From an optimization exercise on the open Yosys and OpenROAD flow, aimed at small area; shortcuts taken in it are not production practice. RTL that was checked went through simulation tests only; none was proved equivalent to the original. The series may have gaps, and a smaller design here may also do less where the tests do not look. For run 15, only the layout was checked, not whether the RTL still works. No activity file was given, so power comes from the tool's default toggle rates.

### flow/config.mk
export PLATFORM = sky130hd
export DESIGN_NAME = Top_Module
export DESIGN_NICKNAME = Top_Module
export VERILOG_FILES = /design/flow/design.v
export SDC_FILE = /design/flow/constraint.sdc
export NUM_CORES = 4
export LEC_CHECK = 0
export CAP_MARGIN = 20
export CORE_MARGIN = 2
export CORE_UTILIZATION = 40
export SLEW_MARGIN = 20
### flow/constraint.sdc
create_clock -name core_clock -period 10.0 [get_ports {Gbl_CLK}]
set_input_delay 2.0000 -clock core_clock [delete_from_list [all_inputs] [get_ports {Gbl_CLK}]]
set_output_delay 2.0000 -clock core_clock [all_outputs]
set_load 0.01 [all_outputs]
### flow/design.v
`timescale 1ns / 1ps
module Top_Module(
    input Trigger_S1,
	 input Trigger_S2,
	 input Trigger_S3,
	 input Trigger_S4,
    input Gbl_CLK,
    input RST_EX,
	 input Dim_Load,
	 input [31:0] DIM_MAX,
    output SR_OUT1,
	 output SR_OUT2,
	 output SR_OUT3,
	 output SR_OUT4,
	 output Flag_ERR,
    output Flag_CNT,
    output Flag_DIAG,
    output Flag_MED,
	 output Result_Ready,
	 output [1:0] Quadrent,
    output [31:0] P,
	 output [31:0] Q,
	 output [31:0] R
	 );
	 wire LOADVALUE;
	 wire [3:0] LN_Out;
	 wire LN_EN;
	 wire	LN_ALL;
	 Latch_Network NW1(.LN_CLK(Gbl_CLK), .LN_DIN_S({Trigger_S1,Trigger_S2,Trigger_S3,Trigger_S4}), .LN_DIN_R(RST_EX), .LN_Q(LN_Out), .SROUT1(SR_OUT1), .SROUT2(SR_OUT2), .SROUT3(SR_OUT3), .SROUT4(SR_OUT4), .LN_CNT_EN(LN_EN), .LN_DIN_ALL(LN_ALL));
	 wire CLK_10MHz;
	 wire TICK_10MHz;
	 ClkDivider DIV_10MHz(.CLK_IN(Gbl_CLK), .CD_RST(RST_EX), .CLK_DIV(CLK_10MHz), .CLK_TICK(TICK_10MHz));
	 wire [31:0] CNTR_Out_A, CNTR_Out_B, CNTR_Out_C, CNTR_Out_D;
	 wire CNTR_COF_A, CNTR_COF_B, CNTR_COF_C, CNTR_COF_D;
	 Counter_Full CNT_A( .CR_CLK(Gbl_CLK), .CR_TICK(TICK_10MHz), .CR_EN(LN_EN), .CR_HALT(LN_Out[3]),   .CR_RST(RST_EX), .CR_LOADMAX(Dim_Load), .D_MAX(DIM_MAX), .CR_DOUT(CNTR_Out_A), .CR_COF(CNTR_COF_A));
	 Counter_Full CNT_B( .CR_CLK(Gbl_CLK), .CR_TICK(TICK_10MHz), .CR_EN(LN_EN), .CR_HALT(LN_Out[2]),   .CR_RST(RST_EX), .CR_LOADMAX(Dim_Load), .D_MAX(DIM_MAX), .CR_DOUT(CNTR_Out_B), .CR_COF(CNTR_COF_B));
	 Counter_Full CNT_C( .CR_CLK(Gbl_CLK), .CR_TICK(TICK_10MHz), .CR_EN(LN_EN), .CR_HALT(LN_Out[1]),   .CR_RST(RST_EX), .CR_LOADMAX(Dim_Load), .D_MAX(DIM_MAX), .CR_DOUT(CNTR_Out_C), .CR_COF(CNTR_COF_C));
	 Counter_Full CNT_D( .CR_CLK(Gbl_CLK), .CR_TICK(TICK_10MHz), .CR_EN(LN_EN), .CR_HALT(LN_Out[0]),   .CR_RST(RST_EX), .CR_LOADMAX(Dim_Load), .D_MAX(DIM_MAX), .CR_DOUT(CNTR_Out_D), .CR_COF(CNTR_COF_D));
	 wire Cofctrl;  
	 COFcontrol CTRL(.A32(CNTR_COF_A), .B32(CNTR_COF_B), .C32(CNTR_COF_C), .D32(CNTR_COF_D), .SRA(LN_Out[3]), .SRB(LN_Out[2]), .SRC(LN_Out[1]), .SRD(LN_Out[0]), .Cout(Cofctrl));
	 wire [1:0] route_data_x, route_data_y, route_data_z;     
	 FSM Logic_System(.FSM_CLK(Gbl_CLK), .COF(Cofctrl), .FSM_RST(RST_EX), .A(LN_Out[3]), .B(LN_Out[2]), .C(LN_Out[1]), .D(LN_Out[0]), .FSM_ERR(Flag_ERR), .FSM_CNT(Flag_CNT), .FSM_DIAG(Flag_DIAG), .FSM_MED(Flag_MED), .FSM_W(Quadrent), .FSM_X(route_data_x), .FSM_Y(route_data_y), .FSM_Z(route_data_z));
	 wire [31:0] Ass_x, Ass_y, Ass_z; 											 
	 Value_Assigner AssignA(.Assign_CLK(Gbl_CLK), .Ca(CNTR_Out_A), .Cb(CNTR_Out_B), .Cc(CNTR_Out_C), .Cd(CNTR_Out_D),
	 .SelX(route_data_x), .SelY(route_data_y), .SelZ(route_data_z), .VAssign_INI(LN_ALL), .RST(RST_EX), .Assign_Done(Result_Ready),
	 .Xassigner(P), .Yassigner(Q), .Zassigner(R));
endmodule
`timescale 1ns / 1ps
module Latch_Network(
    input LN_CLK,
	 input [3:0] LN_DIN_S,
	 input LN_DIN_R,
	 output reg SROUT1,
	 output reg SROUT2,
	 output reg SROUT3,
	 output reg SROUT4,
	 output reg [3:0] LN_Q,
    output reg LN_CNT_EN,
    output reg LN_DIN_ALL
    );
	always @(posedge LN_CLK)
	begin
		if(LN_DIN_S[0] == 1)
		begin
			LN_Q[0] <= 1;
		end
		else if(LN_DIN_R == 1)
		begin
			LN_Q[0] <= 1'b0;
		end
		else if(LN_DIN_S[0] == 0 & LN_DIN_R == 0)
		begin
			LN_Q[0] <= LN_Q[0];
		end
	end
	always @(posedge LN_CLK)
	begin
		if(LN_DIN_S[1] == 1)
		begin
			LN_Q[1] <= 1;
		end
		else if(LN_DIN_R == 1)
		begin
			LN_Q[1] <= 1'b0;
		end
		else if(LN_DIN_S[1] == 0 & LN_DIN_R == 0)
		begin
			LN_Q[1] <= LN_Q[1];
		end
	end
	always @(posedge LN_CLK)
	begin
		if(LN_DIN_S[2] == 1)
		begin
			LN_Q[2] <= 1;
		end
		else if(LN_DIN_R == 1)
		begin
			LN_Q[2] <= 1'b0;
		end
		else if(LN_DIN_S[2] == 0 & LN_DIN_R == 0)
		begin
			LN_Q[2] <= LN_Q[2];
		end
	end
	always @(posedge LN_CLK)
	begin
		if(LN_DIN_S[3] == 1)
		begin
			LN_Q[3] <= 1;
		end
		else if(LN_DIN_R == 1)
		begin
			LN_Q[3] <= 1'b0;
		end
		else if(LN_DIN_S[3] == 0 & LN_DIN_R == 0)
		begin
			LN_Q[3] <= LN_Q[3];
		end
	end
	always @(posedge LN_CLK)
	begin
		{SROUT1,SROUT2,SROUT3,SROUT4} <= LN_Q;
	end
	always @(posedge LN_CLK)
	begin
		LN_CNT_EN <= LN_Q[0] | LN_Q[1] | LN_Q[2] | LN_Q[3];
		LN_DIN_ALL <= LN_Q[0] & LN_Q[1] & LN_Q[2] & LN_Q[3];
	end
endmodule
`timescale 1ns / 1ps
module ClkDivider(
    input CLK_IN,							 
    input CD_RST,
    output reg CLK_DIV,
    output CLK_TICK						 
    );
	reg [7:0] count;
	localparam Limit = 8'd5;   
	assign CLK_TICK = ~CD_RST & (count == Limit - 1) & ~CLK_DIV;
	always @(posedge CLK_IN)
	begin
		 if (CD_RST == 1'b1)
		 begin
			  CLK_DIV <= 1'b0;
			  count <=  8'd0;
		 end
		 else if (count == Limit - 1)
		 begin
			  CLK_DIV <= ~CLK_DIV;
			  count <=  8'd0;
		 end
		 else
		 begin
			  CLK_DIV <= CLK_DIV;
			  count <= count + 1'b1;
		 end
	end
endmodule
`timescale 1ns / 1ps
module Counter_Full #(
    parameter CNT_W = 16						 
    )(
    input CR_CLK,
    input CR_TICK,							 
    input CR_EN,
	 input CR_HALT,
	 input CR_RST,
	 input CR_LOADMAX,
	 input [31:0] D_MAX,
    output [31:0] CR_DOUT,
    output reg CR_COF
    );
	 reg Latch_EN;								 
	 reg [31:0] D_MAX_TEMP;
	 reg [CNT_W-1:0] cnt;
	 assign CR_DOUT = {{(32-CNT_W){1'b0}}, cnt};
	 reg        en_n;
	 reg        cof_n;
	 reg [CNT_W-1:0] dout_n;
	 always@ (posedge CR_CLK)
	 begin
		en_n = Latch_EN;
		cof_n = CR_COF;
		dout_n = cnt;
		if(CR_RST)
		begin
			cof_n = 1'b0;
			en_n = 1'b0;
			dout_n = {CNT_W{1'b0}};
		end
		if(CR_TICK)
		begin
			if(CR_EN)
			begin
				en_n = 1'b1;
			end
			if(CR_HALT)
			begin
				en_n = 1'b0;
			end
			if(en_n)
			begin
				if ({{(32-CNT_W){1'b0}}, dout_n} >= D_MAX_TEMP)			 
				begin
					cof_n = 1'b1;
				end
				else
				begin
					dout_n = dout_n + 1'b1;
					cof_n = 1'b0;
				end
			end
		end
		if(CR_LOADMAX == 1'b1)
		begin
			D_MAX_TEMP <= D_MAX;
		end		
		Latch_EN <= en_n;
		CR_COF <= cof_n;
		cnt <= dout_n;
	end
endmodule
`timescale 1ns / 1ps
module COFcontrol(
    input A32,
    input B32,
    input C32,
    input D32,
    input SRA,
    input SRB,
    input SRC,
    input SRD,
    output reg Cout
    );
		wire P1,P2,P3;
		nand g1(P1,SRA,SRB,SRC,SRD);
		or g2(P2,A32,B32,C32,D32);
		and g3(P3,P1,P2);
		always @*
		begin
			Cout = P3;
		end
endmodule
`timescale 1ns / 1ps
module FSM(
    input FSM_CLK,
    input COF,
    input FSM_RST,
    input A,
    input B,
    input C,
    input D,
    output reg FSM_ERR,
    output reg FSM_CNT,
    output reg FSM_DIAG,
    output reg FSM_MED,
	 output reg [1:0] FSM_W,
	 output reg [1:0] FSM_X,
	 output reg [1:0] FSM_Y,
	 output reg [1:0] FSM_Z
    );
	 parameter S0 = 8'd0, S1 = 8'd1, S2 = 8'd2, S3 = 8'd3, S4 = 8'd4, S5 = 8'd5, S6 = 8'd6, S7 = 8'd7, S8 = 8'd8, S9 = 8'd9,
	 S10 = 8'd10, S11 = 8'd11, S12 = 8'd12, S13 = 8'd13, S14 = 8'd14, S15 = 8'd15, S16 = 8'd16, S17 = 8'd17, S18 = 8'd18, S19 = 8'd19,
	 S20 = 8'd20, S21 = 8'd21, S22 = 8'd22, S23 = 8'd23, S24 = 8'd24, S25 = 8'd25, S26 = 8'd26, S27 = 8'd27, S28 = 8'd28, S29 = 8'd29,
	 S30 = 8'd30, S31 = 8'd31, S32 = 8'd32, S33 = 8'd33, S34 = 8'd34, S35 = 8'd35, S36 = 8'd36, S37 = 8'd37, S38 = 8'd38, S39 = 8'd39,
	 S40 = 8'd40, S41 = 8'd41, S42 = 8'd42, S43 = 8'd43, S44 = 8'd44, S45 = 8'd45, S46 = 8'd46, S47 = 8'd47, S48 = 8'd48, S49 = 8'd49, 
	 S50 = 8'd50, S51 = 8'd51, S52 = 8'd52, S53 = 8'd53, S54 = 8'd54, S55 = 8'd55, S56 = 8'd56, S57 = 8'd57, S58 = 8'd58, S59 = 8'd59,
	 S60 = 8'd60, S61 = 8'd61, S62 = 8'd62, S63 = 8'd63, S64 = 8'd64, S65 = 8'd65, S66 = 8'd66, S67 = 8'd67, S68 = 8'd68, S69 = 8'd69,
	 S70 = 8'd70, S71 = 8'd71, S72 = 8'd72, S73 = 8'd73, S74 = 8'd74, S75 = 8'd75, S76 = 8'd76, S77 = 8'd77, S78 = 8'd78, S79 = 8'd79,
	 S80 = 8'd80, S81 = 8'd81;
	 reg [6:0] currentState;
	 reg [6:0] nextState;
	 always @(posedge FSM_CLK)
		begin
			if(FSM_RST)
			currentState <= S0;
			else
			currentState <= nextState;
		end
	 always @*  
		 begin
		 case(currentState)
			 S0:
				begin
					FSM_ERR = 1'b0;
					FSM_CNT = 1'b0;
					FSM_DIAG = 1'b0;
					FSM_MED = 1'b0;
					FSM_W = 2'b00;
					FSM_X = 2'b00;
					FSM_Y = 2'b00;
					FSM_Z = 2'b00;
				end
			S1:
				begin
					FSM_ERR = 1'b0;
					FSM_CNT = 1'b1;
					FSM_DIAG = 1'b0;
					FSM_MED = 1'b0;
					FSM_W = 2'b00;
					FSM_X = 2'b01;
					FSM_Y = 2'b10;
					FSM_Z = 2'b11;
				end
			S2:
				begin
					FSM_ERR = 1'b0;
					FSM_CNT = 1'b0;
					FSM_DIAG = 1'b0;
					FSM_MED = 1'b0;
					FSM_W = 2'b00;
					FSM_X = 2'b11;
					FSM_Y = 2'b01;
					FSM_Z = 2'b10;
				end
			S3:
				begin
					FSM_ERR = 1'b0;
					FSM_CNT = 1'b0;
					FSM_DIAG = 1'b0;
					FSM_MED = 1'b1;
					FSM_W = 2'b00;
					FSM_X = 2'b11;
					FSM_Y = 2'b01;
					FSM_Z = 2'b10;
				end
			S4:
				begin
					FSM_ERR = 1'b1;
					FSM_CNT = 1'b0;
					FSM_DIAG = 1'b0;
					FSM_MED = 1'b0;
					FSM_W = 2'b00;
					FSM_X = 2'b11;
					FSM_Y = 2'b01;
					FSM_Z = 2'b10;
				end
			S5:
				begin
					FSM_ERR = 1'b1;
					FSM_CNT = 1'b0;
					FSM_DIAG = 1'b0;
					FSM_MED = 1'b0;
					FSM_W = 2'b00;
					FSM_X = 2'b11;
					FSM_Y = 2'b01;
					FSM_Z = 2'b10;
				end
			S6:
				begin
					FSM_ERR = 1'b1;
					FSM_CNT = 1'b0;
					FSM_DIAG = 1'b0;
					FSM_MED = 1'b1;
					FSM_W = 2'b00;
					FSM_X = 2'b11;
					FSM_Y = 2'b01;
					FSM_Z = 2'b10;
				end
			S7:
				begin
					FSM_ERR = 1'b0;
					FSM_CNT = 1'b0;
					FSM_DIAG = 1'b0;
					FSM_MED = 1'b0;
					FSM_W = 2'b01;
					FSM_X = 2'b00;
					FSM_Y = 2'b10;
					FSM_Z = 2'b11;
				end
			S8:
				begin
					FSM_ERR = 1'b0;
					FSM_CNT = 1'b0;
					FSM_DIAG = 1'b0;
					FSM_MED = 1'b0;
					FSM_W = 2'b01;
					FSM_X = 2'b00;
					FSM_Y = 2'b10;
					FSM_Z = 2'b11;
				end
			S9:
				begin
					FSM_ERR = 1'b1;
					FSM_CNT = 1'b0;
					FSM_DIAG = 1'b0;
					FSM_MED = 1'b1;
					FSM_W = 2'b01;
					FSM_X = 2'b00;
					FSM_Y = 2'b10;
					FSM_Z = 2'b11;
				end
			S10:
				begin
					FSM_ERR = 1'b1;
					FSM_CNT = 1'b0;
					FSM_DIAG = 1'b0;
					FSM_MED = 1'b0;
					FSM_W = 2'b01;
					FSM_X = 2'b00;
					FSM_Y = 2'b10;
					FSM_Z = 2'b11;
				end
			S11:
				begin
					FSM_ERR = 1'b1;
					FSM_CNT = 1'b0;
					FSM_DIAG = 1'b0;
					FSM_MED = 1'b0;
					FSM_W = 2'b01;
					FSM_X = 2'b00;
					FSM_Y = 2'b10;
					FSM_Z = 2'b11;
				end
			S12:
				begin
					FSM_ERR = 1'b0;
					FSM_CNT = 1'b0;
					FSM_DIAG = 1'b0;
					FSM_MED = 1'b1;
					FSM_W = 2'b10;
					FSM_X = 2'b01;
					FSM_Y = 2'b11;
					FSM_Z = 2'b00;
				end
			S13:
				begin
					FSM_ERR = 1'b0;
					FSM_CNT = 1'b0;
					FSM_DIAG = 1'b0;
					FSM_MED = 1'b0;
					FSM_W = 2'b10;
					FSM_X = 2'b01;
					FSM_Y = 2'b11;
					FSM_Z = 2'b00;
				end
			S14:
				begin
					FSM_ERR = 1'b1;
					FSM_CNT = 1'b0;
					FSM_DIAG = 1'b0;
					FSM_MED = 1'b0;
					FSM_W = 2'b10;
					FSM_X = 2'b01;
					FSM_Y = 2'b11;
					FSM_Z = 2'b00;
				end
			S15:
				begin
					FSM_ERR = 1'b1;
					FSM_CNT = 1'b0;
					FSM_DIAG = 1'b0;
					FSM_MED = 1'b0;
					FSM_W = 2'b10;
					FSM_X = 2'b01;
					FSM_Y = 2'b11;
					FSM_Z = 2'b00;
				end
			S16:
				begin
					FSM_ERR = 1'b1;
					FSM_CNT = 1'b0;
					FSM_DIAG = 1'b0;
					FSM_MED = 1'b0;
					FSM_W = 2'b10;
					FSM_X = 2'b01;
					FSM_Y = 2'b11;
					FSM_Z = 2'b00;
				end
			S17:
				begin
					FSM_ERR = 1'b0;
					FSM_CNT = 1'b0;
					FSM_DIAG = 1'b0;
					FSM_MED = 1'b0;
					FSM_W = 2'b11;
					FSM_X = 2'b10;
					FSM_Y = 2'b00;
					FSM_Z = 2'b01;
				end
			S18:
				begin
					FSM_ERR = 1'b0;
					FSM_CNT = 1'b0;
					FSM_DIAG = 1'b0;
					FSM_MED = 1'b0;
					FSM_W = 2'b11;
					FSM_X = 2'b10;
					FSM_Y = 2'b00;
					FSM_Z = 2'b01;
				end
			S19:
				begin
					FSM_ERR = 1'b1;
					FSM_CNT = 1'b0;
					FSM_DIAG = 1'b0;
					FSM_MED = 1'b0;
					FSM_W = 2'b11;
					FSM_X = 2'b10;
					FSM_Y = 2'b00;
					FSM_Z = 2'b01;
				end
			S20:
				begin
					FSM_ERR = 1'b1;
					FSM_CNT = 1'b0;
					FSM_DIAG = 1'b0;
					FSM_MED = 1'b0;
					FSM_W = 2'b11;
					FSM_X = 2'b10;
					FSM_Y = 2'b00;
					FSM_Z = 2'b01;
				end
			S21:
				begin
					FSM_ERR = 1'b1;
					FSM_CNT = 1'b0;
					FSM_DIAG = 1'b0;
					FSM_MED = 1'b0;
					FSM_W = 2'b11;
					FSM_X = 2'b10;
					FSM_Y = 2'b00;
					FSM_Z = 2'b01;
				end
			S22:
				begin
					FSM_ERR = 1'b0;
					FSM_CNT = 1'b0;
					FSM_DIAG = 1'b0;
					FSM_MED = 1'b0;
					FSM_W = 2'b11;
					FSM_X = 2'b10;
					FSM_Y = 2'b00;
					FSM_Z = 2'b01;
				end
			S23:
				begin
					FSM_ERR = 1'b1;
					FSM_CNT = 1'b0;
					FSM_DIAG = 1'b0;
					FSM_MED = 1'b0;
					FSM_W = 2'b11;
					FSM_X = 2'b10;
					FSM_Y = 2'b00;
					FSM_Z = 2'b01;
				end
			S24:
				begin
					FSM_ERR = 1'b0;
					FSM_CNT = 1'b0;
					FSM_DIAG = 1'b0;
					FSM_MED = 1'b0;
					FSM_W = 2'b11;
					FSM_X = 2'b10;
					FSM_Y = 2'b00;
					FSM_Z = 2'b01;
				end
			S25:
				begin
					FSM_ERR = 1'b0;
					FSM_CNT = 1'b0;
					FSM_DIAG = 1'b1;
					FSM_MED = 1'b0;
					FSM_W = 2'b11;
					FSM_X = 2'b10;
					FSM_Y = 2'b00;
					FSM_Z = 2'b01;
				end
			S26:
				begin
					FSM_ERR = 1'b1;
					FSM_CNT = 1'b0;
					FSM_DIAG = 1'b0;
					FSM_MED = 1'b0;
					FSM_W = 2'b11;
					FSM_X = 2'b10;
					FSM_Y = 2'b00;
					FSM_Z = 2'b01;
				end
			S27:
				begin
					FSM_ERR = 1'b0;
					FSM_CNT = 1'b0;
					FSM_DIAG = 1'b0;
					FSM_MED = 1'b0;
					FSM_W = 2'b11;
					FSM_X = 2'b10;
					FSM_Y = 2'b00;
					FSM_Z = 2'b01;
				end
			S28:
				begin
					FSM_ERR = 1'b0;
					FSM_CNT = 1'b0;
					FSM_DIAG = 1'b0;
					FSM_MED = 1'b0;
					FSM_W = 2'b11;
					FSM_X = 2'b10;
					FSM_Y = 2'b00;
					FSM_Z = 2'b01;
				end
			S29:
				begin
					FSM_ERR = 1'b0;
					FSM_CNT = 1'b0;
					FSM_DIAG = 1'b0;
					FSM_MED = 1'b0;
					FSM_W = 2'b11;
					FSM_X = 2'b10;
					FSM_Y = 2'b00;
					FSM_Z = 2'b01;
				end
			S30:
				begin
					FSM_ERR = 1'b1;
					FSM_CNT = 1'b0;
					FSM_DIAG = 1'b0;
					FSM_MED = 1'b0;
					FSM_W = 2'b11;
					FSM_X = 2'b10;
					FSM_Y = 2'b00;
					FSM_Z = 2'b01;
				end
			S31:
				begin
					FSM_ERR = 1'b1;
					FSM_CNT = 1'b0;
					FSM_DIAG = 1'b0;
					FSM_MED = 1'b0;
					FSM_W = 2'b11;
					FSM_X = 2'b10;
					FSM_Y = 2'b00;
					FSM_Z = 2'b01;
				end
			S32:
				begin
					FSM_ERR = 1'b0;
					FSM_CNT = 1'b0;
					FSM_DIAG = 1'b0;
					FSM_MED = 1'b0;
					FSM_W = 2'b11;
					FSM_X = 2'b10;
					FSM_Y = 2'b00;
					FSM_Z = 2'b01;
				end
			S33:
				begin
					FSM_ERR = 1'b0;
					FSM_CNT = 1'b0;
					FSM_DIAG = 1'b0;
					FSM_MED = 1'b0;
					FSM_W = 2'b11;
					FSM_X = 2'b10;
					FSM_Y = 2'b00;
					FSM_Z = 2'b01;
				end
			S34:
				begin
					FSM_ERR = 1'b0;
					FSM_CNT = 1'b0;
					FSM_DIAG = 1'b0;
					FSM_MED = 1'b0;
					FSM_W = 2'b11;
					FSM_X = 2'b10;
					FSM_Y = 2'b00;
					FSM_Z = 2'b01;
				end
			S35:
				begin
					FSM_ERR = 1'b1;
					FSM_CNT = 1'b0;
					FSM_DIAG = 1'b0;
					FSM_MED = 1'b0;
					FSM_W = 2'b10;
					FSM_X = 2'b00;
					FSM_Y = 2'b00;
					FSM_Z = 2'b00;
				end
			S36:
				begin
					FSM_ERR = 1'b1;
					FSM_CNT = 1'b0;
					FSM_DIAG = 1'b0;
					FSM_MED = 1'b0;
					FSM_W = 2'b10;
					FSM_X = 2'b01;
					FSM_Y = 2'b11;
					FSM_Z = 2'b00;
				end
			S37:
				begin
					FSM_ERR = 1'b0;
					FSM_CNT = 1'b0;
					FSM_DIAG = 1'b0;
					FSM_MED = 1'b0;
					FSM_W = 2'b10;
					FSM_X = 2'b01;
					FSM_Y = 2'b11;
					FSM_Z = 2'b00;
				end
			S38:
				begin
					FSM_ERR = 1'b1;
					FSM_CNT = 1'b0;
					FSM_DIAG = 1'b0;
					FSM_MED = 1'b0;
					FSM_W = 2'b10;
					FSM_X = 2'b01;
					FSM_Y = 2'b11;
					FSM_Z = 2'b00;
				end
			S39:
				begin
					FSM_ERR = 1'b0;
					FSM_CNT = 1'b0;
					FSM_DIAG = 1'b0;
					FSM_MED = 1'b0;
					FSM_W = 2'b10;
					FSM_X = 2'b01;
					FSM_Y = 2'b11;
					FSM_Z = 2'b00;
				end
			S40:
				begin
					FSM_ERR = 1'b0;
					FSM_CNT = 1'b0;
					FSM_DIAG = 1'b1;
					FSM_MED = 1'b0;
					FSM_W = 2'b10;
					FSM_X = 2'b01;
					FSM_Y = 2'b11;
					FSM_Z = 2'b00;
				end
			S41:
				begin
					FSM_ERR = 1'b1;
					FSM_CNT = 1'b0;
					FSM_DIAG = 1'b0;
					FSM_MED = 1'b0;
					FSM_W = 2'b10;
					FSM_X = 2'b01;
					FSM_Y = 2'b11;
					FSM_Z = 2'b00;
				end
			S42:
				begin
					FSM_ERR = 1'b0;
					FSM_CNT = 1'b0;
					FSM_DIAG = 1'b0;
					FSM_MED = 1'b0;
					FSM_W = 2'b10;
					FSM_X = 2'b01;
					FSM_Y = 2'b11;
					FSM_Z = 2'b00;
				end
			S43:
				begin
					FSM_ERR = 1'b0;
					FSM_CNT = 1'b0;
					FSM_DIAG = 1'b0;
					FSM_MED = 1'b0;
					FSM_W = 2'b10;
					FSM_X = 2'b01;
					FSM_Y = 2'b11;
					FSM_Z = 2'b00;
				end
			S44:
				begin
					FSM_ERR = 1'b0;
					FSM_CNT = 1'b0;
					FSM_DIAG = 1'b0;
					FSM_MED = 1'b0;
					FSM_W = 2'b10;
					FSM_X = 2'b01;
					FSM_Y = 2'b11;
					FSM_Z = 2'b00;
				end
			S45:
				begin
					FSM_ERR = 1'b1;
					FSM_CNT = 1'b0;
					FSM_DIAG = 1'b0;
					FSM_MED = 1'b0;
					FSM_W = 2'b10;
					FSM_X = 2'b01;
					FSM_Y = 2'b11;
					FSM_Z = 2'b00;
				end
			S46:
				begin
					FSM_ERR = 1'b1;
					FSM_CNT = 1'b0;
					FSM_DIAG = 1'b0;
					FSM_MED = 1'b0;
					FSM_W = 2'b10;
					FSM_X = 2'b01;
					FSM_Y = 2'b11;
					FSM_Z = 2'b00;
				end
			S47:
				begin
					FSM_ERR = 1'b0;
					FSM_CNT = 1'b0;
					FSM_DIAG = 1'b0;
					FSM_MED = 1'b0;
					FSM_W = 2'b10;
					FSM_X = 2'b01;
					FSM_Y = 2'b11;
					FSM_Z = 2'b00;
				end
			S48:
				begin
					FSM_ERR = 1'b0;
					FSM_CNT = 1'b0;
					FSM_DIAG = 1'b0;
					FSM_MED = 1'b0;
					FSM_W = 2'b10;
					FSM_X = 2'b01;
					FSM_Y = 2'b11;
					FSM_Z = 2'b00;
				end
			S49:
				begin
					FSM_ERR = 1'b0;
					FSM_CNT = 1'b0;
					FSM_DIAG = 1'b0;
					FSM_MED = 1'b0;
					FSM_W = 2'b10;
					FSM_X = 2'b01;
					FSM_Y = 2'b11;
					FSM_Z = 2'b00;
				end
			S50:
				begin
					FSM_ERR = 1'b1;
					FSM_CNT = 1'b0;
					FSM_DIAG = 1'b0;
					FSM_MED = 1'b0;
					FSM_W = 2'b10;
					FSM_X = 2'b01;
					FSM_Y = 2'b11;
					FSM_Z = 2'b00;
				end
			S51:
				begin
					FSM_ERR = 1'b1;
					FSM_CNT = 1'b0;
					FSM_DIAG = 1'b0;
					FSM_MED = 1'b0;
					FSM_W = 2'b10;
					FSM_X = 2'b01;
					FSM_Y = 2'b11;
					FSM_Z = 2'b00;
				end
			S52:
				begin
					FSM_ERR = 1'b0;
					FSM_CNT = 1'b0;
					FSM_DIAG = 1'b0;
					FSM_MED = 1'b0;
					FSM_W = 2'b01;
					FSM_X = 2'b10;
					FSM_Y = 2'b00;
					FSM_Z = 2'b11;
				end
			S53:
				begin
					FSM_ERR = 1'b1;
					FSM_CNT = 1'b0;
					FSM_DIAG = 1'b0;
					FSM_MED = 1'b0;
					FSM_W = 2'b01;
					FSM_X = 2'b10;
					FSM_Y = 2'b00;
					FSM_Z = 2'b11;
				end
			S54:
				begin
					FSM_ERR = 1'b0;
					FSM_CNT = 1'b0;
					FSM_DIAG = 1'b0;
					FSM_MED = 1'b0;
					FSM_W = 2'b01;
					FSM_X = 2'b10;
					FSM_Y = 2'b00;
					FSM_Z = 2'b11;
				end
			S55:
				begin
					FSM_ERR = 1'b1;
					FSM_CNT = 1'b0;
					FSM_DIAG = 1'b1;
					FSM_MED = 1'b0;
					FSM_W = 2'b01;
					FSM_X = 2'b10;
					FSM_Y = 2'b00;
					FSM_Z = 2'b11;
				end
			S56:
			begin
					FSM_ERR = 1'b1;
					FSM_CNT = 1'b0;
					FSM_DIAG = 1'b0;
					FSM_MED = 1'b0;
					FSM_W = 2'b01;
					FSM_X = 2'b10;
					FSM_Y = 2'b00;
					FSM_Z = 2'b11;
				end
			S57:
				begin
					FSM_ERR = 1'b0;
					FSM_CNT = 1'b0;
					FSM_DIAG = 1'b0;
					FSM_MED = 1'b0;
					FSM_W = 2'b01;
					FSM_X = 2'b10;
					FSM_Y = 2'b00;
					FSM_Z = 2'b11;
				end
			S58:
				begin
					FSM_ERR = 1'b0;
					FSM_CNT = 1'b0;
					FSM_DIAG = 1'b0;
					FSM_MED = 1'b0;
					FSM_W = 2'b01;
					FSM_X = 2'b10;
					FSM_Y = 2'b00;
					FSM_Z = 2'b11;
				end
			S59:
				begin
					FSM_ERR = 1'b0;
					FSM_CNT = 1'b0;
					FSM_DIAG = 1'b0;
					FSM_MED = 1'b0;
					FSM_W = 2'b01;
					FSM_X = 2'b10;
					FSM_Y = 2'b00;
					FSM_Z = 2'b11;
				end
			S60:
				begin
					FSM_ERR = 1'b1;
					FSM_CNT = 1'b0;
					FSM_DIAG = 1'b0;
					FSM_MED = 1'b0;
					FSM_W = 2'b01;
					FSM_X = 2'b10;
					FSM_Y = 2'b00;
					FSM_Z = 2'b11;
				end
			S61:
				begin
					FSM_ERR = 1'b0;
					FSM_CNT = 1'b0;
					FSM_DIAG = 1'b0;
					FSM_MED = 1'b0;
					FSM_W = 2'b01;
					FSM_X = 2'b10;
					FSM_Y = 2'b00;
					FSM_Z = 2'b11;
				end
			S62:
				begin
					FSM_ERR = 1'b0;
					FSM_CNT = 1'b0;
					FSM_DIAG = 1'b0;
					FSM_MED = 1'b0;
					FSM_W = 2'b01;
					FSM_X = 2'b10;
					FSM_Y = 2'b00;
					FSM_Z = 2'b11;
				end
			S63:
				begin
					FSM_ERR = 1'b0;
					FSM_CNT = 1'b0;
					FSM_DIAG = 1'b0;
					FSM_MED = 1'b0;
					FSM_W = 2'b01;
					FSM_X = 2'b10;
					FSM_Y = 2'b00;
					FSM_Z = 2'b11;
				end
			S64:
				begin
					FSM_ERR = 1'b0;
					FSM_CNT = 1'b0;
					FSM_DIAG = 1'b0;
					FSM_MED = 1'b0;
					FSM_W = 2'b01;
					FSM_X = 2'b10;
					FSM_Y = 2'b00;
					FSM_Z = 2'b11;
				end
			S65:
				begin
					FSM_ERR = 1'b1;
					FSM_CNT = 1'b0;
					FSM_DIAG = 1'b0;
					FSM_MED = 1'b0;
					FSM_W = 2'b01;
					FSM_X = 2'b10;
					FSM_Y = 2'b00;
					FSM_Z = 2'b11;
				end
			S66:
				begin
					FSM_ERR = 1'b1;
					FSM_CNT = 1'b0;
					FSM_DIAG = 1'b0;
					FSM_MED = 1'b0;
					FSM_W = 2'b00;
					FSM_X = 2'b11;
					FSM_Y = 2'b01;
					FSM_Z = 2'b10;
				end
			S67:
				begin
					FSM_ERR = 1'b0;
					FSM_CNT = 1'b0;
					FSM_DIAG = 1'b0;
					FSM_MED = 1'b0;
					FSM_W = 2'b00;
					FSM_X = 2'b11;
					FSM_Y = 2'b01;
					FSM_Z = 2'b10;
				end
			S68:
				begin
					FSM_ERR = 1'b1;
					FSM_CNT = 1'b0;
					FSM_DIAG = 1'b0;
					FSM_MED = 1'b0;
					FSM_W = 2'b00;
					FSM_X = 2'b11;
					FSM_Y = 2'b01;
					FSM_Z = 2'b10;
				end
			S69:
				begin
					FSM_ERR = 1'b0;
					FSM_CNT = 1'b0;
					FSM_DIAG = 1'b0;
					FSM_MED = 1'b0;
					FSM_W = 2'b00;
					FSM_X = 2'b11;
					FSM_Y = 2'b01;
					FSM_Z = 2'b10;
				end
			S70:
				begin
					FSM_ERR = 1'b0;
					FSM_CNT = 1'b0;
					FSM_DIAG = 1'b1;
					FSM_MED = 1'b0;
					FSM_W = 2'b00;
					FSM_X = 2'b11;
					FSM_Y = 2'b01;
					FSM_Z = 2'b10;
				end
			S71:
				begin
					FSM_ERR = 1'b1;
					FSM_CNT = 1'b0;
					FSM_DIAG = 1'b0;
					FSM_MED = 1'b0;
					FSM_W = 2'b00;
					FSM_X = 2'b11;
					FSM_Y = 2'b01;
					FSM_Z = 2'b10;
				end
			S72:
				begin
					FSM_ERR = 1'b0;
					FSM_CNT = 1'b0;
					FSM_DIAG = 1'b0;
					FSM_MED = 1'b0;
					FSM_W = 2'b00;
					FSM_X = 2'b11;
					FSM_Y = 2'b01;
					FSM_Z = 2'b10;
				end
			S73:
				begin
					FSM_ERR = 1'b0;
					FSM_CNT = 1'b0;
					FSM_DIAG = 1'b0;
					FSM_MED = 1'b0;
					FSM_W = 2'b00;
					FSM_X = 2'b11;
					FSM_Y = 2'b01;
					FSM_Z = 2'b10;
				end
			S74:
				begin
					FSM_ERR = 1'b0;
					FSM_CNT = 1'b0;
					FSM_DIAG = 1'b0;
					FSM_MED = 1'b0;
					FSM_W = 2'b00;
					FSM_X = 2'b11;
					FSM_Y = 2'b01;
					FSM_Z = 2'b10;
				end
			S75:
				begin
					FSM_ERR = 1'b1;
					FSM_CNT = 1'b0;
					FSM_DIAG = 1'b0;
					FSM_MED = 1'b0;
					FSM_W = 2'b00;
					FSM_X = 2'b11;
					FSM_Y = 2'b01;
					FSM_Z = 2'b10;
				end
			S76:
				begin
					FSM_ERR = 1'b1;
					FSM_CNT = 1'b0;
					FSM_DIAG = 1'b0;
					FSM_MED = 1'b0;
					FSM_W = 2'b00;
					FSM_X = 2'b11;
					FSM_Y = 2'b01;
					FSM_Z = 2'b10;
				end
			S77:
				begin
					FSM_ERR = 1'b0;
					FSM_CNT = 1'b0;
					FSM_DIAG = 1'b0;
					FSM_MED = 1'b0;
					FSM_W = 2'b00;
					FSM_X = 2'b11;
					FSM_Y = 2'b01;
					FSM_Z = 2'b10;
				end
			S78:
				begin
					FSM_ERR = 1'b0;
					FSM_CNT = 1'b0;
					FSM_DIAG = 1'b0;
					FSM_MED = 1'b0;
					FSM_W = 2'b00;
					FSM_X = 2'b11;
					FSM_Y = 2'b01;
					FSM_Z = 2'b10;
				end
			S79:
				begin
					FSM_ERR = 1'b0;
					FSM_CNT = 1'b0;
					FSM_DIAG = 1'b0;
					FSM_MED = 1'b0;
					FSM_W = 2'b00;
					FSM_X = 2'b11;
					FSM_Y = 2'b01;
					FSM_Z = 2'b10;
				end
			S80:
				begin
					FSM_ERR = 1'b1;
					FSM_CNT = 1'b0;
					FSM_DIAG = 1'b0;
					FSM_MED = 1'b0;
					FSM_W = 2'b00;
					FSM_X = 2'b11;
					FSM_Y = 2'b01;
					FSM_Z = 2'b10;
				end
			S81:
				begin
					FSM_ERR = 1'b1;
					FSM_CNT = 1'b0;
					FSM_DIAG = 1'b0;
					FSM_MED = 1'b0;
					FSM_W = 2'b00;
					FSM_X = 2'b11;
					FSM_Y = 2'b01;
					FSM_Z = 2'b10;
				end
			default:
				begin
					FSM_ERR = 1'b0;
					FSM_CNT = 1'b0;
					FSM_DIAG = 1'b0;
					FSM_MED = 1'b0;
					FSM_W = 2'b00;
					FSM_X = 2'b00;
					FSM_Y = 2'b00;
					FSM_Z = 2'b00;
				end
			endcase
		end
		always @*  
		begin
			case(currentState)
			S0:
				begin
					if(A && B && C && D)
						nextState = S1;
					else if(D && A)
						nextState = S2;
					else if(A && B)
						nextState = S7;
					else if(B && C)
						nextState = S12;
					else if(C && D)
						nextState = S17;
					else if(D)
						nextState = S22;
					else if(C)
						nextState = S37;
					else if(B)
						nextState = S52;
					else if(A)
						nextState = S67;
					else
					nextState = S0;
				end
			S1: nextState = S1;
			S2:
				begin
				if(C && B)
					nextState = S3;
				else if(C)
					nextState = S5;
				else if(B)
					nextState = S6;
				else if (COF)
					nextState = S4;
				else
					nextState = S2;
				end
			S3:  nextState = S3;
			S4:  nextState = S4;
			S5:  nextState = S5;
			S6:  nextState = S6;
			S7:
				begin
				if(C && D)
					nextState = S8;
				else if(C)
					nextState = S11;
				else if(D)
					nextState = S10;
				else if (COF)
					nextState = S9;
				else
					nextState = S7;
				end
			S8: nextState = S8;
			S9: nextState = S9;
			S10: nextState = S10;
			S11: nextState = S11;
			S12:
				begin
				if(A && D)
					nextState = S13;
				else if(A)
					nextState = S16;
				else if(D)
					nextState = S15;
				else if (COF)
					nextState = S14;
				else
					nextState = S12;
				end
			S13: nextState = S13;
			S14: nextState = S14;
			S15: nextState = S15;
			S16: nextState = S16;
			S17:
				begin
				if(A && B)
					nextState = S18;
				else if(A)
					nextState = S21;
				else if(D)
					nextState = S20;
				else if (COF)
					nextState = S19;
				else
					nextState = S17;
				end
			S18: nextState = S18;
			S19: nextState = S19;
			S20: nextState = S20;
			S21: nextState = S21;
			S22:
				begin
				if(A && C)
					nextState = S24;
				else if (A)
					nextState = S32;
				else if (C)
					nextState = S27;
				else if (COF)
					nextState = S23;
				else
					nextState = S22;
				end
			S23: nextState = 23;
			S24:
				begin
				if(B)
					nextState = S25;
				else if (COF)
					nextState = S26;
				else
				   nextState = S24;
				end
			S25: nextState = S25;
			S26: nextState = S26;
		   S27:
				begin
				if(A)
					nextState = S28;
				else if (COF)
					nextState = S30;
				else
				   nextState = S27;
				end
			S28:
				begin
				if(B)
					nextState = S29;
				else if (COF)
					nextState = S31;
				else
				   nextState = S28;
				end
			S29: nextState = S29;
			S30: nextState = S30;
			S31: nextState = S31;
			S32:
				begin
				if(C)
					nextState = S33;
				else if (COF)
					nextState = S35;
				else
				   nextState = S32;
				end
			S33:
				begin
				if(B)
					nextState = S34;
				else if (COF)
					nextState = S36;
				else
				   nextState = S33;
				end
			S34: nextState = S34;
			S35: nextState = S35;
			S36: nextState = S36;
			S37:
				begin
				if(B && D)
					nextState = S39;
				else if (B)
					nextState = S42;
				else if (D)
					nextState = S47;
				else
					nextState = S28;
				end
			S38: nextState = S38;
			S39:
				begin
				if(A)
					nextState = S40;
				else if (COF)
					nextState = S41;
				else
				   nextState = S39;
				end
			S40: nextState = S40;
			S41: nextState = S41;
		   S42:
				begin
				if(D)
					nextState = S43;
				else if (COF)
					nextState = S45;
				else
				   nextState = S42;
				end
			S43:
				begin
				if(A)
					nextState = S44;
				else if (COF)
					nextState = S46;
				else
				   nextState = S43;
				end
			S44: nextState = S44;
			S45: nextState = S45;
			S46: nextState = S46;
			S47:
				begin
				if(B)
					nextState = S48;
				else if (COF)
					nextState = S50;
				else
				   nextState = S47;
				end
			S48:
				begin
				if(A)
					nextState = S49;
				else if (COF)
					nextState = S51;
				else
				   nextState = S48;
				end
			S49: nextState = S49;
			S50: nextState = S50;
			S51: nextState = S51;
			S52:
				begin
				if(A && C)
					nextState = S54;
				else if (A)
					nextState = S57;
				else if (C)
					nextState = S51;
				else
					nextState = S52;
				end
			S53: nextState = S53;
			S54:
				begin
				if(D)
					nextState = S55;
				else if (COF)
					nextState = S56;
				else
				   nextState = S54;
				end
			S55: nextState = S55;
			S56: nextState = S56;
		   S57:
				begin
				if(C)
					nextState = S58;
				else if (COF)
					nextState = S60;
				else
				   nextState = S57;
				end
			S58:
				begin
				if(D)
					nextState = S59;
				else if (COF)
					nextState = S61;
				else
				   nextState = S58;
				end
			S59: nextState = S59;
			S60: nextState = S60;
			S61: nextState = S61;
			S62:
				begin
				if(A)
					nextState = S63;
				else if (COF)
					nextState = S65;
				else
				   nextState = S62;
				end
			S63:
				begin
				if(D)
					nextState = S64;
				else if (COF)
					nextState = S66;
				else
				   nextState = S63;
				end
			S64: nextState = S64;
			S65: nextState = S65;
			S66: nextState = S66;
			S67:
				begin
				if(B && D)
					nextState = S69;
				else if (B)
					nextState = S72;
				else if (D)
					nextState = S77;
				else
					nextState = S67;
				end
			S68: nextState = S68;
			S69:
				begin
				if(C)
					nextState = S70;
				else if (COF)
					nextState = S71;
				else
				   nextState = S69;
				end
			S70: nextState = S70;
			S71: nextState = S71;
		   S72:
				begin
				if(D)
					nextState = S73;
				else if (COF)
					nextState = S75;
				else
				   nextState = S72;
				end
			S73:
				begin
				if(C)
					nextState = S74;
				else if (COF)
					nextState = S76;
				else
				   nextState = S73;
				end
			S74: nextState = S74;
			S75: nextState = S75;
			S76: nextState = S76;
			S77:
				begin
				if(B)
					nextState = S78;
				else if (COF)
					nextState = S80;
				else
				   nextState = S77;
				end
			S78:
				begin
				if(C)
					nextState = S79;
				else if (COF)
					nextState = S81;
				else
				   nextState = S78;
				end
			S79: nextState = S79;
			S80: nextState = S80;
			S81: nextState = S81;
			default: nextState = S0;
			endcase
		end
endmodule
`timescale 1ns / 1ps
module Value_Assigner(
    input Assign_CLK,
	 input [31:0] Ca,
    input [31:0] Cb,
    input [31:0] Cc,
    input [31:0] Cd,
    input [1:0] SelX,
    input [1:0] SelY,
    input [1:0] SelZ,
	 input VAssign_INI,
	 input RST,
	 output reg Assign_Done,
    output reg [31:0] Xassigner,
    output reg [31:0] Yassigner,
    output reg [31:0] Zassigner
    );
	 always @( posedge Assign_CLK)
		begin
			if(RST)
			begin
				Assign_Done <= 1'b0;
				Xassigner <= 31'h00000000;
				Yassigner <= 31'h00000000;
				Zassigner <= 31'h00000000;
			end
			if(VAssign_INI)
			begin
				case (SelX)
					2'b00: Xassigner <= Ca;
					2'b01: Xassigner <= Cb;
					2'b10: Xassigner <= Cc;
					2'b11: Xassigner <= Cd;
					default: Xassigner <= 31'bxxxxxxxxxxxxxxxxxxxxxxxxxxxxxxx;
				endcase
				case (SelY)
					2'b00: Yassigner <= Ca;
					2'b01: Yassigner <= Cb;
					2'b10: Yassigner <= Cc;
					2'b11: Yassigner <= Cd;
					default: Yassigner <= 31'bxxxxxxxxxxxxxxxxxxxxxxxxxxxxxxx;
				endcase
				case (SelZ)
					2'b00: Zassigner <= Ca;
					2'b01: Zassigner <= Cb;
					2'b10: Zassigner <= Cc;
					2'b11: Zassigner <= Cd;
					default: Zassigner <= 31'bxxxxxxxxxxxxxxxxxxxxxxxxxxxxxxx;
				endcase
				Assign_Done <= 1'b1;
		  end
	 end
endmodule
### flow/run.sh
#!/bin/bash
# synth_recipe.tcl (not shown) runs the flow's synth.tcl, then flattens the netlist and writes it again
# the make line also repeats each setting of config.mk as NAME=value (left out here)
make -C /OpenROAD-flow-scripts/flow DESIGN_CONFIG=/design/flow/config.mk WORK_HOME=/design/flow/orfs CLKGATE_MAP_FILE= SYNTH_SCRIPT=/design/flow/synth_recipe.tcl finish
**Run 1: logic cells by family**

Scale: 4 px per um.
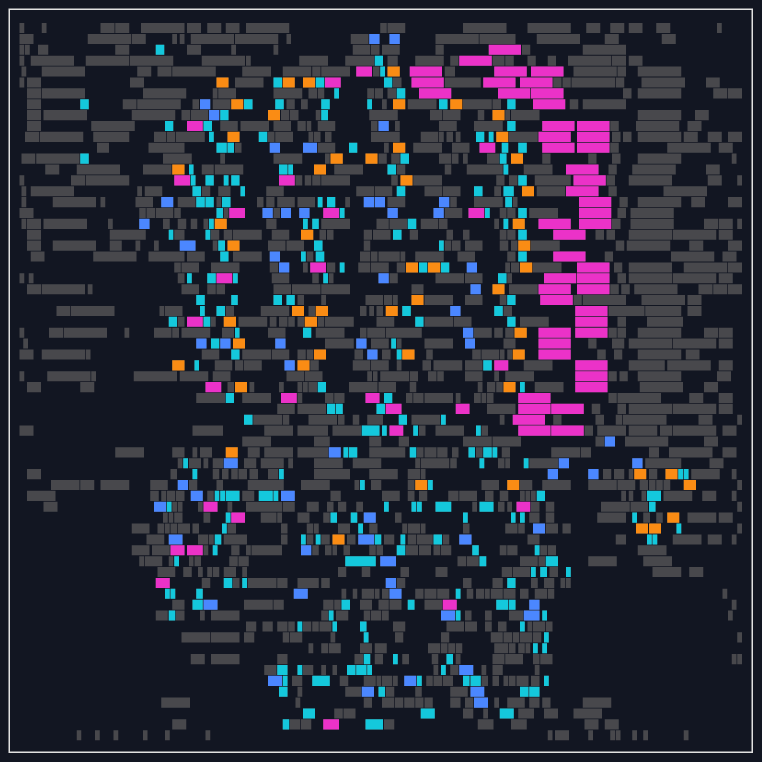
Key: non-inverting ao/oa cells = blue [cells 63, most used a21o_1]; nor cells = cyan [cells 222, most used nor2_1]; mux cells = magenta [cells 75, most used mux4_2]; xor and xnor cells = orange [cells 53, most used xnor2_1]

**Run 1: layout detail**

Region (36, 36) to (56, 56) um. Cells in gray, sequential cells in the stronger gray; small squares are vias.
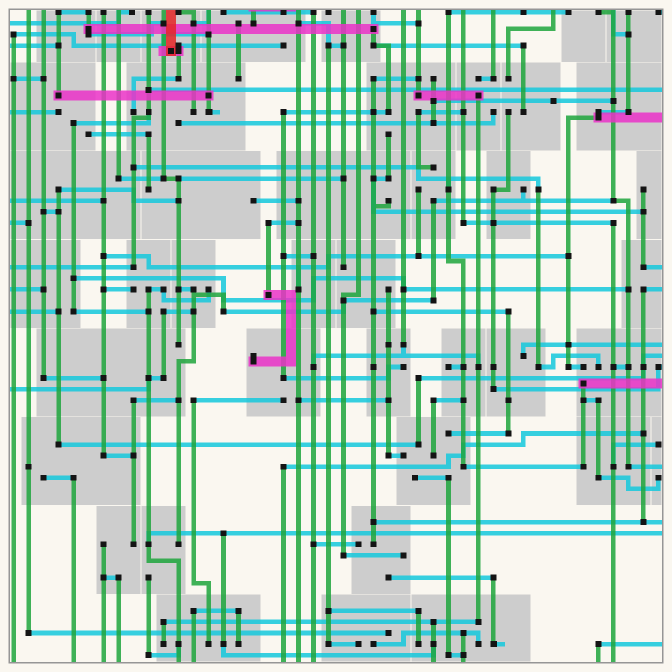
Key: metal 3 = magenta; metal 1 = cyan; metal 4 = red; metal 2 = green
Most frequent: nand2_1 (6), nor2_1 (5). 37 logic cells have their middle in the window. Sequential cells in the window: 0.

**Run 1: I/O nets highlighted**

Scale: 2 px per um.
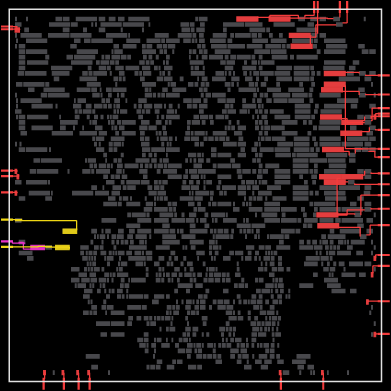
Key: Flag_CNT = magenta [bits 1, direction output, edge left, end cells 1, buffers 1, wire 24.3 um]; R = red [bits 32, direction output, edge 17 right, 6 bottom, 5 left, 4 top, end cells 32, buffers 16, wire 428 um]; Quadrent = yellow [bits 2, direction output, edge left, end cells 2, buffers 2, wire 74.3 um]

**Run 1: the worst timing path**

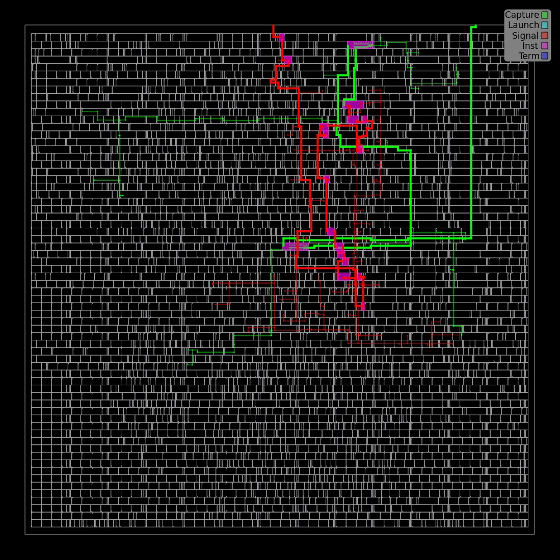
Final WS setup: 4.48 ns
fin crit period: 5.52 ns
Core Util, Final: 45.6%
Finished Layout Cells: 1862
setup_tns: 0 ns

==> reports/qor.txt, run 1 <==
crit-path cells = buf_2 -> buf_4 -> inv_1 -> nand2_1 -> ha_1 -> nand2b_1 -> a21o_1 -> a21o_1 -> a21o_1 -> a21oi_1 -> o21ai_0 -> a41oi_1 -> nand3_1 -> nor3_1 -> mux2_2
Resized Gates After CTS = 0
CP max stage delay = 0.60 ns
most frequent cells in the layout = 107 x dfxtp_1, 96 x clkdlybuf4s50_1, 92 x nor2_1, 87 x ha_1, 80 x edfxtp_1
synthesized area per cell = 9.66 um^2
EDFF count, synth = 80
GRT Overall Usage = 20.9%
# IOs = 146
fraction of layout cells with a size suffix above 1 = 10.5%
Finish-stage setup viols = 0
via count = 10700
Port Buf Inserts = 97
Yosys top cell by area = edfxtp_1
DRC Markers = 0
total CTS buffers = 17
WL per Instance = 19.2 um
Main synth FF type = dfxtp_1
Tcrit/Tclk final = 55.2%
PD cells = 165 nW/um^2
CP max FO = 46
Hold Violations, Final = 0
sequential area share after synthesis = 35.1%
outcome = finished clean
# Post-CTS Setup Buffers = 0
CP Launch Type = input pin
Sink Count = 191
clock root cell = clkbuf_16
floorplan core area = 32500 um^2
Synth Instances = 1362
unrepaired setup endpoints after global routing = false
==> run 1: final timing paths <==
path | start | to | slack (ns) | cells past startpoint
min | DIV_10MHz.CLK_DIV | DIV_10MHz.CLK_DIV | 0.48 | 2
max reg2reg | NW1.LN_Q[0] | AssignA.SelX[1] | 4.88 | 16
max | RST_EX | CNT_A.cnt[13] | 4.48 | 15
min reg2reg | DIV_10MHz.CLK_DIV | DIV_10MHz.CLK_DIV | 0.48 | 2
==> run 1: cell usage after synthesis (8+ instances only) <==
library cell	n
xor2_1	18
a31oi_1	9
o22ai_1	11
xnor2_1	35
inv_1	47
a21oi_1	50
buf_2	28
ha_1	87
nor4_1	13
a211oi_1	8
nand3_1	48
o21ai_0	37
and2_1	53
nand2_1	71
dfxtp_1	111
or3_1	8
o31ai_1	8
mux2i_1	10
clkbuf_1	46
a21o_1	36
mux2_2	17
nor2b_1	66
mux4_2	48
edfxtp_1	80
and3_1	25
nand2b_1	21
buf_4	51
nor2_1	92
nand4_1	33
nor3_1	31
==> run 1: per-layer routing <==
layer,track usage [%],up-vias
li1,-,5039
met1,32.3,5083
met2,29.1,509
met3,4.27,50
met4,5.59,0
met5,0,-
==> run 1: kinds of logic after synthesis <==
logic type      Yosys count  synth area share (%)
buf+inv                 186                  7.20
xor+xnor                 53                  3.53
mux                      75                  10.4
fa+ha+maj                87                  8.27
other cells               1                0.0285
compound gates          245                  13.1
simple gates            524                  22.3
flops                   191                  35.1
==> run 1: final cells by class <==
type | instances | area share [%]
Antenna cell | 1 | 0.0169
Multi-Input combinational cell | 1032 | 52.5
Clock buffer | 18 | 3.04
Timing Repair Buffer | 113 | 7.34
Tap cell | 442 | 3.74
Inverter | 51 | 1.29
Sequential cell | 191 | 31.3
Clock inverter | 14 | 0.786
==> run 1: power breakdown <==
part,internal (uW),switching [uW]
sequential,867,117
clock,342,330
combinational,326,464
total,1540,911
==> run 1: metrics by stage <==
step                hold WS (ns)  power (uW)  instances
floorplan                  0.370        1560       1409
global placement           0.454        1780       1829
detailed placement         0.466        1770       1829
CTS                        0.476        2450       1861
global route               0.511        2580       1861
finish                     0.478        2450       1862
==> run 1: sequential cells by signal (all words and copies together) (netlist names), 2 cells and up <==
register / cells
CNT_A.cnt: 16
NW1.LN_Q: 4
AssignA.SelX: 2
CNT_D.D_MAX_TEMP: 32
AssignA.Yassigner: 16
CNT_B.cnt: 16
AssignA.SelY: 2
CNT_D.cnt: 16
Logic_System.currentState: 7
DIV_10MHz.count: 8
AssignA.Xassigner: 16
AssignA.SelZ: 2
AssignA.Zassigner: 16
Quadrent: 2
CNT_C.cnt: 16
==> run 1: worst min-delay path, stage by stage (launching register included) <==
cell and delay [ns]:
dfxtp_1 0.32, nand2_1 0.05, a21oi_1 0.06
## Run 2: what changed since run 1
--- a/flow/design.v
+++ b/flow/design.v
@@ -1,16 +1,16 @@
 `timescale 1ns / 1ps
-module Top_Module(
+module Top_Module #(parameter CW = 16) (
     input Trigger_S1,
-	 input Trigger_S2,
-	 input Trigger_S3,
-	 input Trigger_S4,
+    input Trigger_S2,
+    input Trigger_S3,
+    input Trigger_S4,
     input Gbl_CLK,
     input RST_EX,
-	 input Dim_Load,
-	 input [31:0] DIM_MAX,
+    input Dim_Load,
+    input [31:0] DIM_MAX,
     output SR_OUT1,
-	 output SR_OUT2,
-	 output SR_OUT3,
-	 output SR_OUT4,
-	 output Flag_ERR,
+    output SR_OUT2,
+    output SR_OUT3,
+    output SR_OUT4,
+    output Flag_ERR,
     output Flag_CNT,
@@ -18,227 +18,97 @@
     output Flag_MED,
-	 output Result_Ready,
-	 output [1:0] Quadrent,
+    output Result_Ready,
+    output [1:0] Quadrent,
     output [31:0] P,
-	 output [31:0] Q,
-	 output [31:0] R
-	 );
-	 wire LOADVALUE;
-	 wire [3:0] LN_Out;
-	 wire LN_EN;
-	 wire	LN_ALL;
-	 Latch_Network NW1(.LN_CLK(Gbl_CLK), .LN_DIN_S({Trigger_S1,Trigger_S2,Trigger_S3,Trigger_S4}), .LN_DIN_R(RST_EX), .LN_Q(LN_Out), .SROUT1(SR_OUT1), .SROUT2(SR_OUT2), .SROUT3(SR_OUT3), .SROUT4(SR_OUT4), .LN_CNT_EN(LN_EN), .LN_DIN_ALL(LN_ALL));
-	 wire CLK_10MHz;
-	 wire TICK_10MHz;
-	 ClkDivider DIV_10MHz(.CLK_IN(Gbl_CLK), .CD_RST(RST_EX), .CLK_DIV(CLK_10MHz), .CLK_TICK(TICK_10MHz));
-	 wire [31:0] CNTR_Out_A, CNTR_Out_B, CNTR_Out_C, CNTR_Out_D;
-	 wire CNTR_COF_A, CNTR_COF_B, CNTR_COF_C, CNTR_COF_D;
-	 Counter_Full CNT_A( .CR_CLK(Gbl_CLK), .CR_TICK(TICK_10MHz), .CR_EN(LN_EN), .CR_HALT(LN_Out[3]),   .CR_RST(RST_EX), .CR_LOADMAX(Dim_Load), .D_MAX(DIM_MAX), .CR_DOUT(CNTR_Out_A), .CR_COF(CNTR_COF_A));
-	 Counter_Full CNT_B( .CR_CLK(Gbl_CLK), .CR_TICK(TICK_10MHz), .CR_EN(LN_EN), .CR_HALT(LN_Out[2]),   .CR_RST(RST_EX), .CR_LOADMAX(Dim_Load), .D_MAX(DIM_MAX), .CR_DOUT(CNTR_Out_B), .CR_COF(CNTR_COF_B));
-	 Counter_Full CNT_C( .CR_CLK(Gbl_CLK), .CR_TICK(TICK_10MHz), .CR_EN(LN_EN), .CR_HALT(LN_Out[1]),   .CR_RST(RST_EX), .CR_LOADMAX(Dim_Load), .D_MAX(DIM_MAX), .CR_DOUT(CNTR_Out_C), .CR_COF(CNTR_COF_C));
-	 Counter_Full CNT_D( .CR_CLK(Gbl_CLK), .CR_TICK(TICK_10MHz), .CR_EN(LN_EN), .CR_HALT(LN_Out[0]),   .CR_RST(RST_EX), .CR_LOADMAX(Dim_Load), .D_MAX(DIM_MAX), .CR_DOUT(CNTR_Out_D), .CR_COF(CNTR_COF_D));
-	 wire Cofctrl;  
-	 COFcontrol CTRL(.A32(CNTR_COF_A), .B32(CNTR_COF_B), .C32(CNTR_COF_C), .D32(CNTR_COF_D), .SRA(LN_Out[3]), .SRB(LN_Out[2]), .SRC(LN_Out[1]), .SRD(LN_Out[0]), .Cout(Cofctrl));
-	 wire [1:0] route_data_x, route_data_y, route_data_z;     
-	 FSM Logic_System(.FSM_CLK(Gbl_CLK), .COF(Cofctrl), .FSM_RST(RST_EX), .A(LN_Out[3]), .B(LN_Out[2]), .C(LN_Out[1]), .D(LN_Out[0]), .FSM_ERR(Flag_ERR), .FSM_CNT(Flag_CNT), .FSM_DIAG(Flag_DIAG), .FSM_MED(Flag_MED), .FSM_W(Quadrent), .FSM_X(route_data_x), .FSM_Y(route_data_y), .FSM_Z(route_data_z));
-	 wire [31:0] Ass_x, Ass_y, Ass_z; 											 
-	 Value_Assigner AssignA(.Assign_CLK(Gbl_CLK), .Ca(CNTR_Out_A), .Cb(CNTR_Out_B), .Cc(CNTR_Out_C), .Cd(CNTR_Out_D),
-	 .SelX(route_data_x), .SelY(route_data_y), .SelZ(route_data_z), .VAssign_INI(LN_ALL), .RST(RST_EX), .Assign_Done(Result_Ready),
-	 .Xassigner(P), .Yassigner(Q), .Zassigner(R));
-endmodule
-`timescale 1ns / 1ps
-module Latch_Network(
-    input LN_CLK,
-	 input [3:0] LN_DIN_S,
-	 input LN_DIN_R,
-	 output reg SROUT1,
-	 output reg SROUT2,
-	 output reg SROUT3,
-	 output reg SROUT4,
-	 output reg [3:0] LN_Q,
-    output reg LN_CNT_EN,
-    output reg LN_DIN_ALL
+    output [31:0] Q,
+    output [31:0] R
     );
-	always @(posedge LN_CLK)
-	begin
-		if(LN_DIN_S[0] == 1)
-		begin
-			LN_Q[0] <= 1;
-		end
-		else if(LN_DIN_R == 1)
-		begin
-			LN_Q[0] <= 1'b0;
-		end
-		else if(LN_DIN_S[0] == 0 & LN_DIN_R == 0)
-		begin
-			LN_Q[0] <= LN_Q[0];
-		end
-	end
-	always @(posedge LN_CLK)
-	begin
-		if(LN_DIN_S[1] == 1)
-		begin
-			LN_Q[1] <= 1;
-		end
-		else if(LN_DIN_R == 1)
-		begin
-			LN_Q[1] <= 1'b0;
-		end
-		else if(LN_DIN_S[1] == 0 & LN_DIN_R == 0)
-		begin
-			LN_Q[1] <= LN_Q[1];
-		end
-	end
-	always @(posedge LN_CLK)
-	begin
-		if(LN_DIN_S[2] == 1)
-		begin
-			LN_Q[2] <= 1;
-		end
-		else if(LN_DIN_R == 1)
-		begin
-			LN_Q[2] <= 1'b0;
-		end
-		else if(LN_DIN_S[2] == 0 & LN_DIN_R == 0)
-		begin
-			LN_Q[2] <= LN_Q[2];
-		end
-	end
-	always @(posedge LN_CLK)
-	begin
-		if(LN_DIN_S[3] == 1)
-		begin
-			LN_Q[3] <= 1;
-		end
-		else if(LN_DIN_R == 1)
-		begin
-			LN_Q[3] <= 1'b0;
-		end
-		else if(LN_DIN_S[3] == 0 & LN_DIN_R == 0)
-		begin
-			LN_Q[3] <= LN_Q[3];
-		end
-	end
-	always @(posedge LN_CLK)
-	begin
-		{SROUT1,SROUT2,SROUT3,SROUT4} <= LN_Q;
-	end
-	always @(posedge LN_CLK)
-	begin
-		LN_CNT_EN <= LN_Q[0] | LN_Q[1] | LN_Q[2] | LN_Q[3];
-		LN_DIN_ALL <= LN_Q[0] & LN_Q[1] & LN_Q[2] & LN_Q[3];
-	end
-endmodule
-`timescale 1ns / 1ps
-module ClkDivider(
-    input CLK_IN,							 
-    input CD_RST,
-    output reg CLK_DIV,
-    output CLK_TICK						 
-    );
-	reg [7:0] count;
-	localparam Limit = 8'd5;   
-	assign CLK_TICK = ~CD_RST & (count == Limit - 1) & ~CLK_DIV;
-	always @(posedge CLK_IN)
-	begin
-		 if (CD_RST == 1'b1)
-		 begin
-			  CLK_DIV <= 1'b0;
-			  count <=  8'd0;
-		 end
-		 else if (count == Limit - 1)
-		 begin
-			  CLK_DIV <= ~CLK_DIV;
-			  count <=  8'd0;
-		 end
-		 else
-		 begin
-			  CLK_DIV <= CLK_DIV;
-			  count <= count + 1'b1;
-		 end
-	end
-endmodule
-`timescale 1ns / 1ps
-module Counter_Full #(
-    parameter CNT_W = 16						 
-    )(
-    input CR_CLK,
-    input CR_TICK,							 
-    input CR_EN,
-	 input CR_HALT,
-	 input CR_RST,
-	 input CR_LOADMAX,
-	 input [31:0] D_MAX,
-    output [31:0] CR_DOUT,
-    output reg CR_COF
-    );
-	 reg Latch_EN;								 
-	 reg [31:0] D_MAX_TEMP;
-	 reg [CNT_W-1:0] cnt;
-	 assign CR_DOUT = {{(32-CNT_W){1'b0}}, cnt};
-	 reg        en_n;
-	 reg        cof_n;
-	 reg [CNT_W-1:0] dout_n;
-	 always@ (posedge CR_CLK)
-	 begin
-		en_n = Latch_EN;
-		cof_n = CR_COF;
-		dout_n = cnt;
-		if(CR_RST)
-		begin
-			cof_n = 1'b0;
-			en_n = 1'b0;
-			dout_n = {CNT_W{1'b0}};
-		end
-		if(CR_TICK)
-		begin
-			if(CR_EN)
-			begin
-				en_n = 1'b1;
-			end
-			if(CR_HALT)
-			begin
-				en_n = 1'b0;
-			end
-			if(en_n)
-			begin
-				if ({{(32-CNT_W){1'b0}}, dout_n} >= D_MAX_TEMP)			 
-				begin
-					cof_n = 1'b1;
-				end
-				else
-				begin
-					dout_n = dout_n + 1'b1;
-					cof_n = 1'b0;
-				end
-			end
-		end
-		if(CR_LOADMAX == 1'b1)
-		begin
-			D_MAX_TEMP <= D_MAX;
-		end		
-		Latch_EN <= en_n;
-		CR_COF <= cof_n;
-		cnt <= dout_n;
-	end
-endmodule
-`timescale 1ns / 1ps
-module COFcontrol(
-    input A32,
-    input B32,
-    input C32,
-    input D32,
-    input SRA,
-    input SRB,
-    input SRC,
-    input SRD,
-    output reg Cout
-    );
-		wire P1,P2,P3;
-		nand g1(P1,SRA,SRB,SRC,SRD);
-		or g2(P2,A32,B32,C32,D32);
-		and g3(P3,P1,P2);
-		always @*
-		begin
-			Cout = P3;
-		end
+    reg [3:0] L, SR;
+    wire [3:0] T = {Trigger_S1, Trigger_S2, Trigger_S3, Trigger_S4};
+    always @(posedge Gbl_CLK) begin
+        L  <= T | (L & {4{~RST_EX}});
+        SR <= L;
+    end
+    assign {SR_OUT1, SR_OUT2, SR_OUT3, SR_OUT4} = SR;
+    wire any_r = |SR;           
+    wire all_r = &SR;           
+    wire all_l = &L;
+    wire [3:0] rise = T & ~L;
+    reg rst_d;
+    always @(posedge Gbl_CLK) rst_d <= RST_EX;
+    reg [3:0] ph;
+    always @(posedge Gbl_CLK)
+        if (RST_EX || ph == 4'd9) ph <= 4'd0;
+        else                      ph <= ph + 4'd1;
+    wire tick = ~RST_EX & (ph == 4'd4);
+    reg [CW-1:0] lim;
+    reg        lim_hi;
+    always @(posedge Gbl_CLK)
+        if (Dim_Load) begin
+            lim    <= DIM_MAX[CW-1:0];
+            lim_hi <= |DIM_MAX[31:CW];
+        end
+    reg [CW-1:0] G;
+    reg        cof_g;           
+    reg        cof_s;           
+    wire       ge    = ~lim_hi & (G >= lim);
+    wire       etick = tick & any_r & ~all_l;
+    wire [CW-1:0] G_n = (etick & ~ge) ? G + 1'b1 : G;
+    wire       cof_n = etick ? ge : cof_g;
+    always @(posedge Gbl_CLK) begin
+        G     <= rst_d ? {CW{1'b0}} : G_n;       
+        cof_g <= ~RST_EX & cof_n;
+        cof_s <= ~RST_EX & (cof_s | (|rise & cof_n));
+    end
+    wire COF = ~all_l & (cof_g | cof_s);
+    reg [CW-1:0] V1, V2;
+    reg [1:0]  s;
+    reg [1:0]  tA, tB, tC, tD;
+    wire       alloc = (|rise) & any_r & ~RST_EX & ~rst_d;
+    wire [1:0] s_n   = s + 2'd1;
+    always @(posedge Gbl_CLK) begin
+        if (alloc && s == 2'd0) V1 <= G_n;
+        if (alloc && s == 2'd1) V2 <= G_n;
+        if (RST_EX) begin
+            s <= 2'd0; tA <= 2'd0; tB <= 2'd0; tC <= 2'd0; tD <= 2'd0;
+        end else if (alloc) begin
+            s <= s_n;
+            if (rise[3]) tA <= s_n;
+            if (rise[2]) tB <= s_n;
+            if (rise[1]) tC <= s_n;
+            if (rise[0]) tD <= s_n;
+        end
+    end
+    wire [1:0] selX, selY, selZ;
+    FSM Logic_System(.FSM_CLK(Gbl_CLK), .COF(COF), .FSM_RST(RST_EX),
+        .A(L[3]), .B(L[2]), .C(L[1]), .D(L[0]),
+        .FSM_ERR(Flag_ERR), .FSM_CNT(Flag_CNT), .FSM_DIAG(Flag_DIAG), .FSM_MED(Flag_MED),
+        .FSM_W(Quadrent), .FSM_X(selX), .FSM_Y(selY), .FSM_Z(selZ));
+    function [1:0] pick(input [1:0] sel, input [1:0] a, input [1:0] b, input [1:0] c, input [1:0] d);
+        case (sel)
+            2'd0: pick = a;
+            2'd1: pick = b;
+            2'd2: pick = c;
+            default: pick = d;
+        endcase
+    endfunction
+    reg [1:0] tP, tQ, tR;
+    reg       rdy;
+    always @(posedge Gbl_CLK) begin
+        tP  <= all_r ? pick(selX, tA, tB, tC, tD) : 2'd0;
+        tQ  <= all_r ? pick(selY, tA, tB, tC, tD) : 2'd0;
+        tR  <= all_r ? pick(selZ, tA, tB, tC, tD) : 2'd0;
+        rdy <= all_r | (rdy & ~RST_EX);
+    end
+    assign Result_Ready = rdy;
+    function [CW-1:0] slot(input [1:0] t, input [CW-1:0] v1, input [CW-1:0] v2, input [CW-1:0] g);
+        case (t)
+            2'd0: slot = {CW{1'b0}};
+            2'd1: slot = v1;
+            2'd2: slot = v2;
+            default: slot = g;
+        endcase
+    endfunction
+    assign P = {{(32-CW){1'b0}}, slot(tP, V1, V2, G)};
+    assign Q = {{(32-CW){1'b0}}, slot(tQ, V1, V2, G)};
+    assign R = {{(32-CW){1'b0}}, slot(tR, V1, V2, G)};
 endmodule
@@ -1559,54 +1429 @@
 endmodule
-`timescale 1ns / 1ps
-module Value_Assigner(
-    input Assign_CLK,
-	 input [31:0] Ca,
-    input [31:0] Cb,
-    input [31:0] Cc,
-    input [31:0] Cd,
-    input [1:0] SelX,
-    input [1:0] SelY,
-    input [1:0] SelZ,
-	 input VAssign_INI,
-	 input RST,
-	 output reg Assign_Done,
-    output reg [31:0] Xassigner,
-    output reg [31:0] Yassigner,
-    output reg [31:0] Zassigner
-    );
-	 always @( posedge Assign_CLK)
-		begin
-			if(RST)
-			begin
-				Assign_Done <= 1'b0;
-				Xassigner <= 31'h00000000;
-				Yassigner <= 31'h00000000;
-				Zassigner <= 31'h00000000;
-			end
-			if(VAssign_INI)
-			begin
-				case (SelX)
-					2'b00: Xassigner <= Ca;
-					2'b01: Xassigner <= Cb;
-					2'b10: Xassigner <= Cc;
-					2'b11: Xassigner <= Cd;
-					default: Xassigner <= 31'bxxxxxxxxxxxxxxxxxxxxxxxxxxxxxxx;
-				endcase
-				case (SelY)
-					2'b00: Yassigner <= Ca;
-					2'b01: Yassigner <= Cb;
-					2'b10: Yassigner <= Cc;
-					2'b11: Yassigner <= Cd;
-					default: Yassigner <= 31'bxxxxxxxxxxxxxxxxxxxxxxxxxxxxxxx;
-				endcase
-				case (SelZ)
-					2'b00: Zassigner <= Ca;
-					2'b01: Zassigner <= Cb;
-					2'b10: Zassigner <= Cc;
-					2'b11: Zassigner <= Cd;
-					default: Zassigner <= 31'bxxxxxxxxxxxxxxxxxxxxxxxxxxxxxxx;
-				endcase
-				Assign_Done <= 1'b1;
-		  end
-	 end
-endmodule
**Run 2: I/O nets highlighted**

Scale: 2 px per um.
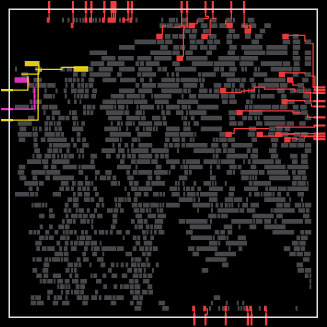
Key: Quadrent = yellow [bits 2, direction output, edge left, end cells 2, buffers 2, wire 95.9 um]; R = red [bits 32, direction output, edge 16 top, 10 right, 6 bottom, end cells 32, buffers 16, wire 436 um]; Flag_CNT = magenta [bits 1, direction output, edge left, end cells 1, buffers 1, wire 24.9 um]

**Run 2: logic cells by family**

Scale: 4 px per um.
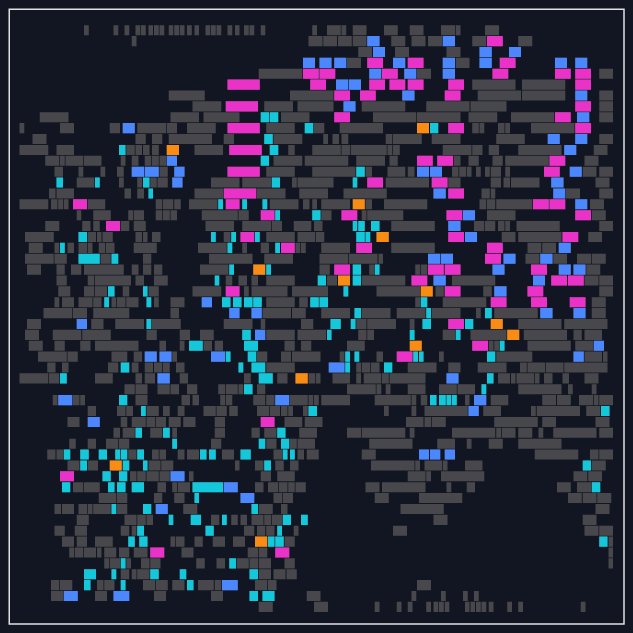
Key: nor cells = cyan [cells 152, most used nor2_1]; mux cells = magenta [cells 73, most used mux2_2]; non-inverting ao/oa cells = blue [cells 82, most used a22o_1, where all over the die]; xor and xnor cells = orange [cells 13, most used xor2_1]

**Run 2: the worst timing path**

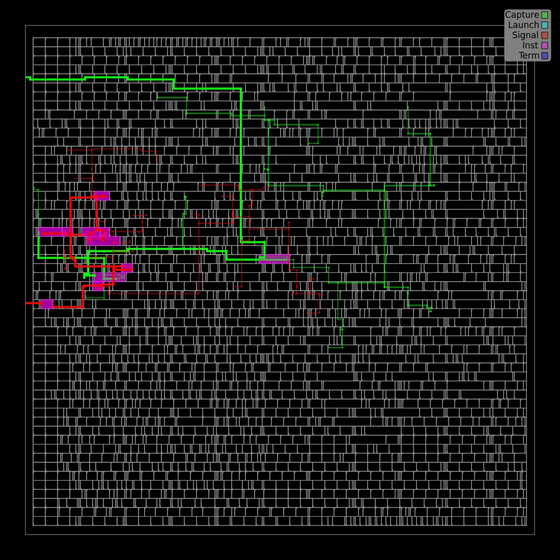
Final WS setup: 5.22 ns
fin crit period: 4.78 ns
Core Util, Final: 47.6%

**Run 2: cell density map**

Scale: 2 px per um. The die is cut into 15 by 15 equal tiles; dark purple is low, yellow is high, 0 to 100% covered.
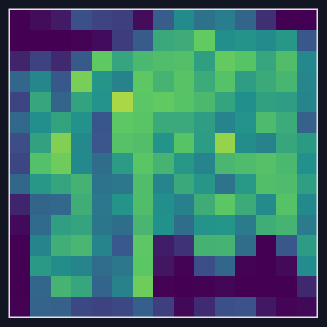
4.0% of the tiles are over 75% full. The mean over all tiles is 43%. 10% of the tiles are nearly empty. The fullest tile reaches 87%.

==> reports/qor.txt, run 2 <==
Combinational Power Share = 40.7%
CP Launch Type = input pin
outcome = finished clean
via count = 8042
DRC Markers = 0
Internal Power = 1200 uW
unrepaired setup endpoints after global routing = false
fraction of layout cells with a size suffix above 1 = 13.3%
Min-Delay Path Depth = 0
EDFF count, synth = 49
Finish-stage setup viols = 0
synthesized area per cell = 9.13 um^2
Reg power frac = 28.7%
switching power = 744 uW
setup_tns = 0 ns
GRT Overall Usage = 23.4%
floorplan core area = 21800 um^2
Synth Instances = 977
sequential area share after synthesis = 31.5%
Post-synth top cells = 67 x dfxtp_1, 63 x buf_4, 56 x mux2_2, 54 x nor2_1, 50 x a22o_1
count leader, synth = dfxtp_1
Sw Ratio = 38.2%
WL per Instance = 20.9 um
# IOs = 146
PD cells = 187 nW/um^2
# Post-CTS Setup Buffers = 0
run 2: cell count changes after synthesis, moves of 25 or more:
cell | before | now
edfxtp_1 | 80 | 49
ha_1 | 87 | 39
and2_1 | 53 | 8
dfxtp_1 | 111 | 67
a21o_1 | 36 | 11
nor2_1 | 92 | 54
nand2_1 | 71 | 39
mux4_2 | 48 | 6
nor2b_1 | 66 | 28
mux2_2 | 17 | 56
nand3_1 | 48 | 16
xnor2_1 | 35 | 6
a22o_1 | 1 | 50
run 2: layer usage:
metal	vias up	global-route usage [%]
met1	3869	29.7
met2	393	39.1
li1	3712	-
met5	-	0
met3	68	5.42
met4	0	8.02
run 2: critical path: stages:
cell and delay (ns):
clkdlybuf4s50_1 0.85, a21oi_2 0.71, o21ai_2 0.30, ha_1 0.42, a21boi_0 0.33, a2111oi_4 0.09, nor4b_2 0.23, a32oi_1 0.12
run 2: final timing paths:
| path | slack, ns | endpoint | start |
|---|---|---|---|
| max | 5.22 | Flag_ERR | RST_EX |
| min | 0.47 | SR[2] | L[2] |
| max reg2reg | 5.41 | Flag_ERR | Logic_System.currentState[5] |
| min reg2reg | 0.47 | SR[2] | L[2] |
run 2: power by group through the flow:
stage	clock, uW	sequential [uW]	combinational (uW)
after floorplan	0	565	587
after global placement	0	568	774
after detailed placement	0	568	759
after CTS	607	559	765
after global routing	630	563	853
final	595	559	792
run 2: cell type report:
class,instances,area share [%]
timing repair buffer,115,10.7
clock inverter,11,1.30
sequential,116,27.1
tap,280,3.37
clock buffer,21,4.24
inverter,48,1.74
multi-input combinational,737,51.6
run 2: cell families after synthesis:
kind of cell	synth area share, %
AO/OA/AOI/OAI	20.3
AND/OR/NAND/NOR	21.1
XOR/XNOR	1.28
multiplexers	9.82
buffers and inverters	10.4
other	0.0421
flip-flops	31.5
adder cells (fa/ha/maj)	5.47
run 2: metrics by stage:
step / worst slack [ns] / instances / power [uW] / util (%) / hold slack, ns
finish: 5.22 / 1328 / 1950 / 47.6 / 0.471
global route: 4.96 / 1328 / 2050 / 47.6 / 0.483
CTS: 5.26 / 1328 / 1930 / 47.6 / 0.474
detailed placement: 4.82 / 1296 / 1330 / 44.9 / 0.469
global placement: 4.87 / 1296 / 1340 / 44.9 / 0.473
floorplan: 6.13 / 1024 / 1150 / - / 0.371
## Run 3: files that changed since run 2, shown whole
removed: flow/run.sh
==> flow/design.v <==
`timescale 1ns / 1ps
module Top_Module #(parameter CW = 16) (
    input Trigger_S1,
    input Trigger_S2,
    input Trigger_S3,
    input Trigger_S4,
    input Gbl_CLK,
    input RST_EX,
    input Dim_Load,
    input [31:0] DIM_MAX,
    output SR_OUT1,
    output SR_OUT2,
    output SR_OUT3,
    output SR_OUT4,
    output Flag_ERR,
    output Flag_CNT,
    output Flag_DIAG,
    output Flag_MED,
    output Result_Ready,
    output [1:0] Quadrent,
    output [31:0] P,
    output [31:0] Q,
    output [31:0] R
    );
    reg [3:0] L, SR;
    wire [3:0] T = {Trigger_S1, Trigger_S2, Trigger_S3, Trigger_S4};
    always @(posedge Gbl_CLK) begin
        L  <= T | (L & {4{~RST_EX}});
        SR <= L;
    end
    assign {SR_OUT1, SR_OUT2, SR_OUT3, SR_OUT4} = SR;
    wire any_r = |SR;           
    wire all_r = &SR;           
    wire all_l = &L;
    wire [3:0] rise = T & ~L;
    reg rst_d;
    always @(posedge Gbl_CLK) rst_d <= RST_EX;
    reg [3:0] ph;
    always @(posedge Gbl_CLK)
        if (RST_EX || ph == 4'd9) ph <= 4'd0;
        else                      ph <= ph + 4'd1;
    wire tick = (ph == 4'd4);      
    reg [CW-1:0] lim;
    reg        lim_hi;
    always @(posedge Gbl_CLK)
        if (Dim_Load) begin
            lim    <= DIM_MAX[CW-1:0];
            lim_hi <= |DIM_MAX[31:CW];
        end
    reg [CW-1:0] G;
    reg        cof_g;           
    reg        cof_s;           
    wire [CW:0] c;
    assign c[0] = 1'b1;
    genvar i;
    generate for (i = 0; i < CW; i = i + 1) begin : cmp
        assign c[i+1] = (G[i] & ~lim[i]) | (c[i] & (G[i] | ~lim[i]));
    end endgenerate
    wire       ge    = ~lim_hi & c[CW];
    wire       etick = tick & any_r & ~all_l;
    wire [CW-1:0] G_n = (etick & ~ge) ? G + 1'b1 : G;
    wire       cof_n = etick ? ge : cof_g;
    always @(posedge Gbl_CLK) begin
        G     <= rst_d ? {CW{1'b0}} : G_n;       
        cof_g <= ~RST_EX & cof_n;
        cof_s <= ~RST_EX & (cof_s | (|rise & cof_n));
    end
    wire COF = ~all_l & (cof_g | cof_s);
    reg [CW-1:0] V1, V2;
    reg [1:0]  s;
    reg [1:0]  tA, tB, tC, tD;
    wire       alloc = (|rise) & any_r & ~RST_EX & ~rst_d;
    wire [1:0] s_n   = s + 2'd1;
    always @(posedge Gbl_CLK) begin
        if (alloc && s == 2'd0) V1 <= G_n;
        if (alloc && s == 2'd1) V2 <= G_n;
        if (RST_EX) begin
            s <= 2'd0; tA <= 2'd0; tB <= 2'd0; tC <= 2'd0; tD <= 2'd0;
        end else if (alloc) begin
            s <= s_n;
            if (rise[3]) tA <= s_n;
            if (rise[2]) tB <= s_n;
            if (rise[1]) tC <= s_n;
            if (rise[0]) tD <= s_n;
        end
    end
    wire [1:0] selX, selY, selZ;
    FSM Logic_System(.FSM_CLK(Gbl_CLK), .COF(COF), .FSM_RST(RST_EX),
        .A(L[3]), .B(L[2]), .C(L[1]), .D(L[0]),
        .FSM_ERR(Flag_ERR), .FSM_CNT(Flag_CNT), .FSM_DIAG(Flag_DIAG), .FSM_MED(Flag_MED),
        .FSM_W(Quadrent), .FSM_X(selX), .FSM_Y(selY), .FSM_Z(selZ));
    function [1:0] pick(input [1:0] sel, input [1:0] a, input [1:0] b, input [1:0] c, input [1:0] d);
        case (sel)
            2'd0: pick = a;
            2'd1: pick = b;
            2'd2: pick = c;
            default: pick = d;
        endcase
    endfunction
    reg [1:0] tP, tQ, tR;
    reg       rdy;
    always @(posedge Gbl_CLK) begin
        tP  <= all_r ? pick(selX, tA, tB, tC, tD) : 2'd0;
        tQ  <= all_r ? pick(selY, tA, tB, tC, tD) : 2'd0;
        tR  <= all_r ? pick(selZ, tA, tB, tC, tD) : 2'd0;
        rdy <= all_r | (rdy & ~RST_EX);
    end
    assign Result_Ready = rdy;
    function [CW-1:0] slot(input [1:0] t, input [CW-1:0] v1, input [CW-1:0] v2, input [CW-1:0] g);
        case (t)
            2'd0: slot = {CW{1'b0}};
            2'd1: slot = v1;
            2'd2: slot = v2;
            default: slot = g;
        endcase
    endfunction
    assign P = {{(32-CW){1'b0}}, slot(tP, V1, V2, G)};
    assign Q = {{(32-CW){1'b0}}, slot(tQ, V1, V2, G)};
    assign R = {{(32-CW){1'b0}}, slot(tR, V1, V2, G)};
endmodule
`timescale 1ns / 1ps
module FSM(input FSM_CLK, input COF, input FSM_RST, input A, input B, input C, input D,
  output FSM_ERR, output FSM_CNT, output FSM_DIAG, output FSM_MED,
  output [1:0] FSM_W, output [1:0] FSM_X, output [1:0] FSM_Y, output [1:0] FSM_Z);
  reg [8:0] q;
  wire [8:0] qn;
  assign qn[0] = (q[1]&~q[2]&D&~C) | (q[0]&q[3]&~A) | (~q[4]&~D&C&~B) | (q[2]&q[3]&C&~A) | (q[0]&q[8]) | (~q[3]&q[4]&D&B) | (q[1]&~q[2]&~q[3]&A) | (~D&~C&~B&A) | (~q[2]&~q[4]&~B&A) | (q[4]&~C) | (q[2]&q[3]&~B) | (~q[1]&q[3]&~q[4]&~COF) | (~q[1]&q[2]&~q[4]) | (~q[0]&q[2]&~q[4]&~q[8]&D&B&A) | (q[3]&~q[4]&~q[8]&~D&A&~COF) | (q[5]&~D&A) | (q[0]&~q[2]&~q[3]&D&C&B) | (~q[0]&~q[1]&~q[2]&q[4]&B) | (q[0]&q[2]&q[4]) | (q[4]&q[6]) | (~q[0]&q[4]&~B&COF) | (q[2]&q[4]&COF) | (~q[0]&~q[4]&~q[8]&A&COF) | (~q[1]&~q[4]&C&COF);
  assign qn[1] = (~D&~C&~A) | (~q[3]&q[4]&~D&~B) | (q[1]&q[3]&C&~COF) | (~q[1]&~q[2]&q[3]&~q[8]&C&~A) | (q[1]&q[8]) | (q[3]&~q[4]&~A) | (~q[3]&q[4]&~q[8]&D&B) | (~D&~C&~B) | (q[2]&~q[4]&~B) | (~q[1]&~q[4]&C&~B) | (q[0]&q[2]&q[4]&~q[8]&C) | (q[2]&~q[3]&~q[4]&~D) | (q[0]&~q[2]&~q[3]&~C&B) | (~q[1]&q[2]&q[3]&~q[4]&D&~C) | (q[2]&~q[4]&~D&C) | (q[5]&~D&A) | (~q[0]&~q[2]&q[4]&B) | (q[2]&~q[3]&~q[8]&C&COF) | (~q[1]&~q[4]&~C&COF) | (q[0]&q[1]&C&A&COF);
  assign qn[2] = (~q[4]&D&C&~A) | (q[0]&~q[1]&~q[3]&~q[7]&D&C) | (q[2]&~q[3]&~B) | (~q[3]&~D&B) | (q[1]&q[2]&~A) | (q[5]&~A) | (~D&~C&~B&A) | (q[4]&~q[8]&~C&A) | (q[0]&q[2]&q[3]) | (q[2]&q[8]) | (q[0]&~q[1]&~q[3]&~C&B) | (~q[0]&q[2]&~q[3]&~q[4]) | (q[2]&q[3]&q[4]&B&A) | (~q[2]&~q[3]&C&B&COF) | (~q[1]&~q[8]&~C&A&COF) | (q[1]&~q[2]&~q[4]&C&B&COF);
  assign qn[3] = (~q[4]&D&~B&~A) | (~q[2]&q[3]) | (q[4]&~D&~B) | (~q[1]&q[3]&C) | (~C&B&~A) | (q[3]&A&~COF) | (~q[2]&~q[4]&~D&B&A) | (q[3]&~q[4]&A);
  assign qn[4] = (~q[2]&D&~A) | (C&~A) | (q[4]) | (~q[2]&~D&C&~B);
  assign qn[5] = (~q[3]&~q[4]&C&B&~A) | (q[5]&~D&~A&~COF) | (~q[4]&q[5]) | (q[0]&~q[2]&~q[3]&~q[4]&~q[7]&B) | (~q[1]&q[2]&~D&~C&COF);
  assign qn[6] = (q[1]&~q[2]&q[3]&~q[4]&D) | (q[1]&q[2]&~q[3]&q[4]&~q[8]&A) | (~q[0]&~q[1]&~q[2]&C&B) | (q[6]);
  assign qn[7] = (q[1]&~q[2]&~q[3]&~q[4]&D&C&B&A) | (q[7]);
  assign qn[8] = (q[8]) | (q[2]&q[3]&C&~A) | (q[5]&D&~A) | (~q[1]&~q[4]&C&~B) | (~q[0]&q[2]&q[3]&~B) | (q[0]&~q[2]&~q[3]&~C&B) | (~q[1]&q[2]&q[3]&~q[4]&D&~C) | (~q[1]&q[2]&~q[4]&~D&C) | (q[5]&~D&A) | (q[1]&~q[2]&q[3]&~q[4]&D) | (q[4]&~C&~A&COF) | (~q[0]&q[4]&~B&COF) | (q[0]&q[1]&~A&COF) | (~q[1]&~q[4]&~C&COF) | (~q[0]&q[2]&~B&COF) | (q[2]&q[4]&~C&COF) | (q[1]&q[2]&q[4]&COF) | (~q[0]&q[2]&~q[3]&~D&COF) | (q[1]&~q[2]&q[3]&~q[4]&COF);
  always @(posedge FSM_CLK) q <= FSM_RST ? 9'd2 : qn;
  assign FSM_ERR = (q[8]);
  assign FSM_CNT = (q[7]);
  assign FSM_DIAG = (q[6]);
  assign FSM_MED = (q[5]);
  assign FSM_W[1] = (q[4]);
  assign FSM_W[0] = (q[3]);
  assign FSM_X[1] = (~q[3]&~q[4]&~q[7]) | (~q[2]&q[3]) | (q[3]&q[4]) | (~q[0]);
  assign FSM_X[0] = (~q[3]&~q[8]) | (q[1]&~q[3]);
  assign FSM_Y[1] = (q[2]&q[3]&~q[4]&~q[8]) | (q[1]&~q[3]&q[4]) | (q[7]) | (q[0]&q[3]&~q[4]&q[8]);
  assign FSM_Y[0] = (~q[3]&~q[7]&~q[8]) | (q[1]&~q[3]);
  assign FSM_Z[1] = (~q[4]);
  assign FSM_Z[0] = (q[3]) | (q[7]);
endmodule
==> flow/flow/run.sh <==
#!/bin/bash
# The standard layout with two changes to how the layout is made:
#  - synthesis maps the logic with an area-oriented ABC script (flow/abc_area.script,
#    used in place of ORFS's own abc_area.script; only the ABC step differs)
#  - the port buffers use the smallest buffer cell
# Each step's full output goes to a log file in this folder.
set -euo pipefail
HERE=$(pwd)
rm -rf "$HERE/scripts_local"
cp -r "$FLOW_HOME/scripts" "$HERE/scripts_local"
cp "$HERE/flow/abc_area.script" "$HERE/scripts_local/abc_area.script"
bash standard.sh SCRIPTS_DIR="$HERE/scripts_local" synth > "$HERE/make_synth.log" 2>&1
export BUFFER_PORTS_ARGS="-buffer_cell sky130_fd_sc_hd__buf_1"
bash standard.sh finish > "$HERE/make_finish.log" 2>&1
==> flow/flow/abc_area.script <==
strash
&get -n
&deepsyn -T 60
&put
dch -f
amap
topo
stime -c
buffer -c
upsize -c
dnsize -c
==> flow/standard.sh <==
#!/bin/bash
# synth_recipe.tcl (not shown) runs the flow's synth.tcl, then flattens the netlist and writes it again
# the make line also repeats each setting of config.mk as NAME=value (left out here)
make -C /OpenROAD-flow-scripts/flow DESIGN_CONFIG=/design/flow/config.mk WORK_HOME=/design/flow/orfs CLKGATE_MAP_FILE= SYNTH_SCRIPT=/design/flow/synth_recipe.tcl "${@:-finish}"
==> flow/config.mk <==
export PLATFORM = sky130hd
export DESIGN_NAME = Top_Module
export DESIGN_NICKNAME = Top_Module
export VERILOG_FILES = /design/flow/design.v
export SDC_FILE = /design/flow/constraint.sdc
export NUM_CORES = 4
export LEC_CHECK = 0
export ABC_AREA = 1
export CAP_MARGIN = 20
export CORE_MARGIN = 2
export CORE_UTILIZATION = 40
export CTS_BUF_LIST = sky130_fd_sc_hd__clkbuf_8
export SLEW_MARGIN = 20
**Run 3: I/O nets highlighted**

Scale: 3 px per um.
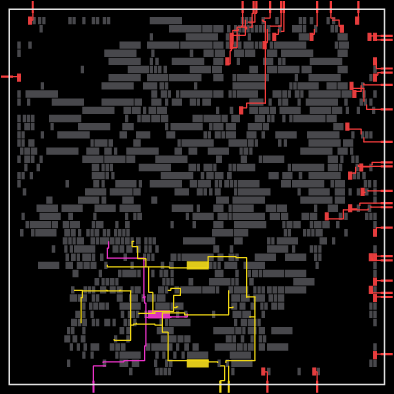
Key: R = red [bits 32, direction output, edge 19 right, 10 top, 2 bottom, 1 left, end cells 32, buffers 16, wire 286 um]; Flag_CNT = magenta [bits 1, direction output, edge bottom, end cells 1, buffers 1, wire 93.8 um]; Quadrent = yellow [bits 2, direction output, edge bottom, end cells 2, buffers 2, wire 308 um]

**Run 3: logic cells by family**

Scale: 6 px per um.
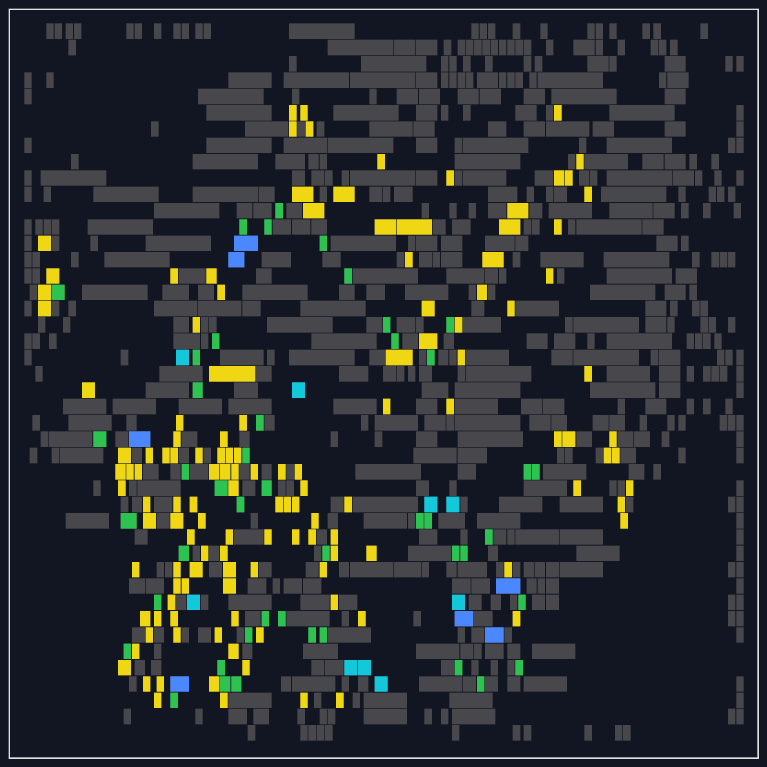
Key: nor cells = yellow [cells 129, most used nor2_1]; nand cells = green [cells 45, most used nand2_1]; non-inverting ao/oa cells = blue [cells 7]; and/or cells = cyan [cells 9, most used or3_1, where bottom middle]

**Run 3: cell density map**

Scale: 3 px per um. The die is cut into 12 by 12 equal tiles; dark purple is low, yellow is high, 0 to 100% covered.
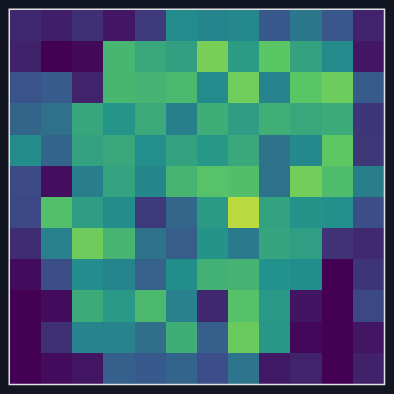
4.9% of the tiles are over 75% full. The emptiest ninth of the die: bottom right. The mean over all tiles is 40%. The fullest tile reaches 90%. 5.6% of the tiles are nearly empty.

**Run 3: layout detail**

Region (21, 21) to (41, 41) um. Cells in gray, sequential cells in the stronger gray; small squares are vias.
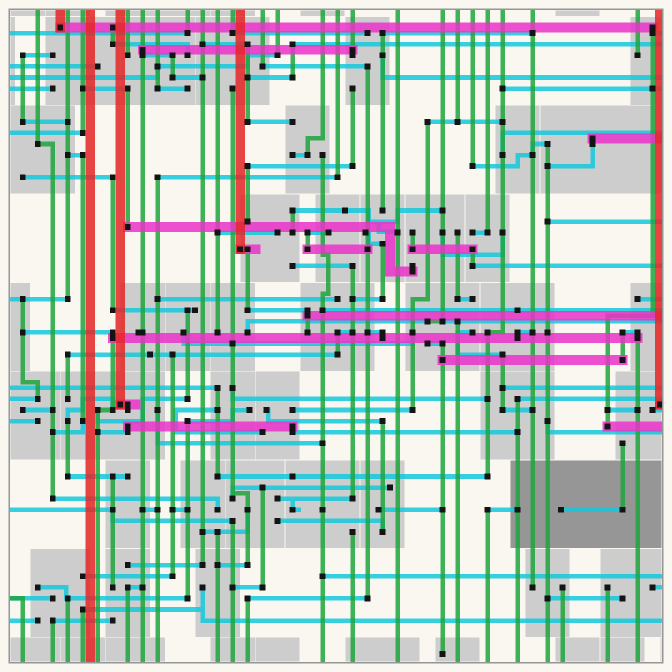
Key: metal 4 = red; metal 3 = magenta; metal 1 = cyan; metal 2 = green
Netlist names of flops here include Logic_System.q (1). 37 logic cells have their middle in the window. Sequential cells in the window: 1. Most frequent: nor2_1 (13), nor4_1 (5), inv_1 (4).

==> reports/qor.txt, run 3 <==
outcome = finished clean
Main synth FF type = dfxtp_1
worst setup path class = register to register
WL per Instance = 17.4 um
Worst Path Buf+Inv = 7
crit-path leading delay family = simple AND/OR/NAND/NOR gates
Final WS setup = 5.58 ns
synthesized area per cell = 8.68 um^2
most frequent cells in the layout = 118 x inv_1, 97 x buf_1, 93 x nor2_1, 57 x dfxtp_1, 49 x edfxtp_1
total CTS buffers = 9
fin crit period = 4.42 ns
floorplan core area = 14400 um^2
fraction of layout cells with a size suffix above 1 = 7.97%
Starting Density = 40.5%
via count = 5337
sequential area share after synthesis = 44.9%
Worst-Skew Late Latency = 0.38 ns
commonest non-fill, non-tap cell in the layout = inv_1
unrepaired setup endpoints after global routing = false
EDFF count, synth = 49
PD cells = 150 nW/um^2
first-pass GRT wire length = 26400 um
Finish-stage setup viols = 0
Core Util, Final = 44.4%
Resized Gates After CTS = 0
Post-synth top cells = 118 x inv_1, 94 x nor2_1, 57 x dfxtp_1, 50 x buf_4, 49 x edfxtp_1
clock root cell = clkbuf_8
number of max-cap violations = 0
Port Buf Inserts = 97
# Post-CTS Setup Buffers = 0
GRT Overall Usage = 20.9%
Sink Count = 106
Synth Instances = 670
antenna diode count = 0
most used cell, CP = nand2_1
CP max stage delay = 0.39 ns
setup_tns = 0 ns
Yosys top cell by area = edfxtp_1
Tcrit/Tclk final = 44.2%
CP Launch Type = register
worst hold margin = 0.472 ns
count leader, synth = inv_1
DRC Markers = 0
Place WS = 5.64 ns
CP max FO = 6
# IOs = 146
CP max stage cell = dfxtp_1
Hold Violations, Final = 0
## run 3: kinds of logic (layout without fill, tap and decap cells)
family                   after synthesis  count (layout)  synth area share (%)
AO/OA/AOI/OAI                        157             157                  20.9
adder cells (fa/ha/maj)                6               6                  1.29
buffers and inverters                217             265                  18.0
flip-flops                           106             106                  44.9
other                                  1              48                0.0645
AND/OR/NAND/NOR                      183             183                  14.8
## run 3: per-stage QoR
stage | power [uW] | instances
after floorplan | 651 | 717
after global placement | 705 | 933
after detailed placement | 704 | 933
after CTS | 960 | 949
after global routing | 1000 | 949
final | 958 | 949
## run 3: worst min-delay path, stage by stage, from the launching register on
cell	delay, ns
dfxtp_1	0.34
nand2_1	0.06
nand2_1	0.04
## run 3: path summary, 6_finish.rpt
check,cells past startpoint,to,slack (ns),from
min,2,rdy,0.47,rdy
max reg2reg,33,V1[15],5.58,G[1]
min reg2reg,2,rdy,0.47,rdy
max,33,V1[15],5.58,G[1]
## run 3: per-layer routing
layer  share of wire [%]  GRT usage, %  vias to the layer above
met5                   0             0                        -
met4                 2.0          6.74                        0
met3                 9.4          4.30                       36
met2                  44          31.9                      333
met1                  45          29.7                     2483
li1                    -             -                     2485
## run 3: final cells by class
type                       count  area (um^2)
fill                        1422         7990
sequential                   106         2610
multi-input combinational    394         2330
inverter                     143          579
timing repair buffer         106          432
tap                          184          230
clock buffer                   9          124
clock inverter                 7         70.1
## run 3: power by group
| part | internal (uW) | switching [uW] | leakage [uW] |
|---|---|---|---|
| clock network | 97.0 | 162 | 0.0000951 |
| logic | 62.0 | 128 | 0.00173 |
| registers | 477 | 32.7 | 0.000925 |
| total | 636 | 323 | 0.00275 |
## Run 4: what changed since run 3
==> flow/flow/run.sh (replaced) <==
#!/bin/bash
set -euo pipefail
export BUFFER_PORTS_ARGS="-buffer_cell sky130_fd_sc_hd__buf_1"
bash standard.sh finish > make_finish.log 2>&1
removed: flow/flow/abc_area.script
**Run 4: layout detail**

Region (23, 23) to (43, 43) um. Cells in gray, sequential cells in the stronger gray; small squares are vias.
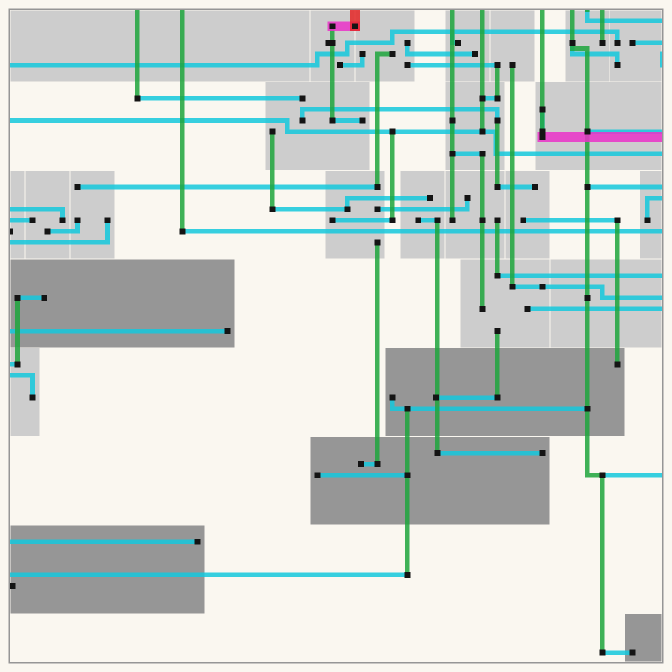
Key: metal 1 = cyan; metal 2 = green; metal 4 = red; metal 3 = magenta
22 logic cells have their middle in the window. Most frequent: inv_1 (4), dfxtp_1 (4). Netlist names of flops here include ph (2). Sequential cells in the window: 4.

**Run 4: the worst timing path**

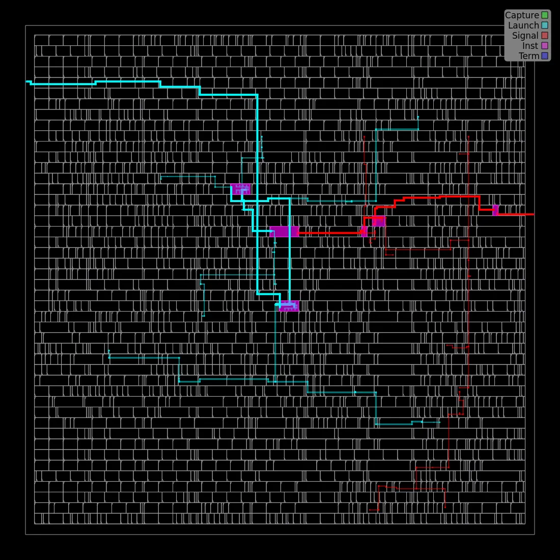
Final WS setup: 6.17 ns
Finished Layout Cells: 1138
Core Util, Final: 44.2%
fin crit period: 3.83 ns

**Run 4: I/O nets highlighted**

Scale: 3 px per um.
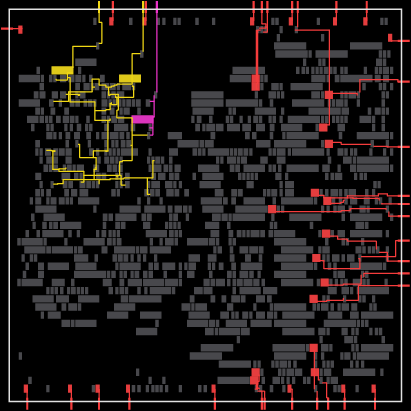
Key: R = red [bits 32, direction output, edge 12 bottom, 10 right, 9 top, 1 left, end cells 32, buffers 16, wire 481 um]; Quadrent = yellow [bits 2, direction output, edge top, end cells 2, buffers 2, wire 343 um]; Flag_CNT = magenta [bits 1, direction output, edge top, end cells 1, buffers 1, wire 44.8 um]

**Run 4: logic cells by family**

Scale: 4 px per um.
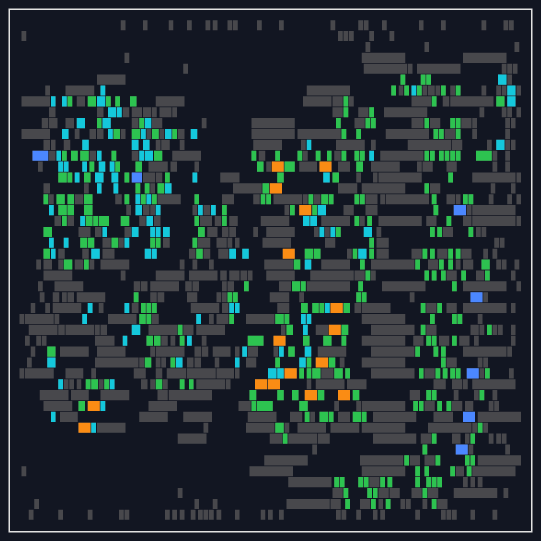
Key: xor and xnor cells = orange [cells 16, most used xor2_1]; non-inverting ao/oa cells = blue [cells 7, most used a22o_1]; nor cells = cyan [cells 99, most used nor2_1]; nand cells = green [cells 269, most used nand2_1]

==> reports/qor.txt, run 4 <==
DRC Markers = 0
EDFF count, synth = 49
worst setup path class = register to output port
clock root cell = clkbuf_8
crit-path leading delay family = compound AO/OA/AOI/OAI gates
total CTS buffers = 9
Total Power = 1060 uW
synthesized area per cell = 7.61 um^2
Yosys top cell by area = edfxtp_1
Synth Area in XOR/XNOR = 2.20%
Port Buf Inserts = 97
Resized Gates After CTS = 0
via count = 5961
Main synth FF type = dfxtp_1
unrepaired setup endpoints after global routing = false
setup_tns = 0 ns
crit-path cells = nand2_1 -> o221ai_1 -> buf_1
DP Cell Count = 1122
Post-Synth Simple-Gate Area = 25.2%
Hold Violations, Final = 0
Synth Instances = 838
Worst Min Path Start = rdy
r2r setup slk = 7.03 ns
Worst Path Buf+Inv = 1
outcome = finished clean
CP max FO = 16
Worst-Skew Late Latency = 0.39 ns
Reg2Reg Depth = 9
CP max stage cell = o221ai_1
-- run 4: worst max path at each step --
stage	startpoint	to	slack [ns]	cells after the start
detailed placement	RST_EX	tB[0]	6.28	7
CTS	tQ[1]	Q[8]	5.86	5
global route	tQ[1]	Q[6]	5.98	5
finish	tP[0]	P[1]	6.17	3
global placement	RST_EX	tB[0]	6.29	7
floorplan	Trigger_S4	V1[0]	6.48	6
-- run 4: kinds of logic after synthesis --
family                     after synthesis
buffers and inverters                  180
adders and majority gates                6
xor gates and xnor gates                16
other                                    1
DFF                                    106
AOI/OAI and AO/OA                      159
and+or+nand+nor                        370
-- run 4: area by class of cell --
type	instances	share of cell area [%]
clock buffers	9	1.78
clock inverters	7	1.60
inverters	100	5.40
multi-input cells	599	44.1
flip-flops and latches	106	37.6
well taps	216	3.89
repair buffers	101	5.67
-- run 4: per-stage QoR --
stage	setup WS (ns)	util, %	hold WS (ns)	area [um^2]
6_report	6.17	44.2	0.480	6950
5_1_grt	5.98	44.2	0.508	6950
4_1_cts	5.86	44.2	0.486	6950
3_5_place_dp	6.28	42.7	0.461	6710
3_3_place_gp	6.29	42.7	0.448	6710
2_1_floorplan	6.48	-	0.329	6560
-- run 4: worst reg2reg max path, delay by kind of cell, from the launching register on --
family                 cells  cell delay (ns)
buffers and inverters      3             0.63
DFF                        1             0.79
and+or+nand+nor            6             1.32
-- run 4: metal layers --
layer / vias up / global-route usage, % / part of all wire, % / wire [um]
met1: 2704 / 27.4 / 44 / 7860
met3: 36 / 4.06 / 7.5 / 1340
met2: 294 / 35.4 / 46 / 8200
li1: 2927 / - / - / -
met4: 0 / 7.02 / 2.0 / 363
met5: - / 0 / 0 / 0
-- run 4: power breakdown --
group	internal, uW	total (uW)	switching (uW)
registers	477	519	41.9
clock network	146	308	163
logic	71.2	230	158
total	694	1060	363
==> run 5: a larger rewrite; changed files in full <==
==> flow/design.v <==
`timescale 1ns / 1ps
module Top_Module #(parameter CW = 16) (
    input Trigger_S1,
    input Trigger_S2,
    input Trigger_S3,
    input Trigger_S4,
    input Gbl_CLK,
    input RST_EX,
    input Dim_Load,
    input [31:0] DIM_MAX,
    output SR_OUT1,
    output SR_OUT2,
    output SR_OUT3,
    output SR_OUT4,
    output Flag_ERR,
    output Flag_CNT,
    output Flag_DIAG,
    output Flag_MED,
    output Result_Ready,
    output [1:0] Quadrent,
    output [31:0] P,
    output [31:0] Q,
    output [31:0] R
    );
    reg [3:0] L, SR;
    wire [3:0] T = {Trigger_S1, Trigger_S2, Trigger_S3, Trigger_S4};
    always @(posedge Gbl_CLK) begin
        L  <= T | (L & {4{~RST_EX}});
        SR <= L;
    end
    assign {SR_OUT1, SR_OUT2, SR_OUT3, SR_OUT4} = SR;
    wire any_r = |SR;           
    wire all_r = &SR;           
    wire all_l = &L;
    wire [3:0] rise = T & ~L;
    reg rst_d;
    always @(posedge Gbl_CLK) rst_d <= RST_EX;
    reg [3:0] ph;
    always @(posedge Gbl_CLK)
        if (RST_EX || ph == 4'd9) ph <= 4'd0;
        else                      ph <= ph + 4'd1;
    wire tick = (ph == 4'd4);      
    reg [CW-1:0] lim;
    reg        lim_hi;
    always @(posedge Gbl_CLK)
        if (Dim_Load) begin
            lim    <= DIM_MAX[CW-1:0];
            lim_hi <= |DIM_MAX[31:CW];
        end
    reg [CW-1:0] G;
    reg        cof_g;           
    reg        cof_s;           
    wire [CW:0] c;
    assign c[0] = 1'b1;
    genvar i;
    generate for (i = 0; i < CW; i = i + 1) begin : cmp
        assign c[i+1] = (G[i] & ~lim[i]) | (c[i] & (G[i] | ~lim[i]));
    end endgenerate
    wire       ge    = ~lim_hi & c[CW];
    wire       etick = tick & any_r & ~all_l;
    wire [CW-1:0] G_n = (etick & ~ge) ? G + 1'b1 : G;
    wire       cof_n = etick ? ge : cof_g;
    always @(posedge Gbl_CLK) begin
        G     <= rst_d ? {CW{1'b0}} : G_n;       
        cof_g <= ~RST_EX & cof_n;
        cof_s <= ~RST_EX & (cof_s | (|rise & cof_n));
    end
    wire COF = ~all_l & (cof_g | cof_s);
    reg [CW-1:0] V1, V2;
    reg [1:0]  s;
    reg [1:0]  tA, tB, tC, tD;
    wire       alloc = (|rise) & any_r & ~RST_EX & ~rst_d;
    wire [1:0] s_n   = s + 2'd1;
    always @(posedge Gbl_CLK) begin
        if (alloc && s == 2'd0) V1 <= G_n;
        if (alloc && s == 2'd1) V2 <= G_n;
        if (RST_EX) begin
            s <= 2'd0; tA <= 2'd0; tB <= 2'd0; tC <= 2'd0; tD <= 2'd0;
        end else if (alloc) begin
            s <= s_n;
            if (rise[3]) tA <= s_n;
            if (rise[2]) tB <= s_n;
            if (rise[1]) tC <= s_n;
            if (rise[0]) tD <= s_n;
        end
    end
    wire [1:0] selX, selY, selZ;
    FSM Logic_System(.FSM_CLK(Gbl_CLK), .COF(COF), .FSM_RST(RST_EX),
        .A(L[3]), .B(L[2]), .C(L[1]), .D(L[0]),
        .FSM_ERR(Flag_ERR), .FSM_CNT(Flag_CNT), .FSM_DIAG(Flag_DIAG), .FSM_MED(Flag_MED),
        .FSM_W(Quadrent), .FSM_X(selX), .FSM_Y(selY), .FSM_Z(selZ));
    function [1:0] pick(input [1:0] sel, input [1:0] a, input [1:0] b, input [1:0] c, input [1:0] d);
        case (sel)
            2'd0: pick = a;
            2'd1: pick = b;
            2'd2: pick = c;
            default: pick = d;
        endcase
    endfunction
    reg [1:0] tP, tQ, tR;
    reg       rdy;
    always @(posedge Gbl_CLK) begin
        tP  <= all_r ? pick(selX, tA, tB, tC, tD) : 2'd0;
        tQ  <= all_r ? pick(selY, tA, tB, tC, tD) : 2'd0;
        tR  <= all_r ? pick(selZ, tA, tB, tC, tD) : 2'd0;
        rdy <= all_r | (rdy & ~RST_EX);
    end
    assign Result_Ready = rdy;
    function [CW-1:0] slot(input [1:0] t, input [CW-1:0] v1, input [CW-1:0] v2, input [CW-1:0] g);
        case (t)
            2'd0: slot = {CW{1'b0}};
            2'd1: slot = v1;
            2'd2: slot = v2;
            default: slot = g;
        endcase
    endfunction
    assign P = {{(32-CW){1'b0}}, slot(tP, V1, V2, G)};
    assign Q = {{(32-CW){1'b0}}, slot(tQ, V1, V2, G)};
    assign R = {{(32-CW){1'b0}}, slot(tR, V1, V2, G)};
endmodule
`timescale 1ns / 1ps
module FSM(input FSM_CLK, input COF, input FSM_RST, input A, input B, input C, input D,
  output FSM_ERR, output FSM_CNT, output FSM_DIAG, output FSM_MED,
  output [1:0] FSM_W, output [1:0] FSM_X, output [1:0] FSM_Y, output [1:0] FSM_Z);
  reg [8:0] q;
  wire [8:0] qn;
  assign qn[0] = (q[1]&~q[2]&D&~C) | (q[0]&~A&~COF) | (q[2]&q[3]&~q[4]&C) | (~q[3]&q[4]&D&B) | (~q[2]&~D&~C&A) | (q[2]&~D&~B) | (q[0]&~q[1]&~q[4]) | (q[3]&~q[8]&~C&A) | (q[0]&q[8]) | (q[1]&~q[2]&~q[3]&~q[4]&D&A) | (q[0]&q[2]&q[4]) | (~q[0]&q[2]&~q[4]&D&B&A) | (~q[2]&~q[4]&~D&B&A) | (q[5]&A) | (q[2]&~q[3]&q[4]&COF) | (~q[1]&~q[2]&~q[8]&C&~A) | (~q[0]&~q[4]&D&A&COF) | (~q[0]&~q[4]&B&A&COF);
  assign qn[1] = (~q[3]&~D&~B) | (q[1]&q[3]&C&~COF) | (~q[1]&~q[2]&~q[8]&C&~A) | (q[1]&q[8]) | (~D&~C&~A) | (q[3]&~q[4]&~A) | (~q[3]&q[4]&~q[8]&D&B) | (q[1]&q[2]&~B) | (q[2]&~q[4]&C&~B) | (q[0]&q[2]&q[4]&~q[8]&C) | (q[2]&~q[3]&~q[4]&~D) | (~q[1]&q[2]&~q[4]&D&~C&B) | (q[2]&~q[4]&~D&C) | (q[5]&~D&A) | (~q[0]&~q[2]&q[4]&~q[8]&D&B) | (q[2]&~q[3]&~q[8]&~B&COF) | (q[2]&~D&C&COF) | (q[1]&q[3]&~D&C&B) | (q[0]&q[1]&~B&A) | (~q[1]&~q[4]&~C&COF);
  assign qn[2] = (~q[0]&~q[2]&~q[3]&D&C&~A) | (q[2]&~q[3]&~B) | (~q[3]&~D&B) | (q[1]&q[2]&~A) | (q[5]&~A) | (q[1]&~q[2]&~q[8]&~C&A) | (q[4]&~q[8]&~C&A) | (~q[3]&D&~B&A) | (q[0]&q[2]&q[3]) | (~q[3]&~q[5]&q[8]) | (~q[0]&~q[2]&~q[3]&q[4]&B) | (q[2]&q[3]&q[4]&B&A) | (~q[2]&~q[3]&C&B&COF) | (~q[2]&~q[3]&~q[8]&B&A&COF);
  assign qn[3] = (~q[4]&D&~B&~A) | (~q[2]&q[3]) | (q[4]&~D&~B) | (~q[1]&q[3]&C) | (~C&B&~A) | (q[3]&A&~COF) | (~q[2]&~q[4]&~D&B&A) | (q[3]&~q[4]&A);
  assign qn[4] = (~q[2]&D&~A) | (C&~A) | (q[4]) | (~q[2]&~D&C&~B);
  assign qn[5] = (~q[3]&~q[4]&C&B&~A) | (q[5]&~D&~A&~COF) | (~q[4]&q[5]) | (~q[1]&q[2]&~q[3]&~q[4]&B) | (~q[1]&q[2]&~D&~C&COF);
  assign qn[6] = (q[1]&~q[2]&q[3]&~q[4]&~q[8]&D) | (q[1]&q[2]&~q[3]&q[4]&~q[8]&A) | (~q[0]&~q[1]&~q[2]&~q[8]&C&B) | (q[6]);
  assign qn[7] = (q[1]&~q[2]&~q[3]&~q[4]&~q[8]&D&C&B&A) | (q[7]);
  assign qn[8] = (q[8]) | (q[2]&q[3]&C&~A) | (q[5]&D&~A) | (~q[1]&~q[4]&C&~B) | (~q[0]&q[2]&q[3]&~B) | (~q[1]&q[2]&~q[4]&D&~C&B) | (~q[1]&q[2]&~q[4]&~D&C) | (q[5]&~D&A) | (q[1]&~q[2]&q[3]&~q[4]&D) | (q[4]&~C&~A&COF) | (~q[0]&q[3]&~B&COF) | (q[0]&q[1]&~A&COF) | (~q[1]&~q[4]&~C&COF) | (~q[0]&q[2]&~B&COF) | (q[2]&q[4]&~C&COF) | (q[1]&q[2]&q[4]&COF) | (~q[0]&q[2]&~q[3]&~D&COF) | (q[1]&~q[2]&q[3]&~q[4]&COF);
  always @(posedge FSM_CLK) q <= FSM_RST ? 9'd2 : qn;
  assign FSM_ERR = (q[8]);
  assign FSM_CNT = (q[7]);
  assign FSM_DIAG = (q[6]);
  assign FSM_MED = (q[5]);
  assign FSM_W[1] = (q[4]);
  assign FSM_W[0] = (q[3]);
  assign FSM_X[1] = (~q[2]&~q[4]&~q[7]) | (q[3]&q[4]) | (~q[3]&~q[4]&q[8]);
  assign FSM_X[0] = (~q[3]&~q[8]) | (q[1]&~q[3]);
  assign FSM_Y[1] = (q[2]&q[3]&~q[4]) | (q[1]&~q[3]&q[4]) | (q[7]);
  assign FSM_Y[0] = (~q[3]&~q[7]&~q[8]) | (q[1]&~q[3]);
  assign FSM_Z[1] = (~q[4]);
  assign FSM_Z[0] = (q[3]) | (q[7]);
endmodule
==> flow/flow/run.sh <==
#!/bin/bash
# The standard layout with two changes to how the layout is made:
#  - synthesis maps the logic with an area-oriented ABC script (flow/abc_area.script,
#    used in place of ORFS's own abc_area.script; only the ABC step differs)
#  - the port buffers use the smallest buffer cell
# Each step's full output goes to a log file in this folder.
set -euo pipefail
HERE=$(pwd)
rm -rf "$HERE/scripts_local"
cp -r "$FLOW_HOME/scripts" "$HERE/scripts_local"
cp "$HERE/flow/abc_area.script" "$HERE/scripts_local/abc_area.script"
bash standard.sh SCRIPTS_DIR="$HERE/scripts_local" synth > "$HERE/make_synth.log" 2>&1
export BUFFER_PORTS_ARGS="-buffer_cell sky130_fd_sc_hd__buf_1"
bash standard.sh finish > "$HERE/make_finish.log" 2>&1
==> flow/flow/abc_area.script <==
strash
&get -n
&deepsyn -T 60
&put
dch -f
amap
topo
stime -c
buffer -c
upsize -c
dnsize -c
==> flow/config.mk <==
export PLATFORM = sky130hd
export DESIGN_NAME = Top_Module
export DESIGN_NICKNAME = Top_Module
export VERILOG_FILES = /design/flow/design.v
export SDC_FILE = /design/flow/constraint.sdc
export NUM_CORES = 4
export LEC_CHECK = 0
export ABC_AREA = 1
export CAP_MARGIN = 20
export CORE_MARGIN = 2
export CORE_UTILIZATION = 65
export CTS_BUF_LIST = sky130_fd_sc_hd__clkbuf_8
export SLEW_MARGIN = 20
**Run 5: I/O nets highlighted**

Scale: 4 px per um.
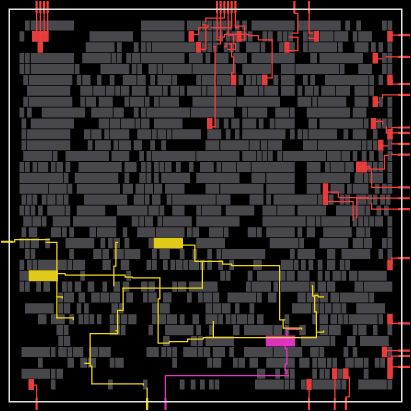
Key: Quadrent = yellow [bits 2, direction output, edge 1 bottom, 1 left, end cells 2, buffers 2, wire 286 um]; Flag_CNT = magenta [bits 1, direction output, edge bottom, end cells 1, buffers 1, wire 55.1 um]; R = red [bits 32, direction output, edge 16 right, 12 top, 4 bottom, end cells 32, buffers 16, wire 325 um]

**Run 5: logic cells by family**

Scale: 6 px per um.
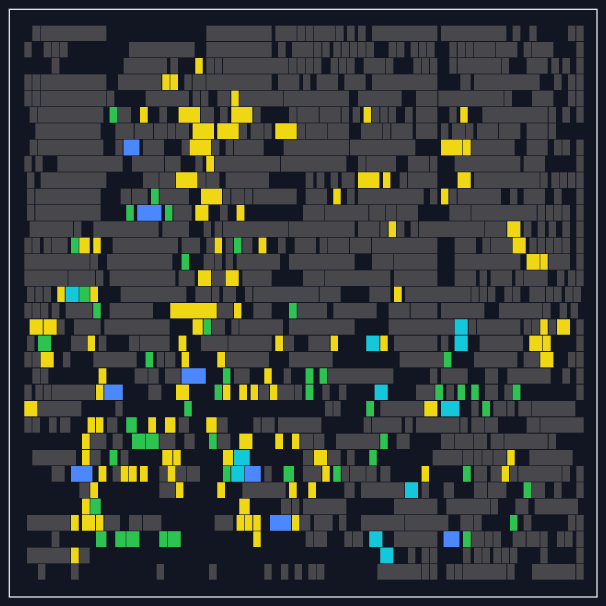
Key: nor cells = yellow [cells 106, most used nor2_1, where all over the die]; nand cells = green [cells 46, most used nand2_1]; non-inverting ao/oa cells = blue [cells 8]; and/or cells = cyan [cells 11, most used or3_1]

**Run 5: the worst timing path**

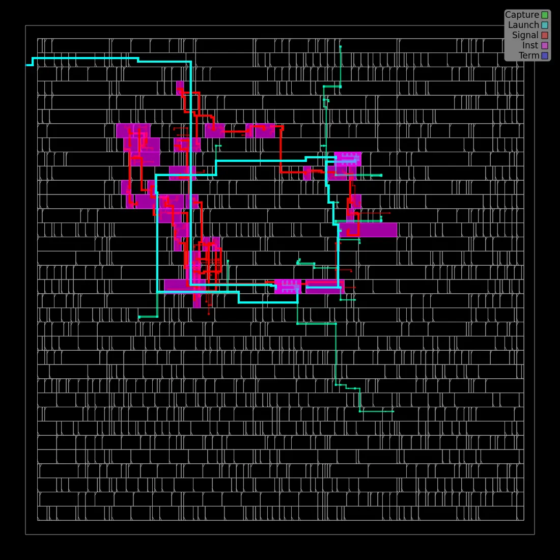
fin crit period: 4.80 ns
Core Util, Final: 70.8%
Finished Layout Cells: 847

**Run 5: layout detail**

Region (14, 14) to (34, 34) um. Cells in gray, sequential cells in the stronger gray; small squares are vias.
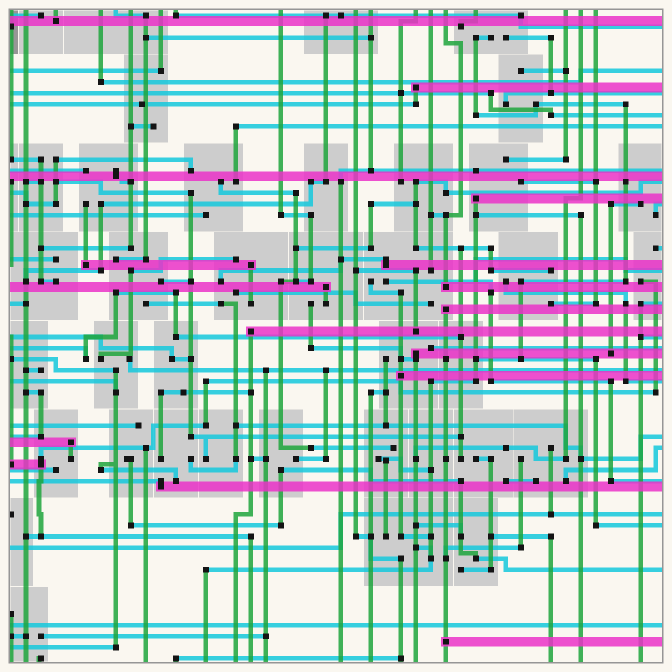
Key: metal 3 = magenta; metal 2 = green; metal 1 = cyan
Sequential cells in the window: 0. Most frequent: nor2_1 (10), inv_1 (4). 34 logic cells have their middle in the window.

==> reports/qor.txt, run 5 <==
Worst-Skew Late Latency = 0.36 ns
sequential area share after synthesis = 45.8%
Crit. Startpoint = G[0]
Hold Violations, Final = 0
Synth Area in Adders = 1.31%
CP max stage cell = dfxtp_1
Sink Count = 106
Total Power = 927 uW
Finish-stage setup viols = 0
post-synthesis compound-gate area fraction = 21.8%
# Post-CTS Setup Buffers = 0
combinational family with the most area after synthesis = compound AO/OA/AOI/OAI gates
WL per Instance = 18.4 um
Yosys top cell by area = edfxtp_1
worst hold margin = 0.474 ns
Critical Path Stages = 34
CP Launch Type = register
post-route ant nets = 0
fraction of layout cells with a size suffix above 1 = 6.90%
synthesized area per cell = 8.77 um^2
most frequent cells in the layout = 125 x inv_1, 97 x buf_1, 69 x nor2_1, 57 x dfxtp_1, 49 x edfxtp_1
Reg2Reg Depth = 34
Synth Instances = 651
CP max stage delay = 0.39 ns
clock root cell = clkbuf_8
Worst Path Buf+Inv = 8
worst setup path class = register to register
top cell type's share of synthesized area = 25.8%
Post-synth top cells = 123 x inv_1, 75 x nor2_1, 57 x dfxtp_1, 50 x buf_4, 49 x edfxtp_1
first-pass GRT wire length = 24500 um
EDFF count, synth = 49
Resized Gates After CTS = 0
Starting Density = 66.1%
total CTS buffers = 9
Post-Synth Simple-Gate Area = 13.7%
R2R Path End = V1[15]
# IOs = 146
Tcrit/Tclk final = 48.0%
floorplan core area = 8640 um^2
Port Buf Inserts = 97
GRT Overall Usage = 32.0%
outcome = finished clean
PD cells = 152 nW/um^2
commonest non-fill, non-tap cell in the layout = inv_1
antenna diode count = 0
r2r setup slk = 5.20 ns
die width = 97.7 um
r2r startpoint = G[0]
setup_tns = 0 ns
count leader, synth = inv_1
Synth Area in XOR/XNOR = 0%
initial antenna violation count = 0
number of max-cap violations = 0
Main synth FF type = dfxtp_1
post-synthesis mux area share = 0%
CP max FO = 6
crit-path leading delay family = simple AND/OR/NAND/NOR gates
## run 5: worst min-delay path by stage
stage / from / endpoint / slack [ns] / depth (start not counted)
global placement: cof_s / cof_s / 0.44 / 2
floorplan: L[1] / SR[1] / 0.33 / 0
detailed placement: rdy / rdy / 0.45 / 1
global route: rdy / rdy / 0.49 / 1
finish: rdy / rdy / 0.47 / 1
CTS: rdy / rdy / 0.47 / 1
## run 5: cell type report
cell class                      count  area (um^2)
Clock inverter                      7         36.3
Inverter                          138          518
Sequential cell                   106         2610
Multi-Input combinational cell    379         2300
Clock buffer                        9          124
Fill cell                         706         2520
Timing Repair Buffer              100          390
Tap cell                          108          135
## run 5: kinds of logic after synthesis
group | Yosys count
and+or+nand+nor | 163
buffers and inverters | 213
other | 1
AOI/OAI and AO/OA | 162
adders and majority gates | 6
DFF | 106
## run 5: routing by layer
layer	up-vias	track usage, %	part of all wire (%)
met2	395	47.6	44
li1	2407	-	-
met3	35	7.27	13
met5	-	0	0
met1	2466	46.3	41
met4	0	11.2	1.6
## run 5: stage by stage
step / area, um^2 / setup slack (ns) / instances / utilization [%]
2_1_floorplan: 5890 / 5.81 / 698 / -
3_3_place_gp: 5930 / 5.48 / 830 / 68.7
3_5_place_dp: 5960 / 5.25 / 831 / 69.0
4_1_cts: 6120 / 5.23 / 847 / 70.8
5_1_grt: 6120 / 4.50 / 847 / 70.8
6_report: 6120 / 5.20 / 847 / 70.8
## run 5: power breakdown
part	switching, uW	internal, uW
clock	141	87.9
combinational	128	61.8
sequential	31.7	477
total	301	626
## Run 6: what changed since run 5
==> flow/flow/abc_area.script (replaced) <==
strash
&get -n
&deepsyn -T 60
&put
dch -f
amap
topo
--- a/flow/config.mk
+++ b/flow/config.mk
@@ -10,3 +10,3 @@
 export CORE_MARGIN = 2
-export CORE_UTILIZATION = 65
+export CORE_UTILIZATION = 40
 export CTS_BUF_LIST = sky130_fd_sc_hd__clkbuf_8
**Run 6: the worst timing path**

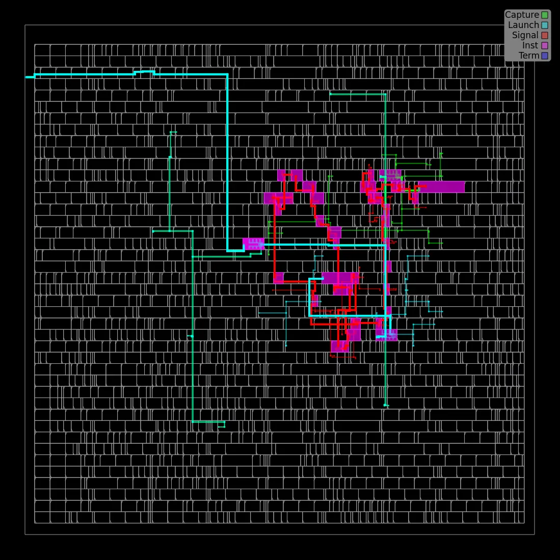
Core Util, Final: 46.1%
fin crit period: 5.94 ns

**Run 6: logic cells by family**

Scale: 6 px per um.
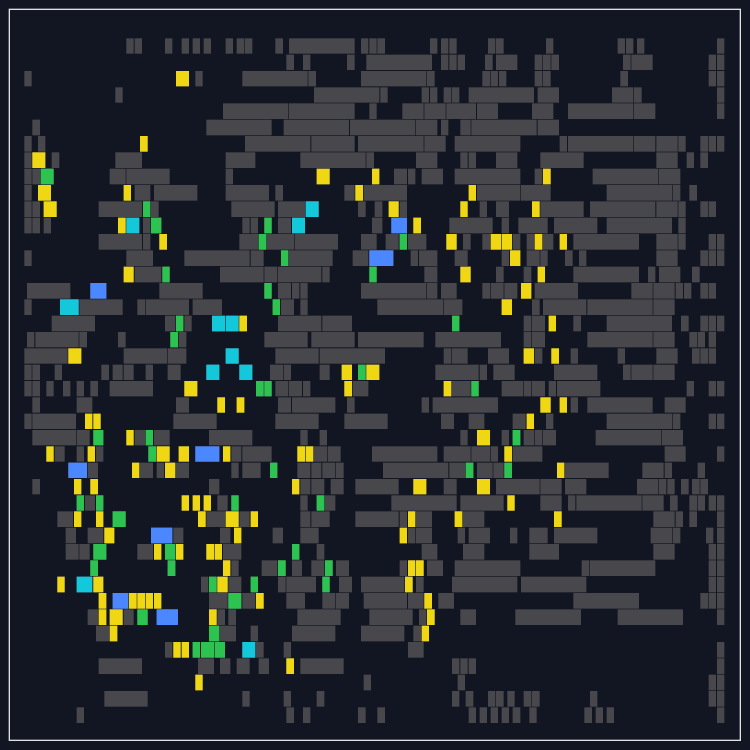
Key: non-inverting ao/oa cells = blue [cells 8]; nor cells = yellow [cells 106, most used nor2_1]; and/or cells = cyan [cells 11, most used or3_1]; nand cells = green [cells 46, most used nand2_1]

**Run 6: I/O nets highlighted**

Scale: 3 px per um.
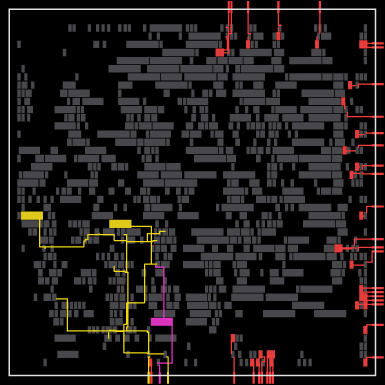
Key: Quadrent = yellow [bits 2, direction output, edge bottom, end cells 2, buffers 2, wire 250 um]; Flag_CNT = magenta [bits 1, direction output, edge bottom, end cells 1, buffers 1, wire 44.4 um]; R = red [bits 32, direction output, edge 19 right, 8 bottom, 5 top, end cells 32, buffers 16, wire 220 um]

**Run 6: cell density map**

Scale: 3 px per um. The die is cut into 12 by 12 equal tiles; dark purple is low, yellow is high, 0 to 100% covered.
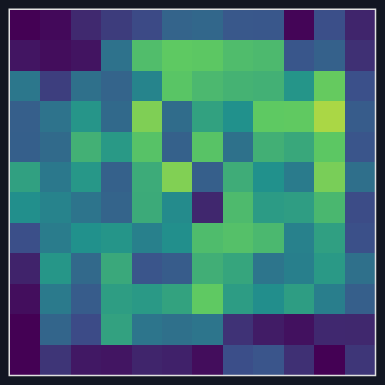
The emptiest ninth of the die: top left. The mean over all tiles is 40%. 3.5% of the tiles are nearly empty. 4.9% of the tiles are over 75% full. The fullest tile reaches 87%.

==> reports/qor.txt, run 6 <==
area of the multi-input gates = 2200 um^2
Post-Synth Simple-Gate Area = 13.0%
Synth Area in Adders = 1.36%
r2r setup slk = 4.06 ns
post-route ant nets = 0
PD cells = 153 nW/um^2
top cell type's share of synthesized area = 26.6%
post-synthesis mux area share = 0%
Min-Delay Path Depth = 1
most used cell, CP = clkinv_1
number of max-cap violations = 0
Final Cell Area = 6160 um^2
WL per Instance = 17.1 um
Reg2Reg Depth = 34
post-synthesis compound-gate area fraction = 22.2%
Hold Violations, Final = 0
EDFF count, synth = 49
Sw Ratio = 32.4%
count leader, synth = clkinv_1
combinational family with the most area after synthesis = compound AO/OA/AOI/OAI gates
Worst Path Buf+Inv = 8
antenna diode count = 0
Worst Min Path Start = rdy
GRT Overall Usage = 21.8%
r2r startpoint = G[0]
crit-path leading delay family = simple AND/OR/NAND/NOR gates
DRC Markers = 0
post-placement cell area = 5980 um^2
outcome = finished clean
via count = 5125
Synth Area in XOR/XNOR = 0%
total CTS buffers = 9
CP Launch Type = register
synthesized area per cell = 8.84 um^2
Resized Gates After CTS = 0
switching power = 306 uW
fillers = 1341
# IOs = 146
Internal Power = 638 uW
CP max stage cell = nor4_1
Tcrit/Tclk final = 59.4%
Hold Path End = rdy
clock root cell = clkbuf_8
first-pass GRT wire length = 24900 um
Yosys top cell by area = edfxtp_1
Clock Power Share = 26.3%
fraction of layout cells with a size suffix above 1 = 3.23%
Synth Instances = 626
Worst-Skew Late Latency = 0.38 ns
Port Buf Inserts = 97
Critical Path Stages = 34
R2R Path End = V1[15]
worst hold margin = 0.482 ns
Reg power frac = 53.9%
# Post-CTS Setup Buffers = 0
==> run 6: how the worst max path moves through the flow <==
stage / from / end / slack [ns]
after global placement: G[1] / V1[15] / 4.44
final: G[0] / V1[15] / 4.06
after floorplan: G[1] / V1[15] / 4.97
after global routing: G[1] / V1[15] / 3.19
after CTS: G[0] / V1[15] / 4.08
after detailed placement: G[0] / V1[15] / 4.12
==> run 6: per-layer routing <==
metal / global-route usage, % / wire, um / up-vias
met4: 7.90 / 371 / 0
li1: - / - / 2433
met5: 0 / 0 / -
met1: 26.8 / 6470 / 2402
met3: 3.42 / 1170 / 29
met2: 38.7 / 7720 / 261
==> run 6: final cells by class <==
type                            instances  area share, %
Sequential cell                       106           42.4
Inverter                              138           8.41
Clock inverter                          6          0.670
Multi-Input combinational cell        379           35.8
Clock buffer                           10           2.23
Tap cell                              176           3.58
Timing Repair Buffer                  105           6.89
==> run 6: cell families after synthesis <==
group / Yosys count
adder cells (fa/ha/maj): 6
AND/OR/NAND/NOR: 163
flip-flops: 106
AO/OA/AOI/OAI: 162
other: 1
buffers and inverters: 188
==> run 6: power by group through the flow <==
stage	Combinational (uW)	Sequential [uW]	Clock, uW
after global placement	184	518	0
after floorplan	141	507	0
final	187	509	248
after CTS	186	509	255
after global routing	210	512	271
after detailed placement	185	519	0
==> run 6: stage by stage <==
stage               worst slack, ns  instances
finish                         4.06        920
global route                   3.19        920
CTS                            4.08        920
detailed placement             4.12        904
global placement               4.44        904
floorplan                      4.97        673
## Run 7: what changed since run 6
--- a/flow/design.v
+++ b/flow/design.v
@@ -73,5 +73,7 @@
     wire [1:0] s_n   = s + 2'd1;
+    reg        alloc_d;
+    always @(posedge Gbl_CLK) alloc_d <= alloc;
     always @(posedge Gbl_CLK) begin
-        if (alloc && s == 2'd0) V1 <= G_n;
-        if (alloc && s == 2'd1) V2 <= G_n;
+        if (alloc_d && s == 2'd1) V1 <= G;
+        if (alloc_d && s == 2'd2) V2 <= G;
         if (RST_EX) begin
**Run 7: cell density map**

Scale: 3 px per um. The die is cut into 12 by 12 equal tiles; dark purple is low, yellow is high, 0 to 100% covered.
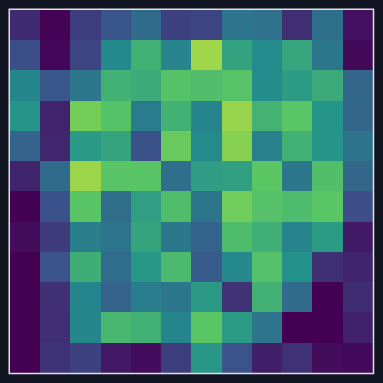
The fullest tile reaches 85%. The mean over all tiles is 40%. 4.9% of the tiles are over 75% full. The emptiest ninth of the die: bottom right. 6.9% of the tiles are nearly empty.

**Run 7: I/O nets highlighted**

Scale: 3 px per um.
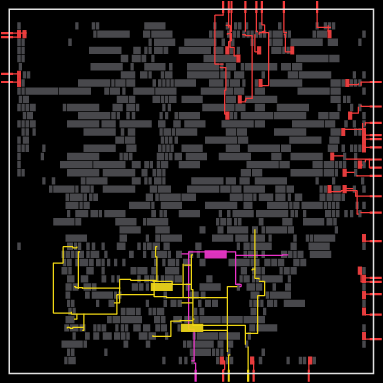
Key: Flag_CNT = magenta [bits 1, direction output, edge bottom, end cells 1, buffers 1, wire 91.9 um]; Quadrent = yellow [bits 2, direction output, edge bottom, end cells 2, buffers 2, wire 372 um]; R = red [bits 32, direction output, edge 17 right, 8 top, 4 left, 3 bottom, end cells 32, buffers 16, wire 330 um]

**Run 7: logic cells by family**

Scale: 6 px per um.
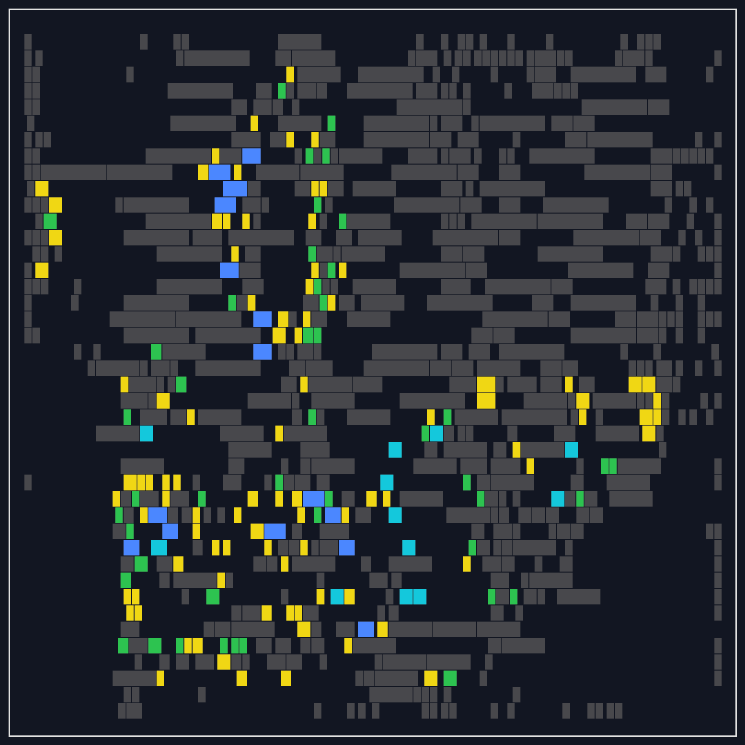
Key: nand cells = green [cells 45, most used nand2_1]; non-inverting ao/oa cells = blue [cells 15, most used o21a_1]; nor cells = yellow [cells 92, most used nor2_1]; and/or cells = cyan [cells 12, most used or3_1]

**Run 7: the worst timing path**

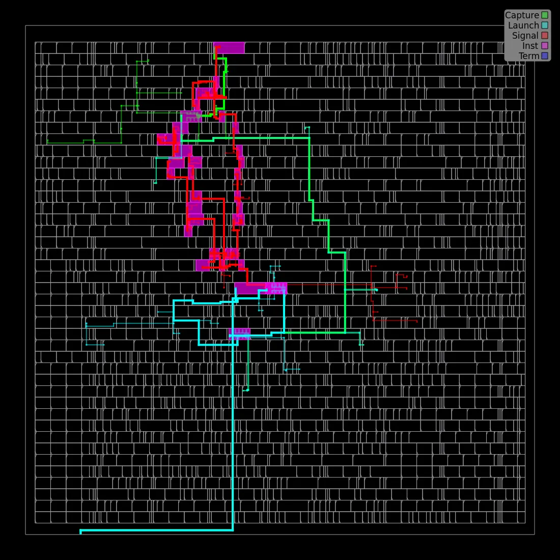
fin crit period: 4.62 ns
Finished Layout Cells: 881
Core Util, Final: 45.9%
Final WS setup: 5.38 ns

==> reports/qor.txt, run 7 <==
via count = 5080
die width = 121 um
synthesized area per cell = 9.27 um^2
# IOs = 146
total CTS buffers = 9
setup_tns = 0 ns
clock root cell = clkbuf_8
number of max-cap violations = 0
DRC Markers = 0
Yosys top cell by area = edfxtp_1
Post-synth top cells = 111 x clkinv_1, 66 x nor2_1, 58 x dfxtp_1, 51 x a222oi_1, 50 x buf_4
outcome = finished clean
first-pass GRT wire length = 23400 um
Worst-Skew Late Latency = 0.37 ns
WL met2 = 6840 um
floorplan core area = 13300 um^2
crit-path leading delay family = simple AND/OR/NAND/NOR gates
commonest non-fill, non-tap cell in the layout = clkinv_1
Resized Gates After CTS = 0
CP max FO = 7
Met1 Wirelength = 6450 um
sequential area share after synthesis = 48.2%
# Post-CTS Setup Buffers = 0
count leader, synth = clkinv_1
fillers = 1298
Tcrit/Tclk final = 46.2%
worst setup path class = register to register
Port Buf Inserts = 97
EDFF count, synth = 49
PD cells = 158 nW/um^2
Hold Violations, Final = 0
Finish-stage setup viols = 0
top cell type's share of synthesized area = 26.9%
-- run 7: kinds of logic after synthesis --
group	after synthesis	share of synthesized area, %
simple gates	149	12.0
compound gates	166	23.9
flops	107	48.2
buf+inv	161	14.5
other cells	1	0.0686
fa+ha+maj	6	1.37
-- run 7: cell type report --
type / count / area, um^2 / share of cell area [%]
Tap cell: 176 / 220 / 3.61
Clock inverter: 7 / 68.8 / 1.13
Multi-Input combinational cell: 369 / 2240 / 36.7
Clock buffer: 9 / 124 / 2.03
Sequential cell: 107 / 2630 / 43.2
Inverter: 111 / 417 / 6.83
Timing Repair Buffer: 102 / 402 / 6.58
-- run 7: per-layer routing --
layer | track usage, % | vias to the layer above
met4 | 6.61 | 0
met1 | 28.1 | 2365
met5 | 0 | -
li1 | - | 2362
met3 | 4.18 | 20
met2 | 31.6 | 333
-- run 7: final timing paths --
kind                            startpoint  endpoint  slack (ns)  cells past startpoint
worst max register to register        G[0]     G[15]        5.38                     31
worst min register to register         rdy       rdy        0.46                      2
worst max-delay path                  G[0]     G[15]        5.38                     31
worst min-delay path                   rdy       rdy        0.46                      2
-- run 7: stage by stage --
stage	cells	area, um^2	total power, uW	util, %	setup slack (ns)
2_1_floorplan	637	5640	647	-	6.09
3_3_place_gp	865	5890	701	44.3	5.63
3_5_place_dp	865	5910	702	44.4	5.45
4_1_cts	881	6100	961	45.9	5.42
5_1_grt	881	6100	1010	45.9	4.86
6_report	881	6100	962	45.9	5.38
-- run 7: worst min-delay path, cell delays in order, from the launching register on --
cell and delay [ns]:
dfxtp_1 0.33, nand2_1 0.06, nand2_1 0.04
-- run 7: power breakdown --
group / switching [uW] / internal, uW / total (uW) / leakage, uW
Clock: 149 / 116 / 265 / 0.000101
Combinational: 125 / 61.9 / 187 / 0.000962
Sequential: 31.3 / 478 / 509 / 0.000935
## Run 8: what changed since run 7
--- a/flow/flow/run.sh
+++ b/flow/flow/run.sh
@@ -13,2 +13,3 @@
 export BUFFER_PORTS_ARGS="-buffer_cell sky130_fd_sc_hd__buf_1"
+export CTS_ARGS="-sink_clustering_enable -repair_clock_nets -buf_list sky130_fd_sc_hd__clkbuf_8 -dont_use_dummy_load"
 bash standard.sh finish > "$HERE/make_finish.log" 2>&1
**Run 8: layout detail**

Region (20, 20) to (40, 40) um. Cells in gray, sequential cells in the stronger gray; small squares are vias.
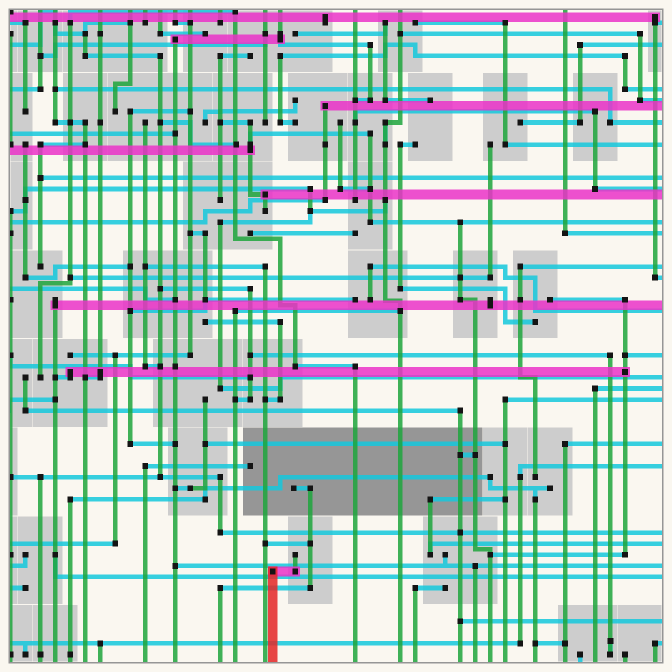
Key: metal 1 = cyan; metal 2 = green; metal 3 = magenta; metal 4 = red
Sequential cells in the window: 1. Netlist names of flops here include Logic_System.q (1). Most frequent: nor2_1 (11), clkinv_1 (4). 34 logic cells have their middle in the window.

**Run 8: I/O nets highlighted**

Scale: 3 px per um.
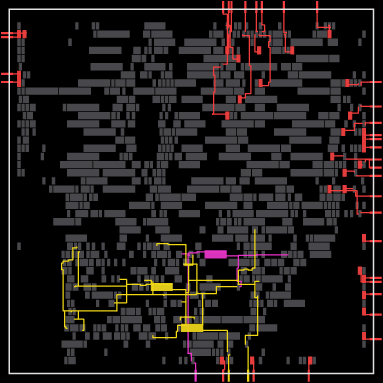
Key: Quadrent = yellow [bits 2, direction output, edge bottom, end cells 2, buffers 2, wire 382 um]; Flag_CNT = magenta [bits 1, direction output, edge bottom, end cells 1, buffers 1, wire 89.4 um]; R = red [bits 32, direction output, edge 17 right, 8 top, 4 left, 3 bottom, end cells 32, buffers 16, wire 330 um]

**Run 8: cell density map**

Scale: 3 px per um. The die is cut into 12 by 12 equal tiles; dark purple is low, yellow is high, 0 to 100% covered.
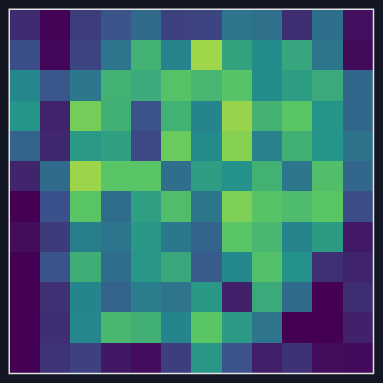
The fullest tile reaches 85%. The emptiest ninth of the die: bottom right. 6.9% of the tiles are nearly empty. 4.9% of the tiles are over 75% full.

**Run 8: logic cells by family**

Scale: 6 px per um.
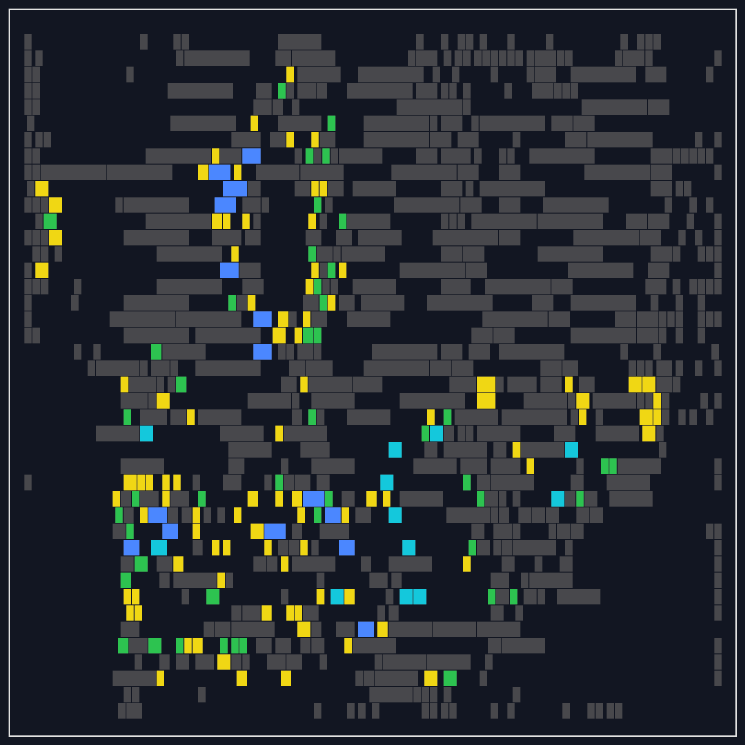
Key: non-inverting ao/oa cells = blue [cells 15, most used o21a_1]; nor cells = yellow [cells 92, most used nor2_1]; and/or cells = cyan [cells 12, most used or3_1]; nand cells = green [cells 45, most used nand2_1]

==> reports/qor.txt, run 8 <==
Clock Power Share = 23.4%
outcome = finished clean
Worst-Skew Late Latency = 0.37 ns
Synth Instances = 590
die width = 121 um
CP Launch Type = register
most used cell, CP = nor2_1
GRT Overall Usage = 20.3%
floorplan core area = 13300 um^2
Post-synth top cells = 111 x clkinv_1, 66 x nor2_1, 58 x dfxtp_1, 51 x a222oi_1, 50 x buf_4
Sw Ratio = 31.7%
fin crit period = 4.63 ns
# IOs = 146
Final Cell Area = 6030 um^2
Port Buf Inserts = 97
most frequent cells in the layout = 111 x clkinv_1, 97 x buf_1, 61 x nor2_1, 58 x dfxtp_1, 51 x a222oi_1
Finish-stage setup viols = 0
Reg power frac = 55.9%
Total Power = 910 uW
top cell type's share of synthesized area = 26.9%
Finished Layout Cells = 874
Yosys top cell by area = edfxtp_1
commonest non-fill, non-tap cell in the layout = clkinv_1
Main synth FF type = dfxtp_1
synthesized area per cell = 9.27 um^2
fraction of layout cells with a size suffix above 1 = 3.01%
Worst Path Buf+Inv = 2
EDFF count, synth = 49
setup_tns = 0 ns
post-placement cell area = 5910 um^2
total CTS buffers = 9
==> run 8: changes by cell type in the layout (fill, tap and decap cells not counted) <==
cell / delta
bufinv_16: -1
clkinv_2: -2
clkinvlp_4: -1
inv_1: -1
inv_6: -2
==> run 8: logic make-up (layout without fill, tap and decap cells) <==
group | count (synthesis) | in the layout | share of synthesized area, %
DFF | 107 | 107 | 48.2
AOI/OAI and AO/OA | 166 | 166 | 23.9
and+or+nand+nor | 149 | 149 | 12.0
other | 1 | 48 | 0.0686
buffers and inverters | 161 | 222 | 14.5
adders and majority gates | 6 | 6 | 1.37
==> run 8: layout make-up <==
type	count	area (um^2)	share of cell area, %
Tap cell	176	220	3.65
Timing Repair Buffer	102	402	6.66
Clock buffer	9	124	2.05
Inverter	111	417	6.91
Sequential cell	107	2630	43.7
Multi-Input combinational cell	369	2240	37.1
==> run 8: tightest hold or removal path, cell delays in order (launching register included) <==
cell     delay, ns
dfxtp_1       0.32
nand2_1       0.06
nand2_1       0.04
==> run 8: power groups by stage <==
stage / registers, uW / clock network (uW) / logic (uW)
floorplan: 509 / 0 / 137
global placement: 518 / 0 / 183
detailed placement: 518 / 0 / 184
CTS: 508 / 214 / 184
global route: 512 / 233 / 207
finish: 509 / 213 / 188
==> run 8: worst paths after layout <==
check	from	endpoint	slack, ns	cells after the start
setup reg to reg	G[2]	G[15]	5.37	30
setup / recovery	G[2]	G[15]	5.37	30
hold reg to reg	rdy	rdy	0.46	2
hold / removal	rdy	rdy	0.46	2
==> run 8: through the flow <==
stage               setup WS [ns]  hold WS [ns]
finish                       5.37         0.461
global route                 4.84         0.464
CTS                          5.39         0.458
detailed placement           5.45         0.445
global placement             5.63         0.444
floorplan                    6.09         0.408
==> run 8: layer usage <==
metal	share of wire [%]	wire, um	vias up	GRT usage, %
met4	1.7	261	0	6.69
met5	0	0	-	0
met1	44	6560	2371	28.1
met3	9.6	1440	29	4.56
li1	-	-	2352	-
met2	45	6760	287	31.3
## Run 9: what changed since run 8
--- a/flow/flow/run.sh
+++ b/flow/flow/run.sh
@@ -13,3 +13,2 @@
 export BUFFER_PORTS_ARGS="-buffer_cell sky130_fd_sc_hd__buf_1"
-export CTS_ARGS="-sink_clustering_enable -repair_clock_nets -buf_list sky130_fd_sc_hd__clkbuf_8 -dont_use_dummy_load"
-bash standard.sh finish > "$HERE/make_finish.log" 2>&1
+bash standard.sh SKIP_REPAIR_TIE_FANOUT=1 finish > "$HERE/make_finish.log" 2>&1
--- a/flow/config.mk
+++ b/flow/config.mk
@@ -11,3 +11,3 @@
 export CORE_UTILIZATION = 40
-export CTS_BUF_LIST = sky130_fd_sc_hd__clkbuf_8
+export CTS_BUF_LIST = sky130_fd_sc_hd__clkbuf_4 sky130_fd_sc_hd__clkbuf_8
 export SLEW_MARGIN = 20
**Run 9: I/O nets highlighted**

Scale: 3 px per um.
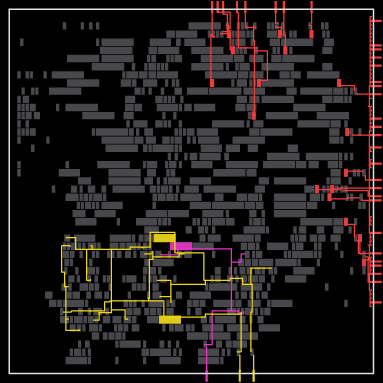
Key: R = red [bits 32, direction output, edge 24 right, 8 top, end cells 17, buffers 16, wire 401 um]; Quadrent = yellow [bits 2, direction output, edge bottom, end cells 2, buffers 2, wire 375 um]; Flag_CNT = magenta [bits 1, direction output, edge bottom, end cells 1, buffers 1, wire 87.8 um]

**Run 9: the worst timing path**

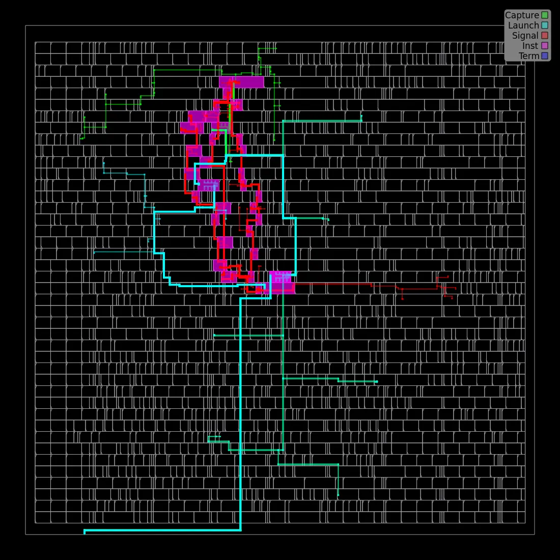
Finished Layout Cells: 839
fin crit period: 4.54 ns
Final WS setup: 5.46 ns

**Run 9: cell density map**

Scale: 3 px per um. The die is cut into 12 by 12 equal tiles; dark purple is low, yellow is high, 0 to 100% covered.
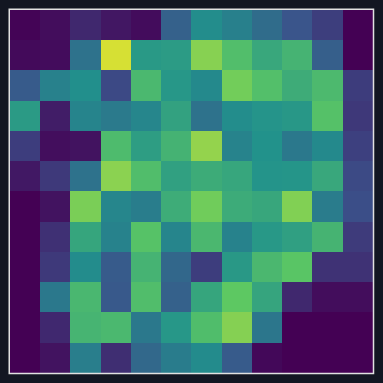
6.2% of the tiles are over 75% full. The emptiest ninth of the die: bottom right. The densest ninth of the die: middle. 10% of the tiles are nearly empty. The mean over all tiles is 39%. The fullest tile reaches 94%.

**Run 9: layout detail**

Region (20, 20) to (40, 40) um. Cells in gray, sequential cells in the stronger gray; small squares are vias.
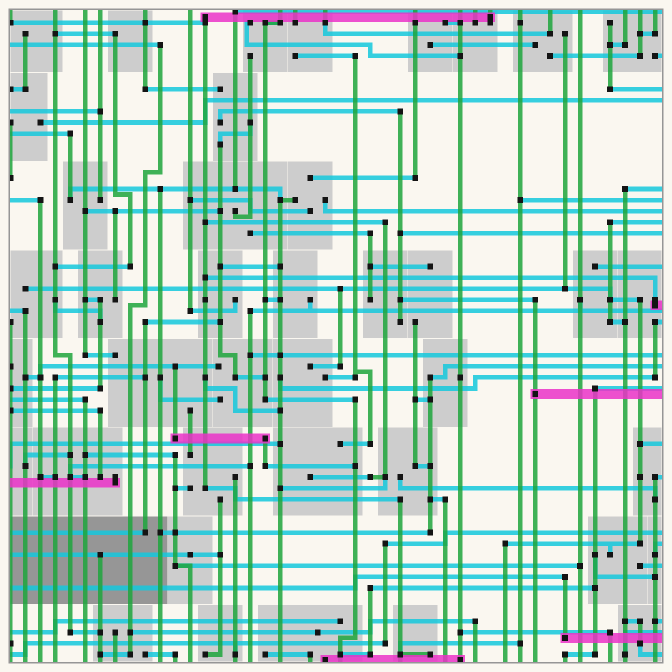
Key: metal 2 = green; metal 3 = magenta; metal 1 = cyan
Sequential cells in the window: 1. Netlist names of flops here include Logic_System.q (1). Most frequent: nor2_1 (12), nand2_1 (5), clkinv_1 (4). 38 logic cells have their middle in the window.

==> reports/qor.txt, run 9 <==
Min-Delay Path Depth = 2
Reg2Reg Depth = 31
DP Cell Count = 823
fraction of layout cells with a size suffix above 1 = 4.22%
crit-path leading delay family = compound AO/OA/AOI/OAI gates
Port Buf Inserts = 97
WL per Instance = 17.0 um
Worst-Skew Late Latency = 0.39 ns
Post-synth top cells = 111 x clkinv_1, 66 x nor2_1, 58 x dfxtp_1, 51 x a222oi_1, 50 x buf_4
count leader, synth = clkinv_1
top cell type's share of synthesized area = 26.9%
outcome = finished clean
most frequent cells in the layout = 111 x clkinv_1, 97 x buf_1, 66 x nor2_1, 58 x dfxtp_1, 51 x a222oi_1
GPL Wtd Cong = 0.908
die width = 121 um
Yosys top cell by area = edfxtp_1
synthesized area per cell = 9.27 um^2
total CTS buffers = 9
floorplan core area = 13300 um^2
Final Cell Area = 5940 um^2
Sink Count = 107
clock root cell = clkbuf_8
PD cells = 159 nW/um^2
worst setup path class = register to register
Hold Violations, Final = 0
FF+latch area = 2630 um^2
Met1 Wirelength = 6500 um
CP Launch Type = register
CP max FO = 7
unrepaired setup endpoints after global routing = false
Finish-stage setup viols = 0
antenna diode count = 0
Worst Min Path Start = cof_s
Worst Path Buf+Inv = 2
CP max stage cell = dfxtp_1
r2r startpoint = G[0]
setup_tns = 0 ns
r2r setup slk = 5.46 ns
via count = 4857
met3 WL = 1230 um
Critical Path Stages = 31
post-route ant nets = 0
EDFF count, synth = 49
first-pass GRT wire length = 22600 um
Hold Path End = cof_s
post-placement cell area = 5760 um^2
commonest non-fill, non-tap cell in the layout = clkinv_1
Max Used Layer = met4
DRC Markers = 0
WL met2 = 6400 um
fillers = 1295
CP max stage delay = 0.48 ns
Slew headroom = 35.9%
GRT Overall Usage = 19.5%
R2R Path End = G[15]
Resized Gates After CTS = 0
Starting Density = 41.1%
area of the multi-input gates = 2050 um^2
Total Power = 946 uW
-- run 9: cell types whose count changed in the layout (fill, tap and decap cells not counted) --
| cell | change |
|---|---|
| nor2_2 | -5 |
| nor2_1 | +5 |
| clkinvlp_4 | +1 |
| clkinv_4 | +3 |
| conb_1 | -47 |
| inv_8 | +1 |
| clkinv_2 | +1 |
| clkbuf_8 | +1 |
| buf_4 | +5 |
-- run 9: layout make-up --
| class | count | area share [%] |
|---|---|---|
| Clock inverter | 6 | 0.842 |
| Clock buffer | 10 | 2.32 |
| Inverter | 111 | 7.01 |
| Sequential cell | 107 | 44.3 |
| Multi-Input combinational cell | 322 | 34.4 |
| Timing Repair Buffer | 107 | 7.39 |
| Tap cell | 176 | 3.71 |
-- run 9: power breakdown --
part / leakage (uW) / switching (uW) / internal (uW) / total, uW
Clock: 0.0000944 / 153 / 100 / 253
Sequential: 0.000935 / 30.4 / 478 / 508
Combinational: 0.000839 / 122 / 63.4 / 185
Total: 0.00187 / 305 / 641 / 946
-- run 9: per-layer routing --
layer	track usage (%)	vias to the layer above
li1	-	2331
met1	26.2	2240
met2	31.5	271
met3	4.09	15
met4	6.32	0
met5	0	-
-- run 9: worst max path at each step --
stage | start | end | slack (ns)
after floorplan | G[2] | G[15] | 6.09
after global placement | G[2] | G[15] | 5.58
after detailed placement | G[2] | G[15] | 5.46
after CTS | G[2] | G[15] | 5.42
after global routing | G[2] | G[15] | 4.82
final | G[0] | G[15] | 5.46
-- run 9: cells by family after synthesis --
logic type	Yosys count	synth area share (%)
adder cells (fa/ha/maj)	6	1.37
flip-flops	107	48.2
buffers and inverters	161	14.5
other	1	0.0686
AND/OR/NAND/NOR	149	12.0
AO/OA/AOI/OAI	166	23.9
-- run 9: stage by stage --
step | setup WS [ns] | util (%) | hold WS, ns
3_3_place_gp | 5.58 | 43.3 | 0.445
6_report | 5.46 | 44.7 | 0.479
3_5_place_dp | 5.46 | 43.3 | 0.452
5_1_grt | 4.82 | 44.7 | 0.497
4_1_cts | 5.42 | 44.7 | 0.479
2_1_floorplan | 6.09 | - | 0.408
-- run 9: worst reg2reg max path: cells and delay by family (launching register included) --
kind / cells / cell delay [ns]
buffers and inverters: 2 / 0.31
AND/OR/NAND/NOR: 17 / 1.27
flip-flops: 1 / 0.48
AO/OA/AOI/OAI: 12 / 2.32
## Run 10: what changed since run 9
--- a/flow/flow/run.sh
+++ b/flow/flow/run.sh
@@ -13,2 +13,3 @@
 export BUFFER_PORTS_ARGS="-buffer_cell sky130_fd_sc_hd__buf_1"
-bash standard.sh SKIP_REPAIR_TIE_FANOUT=1 finish > "$HERE/make_finish.log" 2>&1
+export CTS_ARGS="-sink_clustering_enable -repair_clock_nets -buf_list sky130_fd_sc_hd__clkbuf_8 -sink_clustering_buffer sky130_fd_sc_hd__clkbuf_4 -sink_clustering_size 8 -dont_use_dummy_load"
+bash standard.sh finish > "$HERE/make_finish.log" 2>&1
--- a/flow/config.mk
+++ b/flow/config.mk
@@ -11,3 +11,3 @@
 export CORE_UTILIZATION = 40
-export CTS_BUF_LIST = sky130_fd_sc_hd__clkbuf_4 sky130_fd_sc_hd__clkbuf_8
+export CTS_BUF_LIST = sky130_fd_sc_hd__clkbuf_8
 export SLEW_MARGIN = 20
**Run 10: the worst timing path**

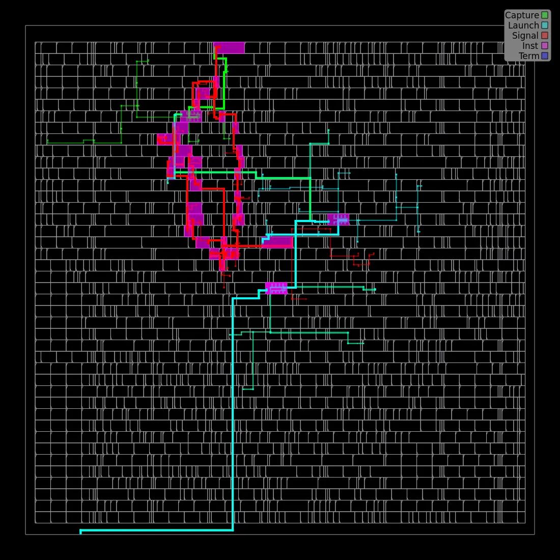
Final WS setup: 5.37 ns
Finished Layout Cells: 874

==> reports/qor.txt, run 10 <==
Internal Power = 621 uW
Combinational Power Share = 20.7%
fin crit period = 4.63 ns
Main synth FF type = dfxtp_1
PD cells = 151 nW/um^2
sequential area share after synthesis = 48.2%
first-pass GRT wire length = 23300 um
Reg2Reg Depth = 30
unrepaired setup endpoints after global routing = false
Clock Power Share = 23.4%
WL per Instance = 17.2 um
most frequent cells in the layout = 111 x clkinv_1, 97 x buf_1, 61 x nor2_1, 58 x dfxtp_1, 51 x a222oi_1
antenna diode count = 0
Sink Count = 107
commonest non-fill, non-tap cell in the layout = clkinv_1
worst hold margin = 0.461 ns
GPL Wtd Cong = 0.899
Yosys top cell by area = edfxtp_1
outcome = finished clean
Starting Density = 41.1%
GRT Overall Usage = 20.3%
Reg power frac = 55.9%
die width = 121 um
CP Launch Type = register
Min-Delay Path Depth = 2
fraction of layout cells with a size suffix above 1 = 3.01%
CP max FO = 7
Worst-Skew Late Latency = 0.37 ns
setup_tns = 0 ns
Final Cell Area = 6030 um^2
CP max stage cell = dfxtp_1
Hold Violations, Final = 0
post-route ant nets = 0
most used cell, CP = nor2_1
Port Buf Inserts = 97
Tcrit/Tclk final = 46.3%
-- run 10: changes by cell type in the layout (fill, tap and decap cells not counted), sizes merged --
cell | before | now
buf | 107 | 102
clkbuf | 10 | 9
clkinv | 115 | 111
clkinvlp | 1 | 0
conb | 1 | 48
inv | 1 | 0
-- run 10: layout make-up --
| cell class | count | area [um^2] |
|---|---|---|
| Fill cell | 1307 | 7260 |
| Sequential cell | 107 | 2630 |
| Multi-Input combinational cell | 369 | 2240 |
| Inverter | 111 | 417 |
| Timing Repair Buffer | 102 | 402 |
| Tap cell | 176 | 220 |
| Clock buffer | 9 | 124 |
-- run 10: final timing paths --
check	from	endpoint	slack, ns
setup / recovery	G[2]	G[15]	5.37
hold / removal	rdy	rdy	0.46
setup reg to reg	G[2]	G[15]	5.37
hold reg to reg	rdy	rdy	0.46
-- run 10: layer usage --
metal | share of wire [%] | vias up | track usage (%)
li1 | - | 2352 | -
met1 | 44 | 2371 | 28.1
met2 | 45 | 287 | 31.3
met3 | 9.6 | 29 | 4.56
met4 | 1.7 | 0 | 6.69
met5 | 0 | - | 0
-- run 10: power by group through the flow --
stage                     combinational [uW]  clock [uW]  sequential, uW
after floorplan                          137           0             509
after global placement                   183           0             518
after detailed placement                 184           0             518
after CTS                                184         214             508
after global routing                     207         233             512
final                                    188         213             509
-- run 10: cell families (layout without fill, tap and decap cells) --
family,after synthesis,count (layout),share of synthesized area [%]
AND/OR/NAND/NOR,149,149,12.0
buffers and inverters,161,222,14.5
flip-flops,107,107,48.2
other,1,48,0.0686
adder cells (fa/ha/maj),6,6,1.37
AO/OA/AOI/OAI,166,166,23.9
-- run 10: worst max-delay path, delay by kind of cell, from the launching register on --
family / cells / cell delay, ns
compound gates: 11 / 2.41
buf+inv: 2 / 0.32
simple gates: 17 / 1.27
flops: 1 / 0.49
-- run 10: through the flow --
| step | util, % | total power [uW] |
|---|---|---|
| after global routing | 45.4 | 953 |
| after floorplan | - | 647 |
| after CTS | 45.4 | 907 |
| after detailed placement | 44.4 | 702 |
| after global placement | 44.3 | 701 |
| final | 45.4 | 910 |
## Run 11: what changed since run 10
==> flow/flow/run.sh (replaced) <==
#!/bin/bash
# The standard layout with three changes to how the layout is made:
#  - synthesis maps the logic with an area-oriented ABC script (flow/abc_area.script,
#    used in place of ORFS's own abc_area.script; only the ABC step differs)
#  - the port buffers use the smallest buffer cell
#  - clock tree synthesis uses clkbuf_8 buffers and inserts no dummy loads
# Each step's full output goes to a log file in this folder.
set -euo pipefail
HERE=$(pwd)
rm -rf "$HERE/scripts_local"
cp -r "$FLOW_HOME/scripts" "$HERE/scripts_local"
cp "$HERE/flow/abc_area.script" "$HERE/scripts_local/abc_area.script"
bash standard.sh SCRIPTS_DIR="$HERE/scripts_local" synth > "$HERE/make_synth.log" 2>&1
export BUFFER_PORTS_ARGS="-buffer_cell sky130_fd_sc_hd__buf_1"
export CTS_ARGS="-sink_clustering_enable -repair_clock_nets -buf_list sky130_fd_sc_hd__clkbuf_8 -dont_use_dummy_load"
bash standard.sh finish > "$HERE/make_finish.log" 2>&1
--- a/flow/config.mk
+++ b/flow/config.mk
@@ -8,3 +8,3 @@
 export ABC_AREA = 1
-export CAP_MARGIN = 20
+export CAP_MARGIN = 5
 export CORE_MARGIN = 2
@@ -12,2 +12,4 @@
 export CTS_BUF_LIST = sky130_fd_sc_hd__clkbuf_8
-export SLEW_MARGIN = 20
+export GPL_ROUTABILITY_DRIVEN = 0
+export GPL_TIMING_DRIVEN = 0
+export SLEW_MARGIN = 5
**Run 11: logic cells by family**

Scale: 6 px per um.
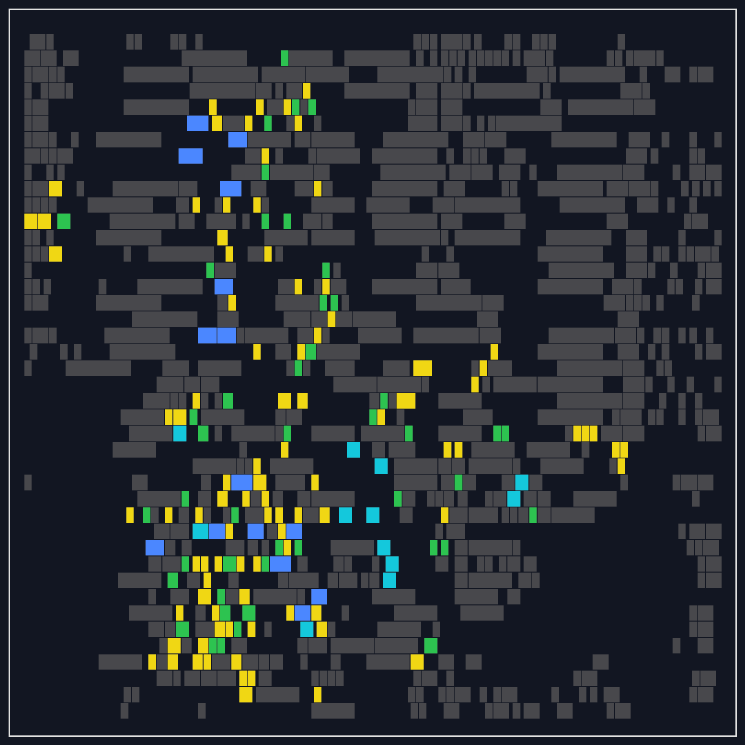
Key: non-inverting ao/oa cells = blue [cells 15, most used o21a_1]; nor cells = yellow [cells 92, most used nor2_1]; nand cells = green [cells 45, most used nand2_1]; and/or cells = cyan [cells 12, most used or3_1]

**Run 11: I/O nets highlighted**

Scale: 3 px per um.
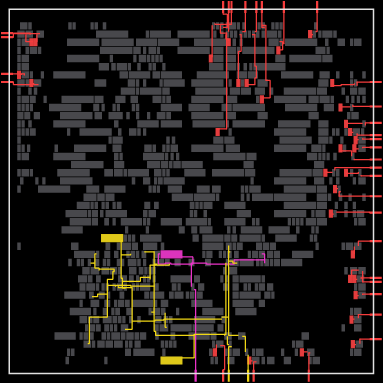
Key: R = red [bits 32, direction output, edge 17 right, 8 top, 4 left, 3 bottom, end cells 32, buffers 32, wire 404 um]; Quadrent = yellow [bits 2, direction output, edge bottom, end cells 2, buffers 4, wire 327 um]; Flag_CNT = magenta [bits 1, direction output, edge bottom, end cells 1, buffers 1, wire 88.2 um]

**Run 11: the worst timing path**

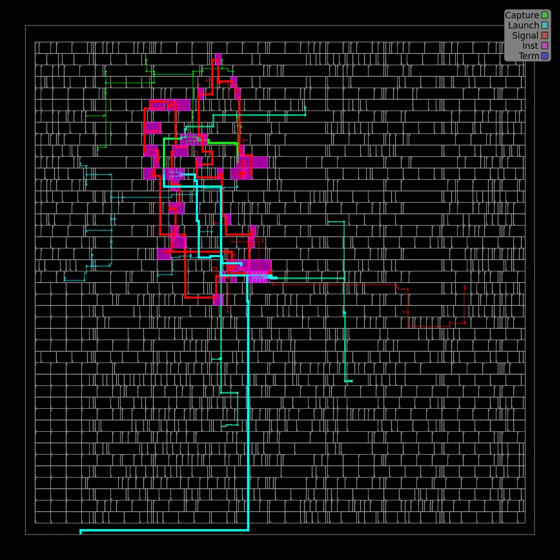
Final WS setup: 5.37 ns
fin crit period: 4.63 ns

**Run 11: cell density map**

Scale: 3 px per um. The die is cut into 12 by 12 equal tiles; dark purple is low, yellow is high, 0 to 100% covered.
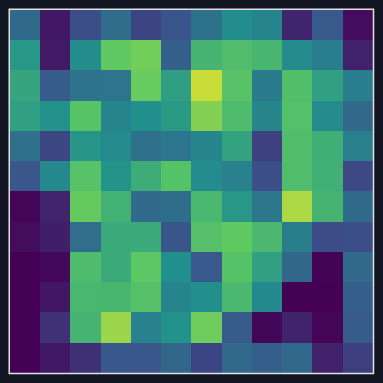
6.9% of the tiles are over 75% full. 6.9% of the tiles are nearly empty. The emptiest ninth of the die: bottom right. The densest ninth of the die: top middle. The fullest tile reaches 92%. The mean over all tiles is 42%.

==> reports/qor.txt, run 11 <==
Hold Violations, Final = 0
EDFF count, synth = 49
CP max FO = 7
Main synth FF type = dfxtp_1
unrepaired setup endpoints after global routing = false
CP max stage cell = dfxtp_1
initial antenna violation count = 0
# Post-CTS Setup Buffers = 0
number of max-cap violations = 0
PD cells = 143 nW/um^2
most used cell, CP = nor2_1
CP max stage delay = 0.52 ns
worst hold margin = 0.475 ns
GRT Overall Usage = 18.8%
Port Buf Inserts = 97
clock root cell = clkbuf_8
# IOs = 146
Post-synth top cells = 111 x clkinv_1, 66 x nor2_1, 58 x dfxtp_1, 51 x a222oi_1, 50 x buf_4
crit-path leading delay family = compound AO/OA/AOI/OAI gates
most frequent cells in the layout = 111 x clkinv_1, 97 x buf_1, 66 x nor2_1, 58 x dfxtp_1, 51 x a222oi_1
post-route ant nets = 0
Tcrit/Tclk final = 46.3%
Resized Gates After CTS = 0
commonest non-fill, non-tap cell in the layout = clkinv_1
sequential area share after synthesis = 48.2%
worst setup path class = register to register
setup_tns = 0 ns
Finish-stage setup viols = 0
synthesized area per cell = 9.27 um^2
Worst Path Buf+Inv = 2
Synth Instances = 590
Worst-Skew Late Latency = 0.37 ns
outcome = finished clean
Sink Count = 107
total CTS buffers = 9
fraction of layout cells with a size suffix above 1 = 8.33%
floorplan core area = 13300 um^2
DRC Markers = 0
Starting Density = 41.1%
Yosys top cell by area = edfxtp_1
die width = 121 um
antenna diode count = 0
==> run 11: final cells by class <==
cell class / instances / area [um^2]
clock buffers: 9 / 124
plain buffers: 50 / 375
repair buffers: 98 / 375
well taps: 176 / 220
fillers: 1252 / 6930
multi-input cells: 369 / 2220
flip-flops and latches: 107 / 2630
inverters: 111 / 417
==> run 11: final timing paths <==
| check | startpoint | to | cells after the start |
|---|---|---|---|
| max | G[0] | G[15] | 31 |
| min | ph[0] | ph[0] | 1 |
| max reg2reg | G[0] | G[15] | 31 |
| min reg2reg | ph[0] | ph[0] | 1 |
==> run 11: logic make-up (layout without fill, tap and decap cells) <==
group,count (synthesis),in the layout,share of synthesized area (%)
compound gates,166,166,23.9
fa+ha+maj,6,6,1.37
buf+inv,161,268,14.5
flops,107,107,48.2
other cells,1,48,0.0686
simple gates,149,149,12.0
==> run 11: through the flow <==
step / instances / worst slack [ns] / util (%) / cell area (um^2) / total power, uW
after floorplan: 637 / 6.09 / - / 5640 / 647
final: 920 / 5.37 / 47.9 / 6370 / 910
after global placement: 910 / 5.39 / 46.8 / 6230 / 706
after global routing: 920 / 4.56 / 47.9 / 6370 / 961
after CTS: 919 / 5.31 / 47.8 / 6360 / 915
after detailed placement: 910 / 5.34 / 46.9 / 6230 / 709
==> run 11: per-layer routing <==
layer  global-route usage (%)  share of wire [%]
met3                     3.48                9.6
met2                     29.3                 45
met1                     25.9                 43
met5                        0                  0
met4                     7.63                2.0
==> run 11: power breakdown <==
| group | internal, uW | switching (uW) |
|---|---|---|
| Clock | 81.1 | 126 |
| Combinational | 74.3 | 122 |
| Sequential | 478 | 29.5 |
## Run 12: what changed since run 11
--- a/flow/config.mk
+++ b/flow/config.mk
@@ -8,8 +8,6 @@
 export ABC_AREA = 1
-export CAP_MARGIN = 5
+export CAP_MARGIN = 20
 export CORE_MARGIN = 2
-export CORE_UTILIZATION = 40
+export CORE_UTILIZATION = 65
 export CTS_BUF_LIST = sky130_fd_sc_hd__clkbuf_8
-export GPL_ROUTABILITY_DRIVEN = 0
-export GPL_TIMING_DRIVEN = 0
-export SLEW_MARGIN = 5
+export SLEW_MARGIN = 20
**Run 12: I/O nets highlighted**

Scale: 4 px per um.
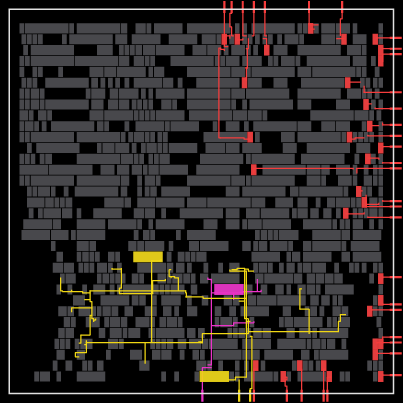
Key: Quadrent = yellow [bits 2, direction output, edge bottom, end cells 2, buffers 2, wire 316 um]; R = red [bits 32, direction output, edge 20 right, 7 top, 5 bottom, end cells 32, buffers 16, wire 264 um]; Flag_CNT = magenta [bits 1, direction output, edge bottom, end cells 1, buffers 1, wire 61.3 um]

**Run 12: logic cells by family**

Scale: 6 px per um.
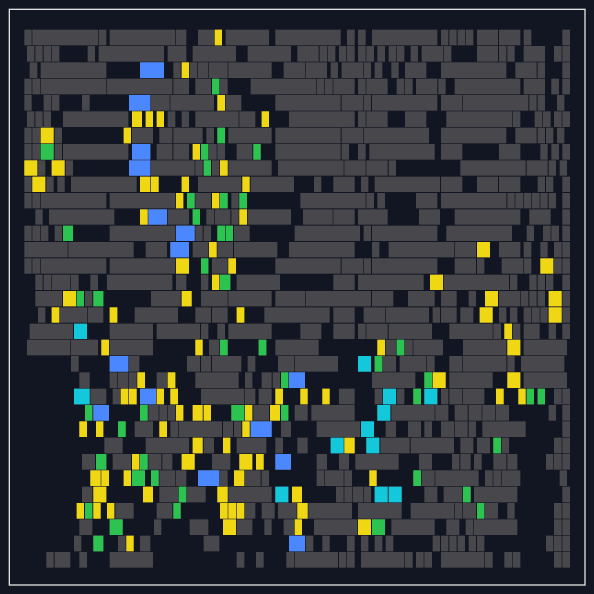
Key: non-inverting ao/oa cells = blue [cells 15, most used o21a_1]; and/or cells = cyan [cells 12, most used or3_1]; nand cells = green [cells 45, most used nand2_1, where all over the die]; nor cells = yellow [cells 92, most used nor2_1, where all over the die]

**Run 12: layout detail**

Region (14, 14) to (34, 34) um. Cells in gray, sequential cells in the stronger gray; small squares are vias.
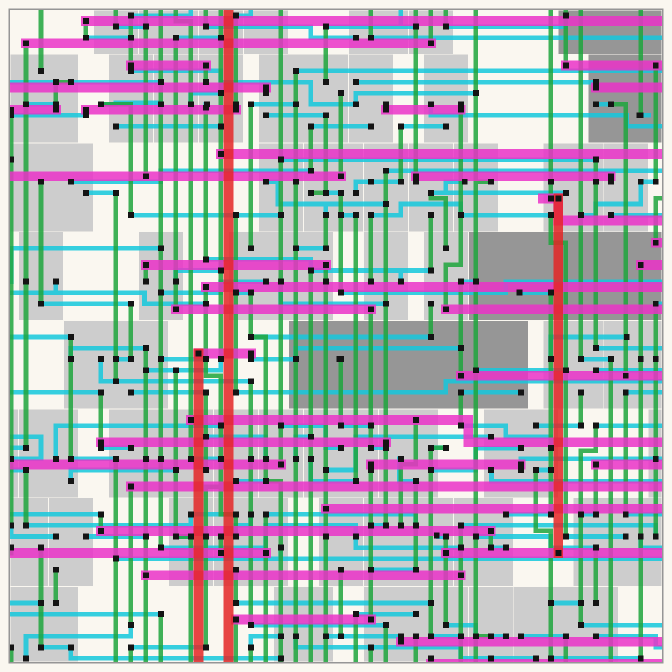
Key: metal 2 = green; metal 4 = red; metal 1 = cyan; metal 3 = magenta
45 logic cells have their middle in the window. Most frequent: nor2_1 (11), nand2_1 (5). Sequential cells in the window: 2. Netlist names of flops here include Logic_System.q (2).

**Run 12: the worst timing path**

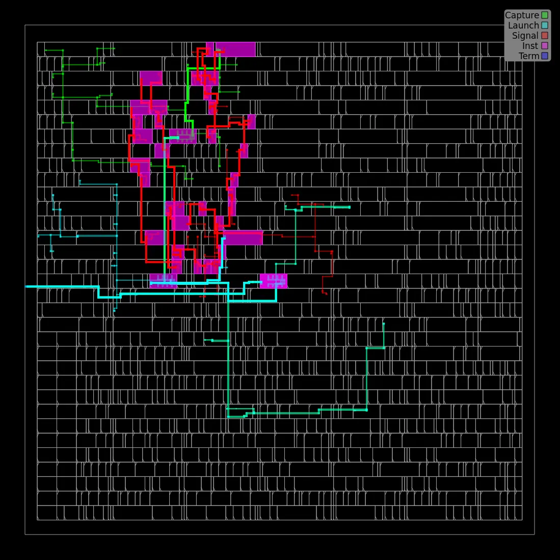
fin crit period: 4.63 ns
Core Util, Final: 72.6%
Final WS setup: 5.37 ns

==> reports/qor.txt, run 12 <==
WL per Instance = 18.0 um
Sink Count = 107
Worst Min Path Start = rdy
# IOs = 146
Post-synth top cells = 111 x clkinv_1, 66 x nor2_1, 58 x dfxtp_1, 51 x a222oi_1, 50 x buf_4
Crit. Startpoint = G[2]
antenna diode count = 0
DP Cell Count = 793
Resized Gates After CTS = 0
fillers = 611
worst setup path class = register to register
Port Buf Inserts = 97
Reg2Reg Depth = 31
worst hold margin = 0.456 ns
Main synth FF type = dfxtp_1
Clock Power Share = 23.1%
fraction of layout cells with a size suffix above 1 = 3.01%
switching power = 286 uW
Starting Density = 66.9%
Reg power frac = 56.2%
total CTS buffers = 9
Combinational Power Share = 20.7%
initial antenna violation count = 0
most frequent cells in the layout = 111 x clkinv_1, 97 x buf_1, 58 x dfxtp_1, 58 x nor2_1, 51 x a222oi_1
via count = 5208
GRT Overall Usage = 31.5%
setup_tns = 0 ns
synthesized area per cell = 9.27 um^2
first-pass GRT wire length = 22600 um
Yosys top cell by area = edfxtp_1
Finished Layout Cells = 802
die width = 95.7 um
clock root cell = clkbuf_8
Slew headroom = 34.5%
most used cell, CP = nor2_1
outcome = finished clean
unrepaired setup endpoints after global routing = false
CP max stage delay = 0.48 ns
number of max-cap violations = 0
post-route ant nets = 0
PD cells = 153 nW/um^2
DRC Markers = 0
CP max FO = 7
Internal Power = 621 uW
Min-Delay Path Depth = 2
Hold Violations, Final = 0
Worst-Skew Late Latency = 0.38 ns
Synth Instances = 590
sequential area share after synthesis = 48.2%
EDFF count, synth = 49
vias per inst = 6.49
Finish-stage setup viols = 0
commonest non-fill, non-tap cell in the layout = clkinv_1
vias in the first global route = 4623
# Post-CTS Setup Buffers = 0
Tcrit/Tclk final = 46.3%
-- run 12: layout make-up --
type	count	area, um^2	share of cell area (%)
sequential	107	2630	44.3
timing repair buffer	101	394	6.64
multi-input combinational	369	2240	37.7
tap	105	131	2.21
inverter	111	417	7.02
clock buffer	9	124	2.09
-- run 12: final timing paths --
check        slack, ns     to
min               0.46    rdy
max reg2reg       5.37  G[15]
min reg2reg       0.46    rdy
max               5.37  G[15]
-- run 12: logic make-up (layout without fill, tap and decap cells) --
family          Yosys count  in the layout  share of synthesized area, %
compound gates          166            166                          23.9
fa+ha+maj                 6              6                          1.37
buf+inv                 161            221                          14.5
flops                   107            107                          48.2
other cells               1             48                        0.0686
simple gates            149            149                          12.0
-- run 12: stage by stage --
step | total power (uW) | area, um^2 | setup slack [ns]
detailed placement | 696 | 5790 | 5.40
global route | 942 | 5940 | 4.69
CTS | 896 | 5920 | 5.41
finish | 907 | 5940 | 5.37
floorplan | 647 | 5640 | 6.09
global placement | 694 | 5790 | 5.66
-- run 12: metal layers --
layer  up-vias  track usage, %  part of all wire, %
met5         -               0                    0
met4         0            9.29                  1.9
met3        33            9.40                   14
met2       429            45.9                   45
met1      2396            45.6                   39
li1       2350               -                    -
-- run 12: critical path, delay by kind of cell, from the launching register on --
kind	cells	cell delay, ns
flops	1	0.48
buf+inv	2	0.32
simple gates	17	1.29
compound gates	12	2.42
-- run 12: power by group through the flow --
stage | clock network (uW) | registers [uW] | logic [uW]
floorplan | 0 | 509 | 137
global route | 224 | 512 | 206
detailed placement | 0 | 517 | 179
finish | 210 | 509 | 188
CTS | 209 | 507 | 180
global placement | 0 | 517 | 177
## Run 13: what changed since run 12
--- a/flow/config.mk
+++ b/flow/config.mk
@@ -10,3 +10,3 @@
 export CORE_MARGIN = 2
-export CORE_UTILIZATION = 65
+export CORE_UTILIZATION = 55
 export CTS_BUF_LIST = sky130_fd_sc_hd__clkbuf_8
**Run 13: I/O nets highlighted**

Scale: 4 px per um.
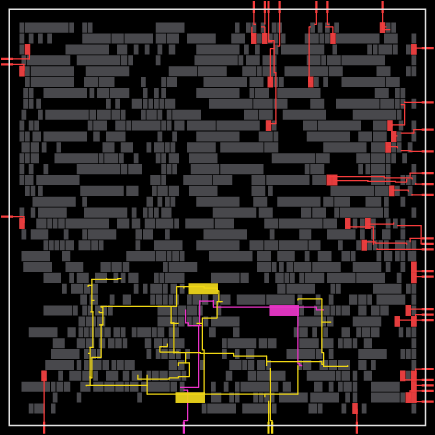
Key: Flag_CNT = magenta [bits 1, direction output, edge bottom, end cells 1, buffers 1, wire 92.8 um]; R = red [bits 32, direction output, edge 20 right, 7 top, 3 left, 2 bottom, end cells 32, buffers 16, wire 306 um]; Quadrent = yellow [bits 2, direction output, edge bottom, end cells 2, buffers 2, wire 336 um]

**Run 13: layout detail**

Region (16, 16) to (36, 36) um. Cells in gray, sequential cells in the stronger gray; small squares are vias.
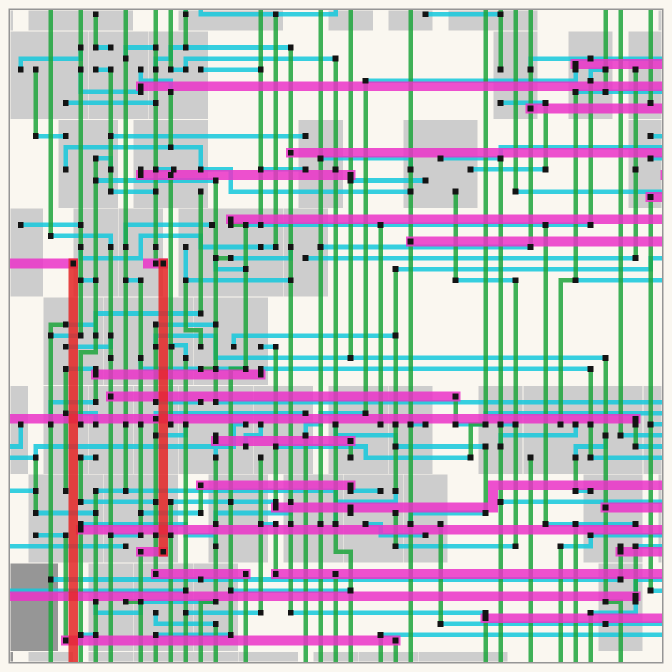
Key: metal 3 = magenta; metal 4 = red; metal 1 = cyan; metal 2 = green
Sequential cells in the window: 0. Most frequent: nor2_1 (11), a21oi_1 (4). 38 logic cells have their middle in the window.

**Run 13: the worst timing path**

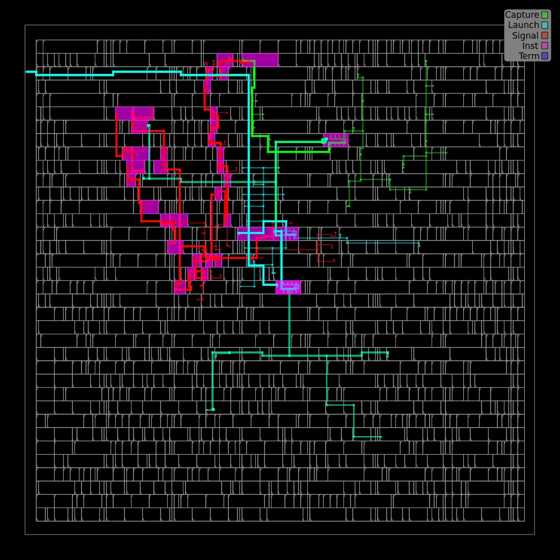
Finished Layout Cells: 832
Final WS setup: 5.46 ns
fin crit period: 4.54 ns
Core Util, Final: 61.6%

**Run 13: cell density map**

Scale: 4 px per um. The die is cut into 10 by 10 equal tiles; dark purple is low, yellow is high, 0 to 100% covered.
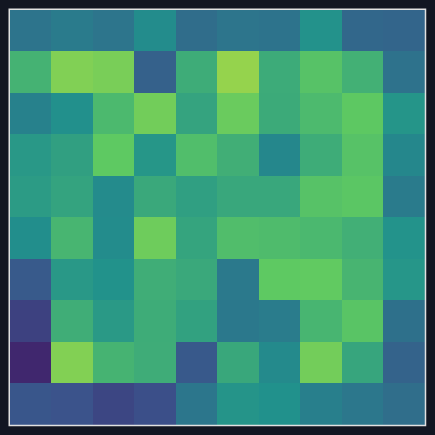
9.0% of the tiles are over 75% full. The emptiest ninth of the die: bottom left. The fullest tile reaches 84%. The mean over all tiles is 54%.

==> reports/qor.txt, run 13 <==
worst setup path class = register to register
worst hold margin = 0.462 ns
Port Buf Inserts = 97
Starting Density = 56.2%
R2R Path End = G[15]
vias in the first global route = 4514
Worst-Skew Late Latency = 0.37 ns
Hold Path End = rdy
Yosys top cell by area = edfxtp_1
Slew headroom = 37.6%
total CTS buffers = 9
Worst Min Path Start = rdy
die width = 104 um
post-placement cell area = 5860 um^2
Main synth FF type = dfxtp_1
synthesized area per cell = 9.27 um^2
EDFF count, synth = 49
r2r setup slk = 5.46 ns
Tcrit/Tclk final = 45.4%
Min-Delay Path Depth = 2
Worst Path Buf+Inv = 2
Sink Count = 107
Achievable Freq = 220 MHz
via count = 5018
unrepaired setup endpoints after global routing = false
CP Launch Type = register
DP Cell Count = 823
WL per Instance = 16.9 um
vias per inst = 6.03
initial antenna violation count = 0
CP max stage cell = dfxtp_1
crit-path leading delay family = compound AO/OA/AOI/OAI gates
# Post-CTS Setup Buffers = 0
setup_tns = 0 ns
PD cells = 151 nW/um^2
fraction of layout cells with a size suffix above 1 = 3.00%
# IOs = 146
Reg2Reg Depth = 31
most used cell, CP = nor2_1
sequential area share after synthesis = 48.2%
most frequent cells in the layout = 111 x clkinv_1, 97 x buf_1, 62 x nor2_1, 58 x dfxtp_1, 51 x a222oi_1
CP max stage delay = 0.47 ns
Synth Instances = 590
Post-synth top cells = 111 x clkinv_1, 66 x nor2_1, 58 x dfxtp_1, 51 x a222oi_1, 50 x buf_4
first-pass GRT wire length = 22000 um
Finish-stage setup viols = 0
antenna diode count = 0
Final Cell Area = 5990 um^2
outcome = finished clean
CP max FO = 7
floorplan core area = 9730 um^2
r2r startpoint = G[2]
Resized Gates After CTS = 0
top cell type's share of synthesized area = 26.9%
run 13: kinds of logic after synthesis:
group	Yosys count	share of synthesized area, %
fa+ha+maj	6	1.37
flops	107	48.2
simple gates	149	12.0
buf+inv	161	14.5
compound gates	166	23.9
other cells	1	0.0686
run 13: worst register-to-register path, delay by kind of cell (launching register included):
family	cells	cell delay (ns)
flops	1	0.47
buf+inv	2	0.32
compound gates	12	2.37
simple gates	17	1.29
run 13: how the worst max path moves through the flow:
stage / start / slack (ns) / to
finish: G[2] / 5.46 / G[15]
global placement: G[2] / 5.62 / G[15]
CTS: G[2] / 5.48 / G[15]
detailed placement: G[2] / 5.50 / G[15]
floorplan: G[2] / 6.09 / G[15]
global route: G[2] / 4.83 / G[15]
run 13: metal layers:
layer / share of wire, % / GRT usage (%)
met5: 0 / 0
met4: 1.2 / 7.72
met3: 12 / 4.85
met2: 44 / 38.9
met1: 43 / 36.3
run 13: power by group:
| part | leakage, uW | switching (uW) | internal (uW) |
|---|---|---|---|
| clock | 0.0000647 | 129 | 81.3 |
| sequential | 0.000935 | 30.0 | 478 |
| combinational | 0.000969 | 123 | 62.8 |
run 13: final cells by class:
class | count | area [um^2]
fillers | 868 | 3740
flip-flops and latches | 107 | 2630
multi-input cells | 369 | 2230
repair buffers | 103 | 417
inverters | 111 | 417
well taps | 133 | 166
clock buffers | 9 | 124
run 13: metrics by stage:
step / setup slack, ns / total power, uW
global route: 4.83 / 944
floorplan: 6.09 / 647
CTS: 5.48 / 901
finish: 5.46 / 904
global placement: 5.62 / 695
detailed placement: 5.50 / 697
## Run 14: what changed since run 13
--- a/flow/config.mk
+++ b/flow/config.mk
@@ -10,3 +10,3 @@
 export CORE_MARGIN = 2
-export CORE_UTILIZATION = 55
+export CORE_UTILIZATION = 40
 export CTS_BUF_LIST = sky130_fd_sc_hd__clkbuf_8
==> reports/qor.txt, run 14 <==
outcome = finished clean
GPL Wtd Cong = 0.899
Combinational Power Share = 20.7%
CP Launch Type = register
top cells by area, synth = edfxtp_1 27%, dfxtp_1 21%, a222oi_1 9.3%, clkinv_1 7.6%, buf_4 6.9%
# IOs = 146
EDFF count, synth = 49
Starting Density = 41.1%
Ys Warns = 2
r2r setup slk = 5.37 ns
clock root cell = clkbuf_8
Sink Count = 107
Clock Power Share = 23.4%
number of max-cap violations = 0
die width = 121 um
post-placement cell area = 5910 um^2
Port Buf Inserts = 97
area of the multi-input gates = 2240 um^2
# Post-CTS Setup Buffers = 0
Finish-stage setup viols = 0
via count = 5039
first-pass GRT wire length = 23300 um
worst setup path class = register to register
sequential area share after synthesis = 48.2%
FF+latch area = 2630 um^2
Yosys top cell by area = edfxtp_1
WL per Instance = 17.2 um
Post-synth top cells = 111 x clkinv_1, 66 x nor2_1, 58 x dfxtp_1, 51 x a222oi_1, 50 x buf_4
worst hold margin = 0.461 ns
Min-Delay Path Depth = 2
Reg power frac = 55.9%
Tcrit/Tclk final = 46.3%
antenna diode count = 0
switching power = 289 uW
count leader, synth = clkinv_1
most frequent cells in the layout = 111 x clkinv_1, 97 x buf_1, 61 x nor2_1, 58 x dfxtp_1, 51 x a222oi_1
Internal Power = 621 uW
Final Cell Area = 6030 um^2
post-route ant nets = 0
DRC Markers = 0
CP max FO = 7
GRT Overall Usage = 20.3%
Slew headroom = 35.1%
synthesized area per cell = 9.27 um^2
vias in the first global route = 4698
Synth Instances = 590
CP max stage cell = dfxtp_1
Final WS setup = 5.37 ns
unrepaired setup endpoints after global routing = false
fillers = 1307
Resized Gates After CTS = 0
vias per inst = 5.77
fin crit period = 4.63 ns
most used cell, CP = nor2_1
Main synth FF type = dfxtp_1
Hold Violations, Final = 0
setup_tns = 0 ns
Reg2Reg Depth = 30
Sw Ratio = 31.7%
top cell type's share of synthesized area = 26.9%
run 14: layout make-up:
cell class                 instances  area share (%)
sequential                       107            43.7
multi-input combinational        369            37.1
inverter                         111            6.91
timing repair buffer             102            6.66
tap                              176            3.65
clock buffer                       9            2.05
run 14: path summary, 6_finish.rpt:
path,startpoint,endpoint
max,G[2],G[15]
min,rdy,rdy
max reg2reg,G[2],G[15]
min reg2reg,rdy,rdy
run 14: logic make-up (layout without fill, tap and decap cells):
logic type | Yosys count | in the layout | synth area share, %
DFF | 107 | 107 | 48.2
AOI/OAI and AO/OA | 166 | 166 | 23.9
other | 1 | 48 | 0.0686
adders and majority gates | 6 | 6 | 1.37
buffers and inverters | 161 | 222 | 14.5
and+or+nand+nor | 149 | 149 | 12.0
run 14: per-layer routing:
layer	global-route usage, %	part of all wire [%]
met1	28.1	44
met2	31.3	45
met3	4.56	9.6
met4	6.69	1.7
met5	0	0
run 14: per-stage QoR:
step	util, %	cells	power (uW)
2_1_floorplan	-	637	647
3_3_place_gp	44.3	865	701
3_5_place_dp	44.4	865	702
4_1_cts	45.4	874	907
5_1_grt	45.4	874	953
6_report	45.4	874	910
run 14: power by group through the flow:
stage               clock (uW)  combinational [uW]  sequential [uW]
floorplan                    0                 137              509
global placement             0                 183              518
detailed placement           0                 184              518
CTS                        214                 184              508
global route               233                 207              512
finish                     213                 188              509
run 14: critical path, delay by kind of cell (launching register included):
family | cells | cell delay [ns]
AOI/OAI and AO/OA | 11 | 2.41
and+or+nand+nor | 17 | 1.27
DFF | 1 | 0.49
buffers and inverters | 2 | 0.32
--- run 15 (changed files replaced; the others as in run 14) ---
==> flow/design.v <==
`timescale 1ns / 1ps
module Top_Module #(parameter CW = 16) (
    input Trigger_S1,
    input Trigger_S2,
    input Trigger_S3,
    input Trigger_S4,
    input Gbl_CLK,
    input RST_EX,
    input Dim_Load,
    input [31:0] DIM_MAX,
    output SR_OUT1,
    output SR_OUT2,
    output SR_OUT3,
    output SR_OUT4,
    output Flag_ERR,
    output Flag_CNT,
    output Flag_DIAG,
    output Flag_MED,
    output Result_Ready,
    output [1:0] Quadrent,
    output [31:0] P,
    output [31:0] Q,
    output [31:0] R
    );
    reg [3:0] L, SR;
    wire [3:0] T = {Trigger_S1, Trigger_S2, Trigger_S3, Trigger_S4};
    always @(posedge Gbl_CLK) begin
        L  <= T | (L & {4{~RST_EX}});
        SR <= L;
    end
    assign {SR_OUT1, SR_OUT2, SR_OUT3, SR_OUT4} = SR;
    wire any_r = |SR;           
    wire all_r = &SR;           
    wire all_l = &L;
    wire [3:0] rise = T & ~L;
    reg rst_d;
    always @(posedge Gbl_CLK) rst_d <= RST_EX;
    reg [3:0] ph;
    always @(posedge Gbl_CLK)
        if (RST_EX || ph == 4'd9) ph <= 4'd0;
        else                      ph <= ph + 4'd1;
    wire tick = (ph == 4'd4);      
    reg [CW-1:0] lim;
    reg        lim_hi;
    always @(posedge Gbl_CLK)
        if (Dim_Load) begin
            lim    <= DIM_MAX[CW-1:0];
            lim_hi <= |DIM_MAX[31:CW];
        end
    reg [CW-1:0] G;
    reg        cof_g;           
    reg        cof_s;           
    wire [CW:0] c;
    assign c[0] = 1'b1;
    genvar i;
    generate for (i = 0; i < CW; i = i + 1) begin : cmp
        assign c[i+1] = (G[i] & ~lim[i]) | (c[i] & (G[i] | ~lim[i]));
    end endgenerate
    wire       ge    = ~lim_hi & c[CW];
    wire       etick = tick & any_r & ~all_l;
    wire [CW-1:0] G_n = (etick & ~ge) ? G + 1'b1 : G;
    wire       cof_n = etick ? ge : cof_g;
    always @(posedge Gbl_CLK) begin
        G     <= rst_d ? {CW{1'b0}} : G_n;       
        cof_g <= ~RST_EX & cof_n;
        cof_s <= ~RST_EX & (cof_s | (|rise & cof_n));
    end
    wire COF = ~all_l & (cof_g | cof_s);
    reg [CW-1:0] V1, V2;
    reg [1:0]  s;
    reg [1:0]  tA, tB, tC, tD;
    wire       alloc = (|rise) & any_r & ~RST_EX & ~rst_d;
    wire [1:0] s_n   = s + 2'd1;
    reg        alloc_d;
    always @(posedge Gbl_CLK) alloc_d <= alloc;
    always @(posedge Gbl_CLK) begin
        if (alloc_d && s == 2'd1) V1 <= G;
        if (alloc_d && s == 2'd2) V2 <= G;
        if (RST_EX) begin
            s <= 2'd0; tA <= 2'd0; tB <= 2'd0; tC <= 2'd0; tD <= 2'd0;
        end else if (alloc) begin
            s <= s_n;
            if (rise[3]) tA <= s_n;
            if (rise[2]) tB <= s_n;
            if (rise[1]) tC <= s_n;
            if (rise[0]) tD <= s_n;
        end
    end
    wire [1:0] selX, selY, selZ;
    FSM Logic_System(.FSM_CLK(Gbl_CLK), .COF(COF), .FSM_RST(RST_EX),
        .A(L[3]), .B(L[2]), .C(L[1]), .D(L[0]),
        .FSM_ERR(Flag_ERR), .FSM_CNT(Flag_CNT), .FSM_DIAG(Flag_DIAG), .FSM_MED(Flag_MED),
        .FSM_W(Quadrent), .FSM_X(selX), .FSM_Y(selY), .FSM_Z(selZ));
    function [1:0] pick(input [1:0] sel, input [1:0] a, input [1:0] b, input [1:0] c, input [1:0] d);
        case (sel)
            2'd0: pick = a;
            2'd1: pick = b;
            2'd2: pick = c;
            default: pick = d;
        endcase
    endfunction
    reg [1:0] tP, tQ, tR;
    reg       rdy;
    always @(posedge Gbl_CLK) begin
        tP  <= all_r ? pick(selX, tA, tB, tC, tD) : 2'd0;
        tQ  <= all_r ? pick(selY, tA, tB, tC, tD) : 2'd0;
        tR  <= all_r ? pick(selZ, tA, tB, tC, tD) : 2'd0;
        rdy <= all_r | (rdy & ~RST_EX);
    end
    assign Result_Ready = rdy;
    function [CW-1:0] slot(input [1:0] t, input [CW-1:0] v1, input [CW-1:0] v2, input [CW-1:0] g);
        case (t)
            2'd0: slot = {CW{1'b0}};
            2'd1: slot = v1;
            2'd2: slot = v2;
            default: slot = g;
        endcase
    endfunction
    assign P = {{(32-CW){1'b0}}, slot(tP, V1, V2, G)};
    assign Q = {{(32-CW){1'b0}}, slot(tQ, V1, V2, G)};
    assign R = {{(32-CW){1'b0}}, slot(tR, V1, V2, G)};
endmodule
`timescale 1ns / 1ps
module FSM(input FSM_CLK, input COF, input FSM_RST, input A, input B, input C, input D,
  output FSM_ERR, output FSM_CNT, output FSM_DIAG, output FSM_MED,
  output [1:0] FSM_W, output [1:0] FSM_X, output [1:0] FSM_Y, output [1:0] FSM_Z);
  reg [8:0] q;
  wire [8:0] qn;
  assign qn[0] = (~q[2]&~q[4]&D&~C) | (q[0]&~A&~COF) | (~q[4]&C&B&~A) | (~q[3]&q[4]&~q[8]&D&B) | (~q[2]&~C&A) | (q[2]&~q[8]&~D&~B) | (q[0]&q[2]&q[3]&~COF) | (q[0]&q[8]) | (q[0]&~q[2]&~q[3]) | (~q[2]&~q[4]&D&~B&A) | (q[2]&q[3]&~q[4]&A) | (q[2]&~q[4]&D&B&A) | (~q[2]&~q[4]&~D&B&A) | (~q[1]&~q[4]) | (~q[0]&~q[1]&~q[2]&B) | (q[6]&~q[8]) | (q[2]&~q[3]&q[4]&~q[8]&COF) | (~q[1]&~q[2]&C&~A) | (~q[0]&~q[4]&D&A&COF) | (q[0]&q[2]&q[4]&C) | (~q[0]&~q[4]&B&A&COF);
  assign qn[1] = (~q[4]&~D&~A) | (q[1]&q[8]) | (~D&~B) | (q[3]&C&~A) | (q[3]&~q[4]&~A) | (q[0]&q[1]) | (q[1]&~q[2]&D&C&B) | (~q[3]&q[4]&~q[8]&D&B) | (q[2]&~q[4]&~B) | (~q[1]&~q[4]&C&~B) | (q[1]&q[3]&C) | (q[2]&q[3]&C&~B) | (q[2]&~q[3]&~q[4]&~D) | (~q[1]&~q[2]&~q[3]&~C&B) | (~q[1]&q[2]&q[3]&~q[4]&D&~C) | (q[2]&~q[4]&~D&C) | (q[0]&q[2]&q[4]&C) | (q[4]&~C&~A&COF) | (q[2]&~q[8]&C&COF) | (~q[1]&~q[4]&~C&COF) | (~q[0]&q[3]&~B&COF);
  assign qn[2] = (q[2]&q[8]) | (~q[0]&~q[2]&~q[3]&D&C&~A) | (q[2]&~B) | (~q[3]&~D&B) | (q[1]&q[2]&~A) | (~D&~C&~B&A) | (q[4]&~C&A) | (~q[1]&~q[4]&C&~B) | (~q[0]&~q[2]&~q[3]&q[4]&D) | (q[0]&~q[1]&q[2]) | (~q[0]&q[2]&~q[3]&~q[4]) | (q[2]&q[3]&q[4]) | (q[4]&~C&COF) | (~q[0]&q[3]&~B&COF) | (q[0]&q[1]&~A&COF) | (~q[1]&~C&~B&COF) | (q[0]&q[1]&~q[2]&~q[8]&~C&COF);
  assign qn[3] = (~q[4]&D&~B&~A) | (~q[2]&q[3]) | (q[3]&q[8]) | (q[4]&~D&~B) | (~q[1]&q[3]&C) | (~C&B&~A) | (q[3]&A&~COF) | (~q[2]&~q[4]&~D&B&A) | (q[3]&~q[4]&A);
  assign qn[4] = (~q[2]&D&~A) | (q[4]) | (C&~A) | (~q[2]&~D&C&~B);
  assign qn[5] = (~q[3]&~q[4]&C&B&~A) | (q[5]&~D&~A&~COF) | (~q[4]&q[5]) | (~q[1]&~q[2]&~q[3]&B) | (~q[1]&q[2]&~D&~C&COF);
  assign qn[6] = (q[0]&q[1]&~q[2]&~q[4]&~q[8]&D&C) | (q[1]&q[2]&~q[3]&q[4]&~q[5]&~q[8]&A) | (~q[0]&~q[1]&~q[2]&B) | (q[6]);
  assign qn[7] = (~q[0]&~q[2]&~q[4]&~q[8]&D&C&B&A);
  assign qn[8] = (q[8]) | (q[2]&q[3]&C&~A) | (q[5]&D&~A) | (~q[1]&~q[4]&C&~B) | (~q[0]&q[2]&q[3]&~B) | (~q[1]&~q[2]&~q[3]&~C&B) | (~q[1]&q[2]&q[3]&~q[4]&D&~C) | (~q[1]&q[2]&~q[4]&~D&C) | (q[5]&~D&A) | (q[1]&~q[2]&q[3]&~q[4]&D) | (q[4]&~C&~A&COF) | (~q[0]&q[3]&~B&COF) | (q[0]&q[1]&~A&COF) | (~q[1]&~q[4]&~C&COF) | (~q[0]&q[2]&~B&COF) | (q[2]&q[4]&~C&COF) | (q[1]&q[2]&q[4]&COF) | (~q[0]&q[2]&~q[3]&~D&COF) | (q[0]&~q[2]&~q[4]&~C&COF) | (q[1]&~q[2]&q[3]&~q[4]&COF);
  always @(posedge FSM_CLK) q <= FSM_RST ? 9'd2 : qn;
  assign FSM_ERR = (q[8]);
  assign FSM_CNT = (q[7]);
  assign FSM_DIAG = (q[6]);
  assign FSM_MED = (q[5]);
  assign FSM_W[1] = (q[4]);
  assign FSM_W[0] = (q[3]);
  assign FSM_X[1] = (~q[2]&~q[4]&~q[7]) | (~q[3]&~q[4]&~q[7]) | (q[3]&q[4]);
  assign FSM_X[0] = (q[0]&~q[3]) | (q[7]);
  assign FSM_Y[1] = (q[2]&q[3]&~q[4]) | (q[1]&~q[3]&q[4]) | (q[7]);
  assign FSM_Y[0] = (q[0]&~q[3]);
  assign FSM_Z[1] = (~q[4]);
  assign FSM_Z[0] = (q[3]) | (q[7]);
endmodule
==> flow/flow/run.sh <==
#!/bin/bash
# The standard layout with two changes to how the layout is made:
#  - synthesis maps the logic with an area-oriented ABC script (flow/abc_area.script,
#    used in place of ORFS's own abc_area.script; only the ABC step differs)
#  - the port buffers use the smallest buffer cell
# Each step's full output goes to a log file in this folder.
set -euo pipefail
HERE=$(pwd)
rm -rf "$HERE/scripts_local"
cp -r "$FLOW_HOME/scripts" "$HERE/scripts_local"
cp "$HERE/flow/abc_area.script" "$HERE/scripts_local/abc_area.script"
bash standard.sh SCRIPTS_DIR="$HERE/scripts_local" synth > "$HERE/make_synth.log" 2>&1
export BUFFER_PORTS_ARGS="-buffer_cell sky130_fd_sc_hd__buf_1"
export CTS_ARGS="-sink_clustering_enable -repair_clock_nets -buf_list sky130_fd_sc_hd__clkbuf_8 -dont_use_dummy_load"
bash standard.sh finish > "$HERE/make_finish.log" 2>&1
**Run 15: layout detail**

Region (20, 20) to (40, 40) um. Cells in gray, sequential cells in the stronger gray; small squares are vias.
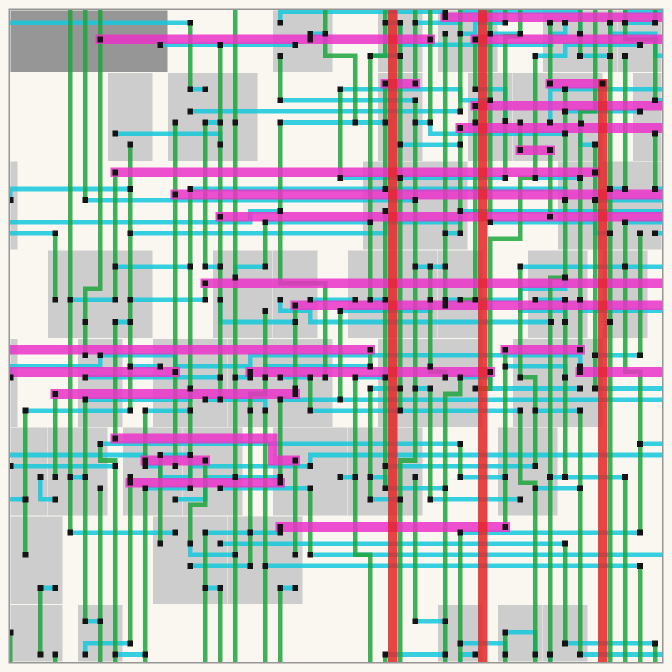
Key: metal 3 = magenta; metal 1 = cyan; metal 4 = red; metal 2 = green
Sequential cells in the window: 1. 41 logic cells have their middle in the window. Most frequent: nor2_1 (6). Netlist names of flops here include Logic_System.q (1).

**Run 15: the worst timing path**

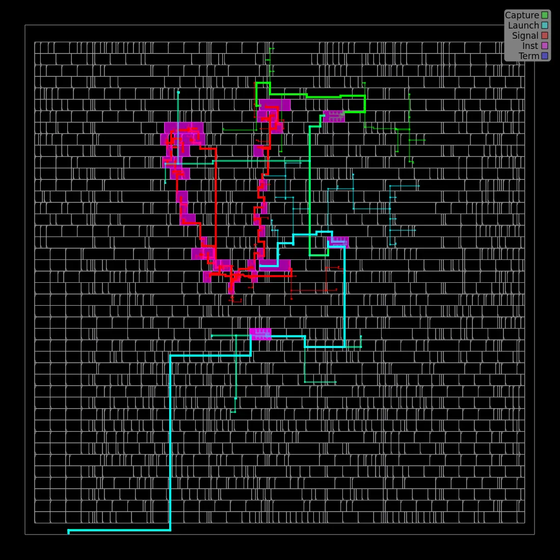
Final WS setup: 4.74 ns
Finished Layout Cells: 882

**Run 15: logic cells by family**

Scale: 6 px per um.
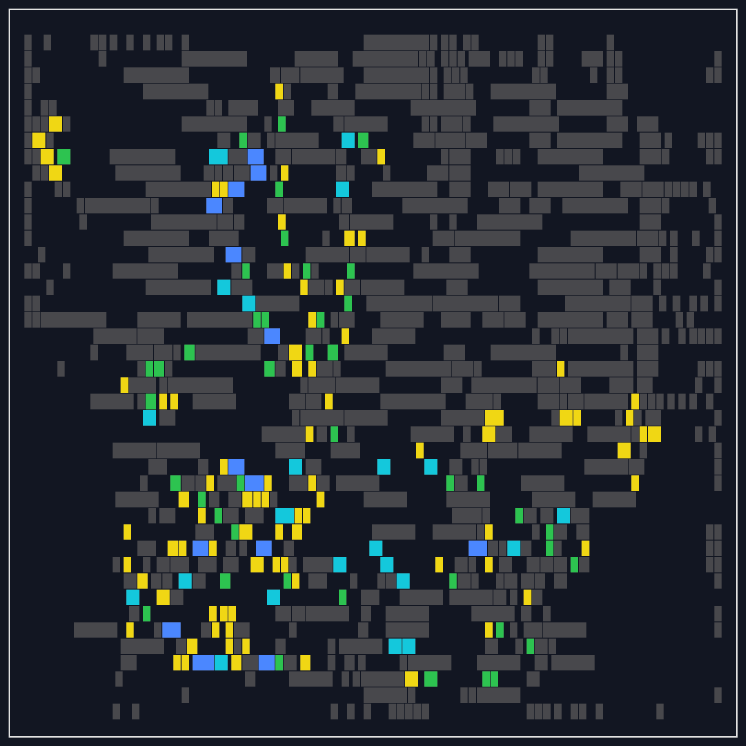
Key: and/or cells = cyan [cells 22, most used or2_0]; nor cells = yellow [cells 83, most used nor2_1]; non-inverting ao/oa cells = blue [cells 14, most used o21a_1]; nand cells = green [cells 43, most used nand2_1]

**Run 15: cell density map**

Scale: 3 px per um. The die is cut into 12 by 12 equal tiles; dark purple is low, yellow is high, 0 to 100% covered.
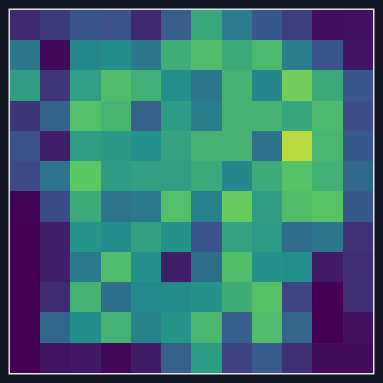
5.6% of the tiles are nearly empty. The mean over all tiles is 40%. 2.1% of the tiles are over 75% full. The fullest tile reaches 90%.

==> reports/qor.txt, run 15 <==
Min-Delay Path Depth = 2
post-synthesis mux area share = 0%
r2r startpoint = G[0]
top cell type's share of synthesized area = 26.9%
r2r setup slk = 4.74 ns
fin crit period = 5.26 ns
first-pass GRT wire length = 23100 um
Synth Area in Adders = 1.37%
Yosys top cell by area = edfxtp_1
most used cell, CP = nor2_1
sequential area share after synthesis = 48.1%
Ys Warns = 2
setup_tns = 0 ns
Port Buf Inserts = 97
Post-Synth Simple-Gate Area = 12.2%
clock root cell = clkbuf_8
Sink Count = 107
outcome = finished clean
CP max stage delay = 0.38 ns
Slew headroom = 37.4%
unrepaired setup endpoints after global routing = false
CP Launch Type = register
Synth Instances = 595
EDFF count, synth = 49
floorplan core area = 13300 um^2
GRT Overall Usage = 19.7%
initial antenna violation count = 0
# IOs = 146
crit-path leading delay family = simple AND/OR/NAND/NOR gates
Worst-Skew Late Latency = 0.38 ns
Finish-stage setup viols = 0
Main synth FF type = dfxtp_1
Resized Gates After CTS = 0
antenna diode count = 0
[run 15: worst max path at each step]
stage	from	endpoint	slack, ns	cells past startpoint
finish	G[0]	G[15]	4.74	35
global route	G[0]	G[15]	3.94	35
CTS	G[0]	G[15]	4.79	35
detailed placement	G[0]	G[15]	4.83	35
global placement	G[0]	G[15]	5.00	35
floorplan	G[0]	G[15]	5.39	35
[run 15: layer usage]
metal / global-route usage, % / up-vias / part of all wire (%)
met3: 3.29 / 21 / 10
met4: 6.61 / 0 / 1.6
li1: - / 2350 / -
met5: 0 / - / 0
met1: 27.9 / 2280 / 44
met2: 30.7 / 329 / 45
[run 15: tightest hold or removal path: stages (launching register included)]
cell,delay [ns]
dfxtp_1,0.32
nand2_1,0.06
nand2_1,0.04
[run 15: area by class of cell]
type | instances | area [um^2]
inverter | 112 | 420
tap | 176 | 220
sequential | 107 | 2630
clock buffer | 9 | 124
multi-input combinational | 373 | 2230
timing repair buffer | 105 | 432
fill | 1305 | 7230
[run 15: power by group]
part           internal, uW  total [uW]  switching, uW  leakage (uW)
sequential              477         507           29.7      0.000938
combinational          63.4         185            122       0.00102
clock                  81.2         211            130     0.0000647
total                   622         904            282       0.00203
[run 15: kinds of logic (layout without fill, tap and decap cells)]
logic type | Yosys count | count (layout)
AO/OA/AOI/OAI | 171 | 171
buffers and inverters | 162 | 226
AND/OR/NAND/NOR | 148 | 148
flip-flops | 107 | 107
adder cells (fa/ha/maj) | 6 | 6
other | 1 | 48
[run 15: stage by stage]
step / hold WS (ns) / power, uW / instances / setup slack, ns / util [%]
final: 0.453 / 904 / 882 / 4.74 / 45.6
after global routing: 0.467 / 950 / 882 / 3.94 / 45.6
after CTS: 0.454 / 907 / 882 / 4.79 / 45.6
after detailed placement: 0.437 / 698 / 873 / 4.83 / 44.7
after global placement: 0.431 / 698 / 871 / 5.00 / 44.4
after floorplan: 0.391 / 644 / 642 / 5.39 / -

==> notes/layouts.md <==
Pictures saved along the way, in no particular order.

Layout detail.
shot_01.png
Region (20, 20) to (40, 40) um. Cells in gray, sequential cells in the stronger gray; small squares are vias.
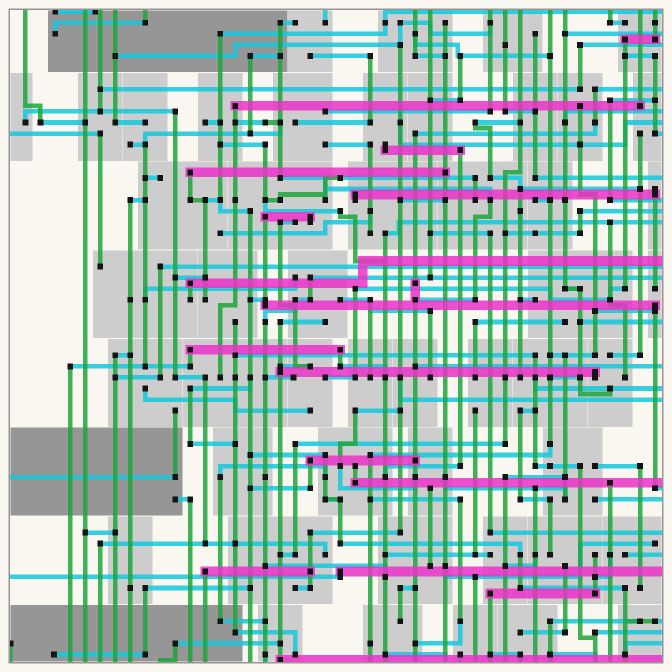
shot_02.png
Region (20, 20) to (40, 40) um. Cells in gray, sequential cells in the stronger gray; small squares are vias.
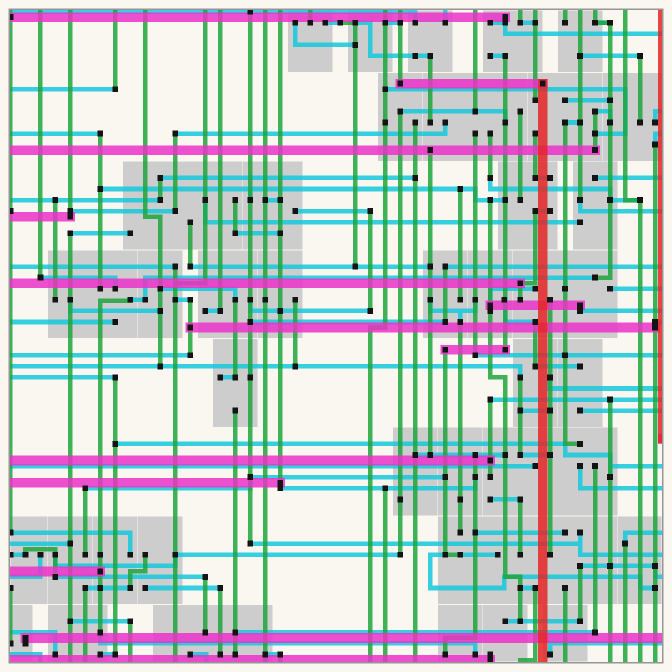
shot_03.png
Region (20, 20) to (40, 40) um. Cells in gray, sequential cells in the stronger gray; small squares are vias.
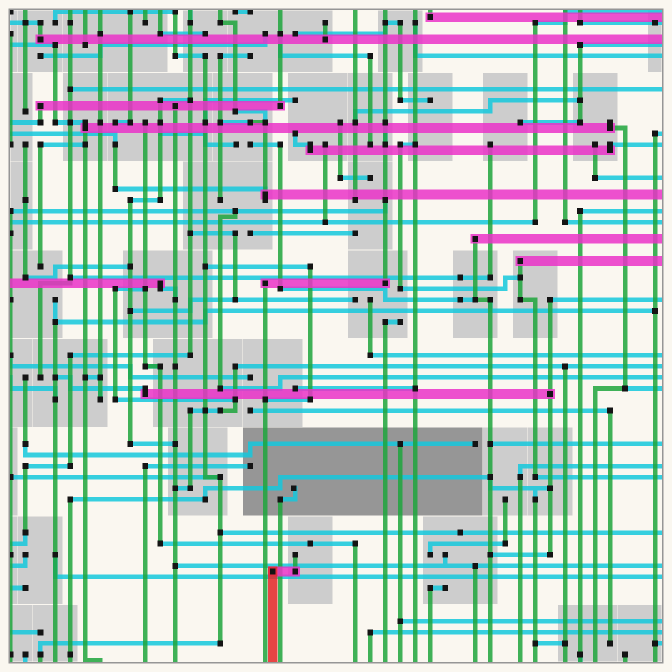
shot_04.png
Region (28, 28) to (48, 48) um. Cells in gray, sequential cells in the stronger gray; small squares are vias.
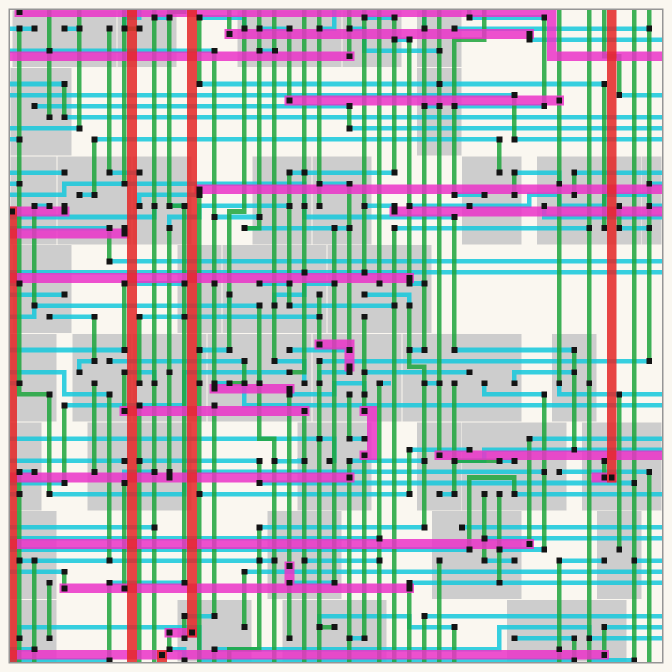
shot_04.png: run 2
shot_02.png: run 6
shot_03.png: run 7
shot_01.png: run 11

Key to shot_01.png:
Key: metal 3 = magenta; metal 1 = cyan; metal 2 = green
Most frequent: nor2_1 (12), nand2_1 (5). Netlist names of flops here include Logic_System.q (2), L (1). 48 logic cells have their middle in the window. Sequential cells in the window: 3.


==> layout pictures side by side <==
Cell density map.
image #1
Scale: 2 px per um. The die is cut into 19 by 19 equal tiles; dark purple is low, yellow is high, 0 to 100% covered.
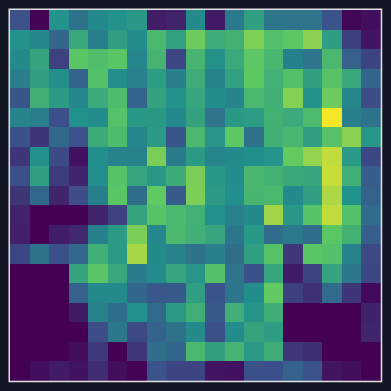
image #2
Scale: 4 px per um. The die is cut into 10 by 10 equal tiles; dark purple is low, yellow is high, 0 to 100% covered.
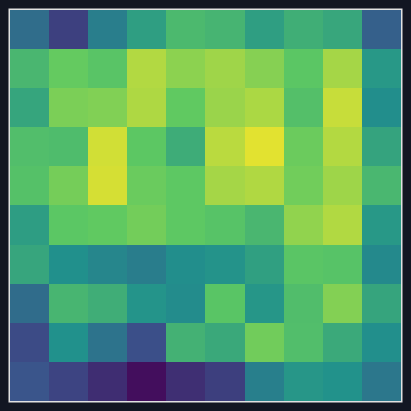
image #3
Scale: 3 px per um. The die is cut into 13 by 13 equal tiles; dark purple is low, yellow is high, 0 to 100% covered.
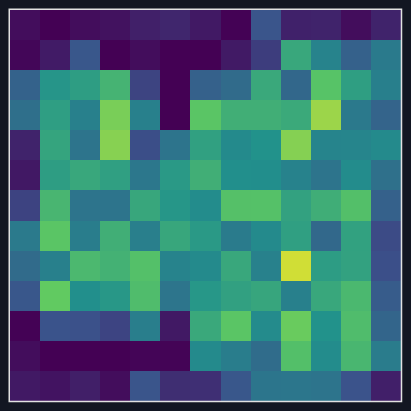
image #4
Scale: 4 px per um. The die is cut into 10 by 10 equal tiles; dark purple is low, yellow is high, 0 to 100% covered.
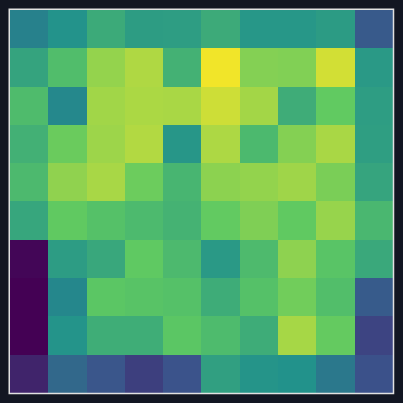
| from | picture |
|---|---|
| run 4 | image #3 |
| run 12 | image #4 |
| run 5 | image #2 |
| run 1 | image #1 |
- largest die: image #1

Key to image #2:
The mean over all tiles is 63%. 31% of the tiles are over 75% full. The emptiest ninth of the die: bottom left. The fullest tile reaches 96%.

[what the ideal ports hide]
In the flow no input, the clock included, has a driving cell. The finished layouts below were timed again as built, in two steps. Step 1 assumes that a clkbuf_16 drives the clock port and a buf_2 every other input. Step 2, shift: input delay + t, output delay - t, t = (earliest + latest rising clock arrival at the registers) / 2. This alone moves slack from input paths to output paths. a / b / c = ideal / step 1 / step 2; a / b = the first two.
run | shift t [ns] | setup slack, ns | worst data-port slew with drivers (ns)
run 1 | 0.494 | 4.481 / 4.507 / 4.013 | 0.04
run 2 | 0.456 | 5.221 / 5.240 / 4.785 | 0.07
run 3 | 0.414 | 5.579 / 5.579 / 5.579 | 0.03
run 4 | 0.421 | 6.167 / 6.132 / 6.225 | 0.04
run 5 | 0.391 | 5.201 / 5.201 / 5.201 | 0.04
run 6 | 0.411 | 4.059 / 4.059 / 4.059 | 0.04
run 7 | 0.393 | 5.379 / 5.379 / 5.379 | 0.04
run 8 | 0.391 | 5.375 / 5.375 / 5.375 | 0.04
run 9 | 0.414 | 5.461 / 5.461 / 5.461 | 0.04
run 10 | 0.391 | 5.375 / 5.375 / 5.375 | 0.04
run 11 | 0.390 | 5.371 / 5.371 / 5.371 | 0.04
run 12 | 0.383 | 5.375 / 5.375 / 5.375 | 0.04
run 13 | 0.388 | 5.461 / 5.461 / 5.461 | 0.04
run 14 | 0.391 | 5.375 / 5.375 / 5.375 | 0.04
run 15 | 0.394 | 4.744 / 4.744 / 4.744 | 0.03
After both steps every run listed still meets setup and hold. The setup slack of run 1, which loses most, moves by +0.026 ns with the drivers and by -0.468 ns with both steps.
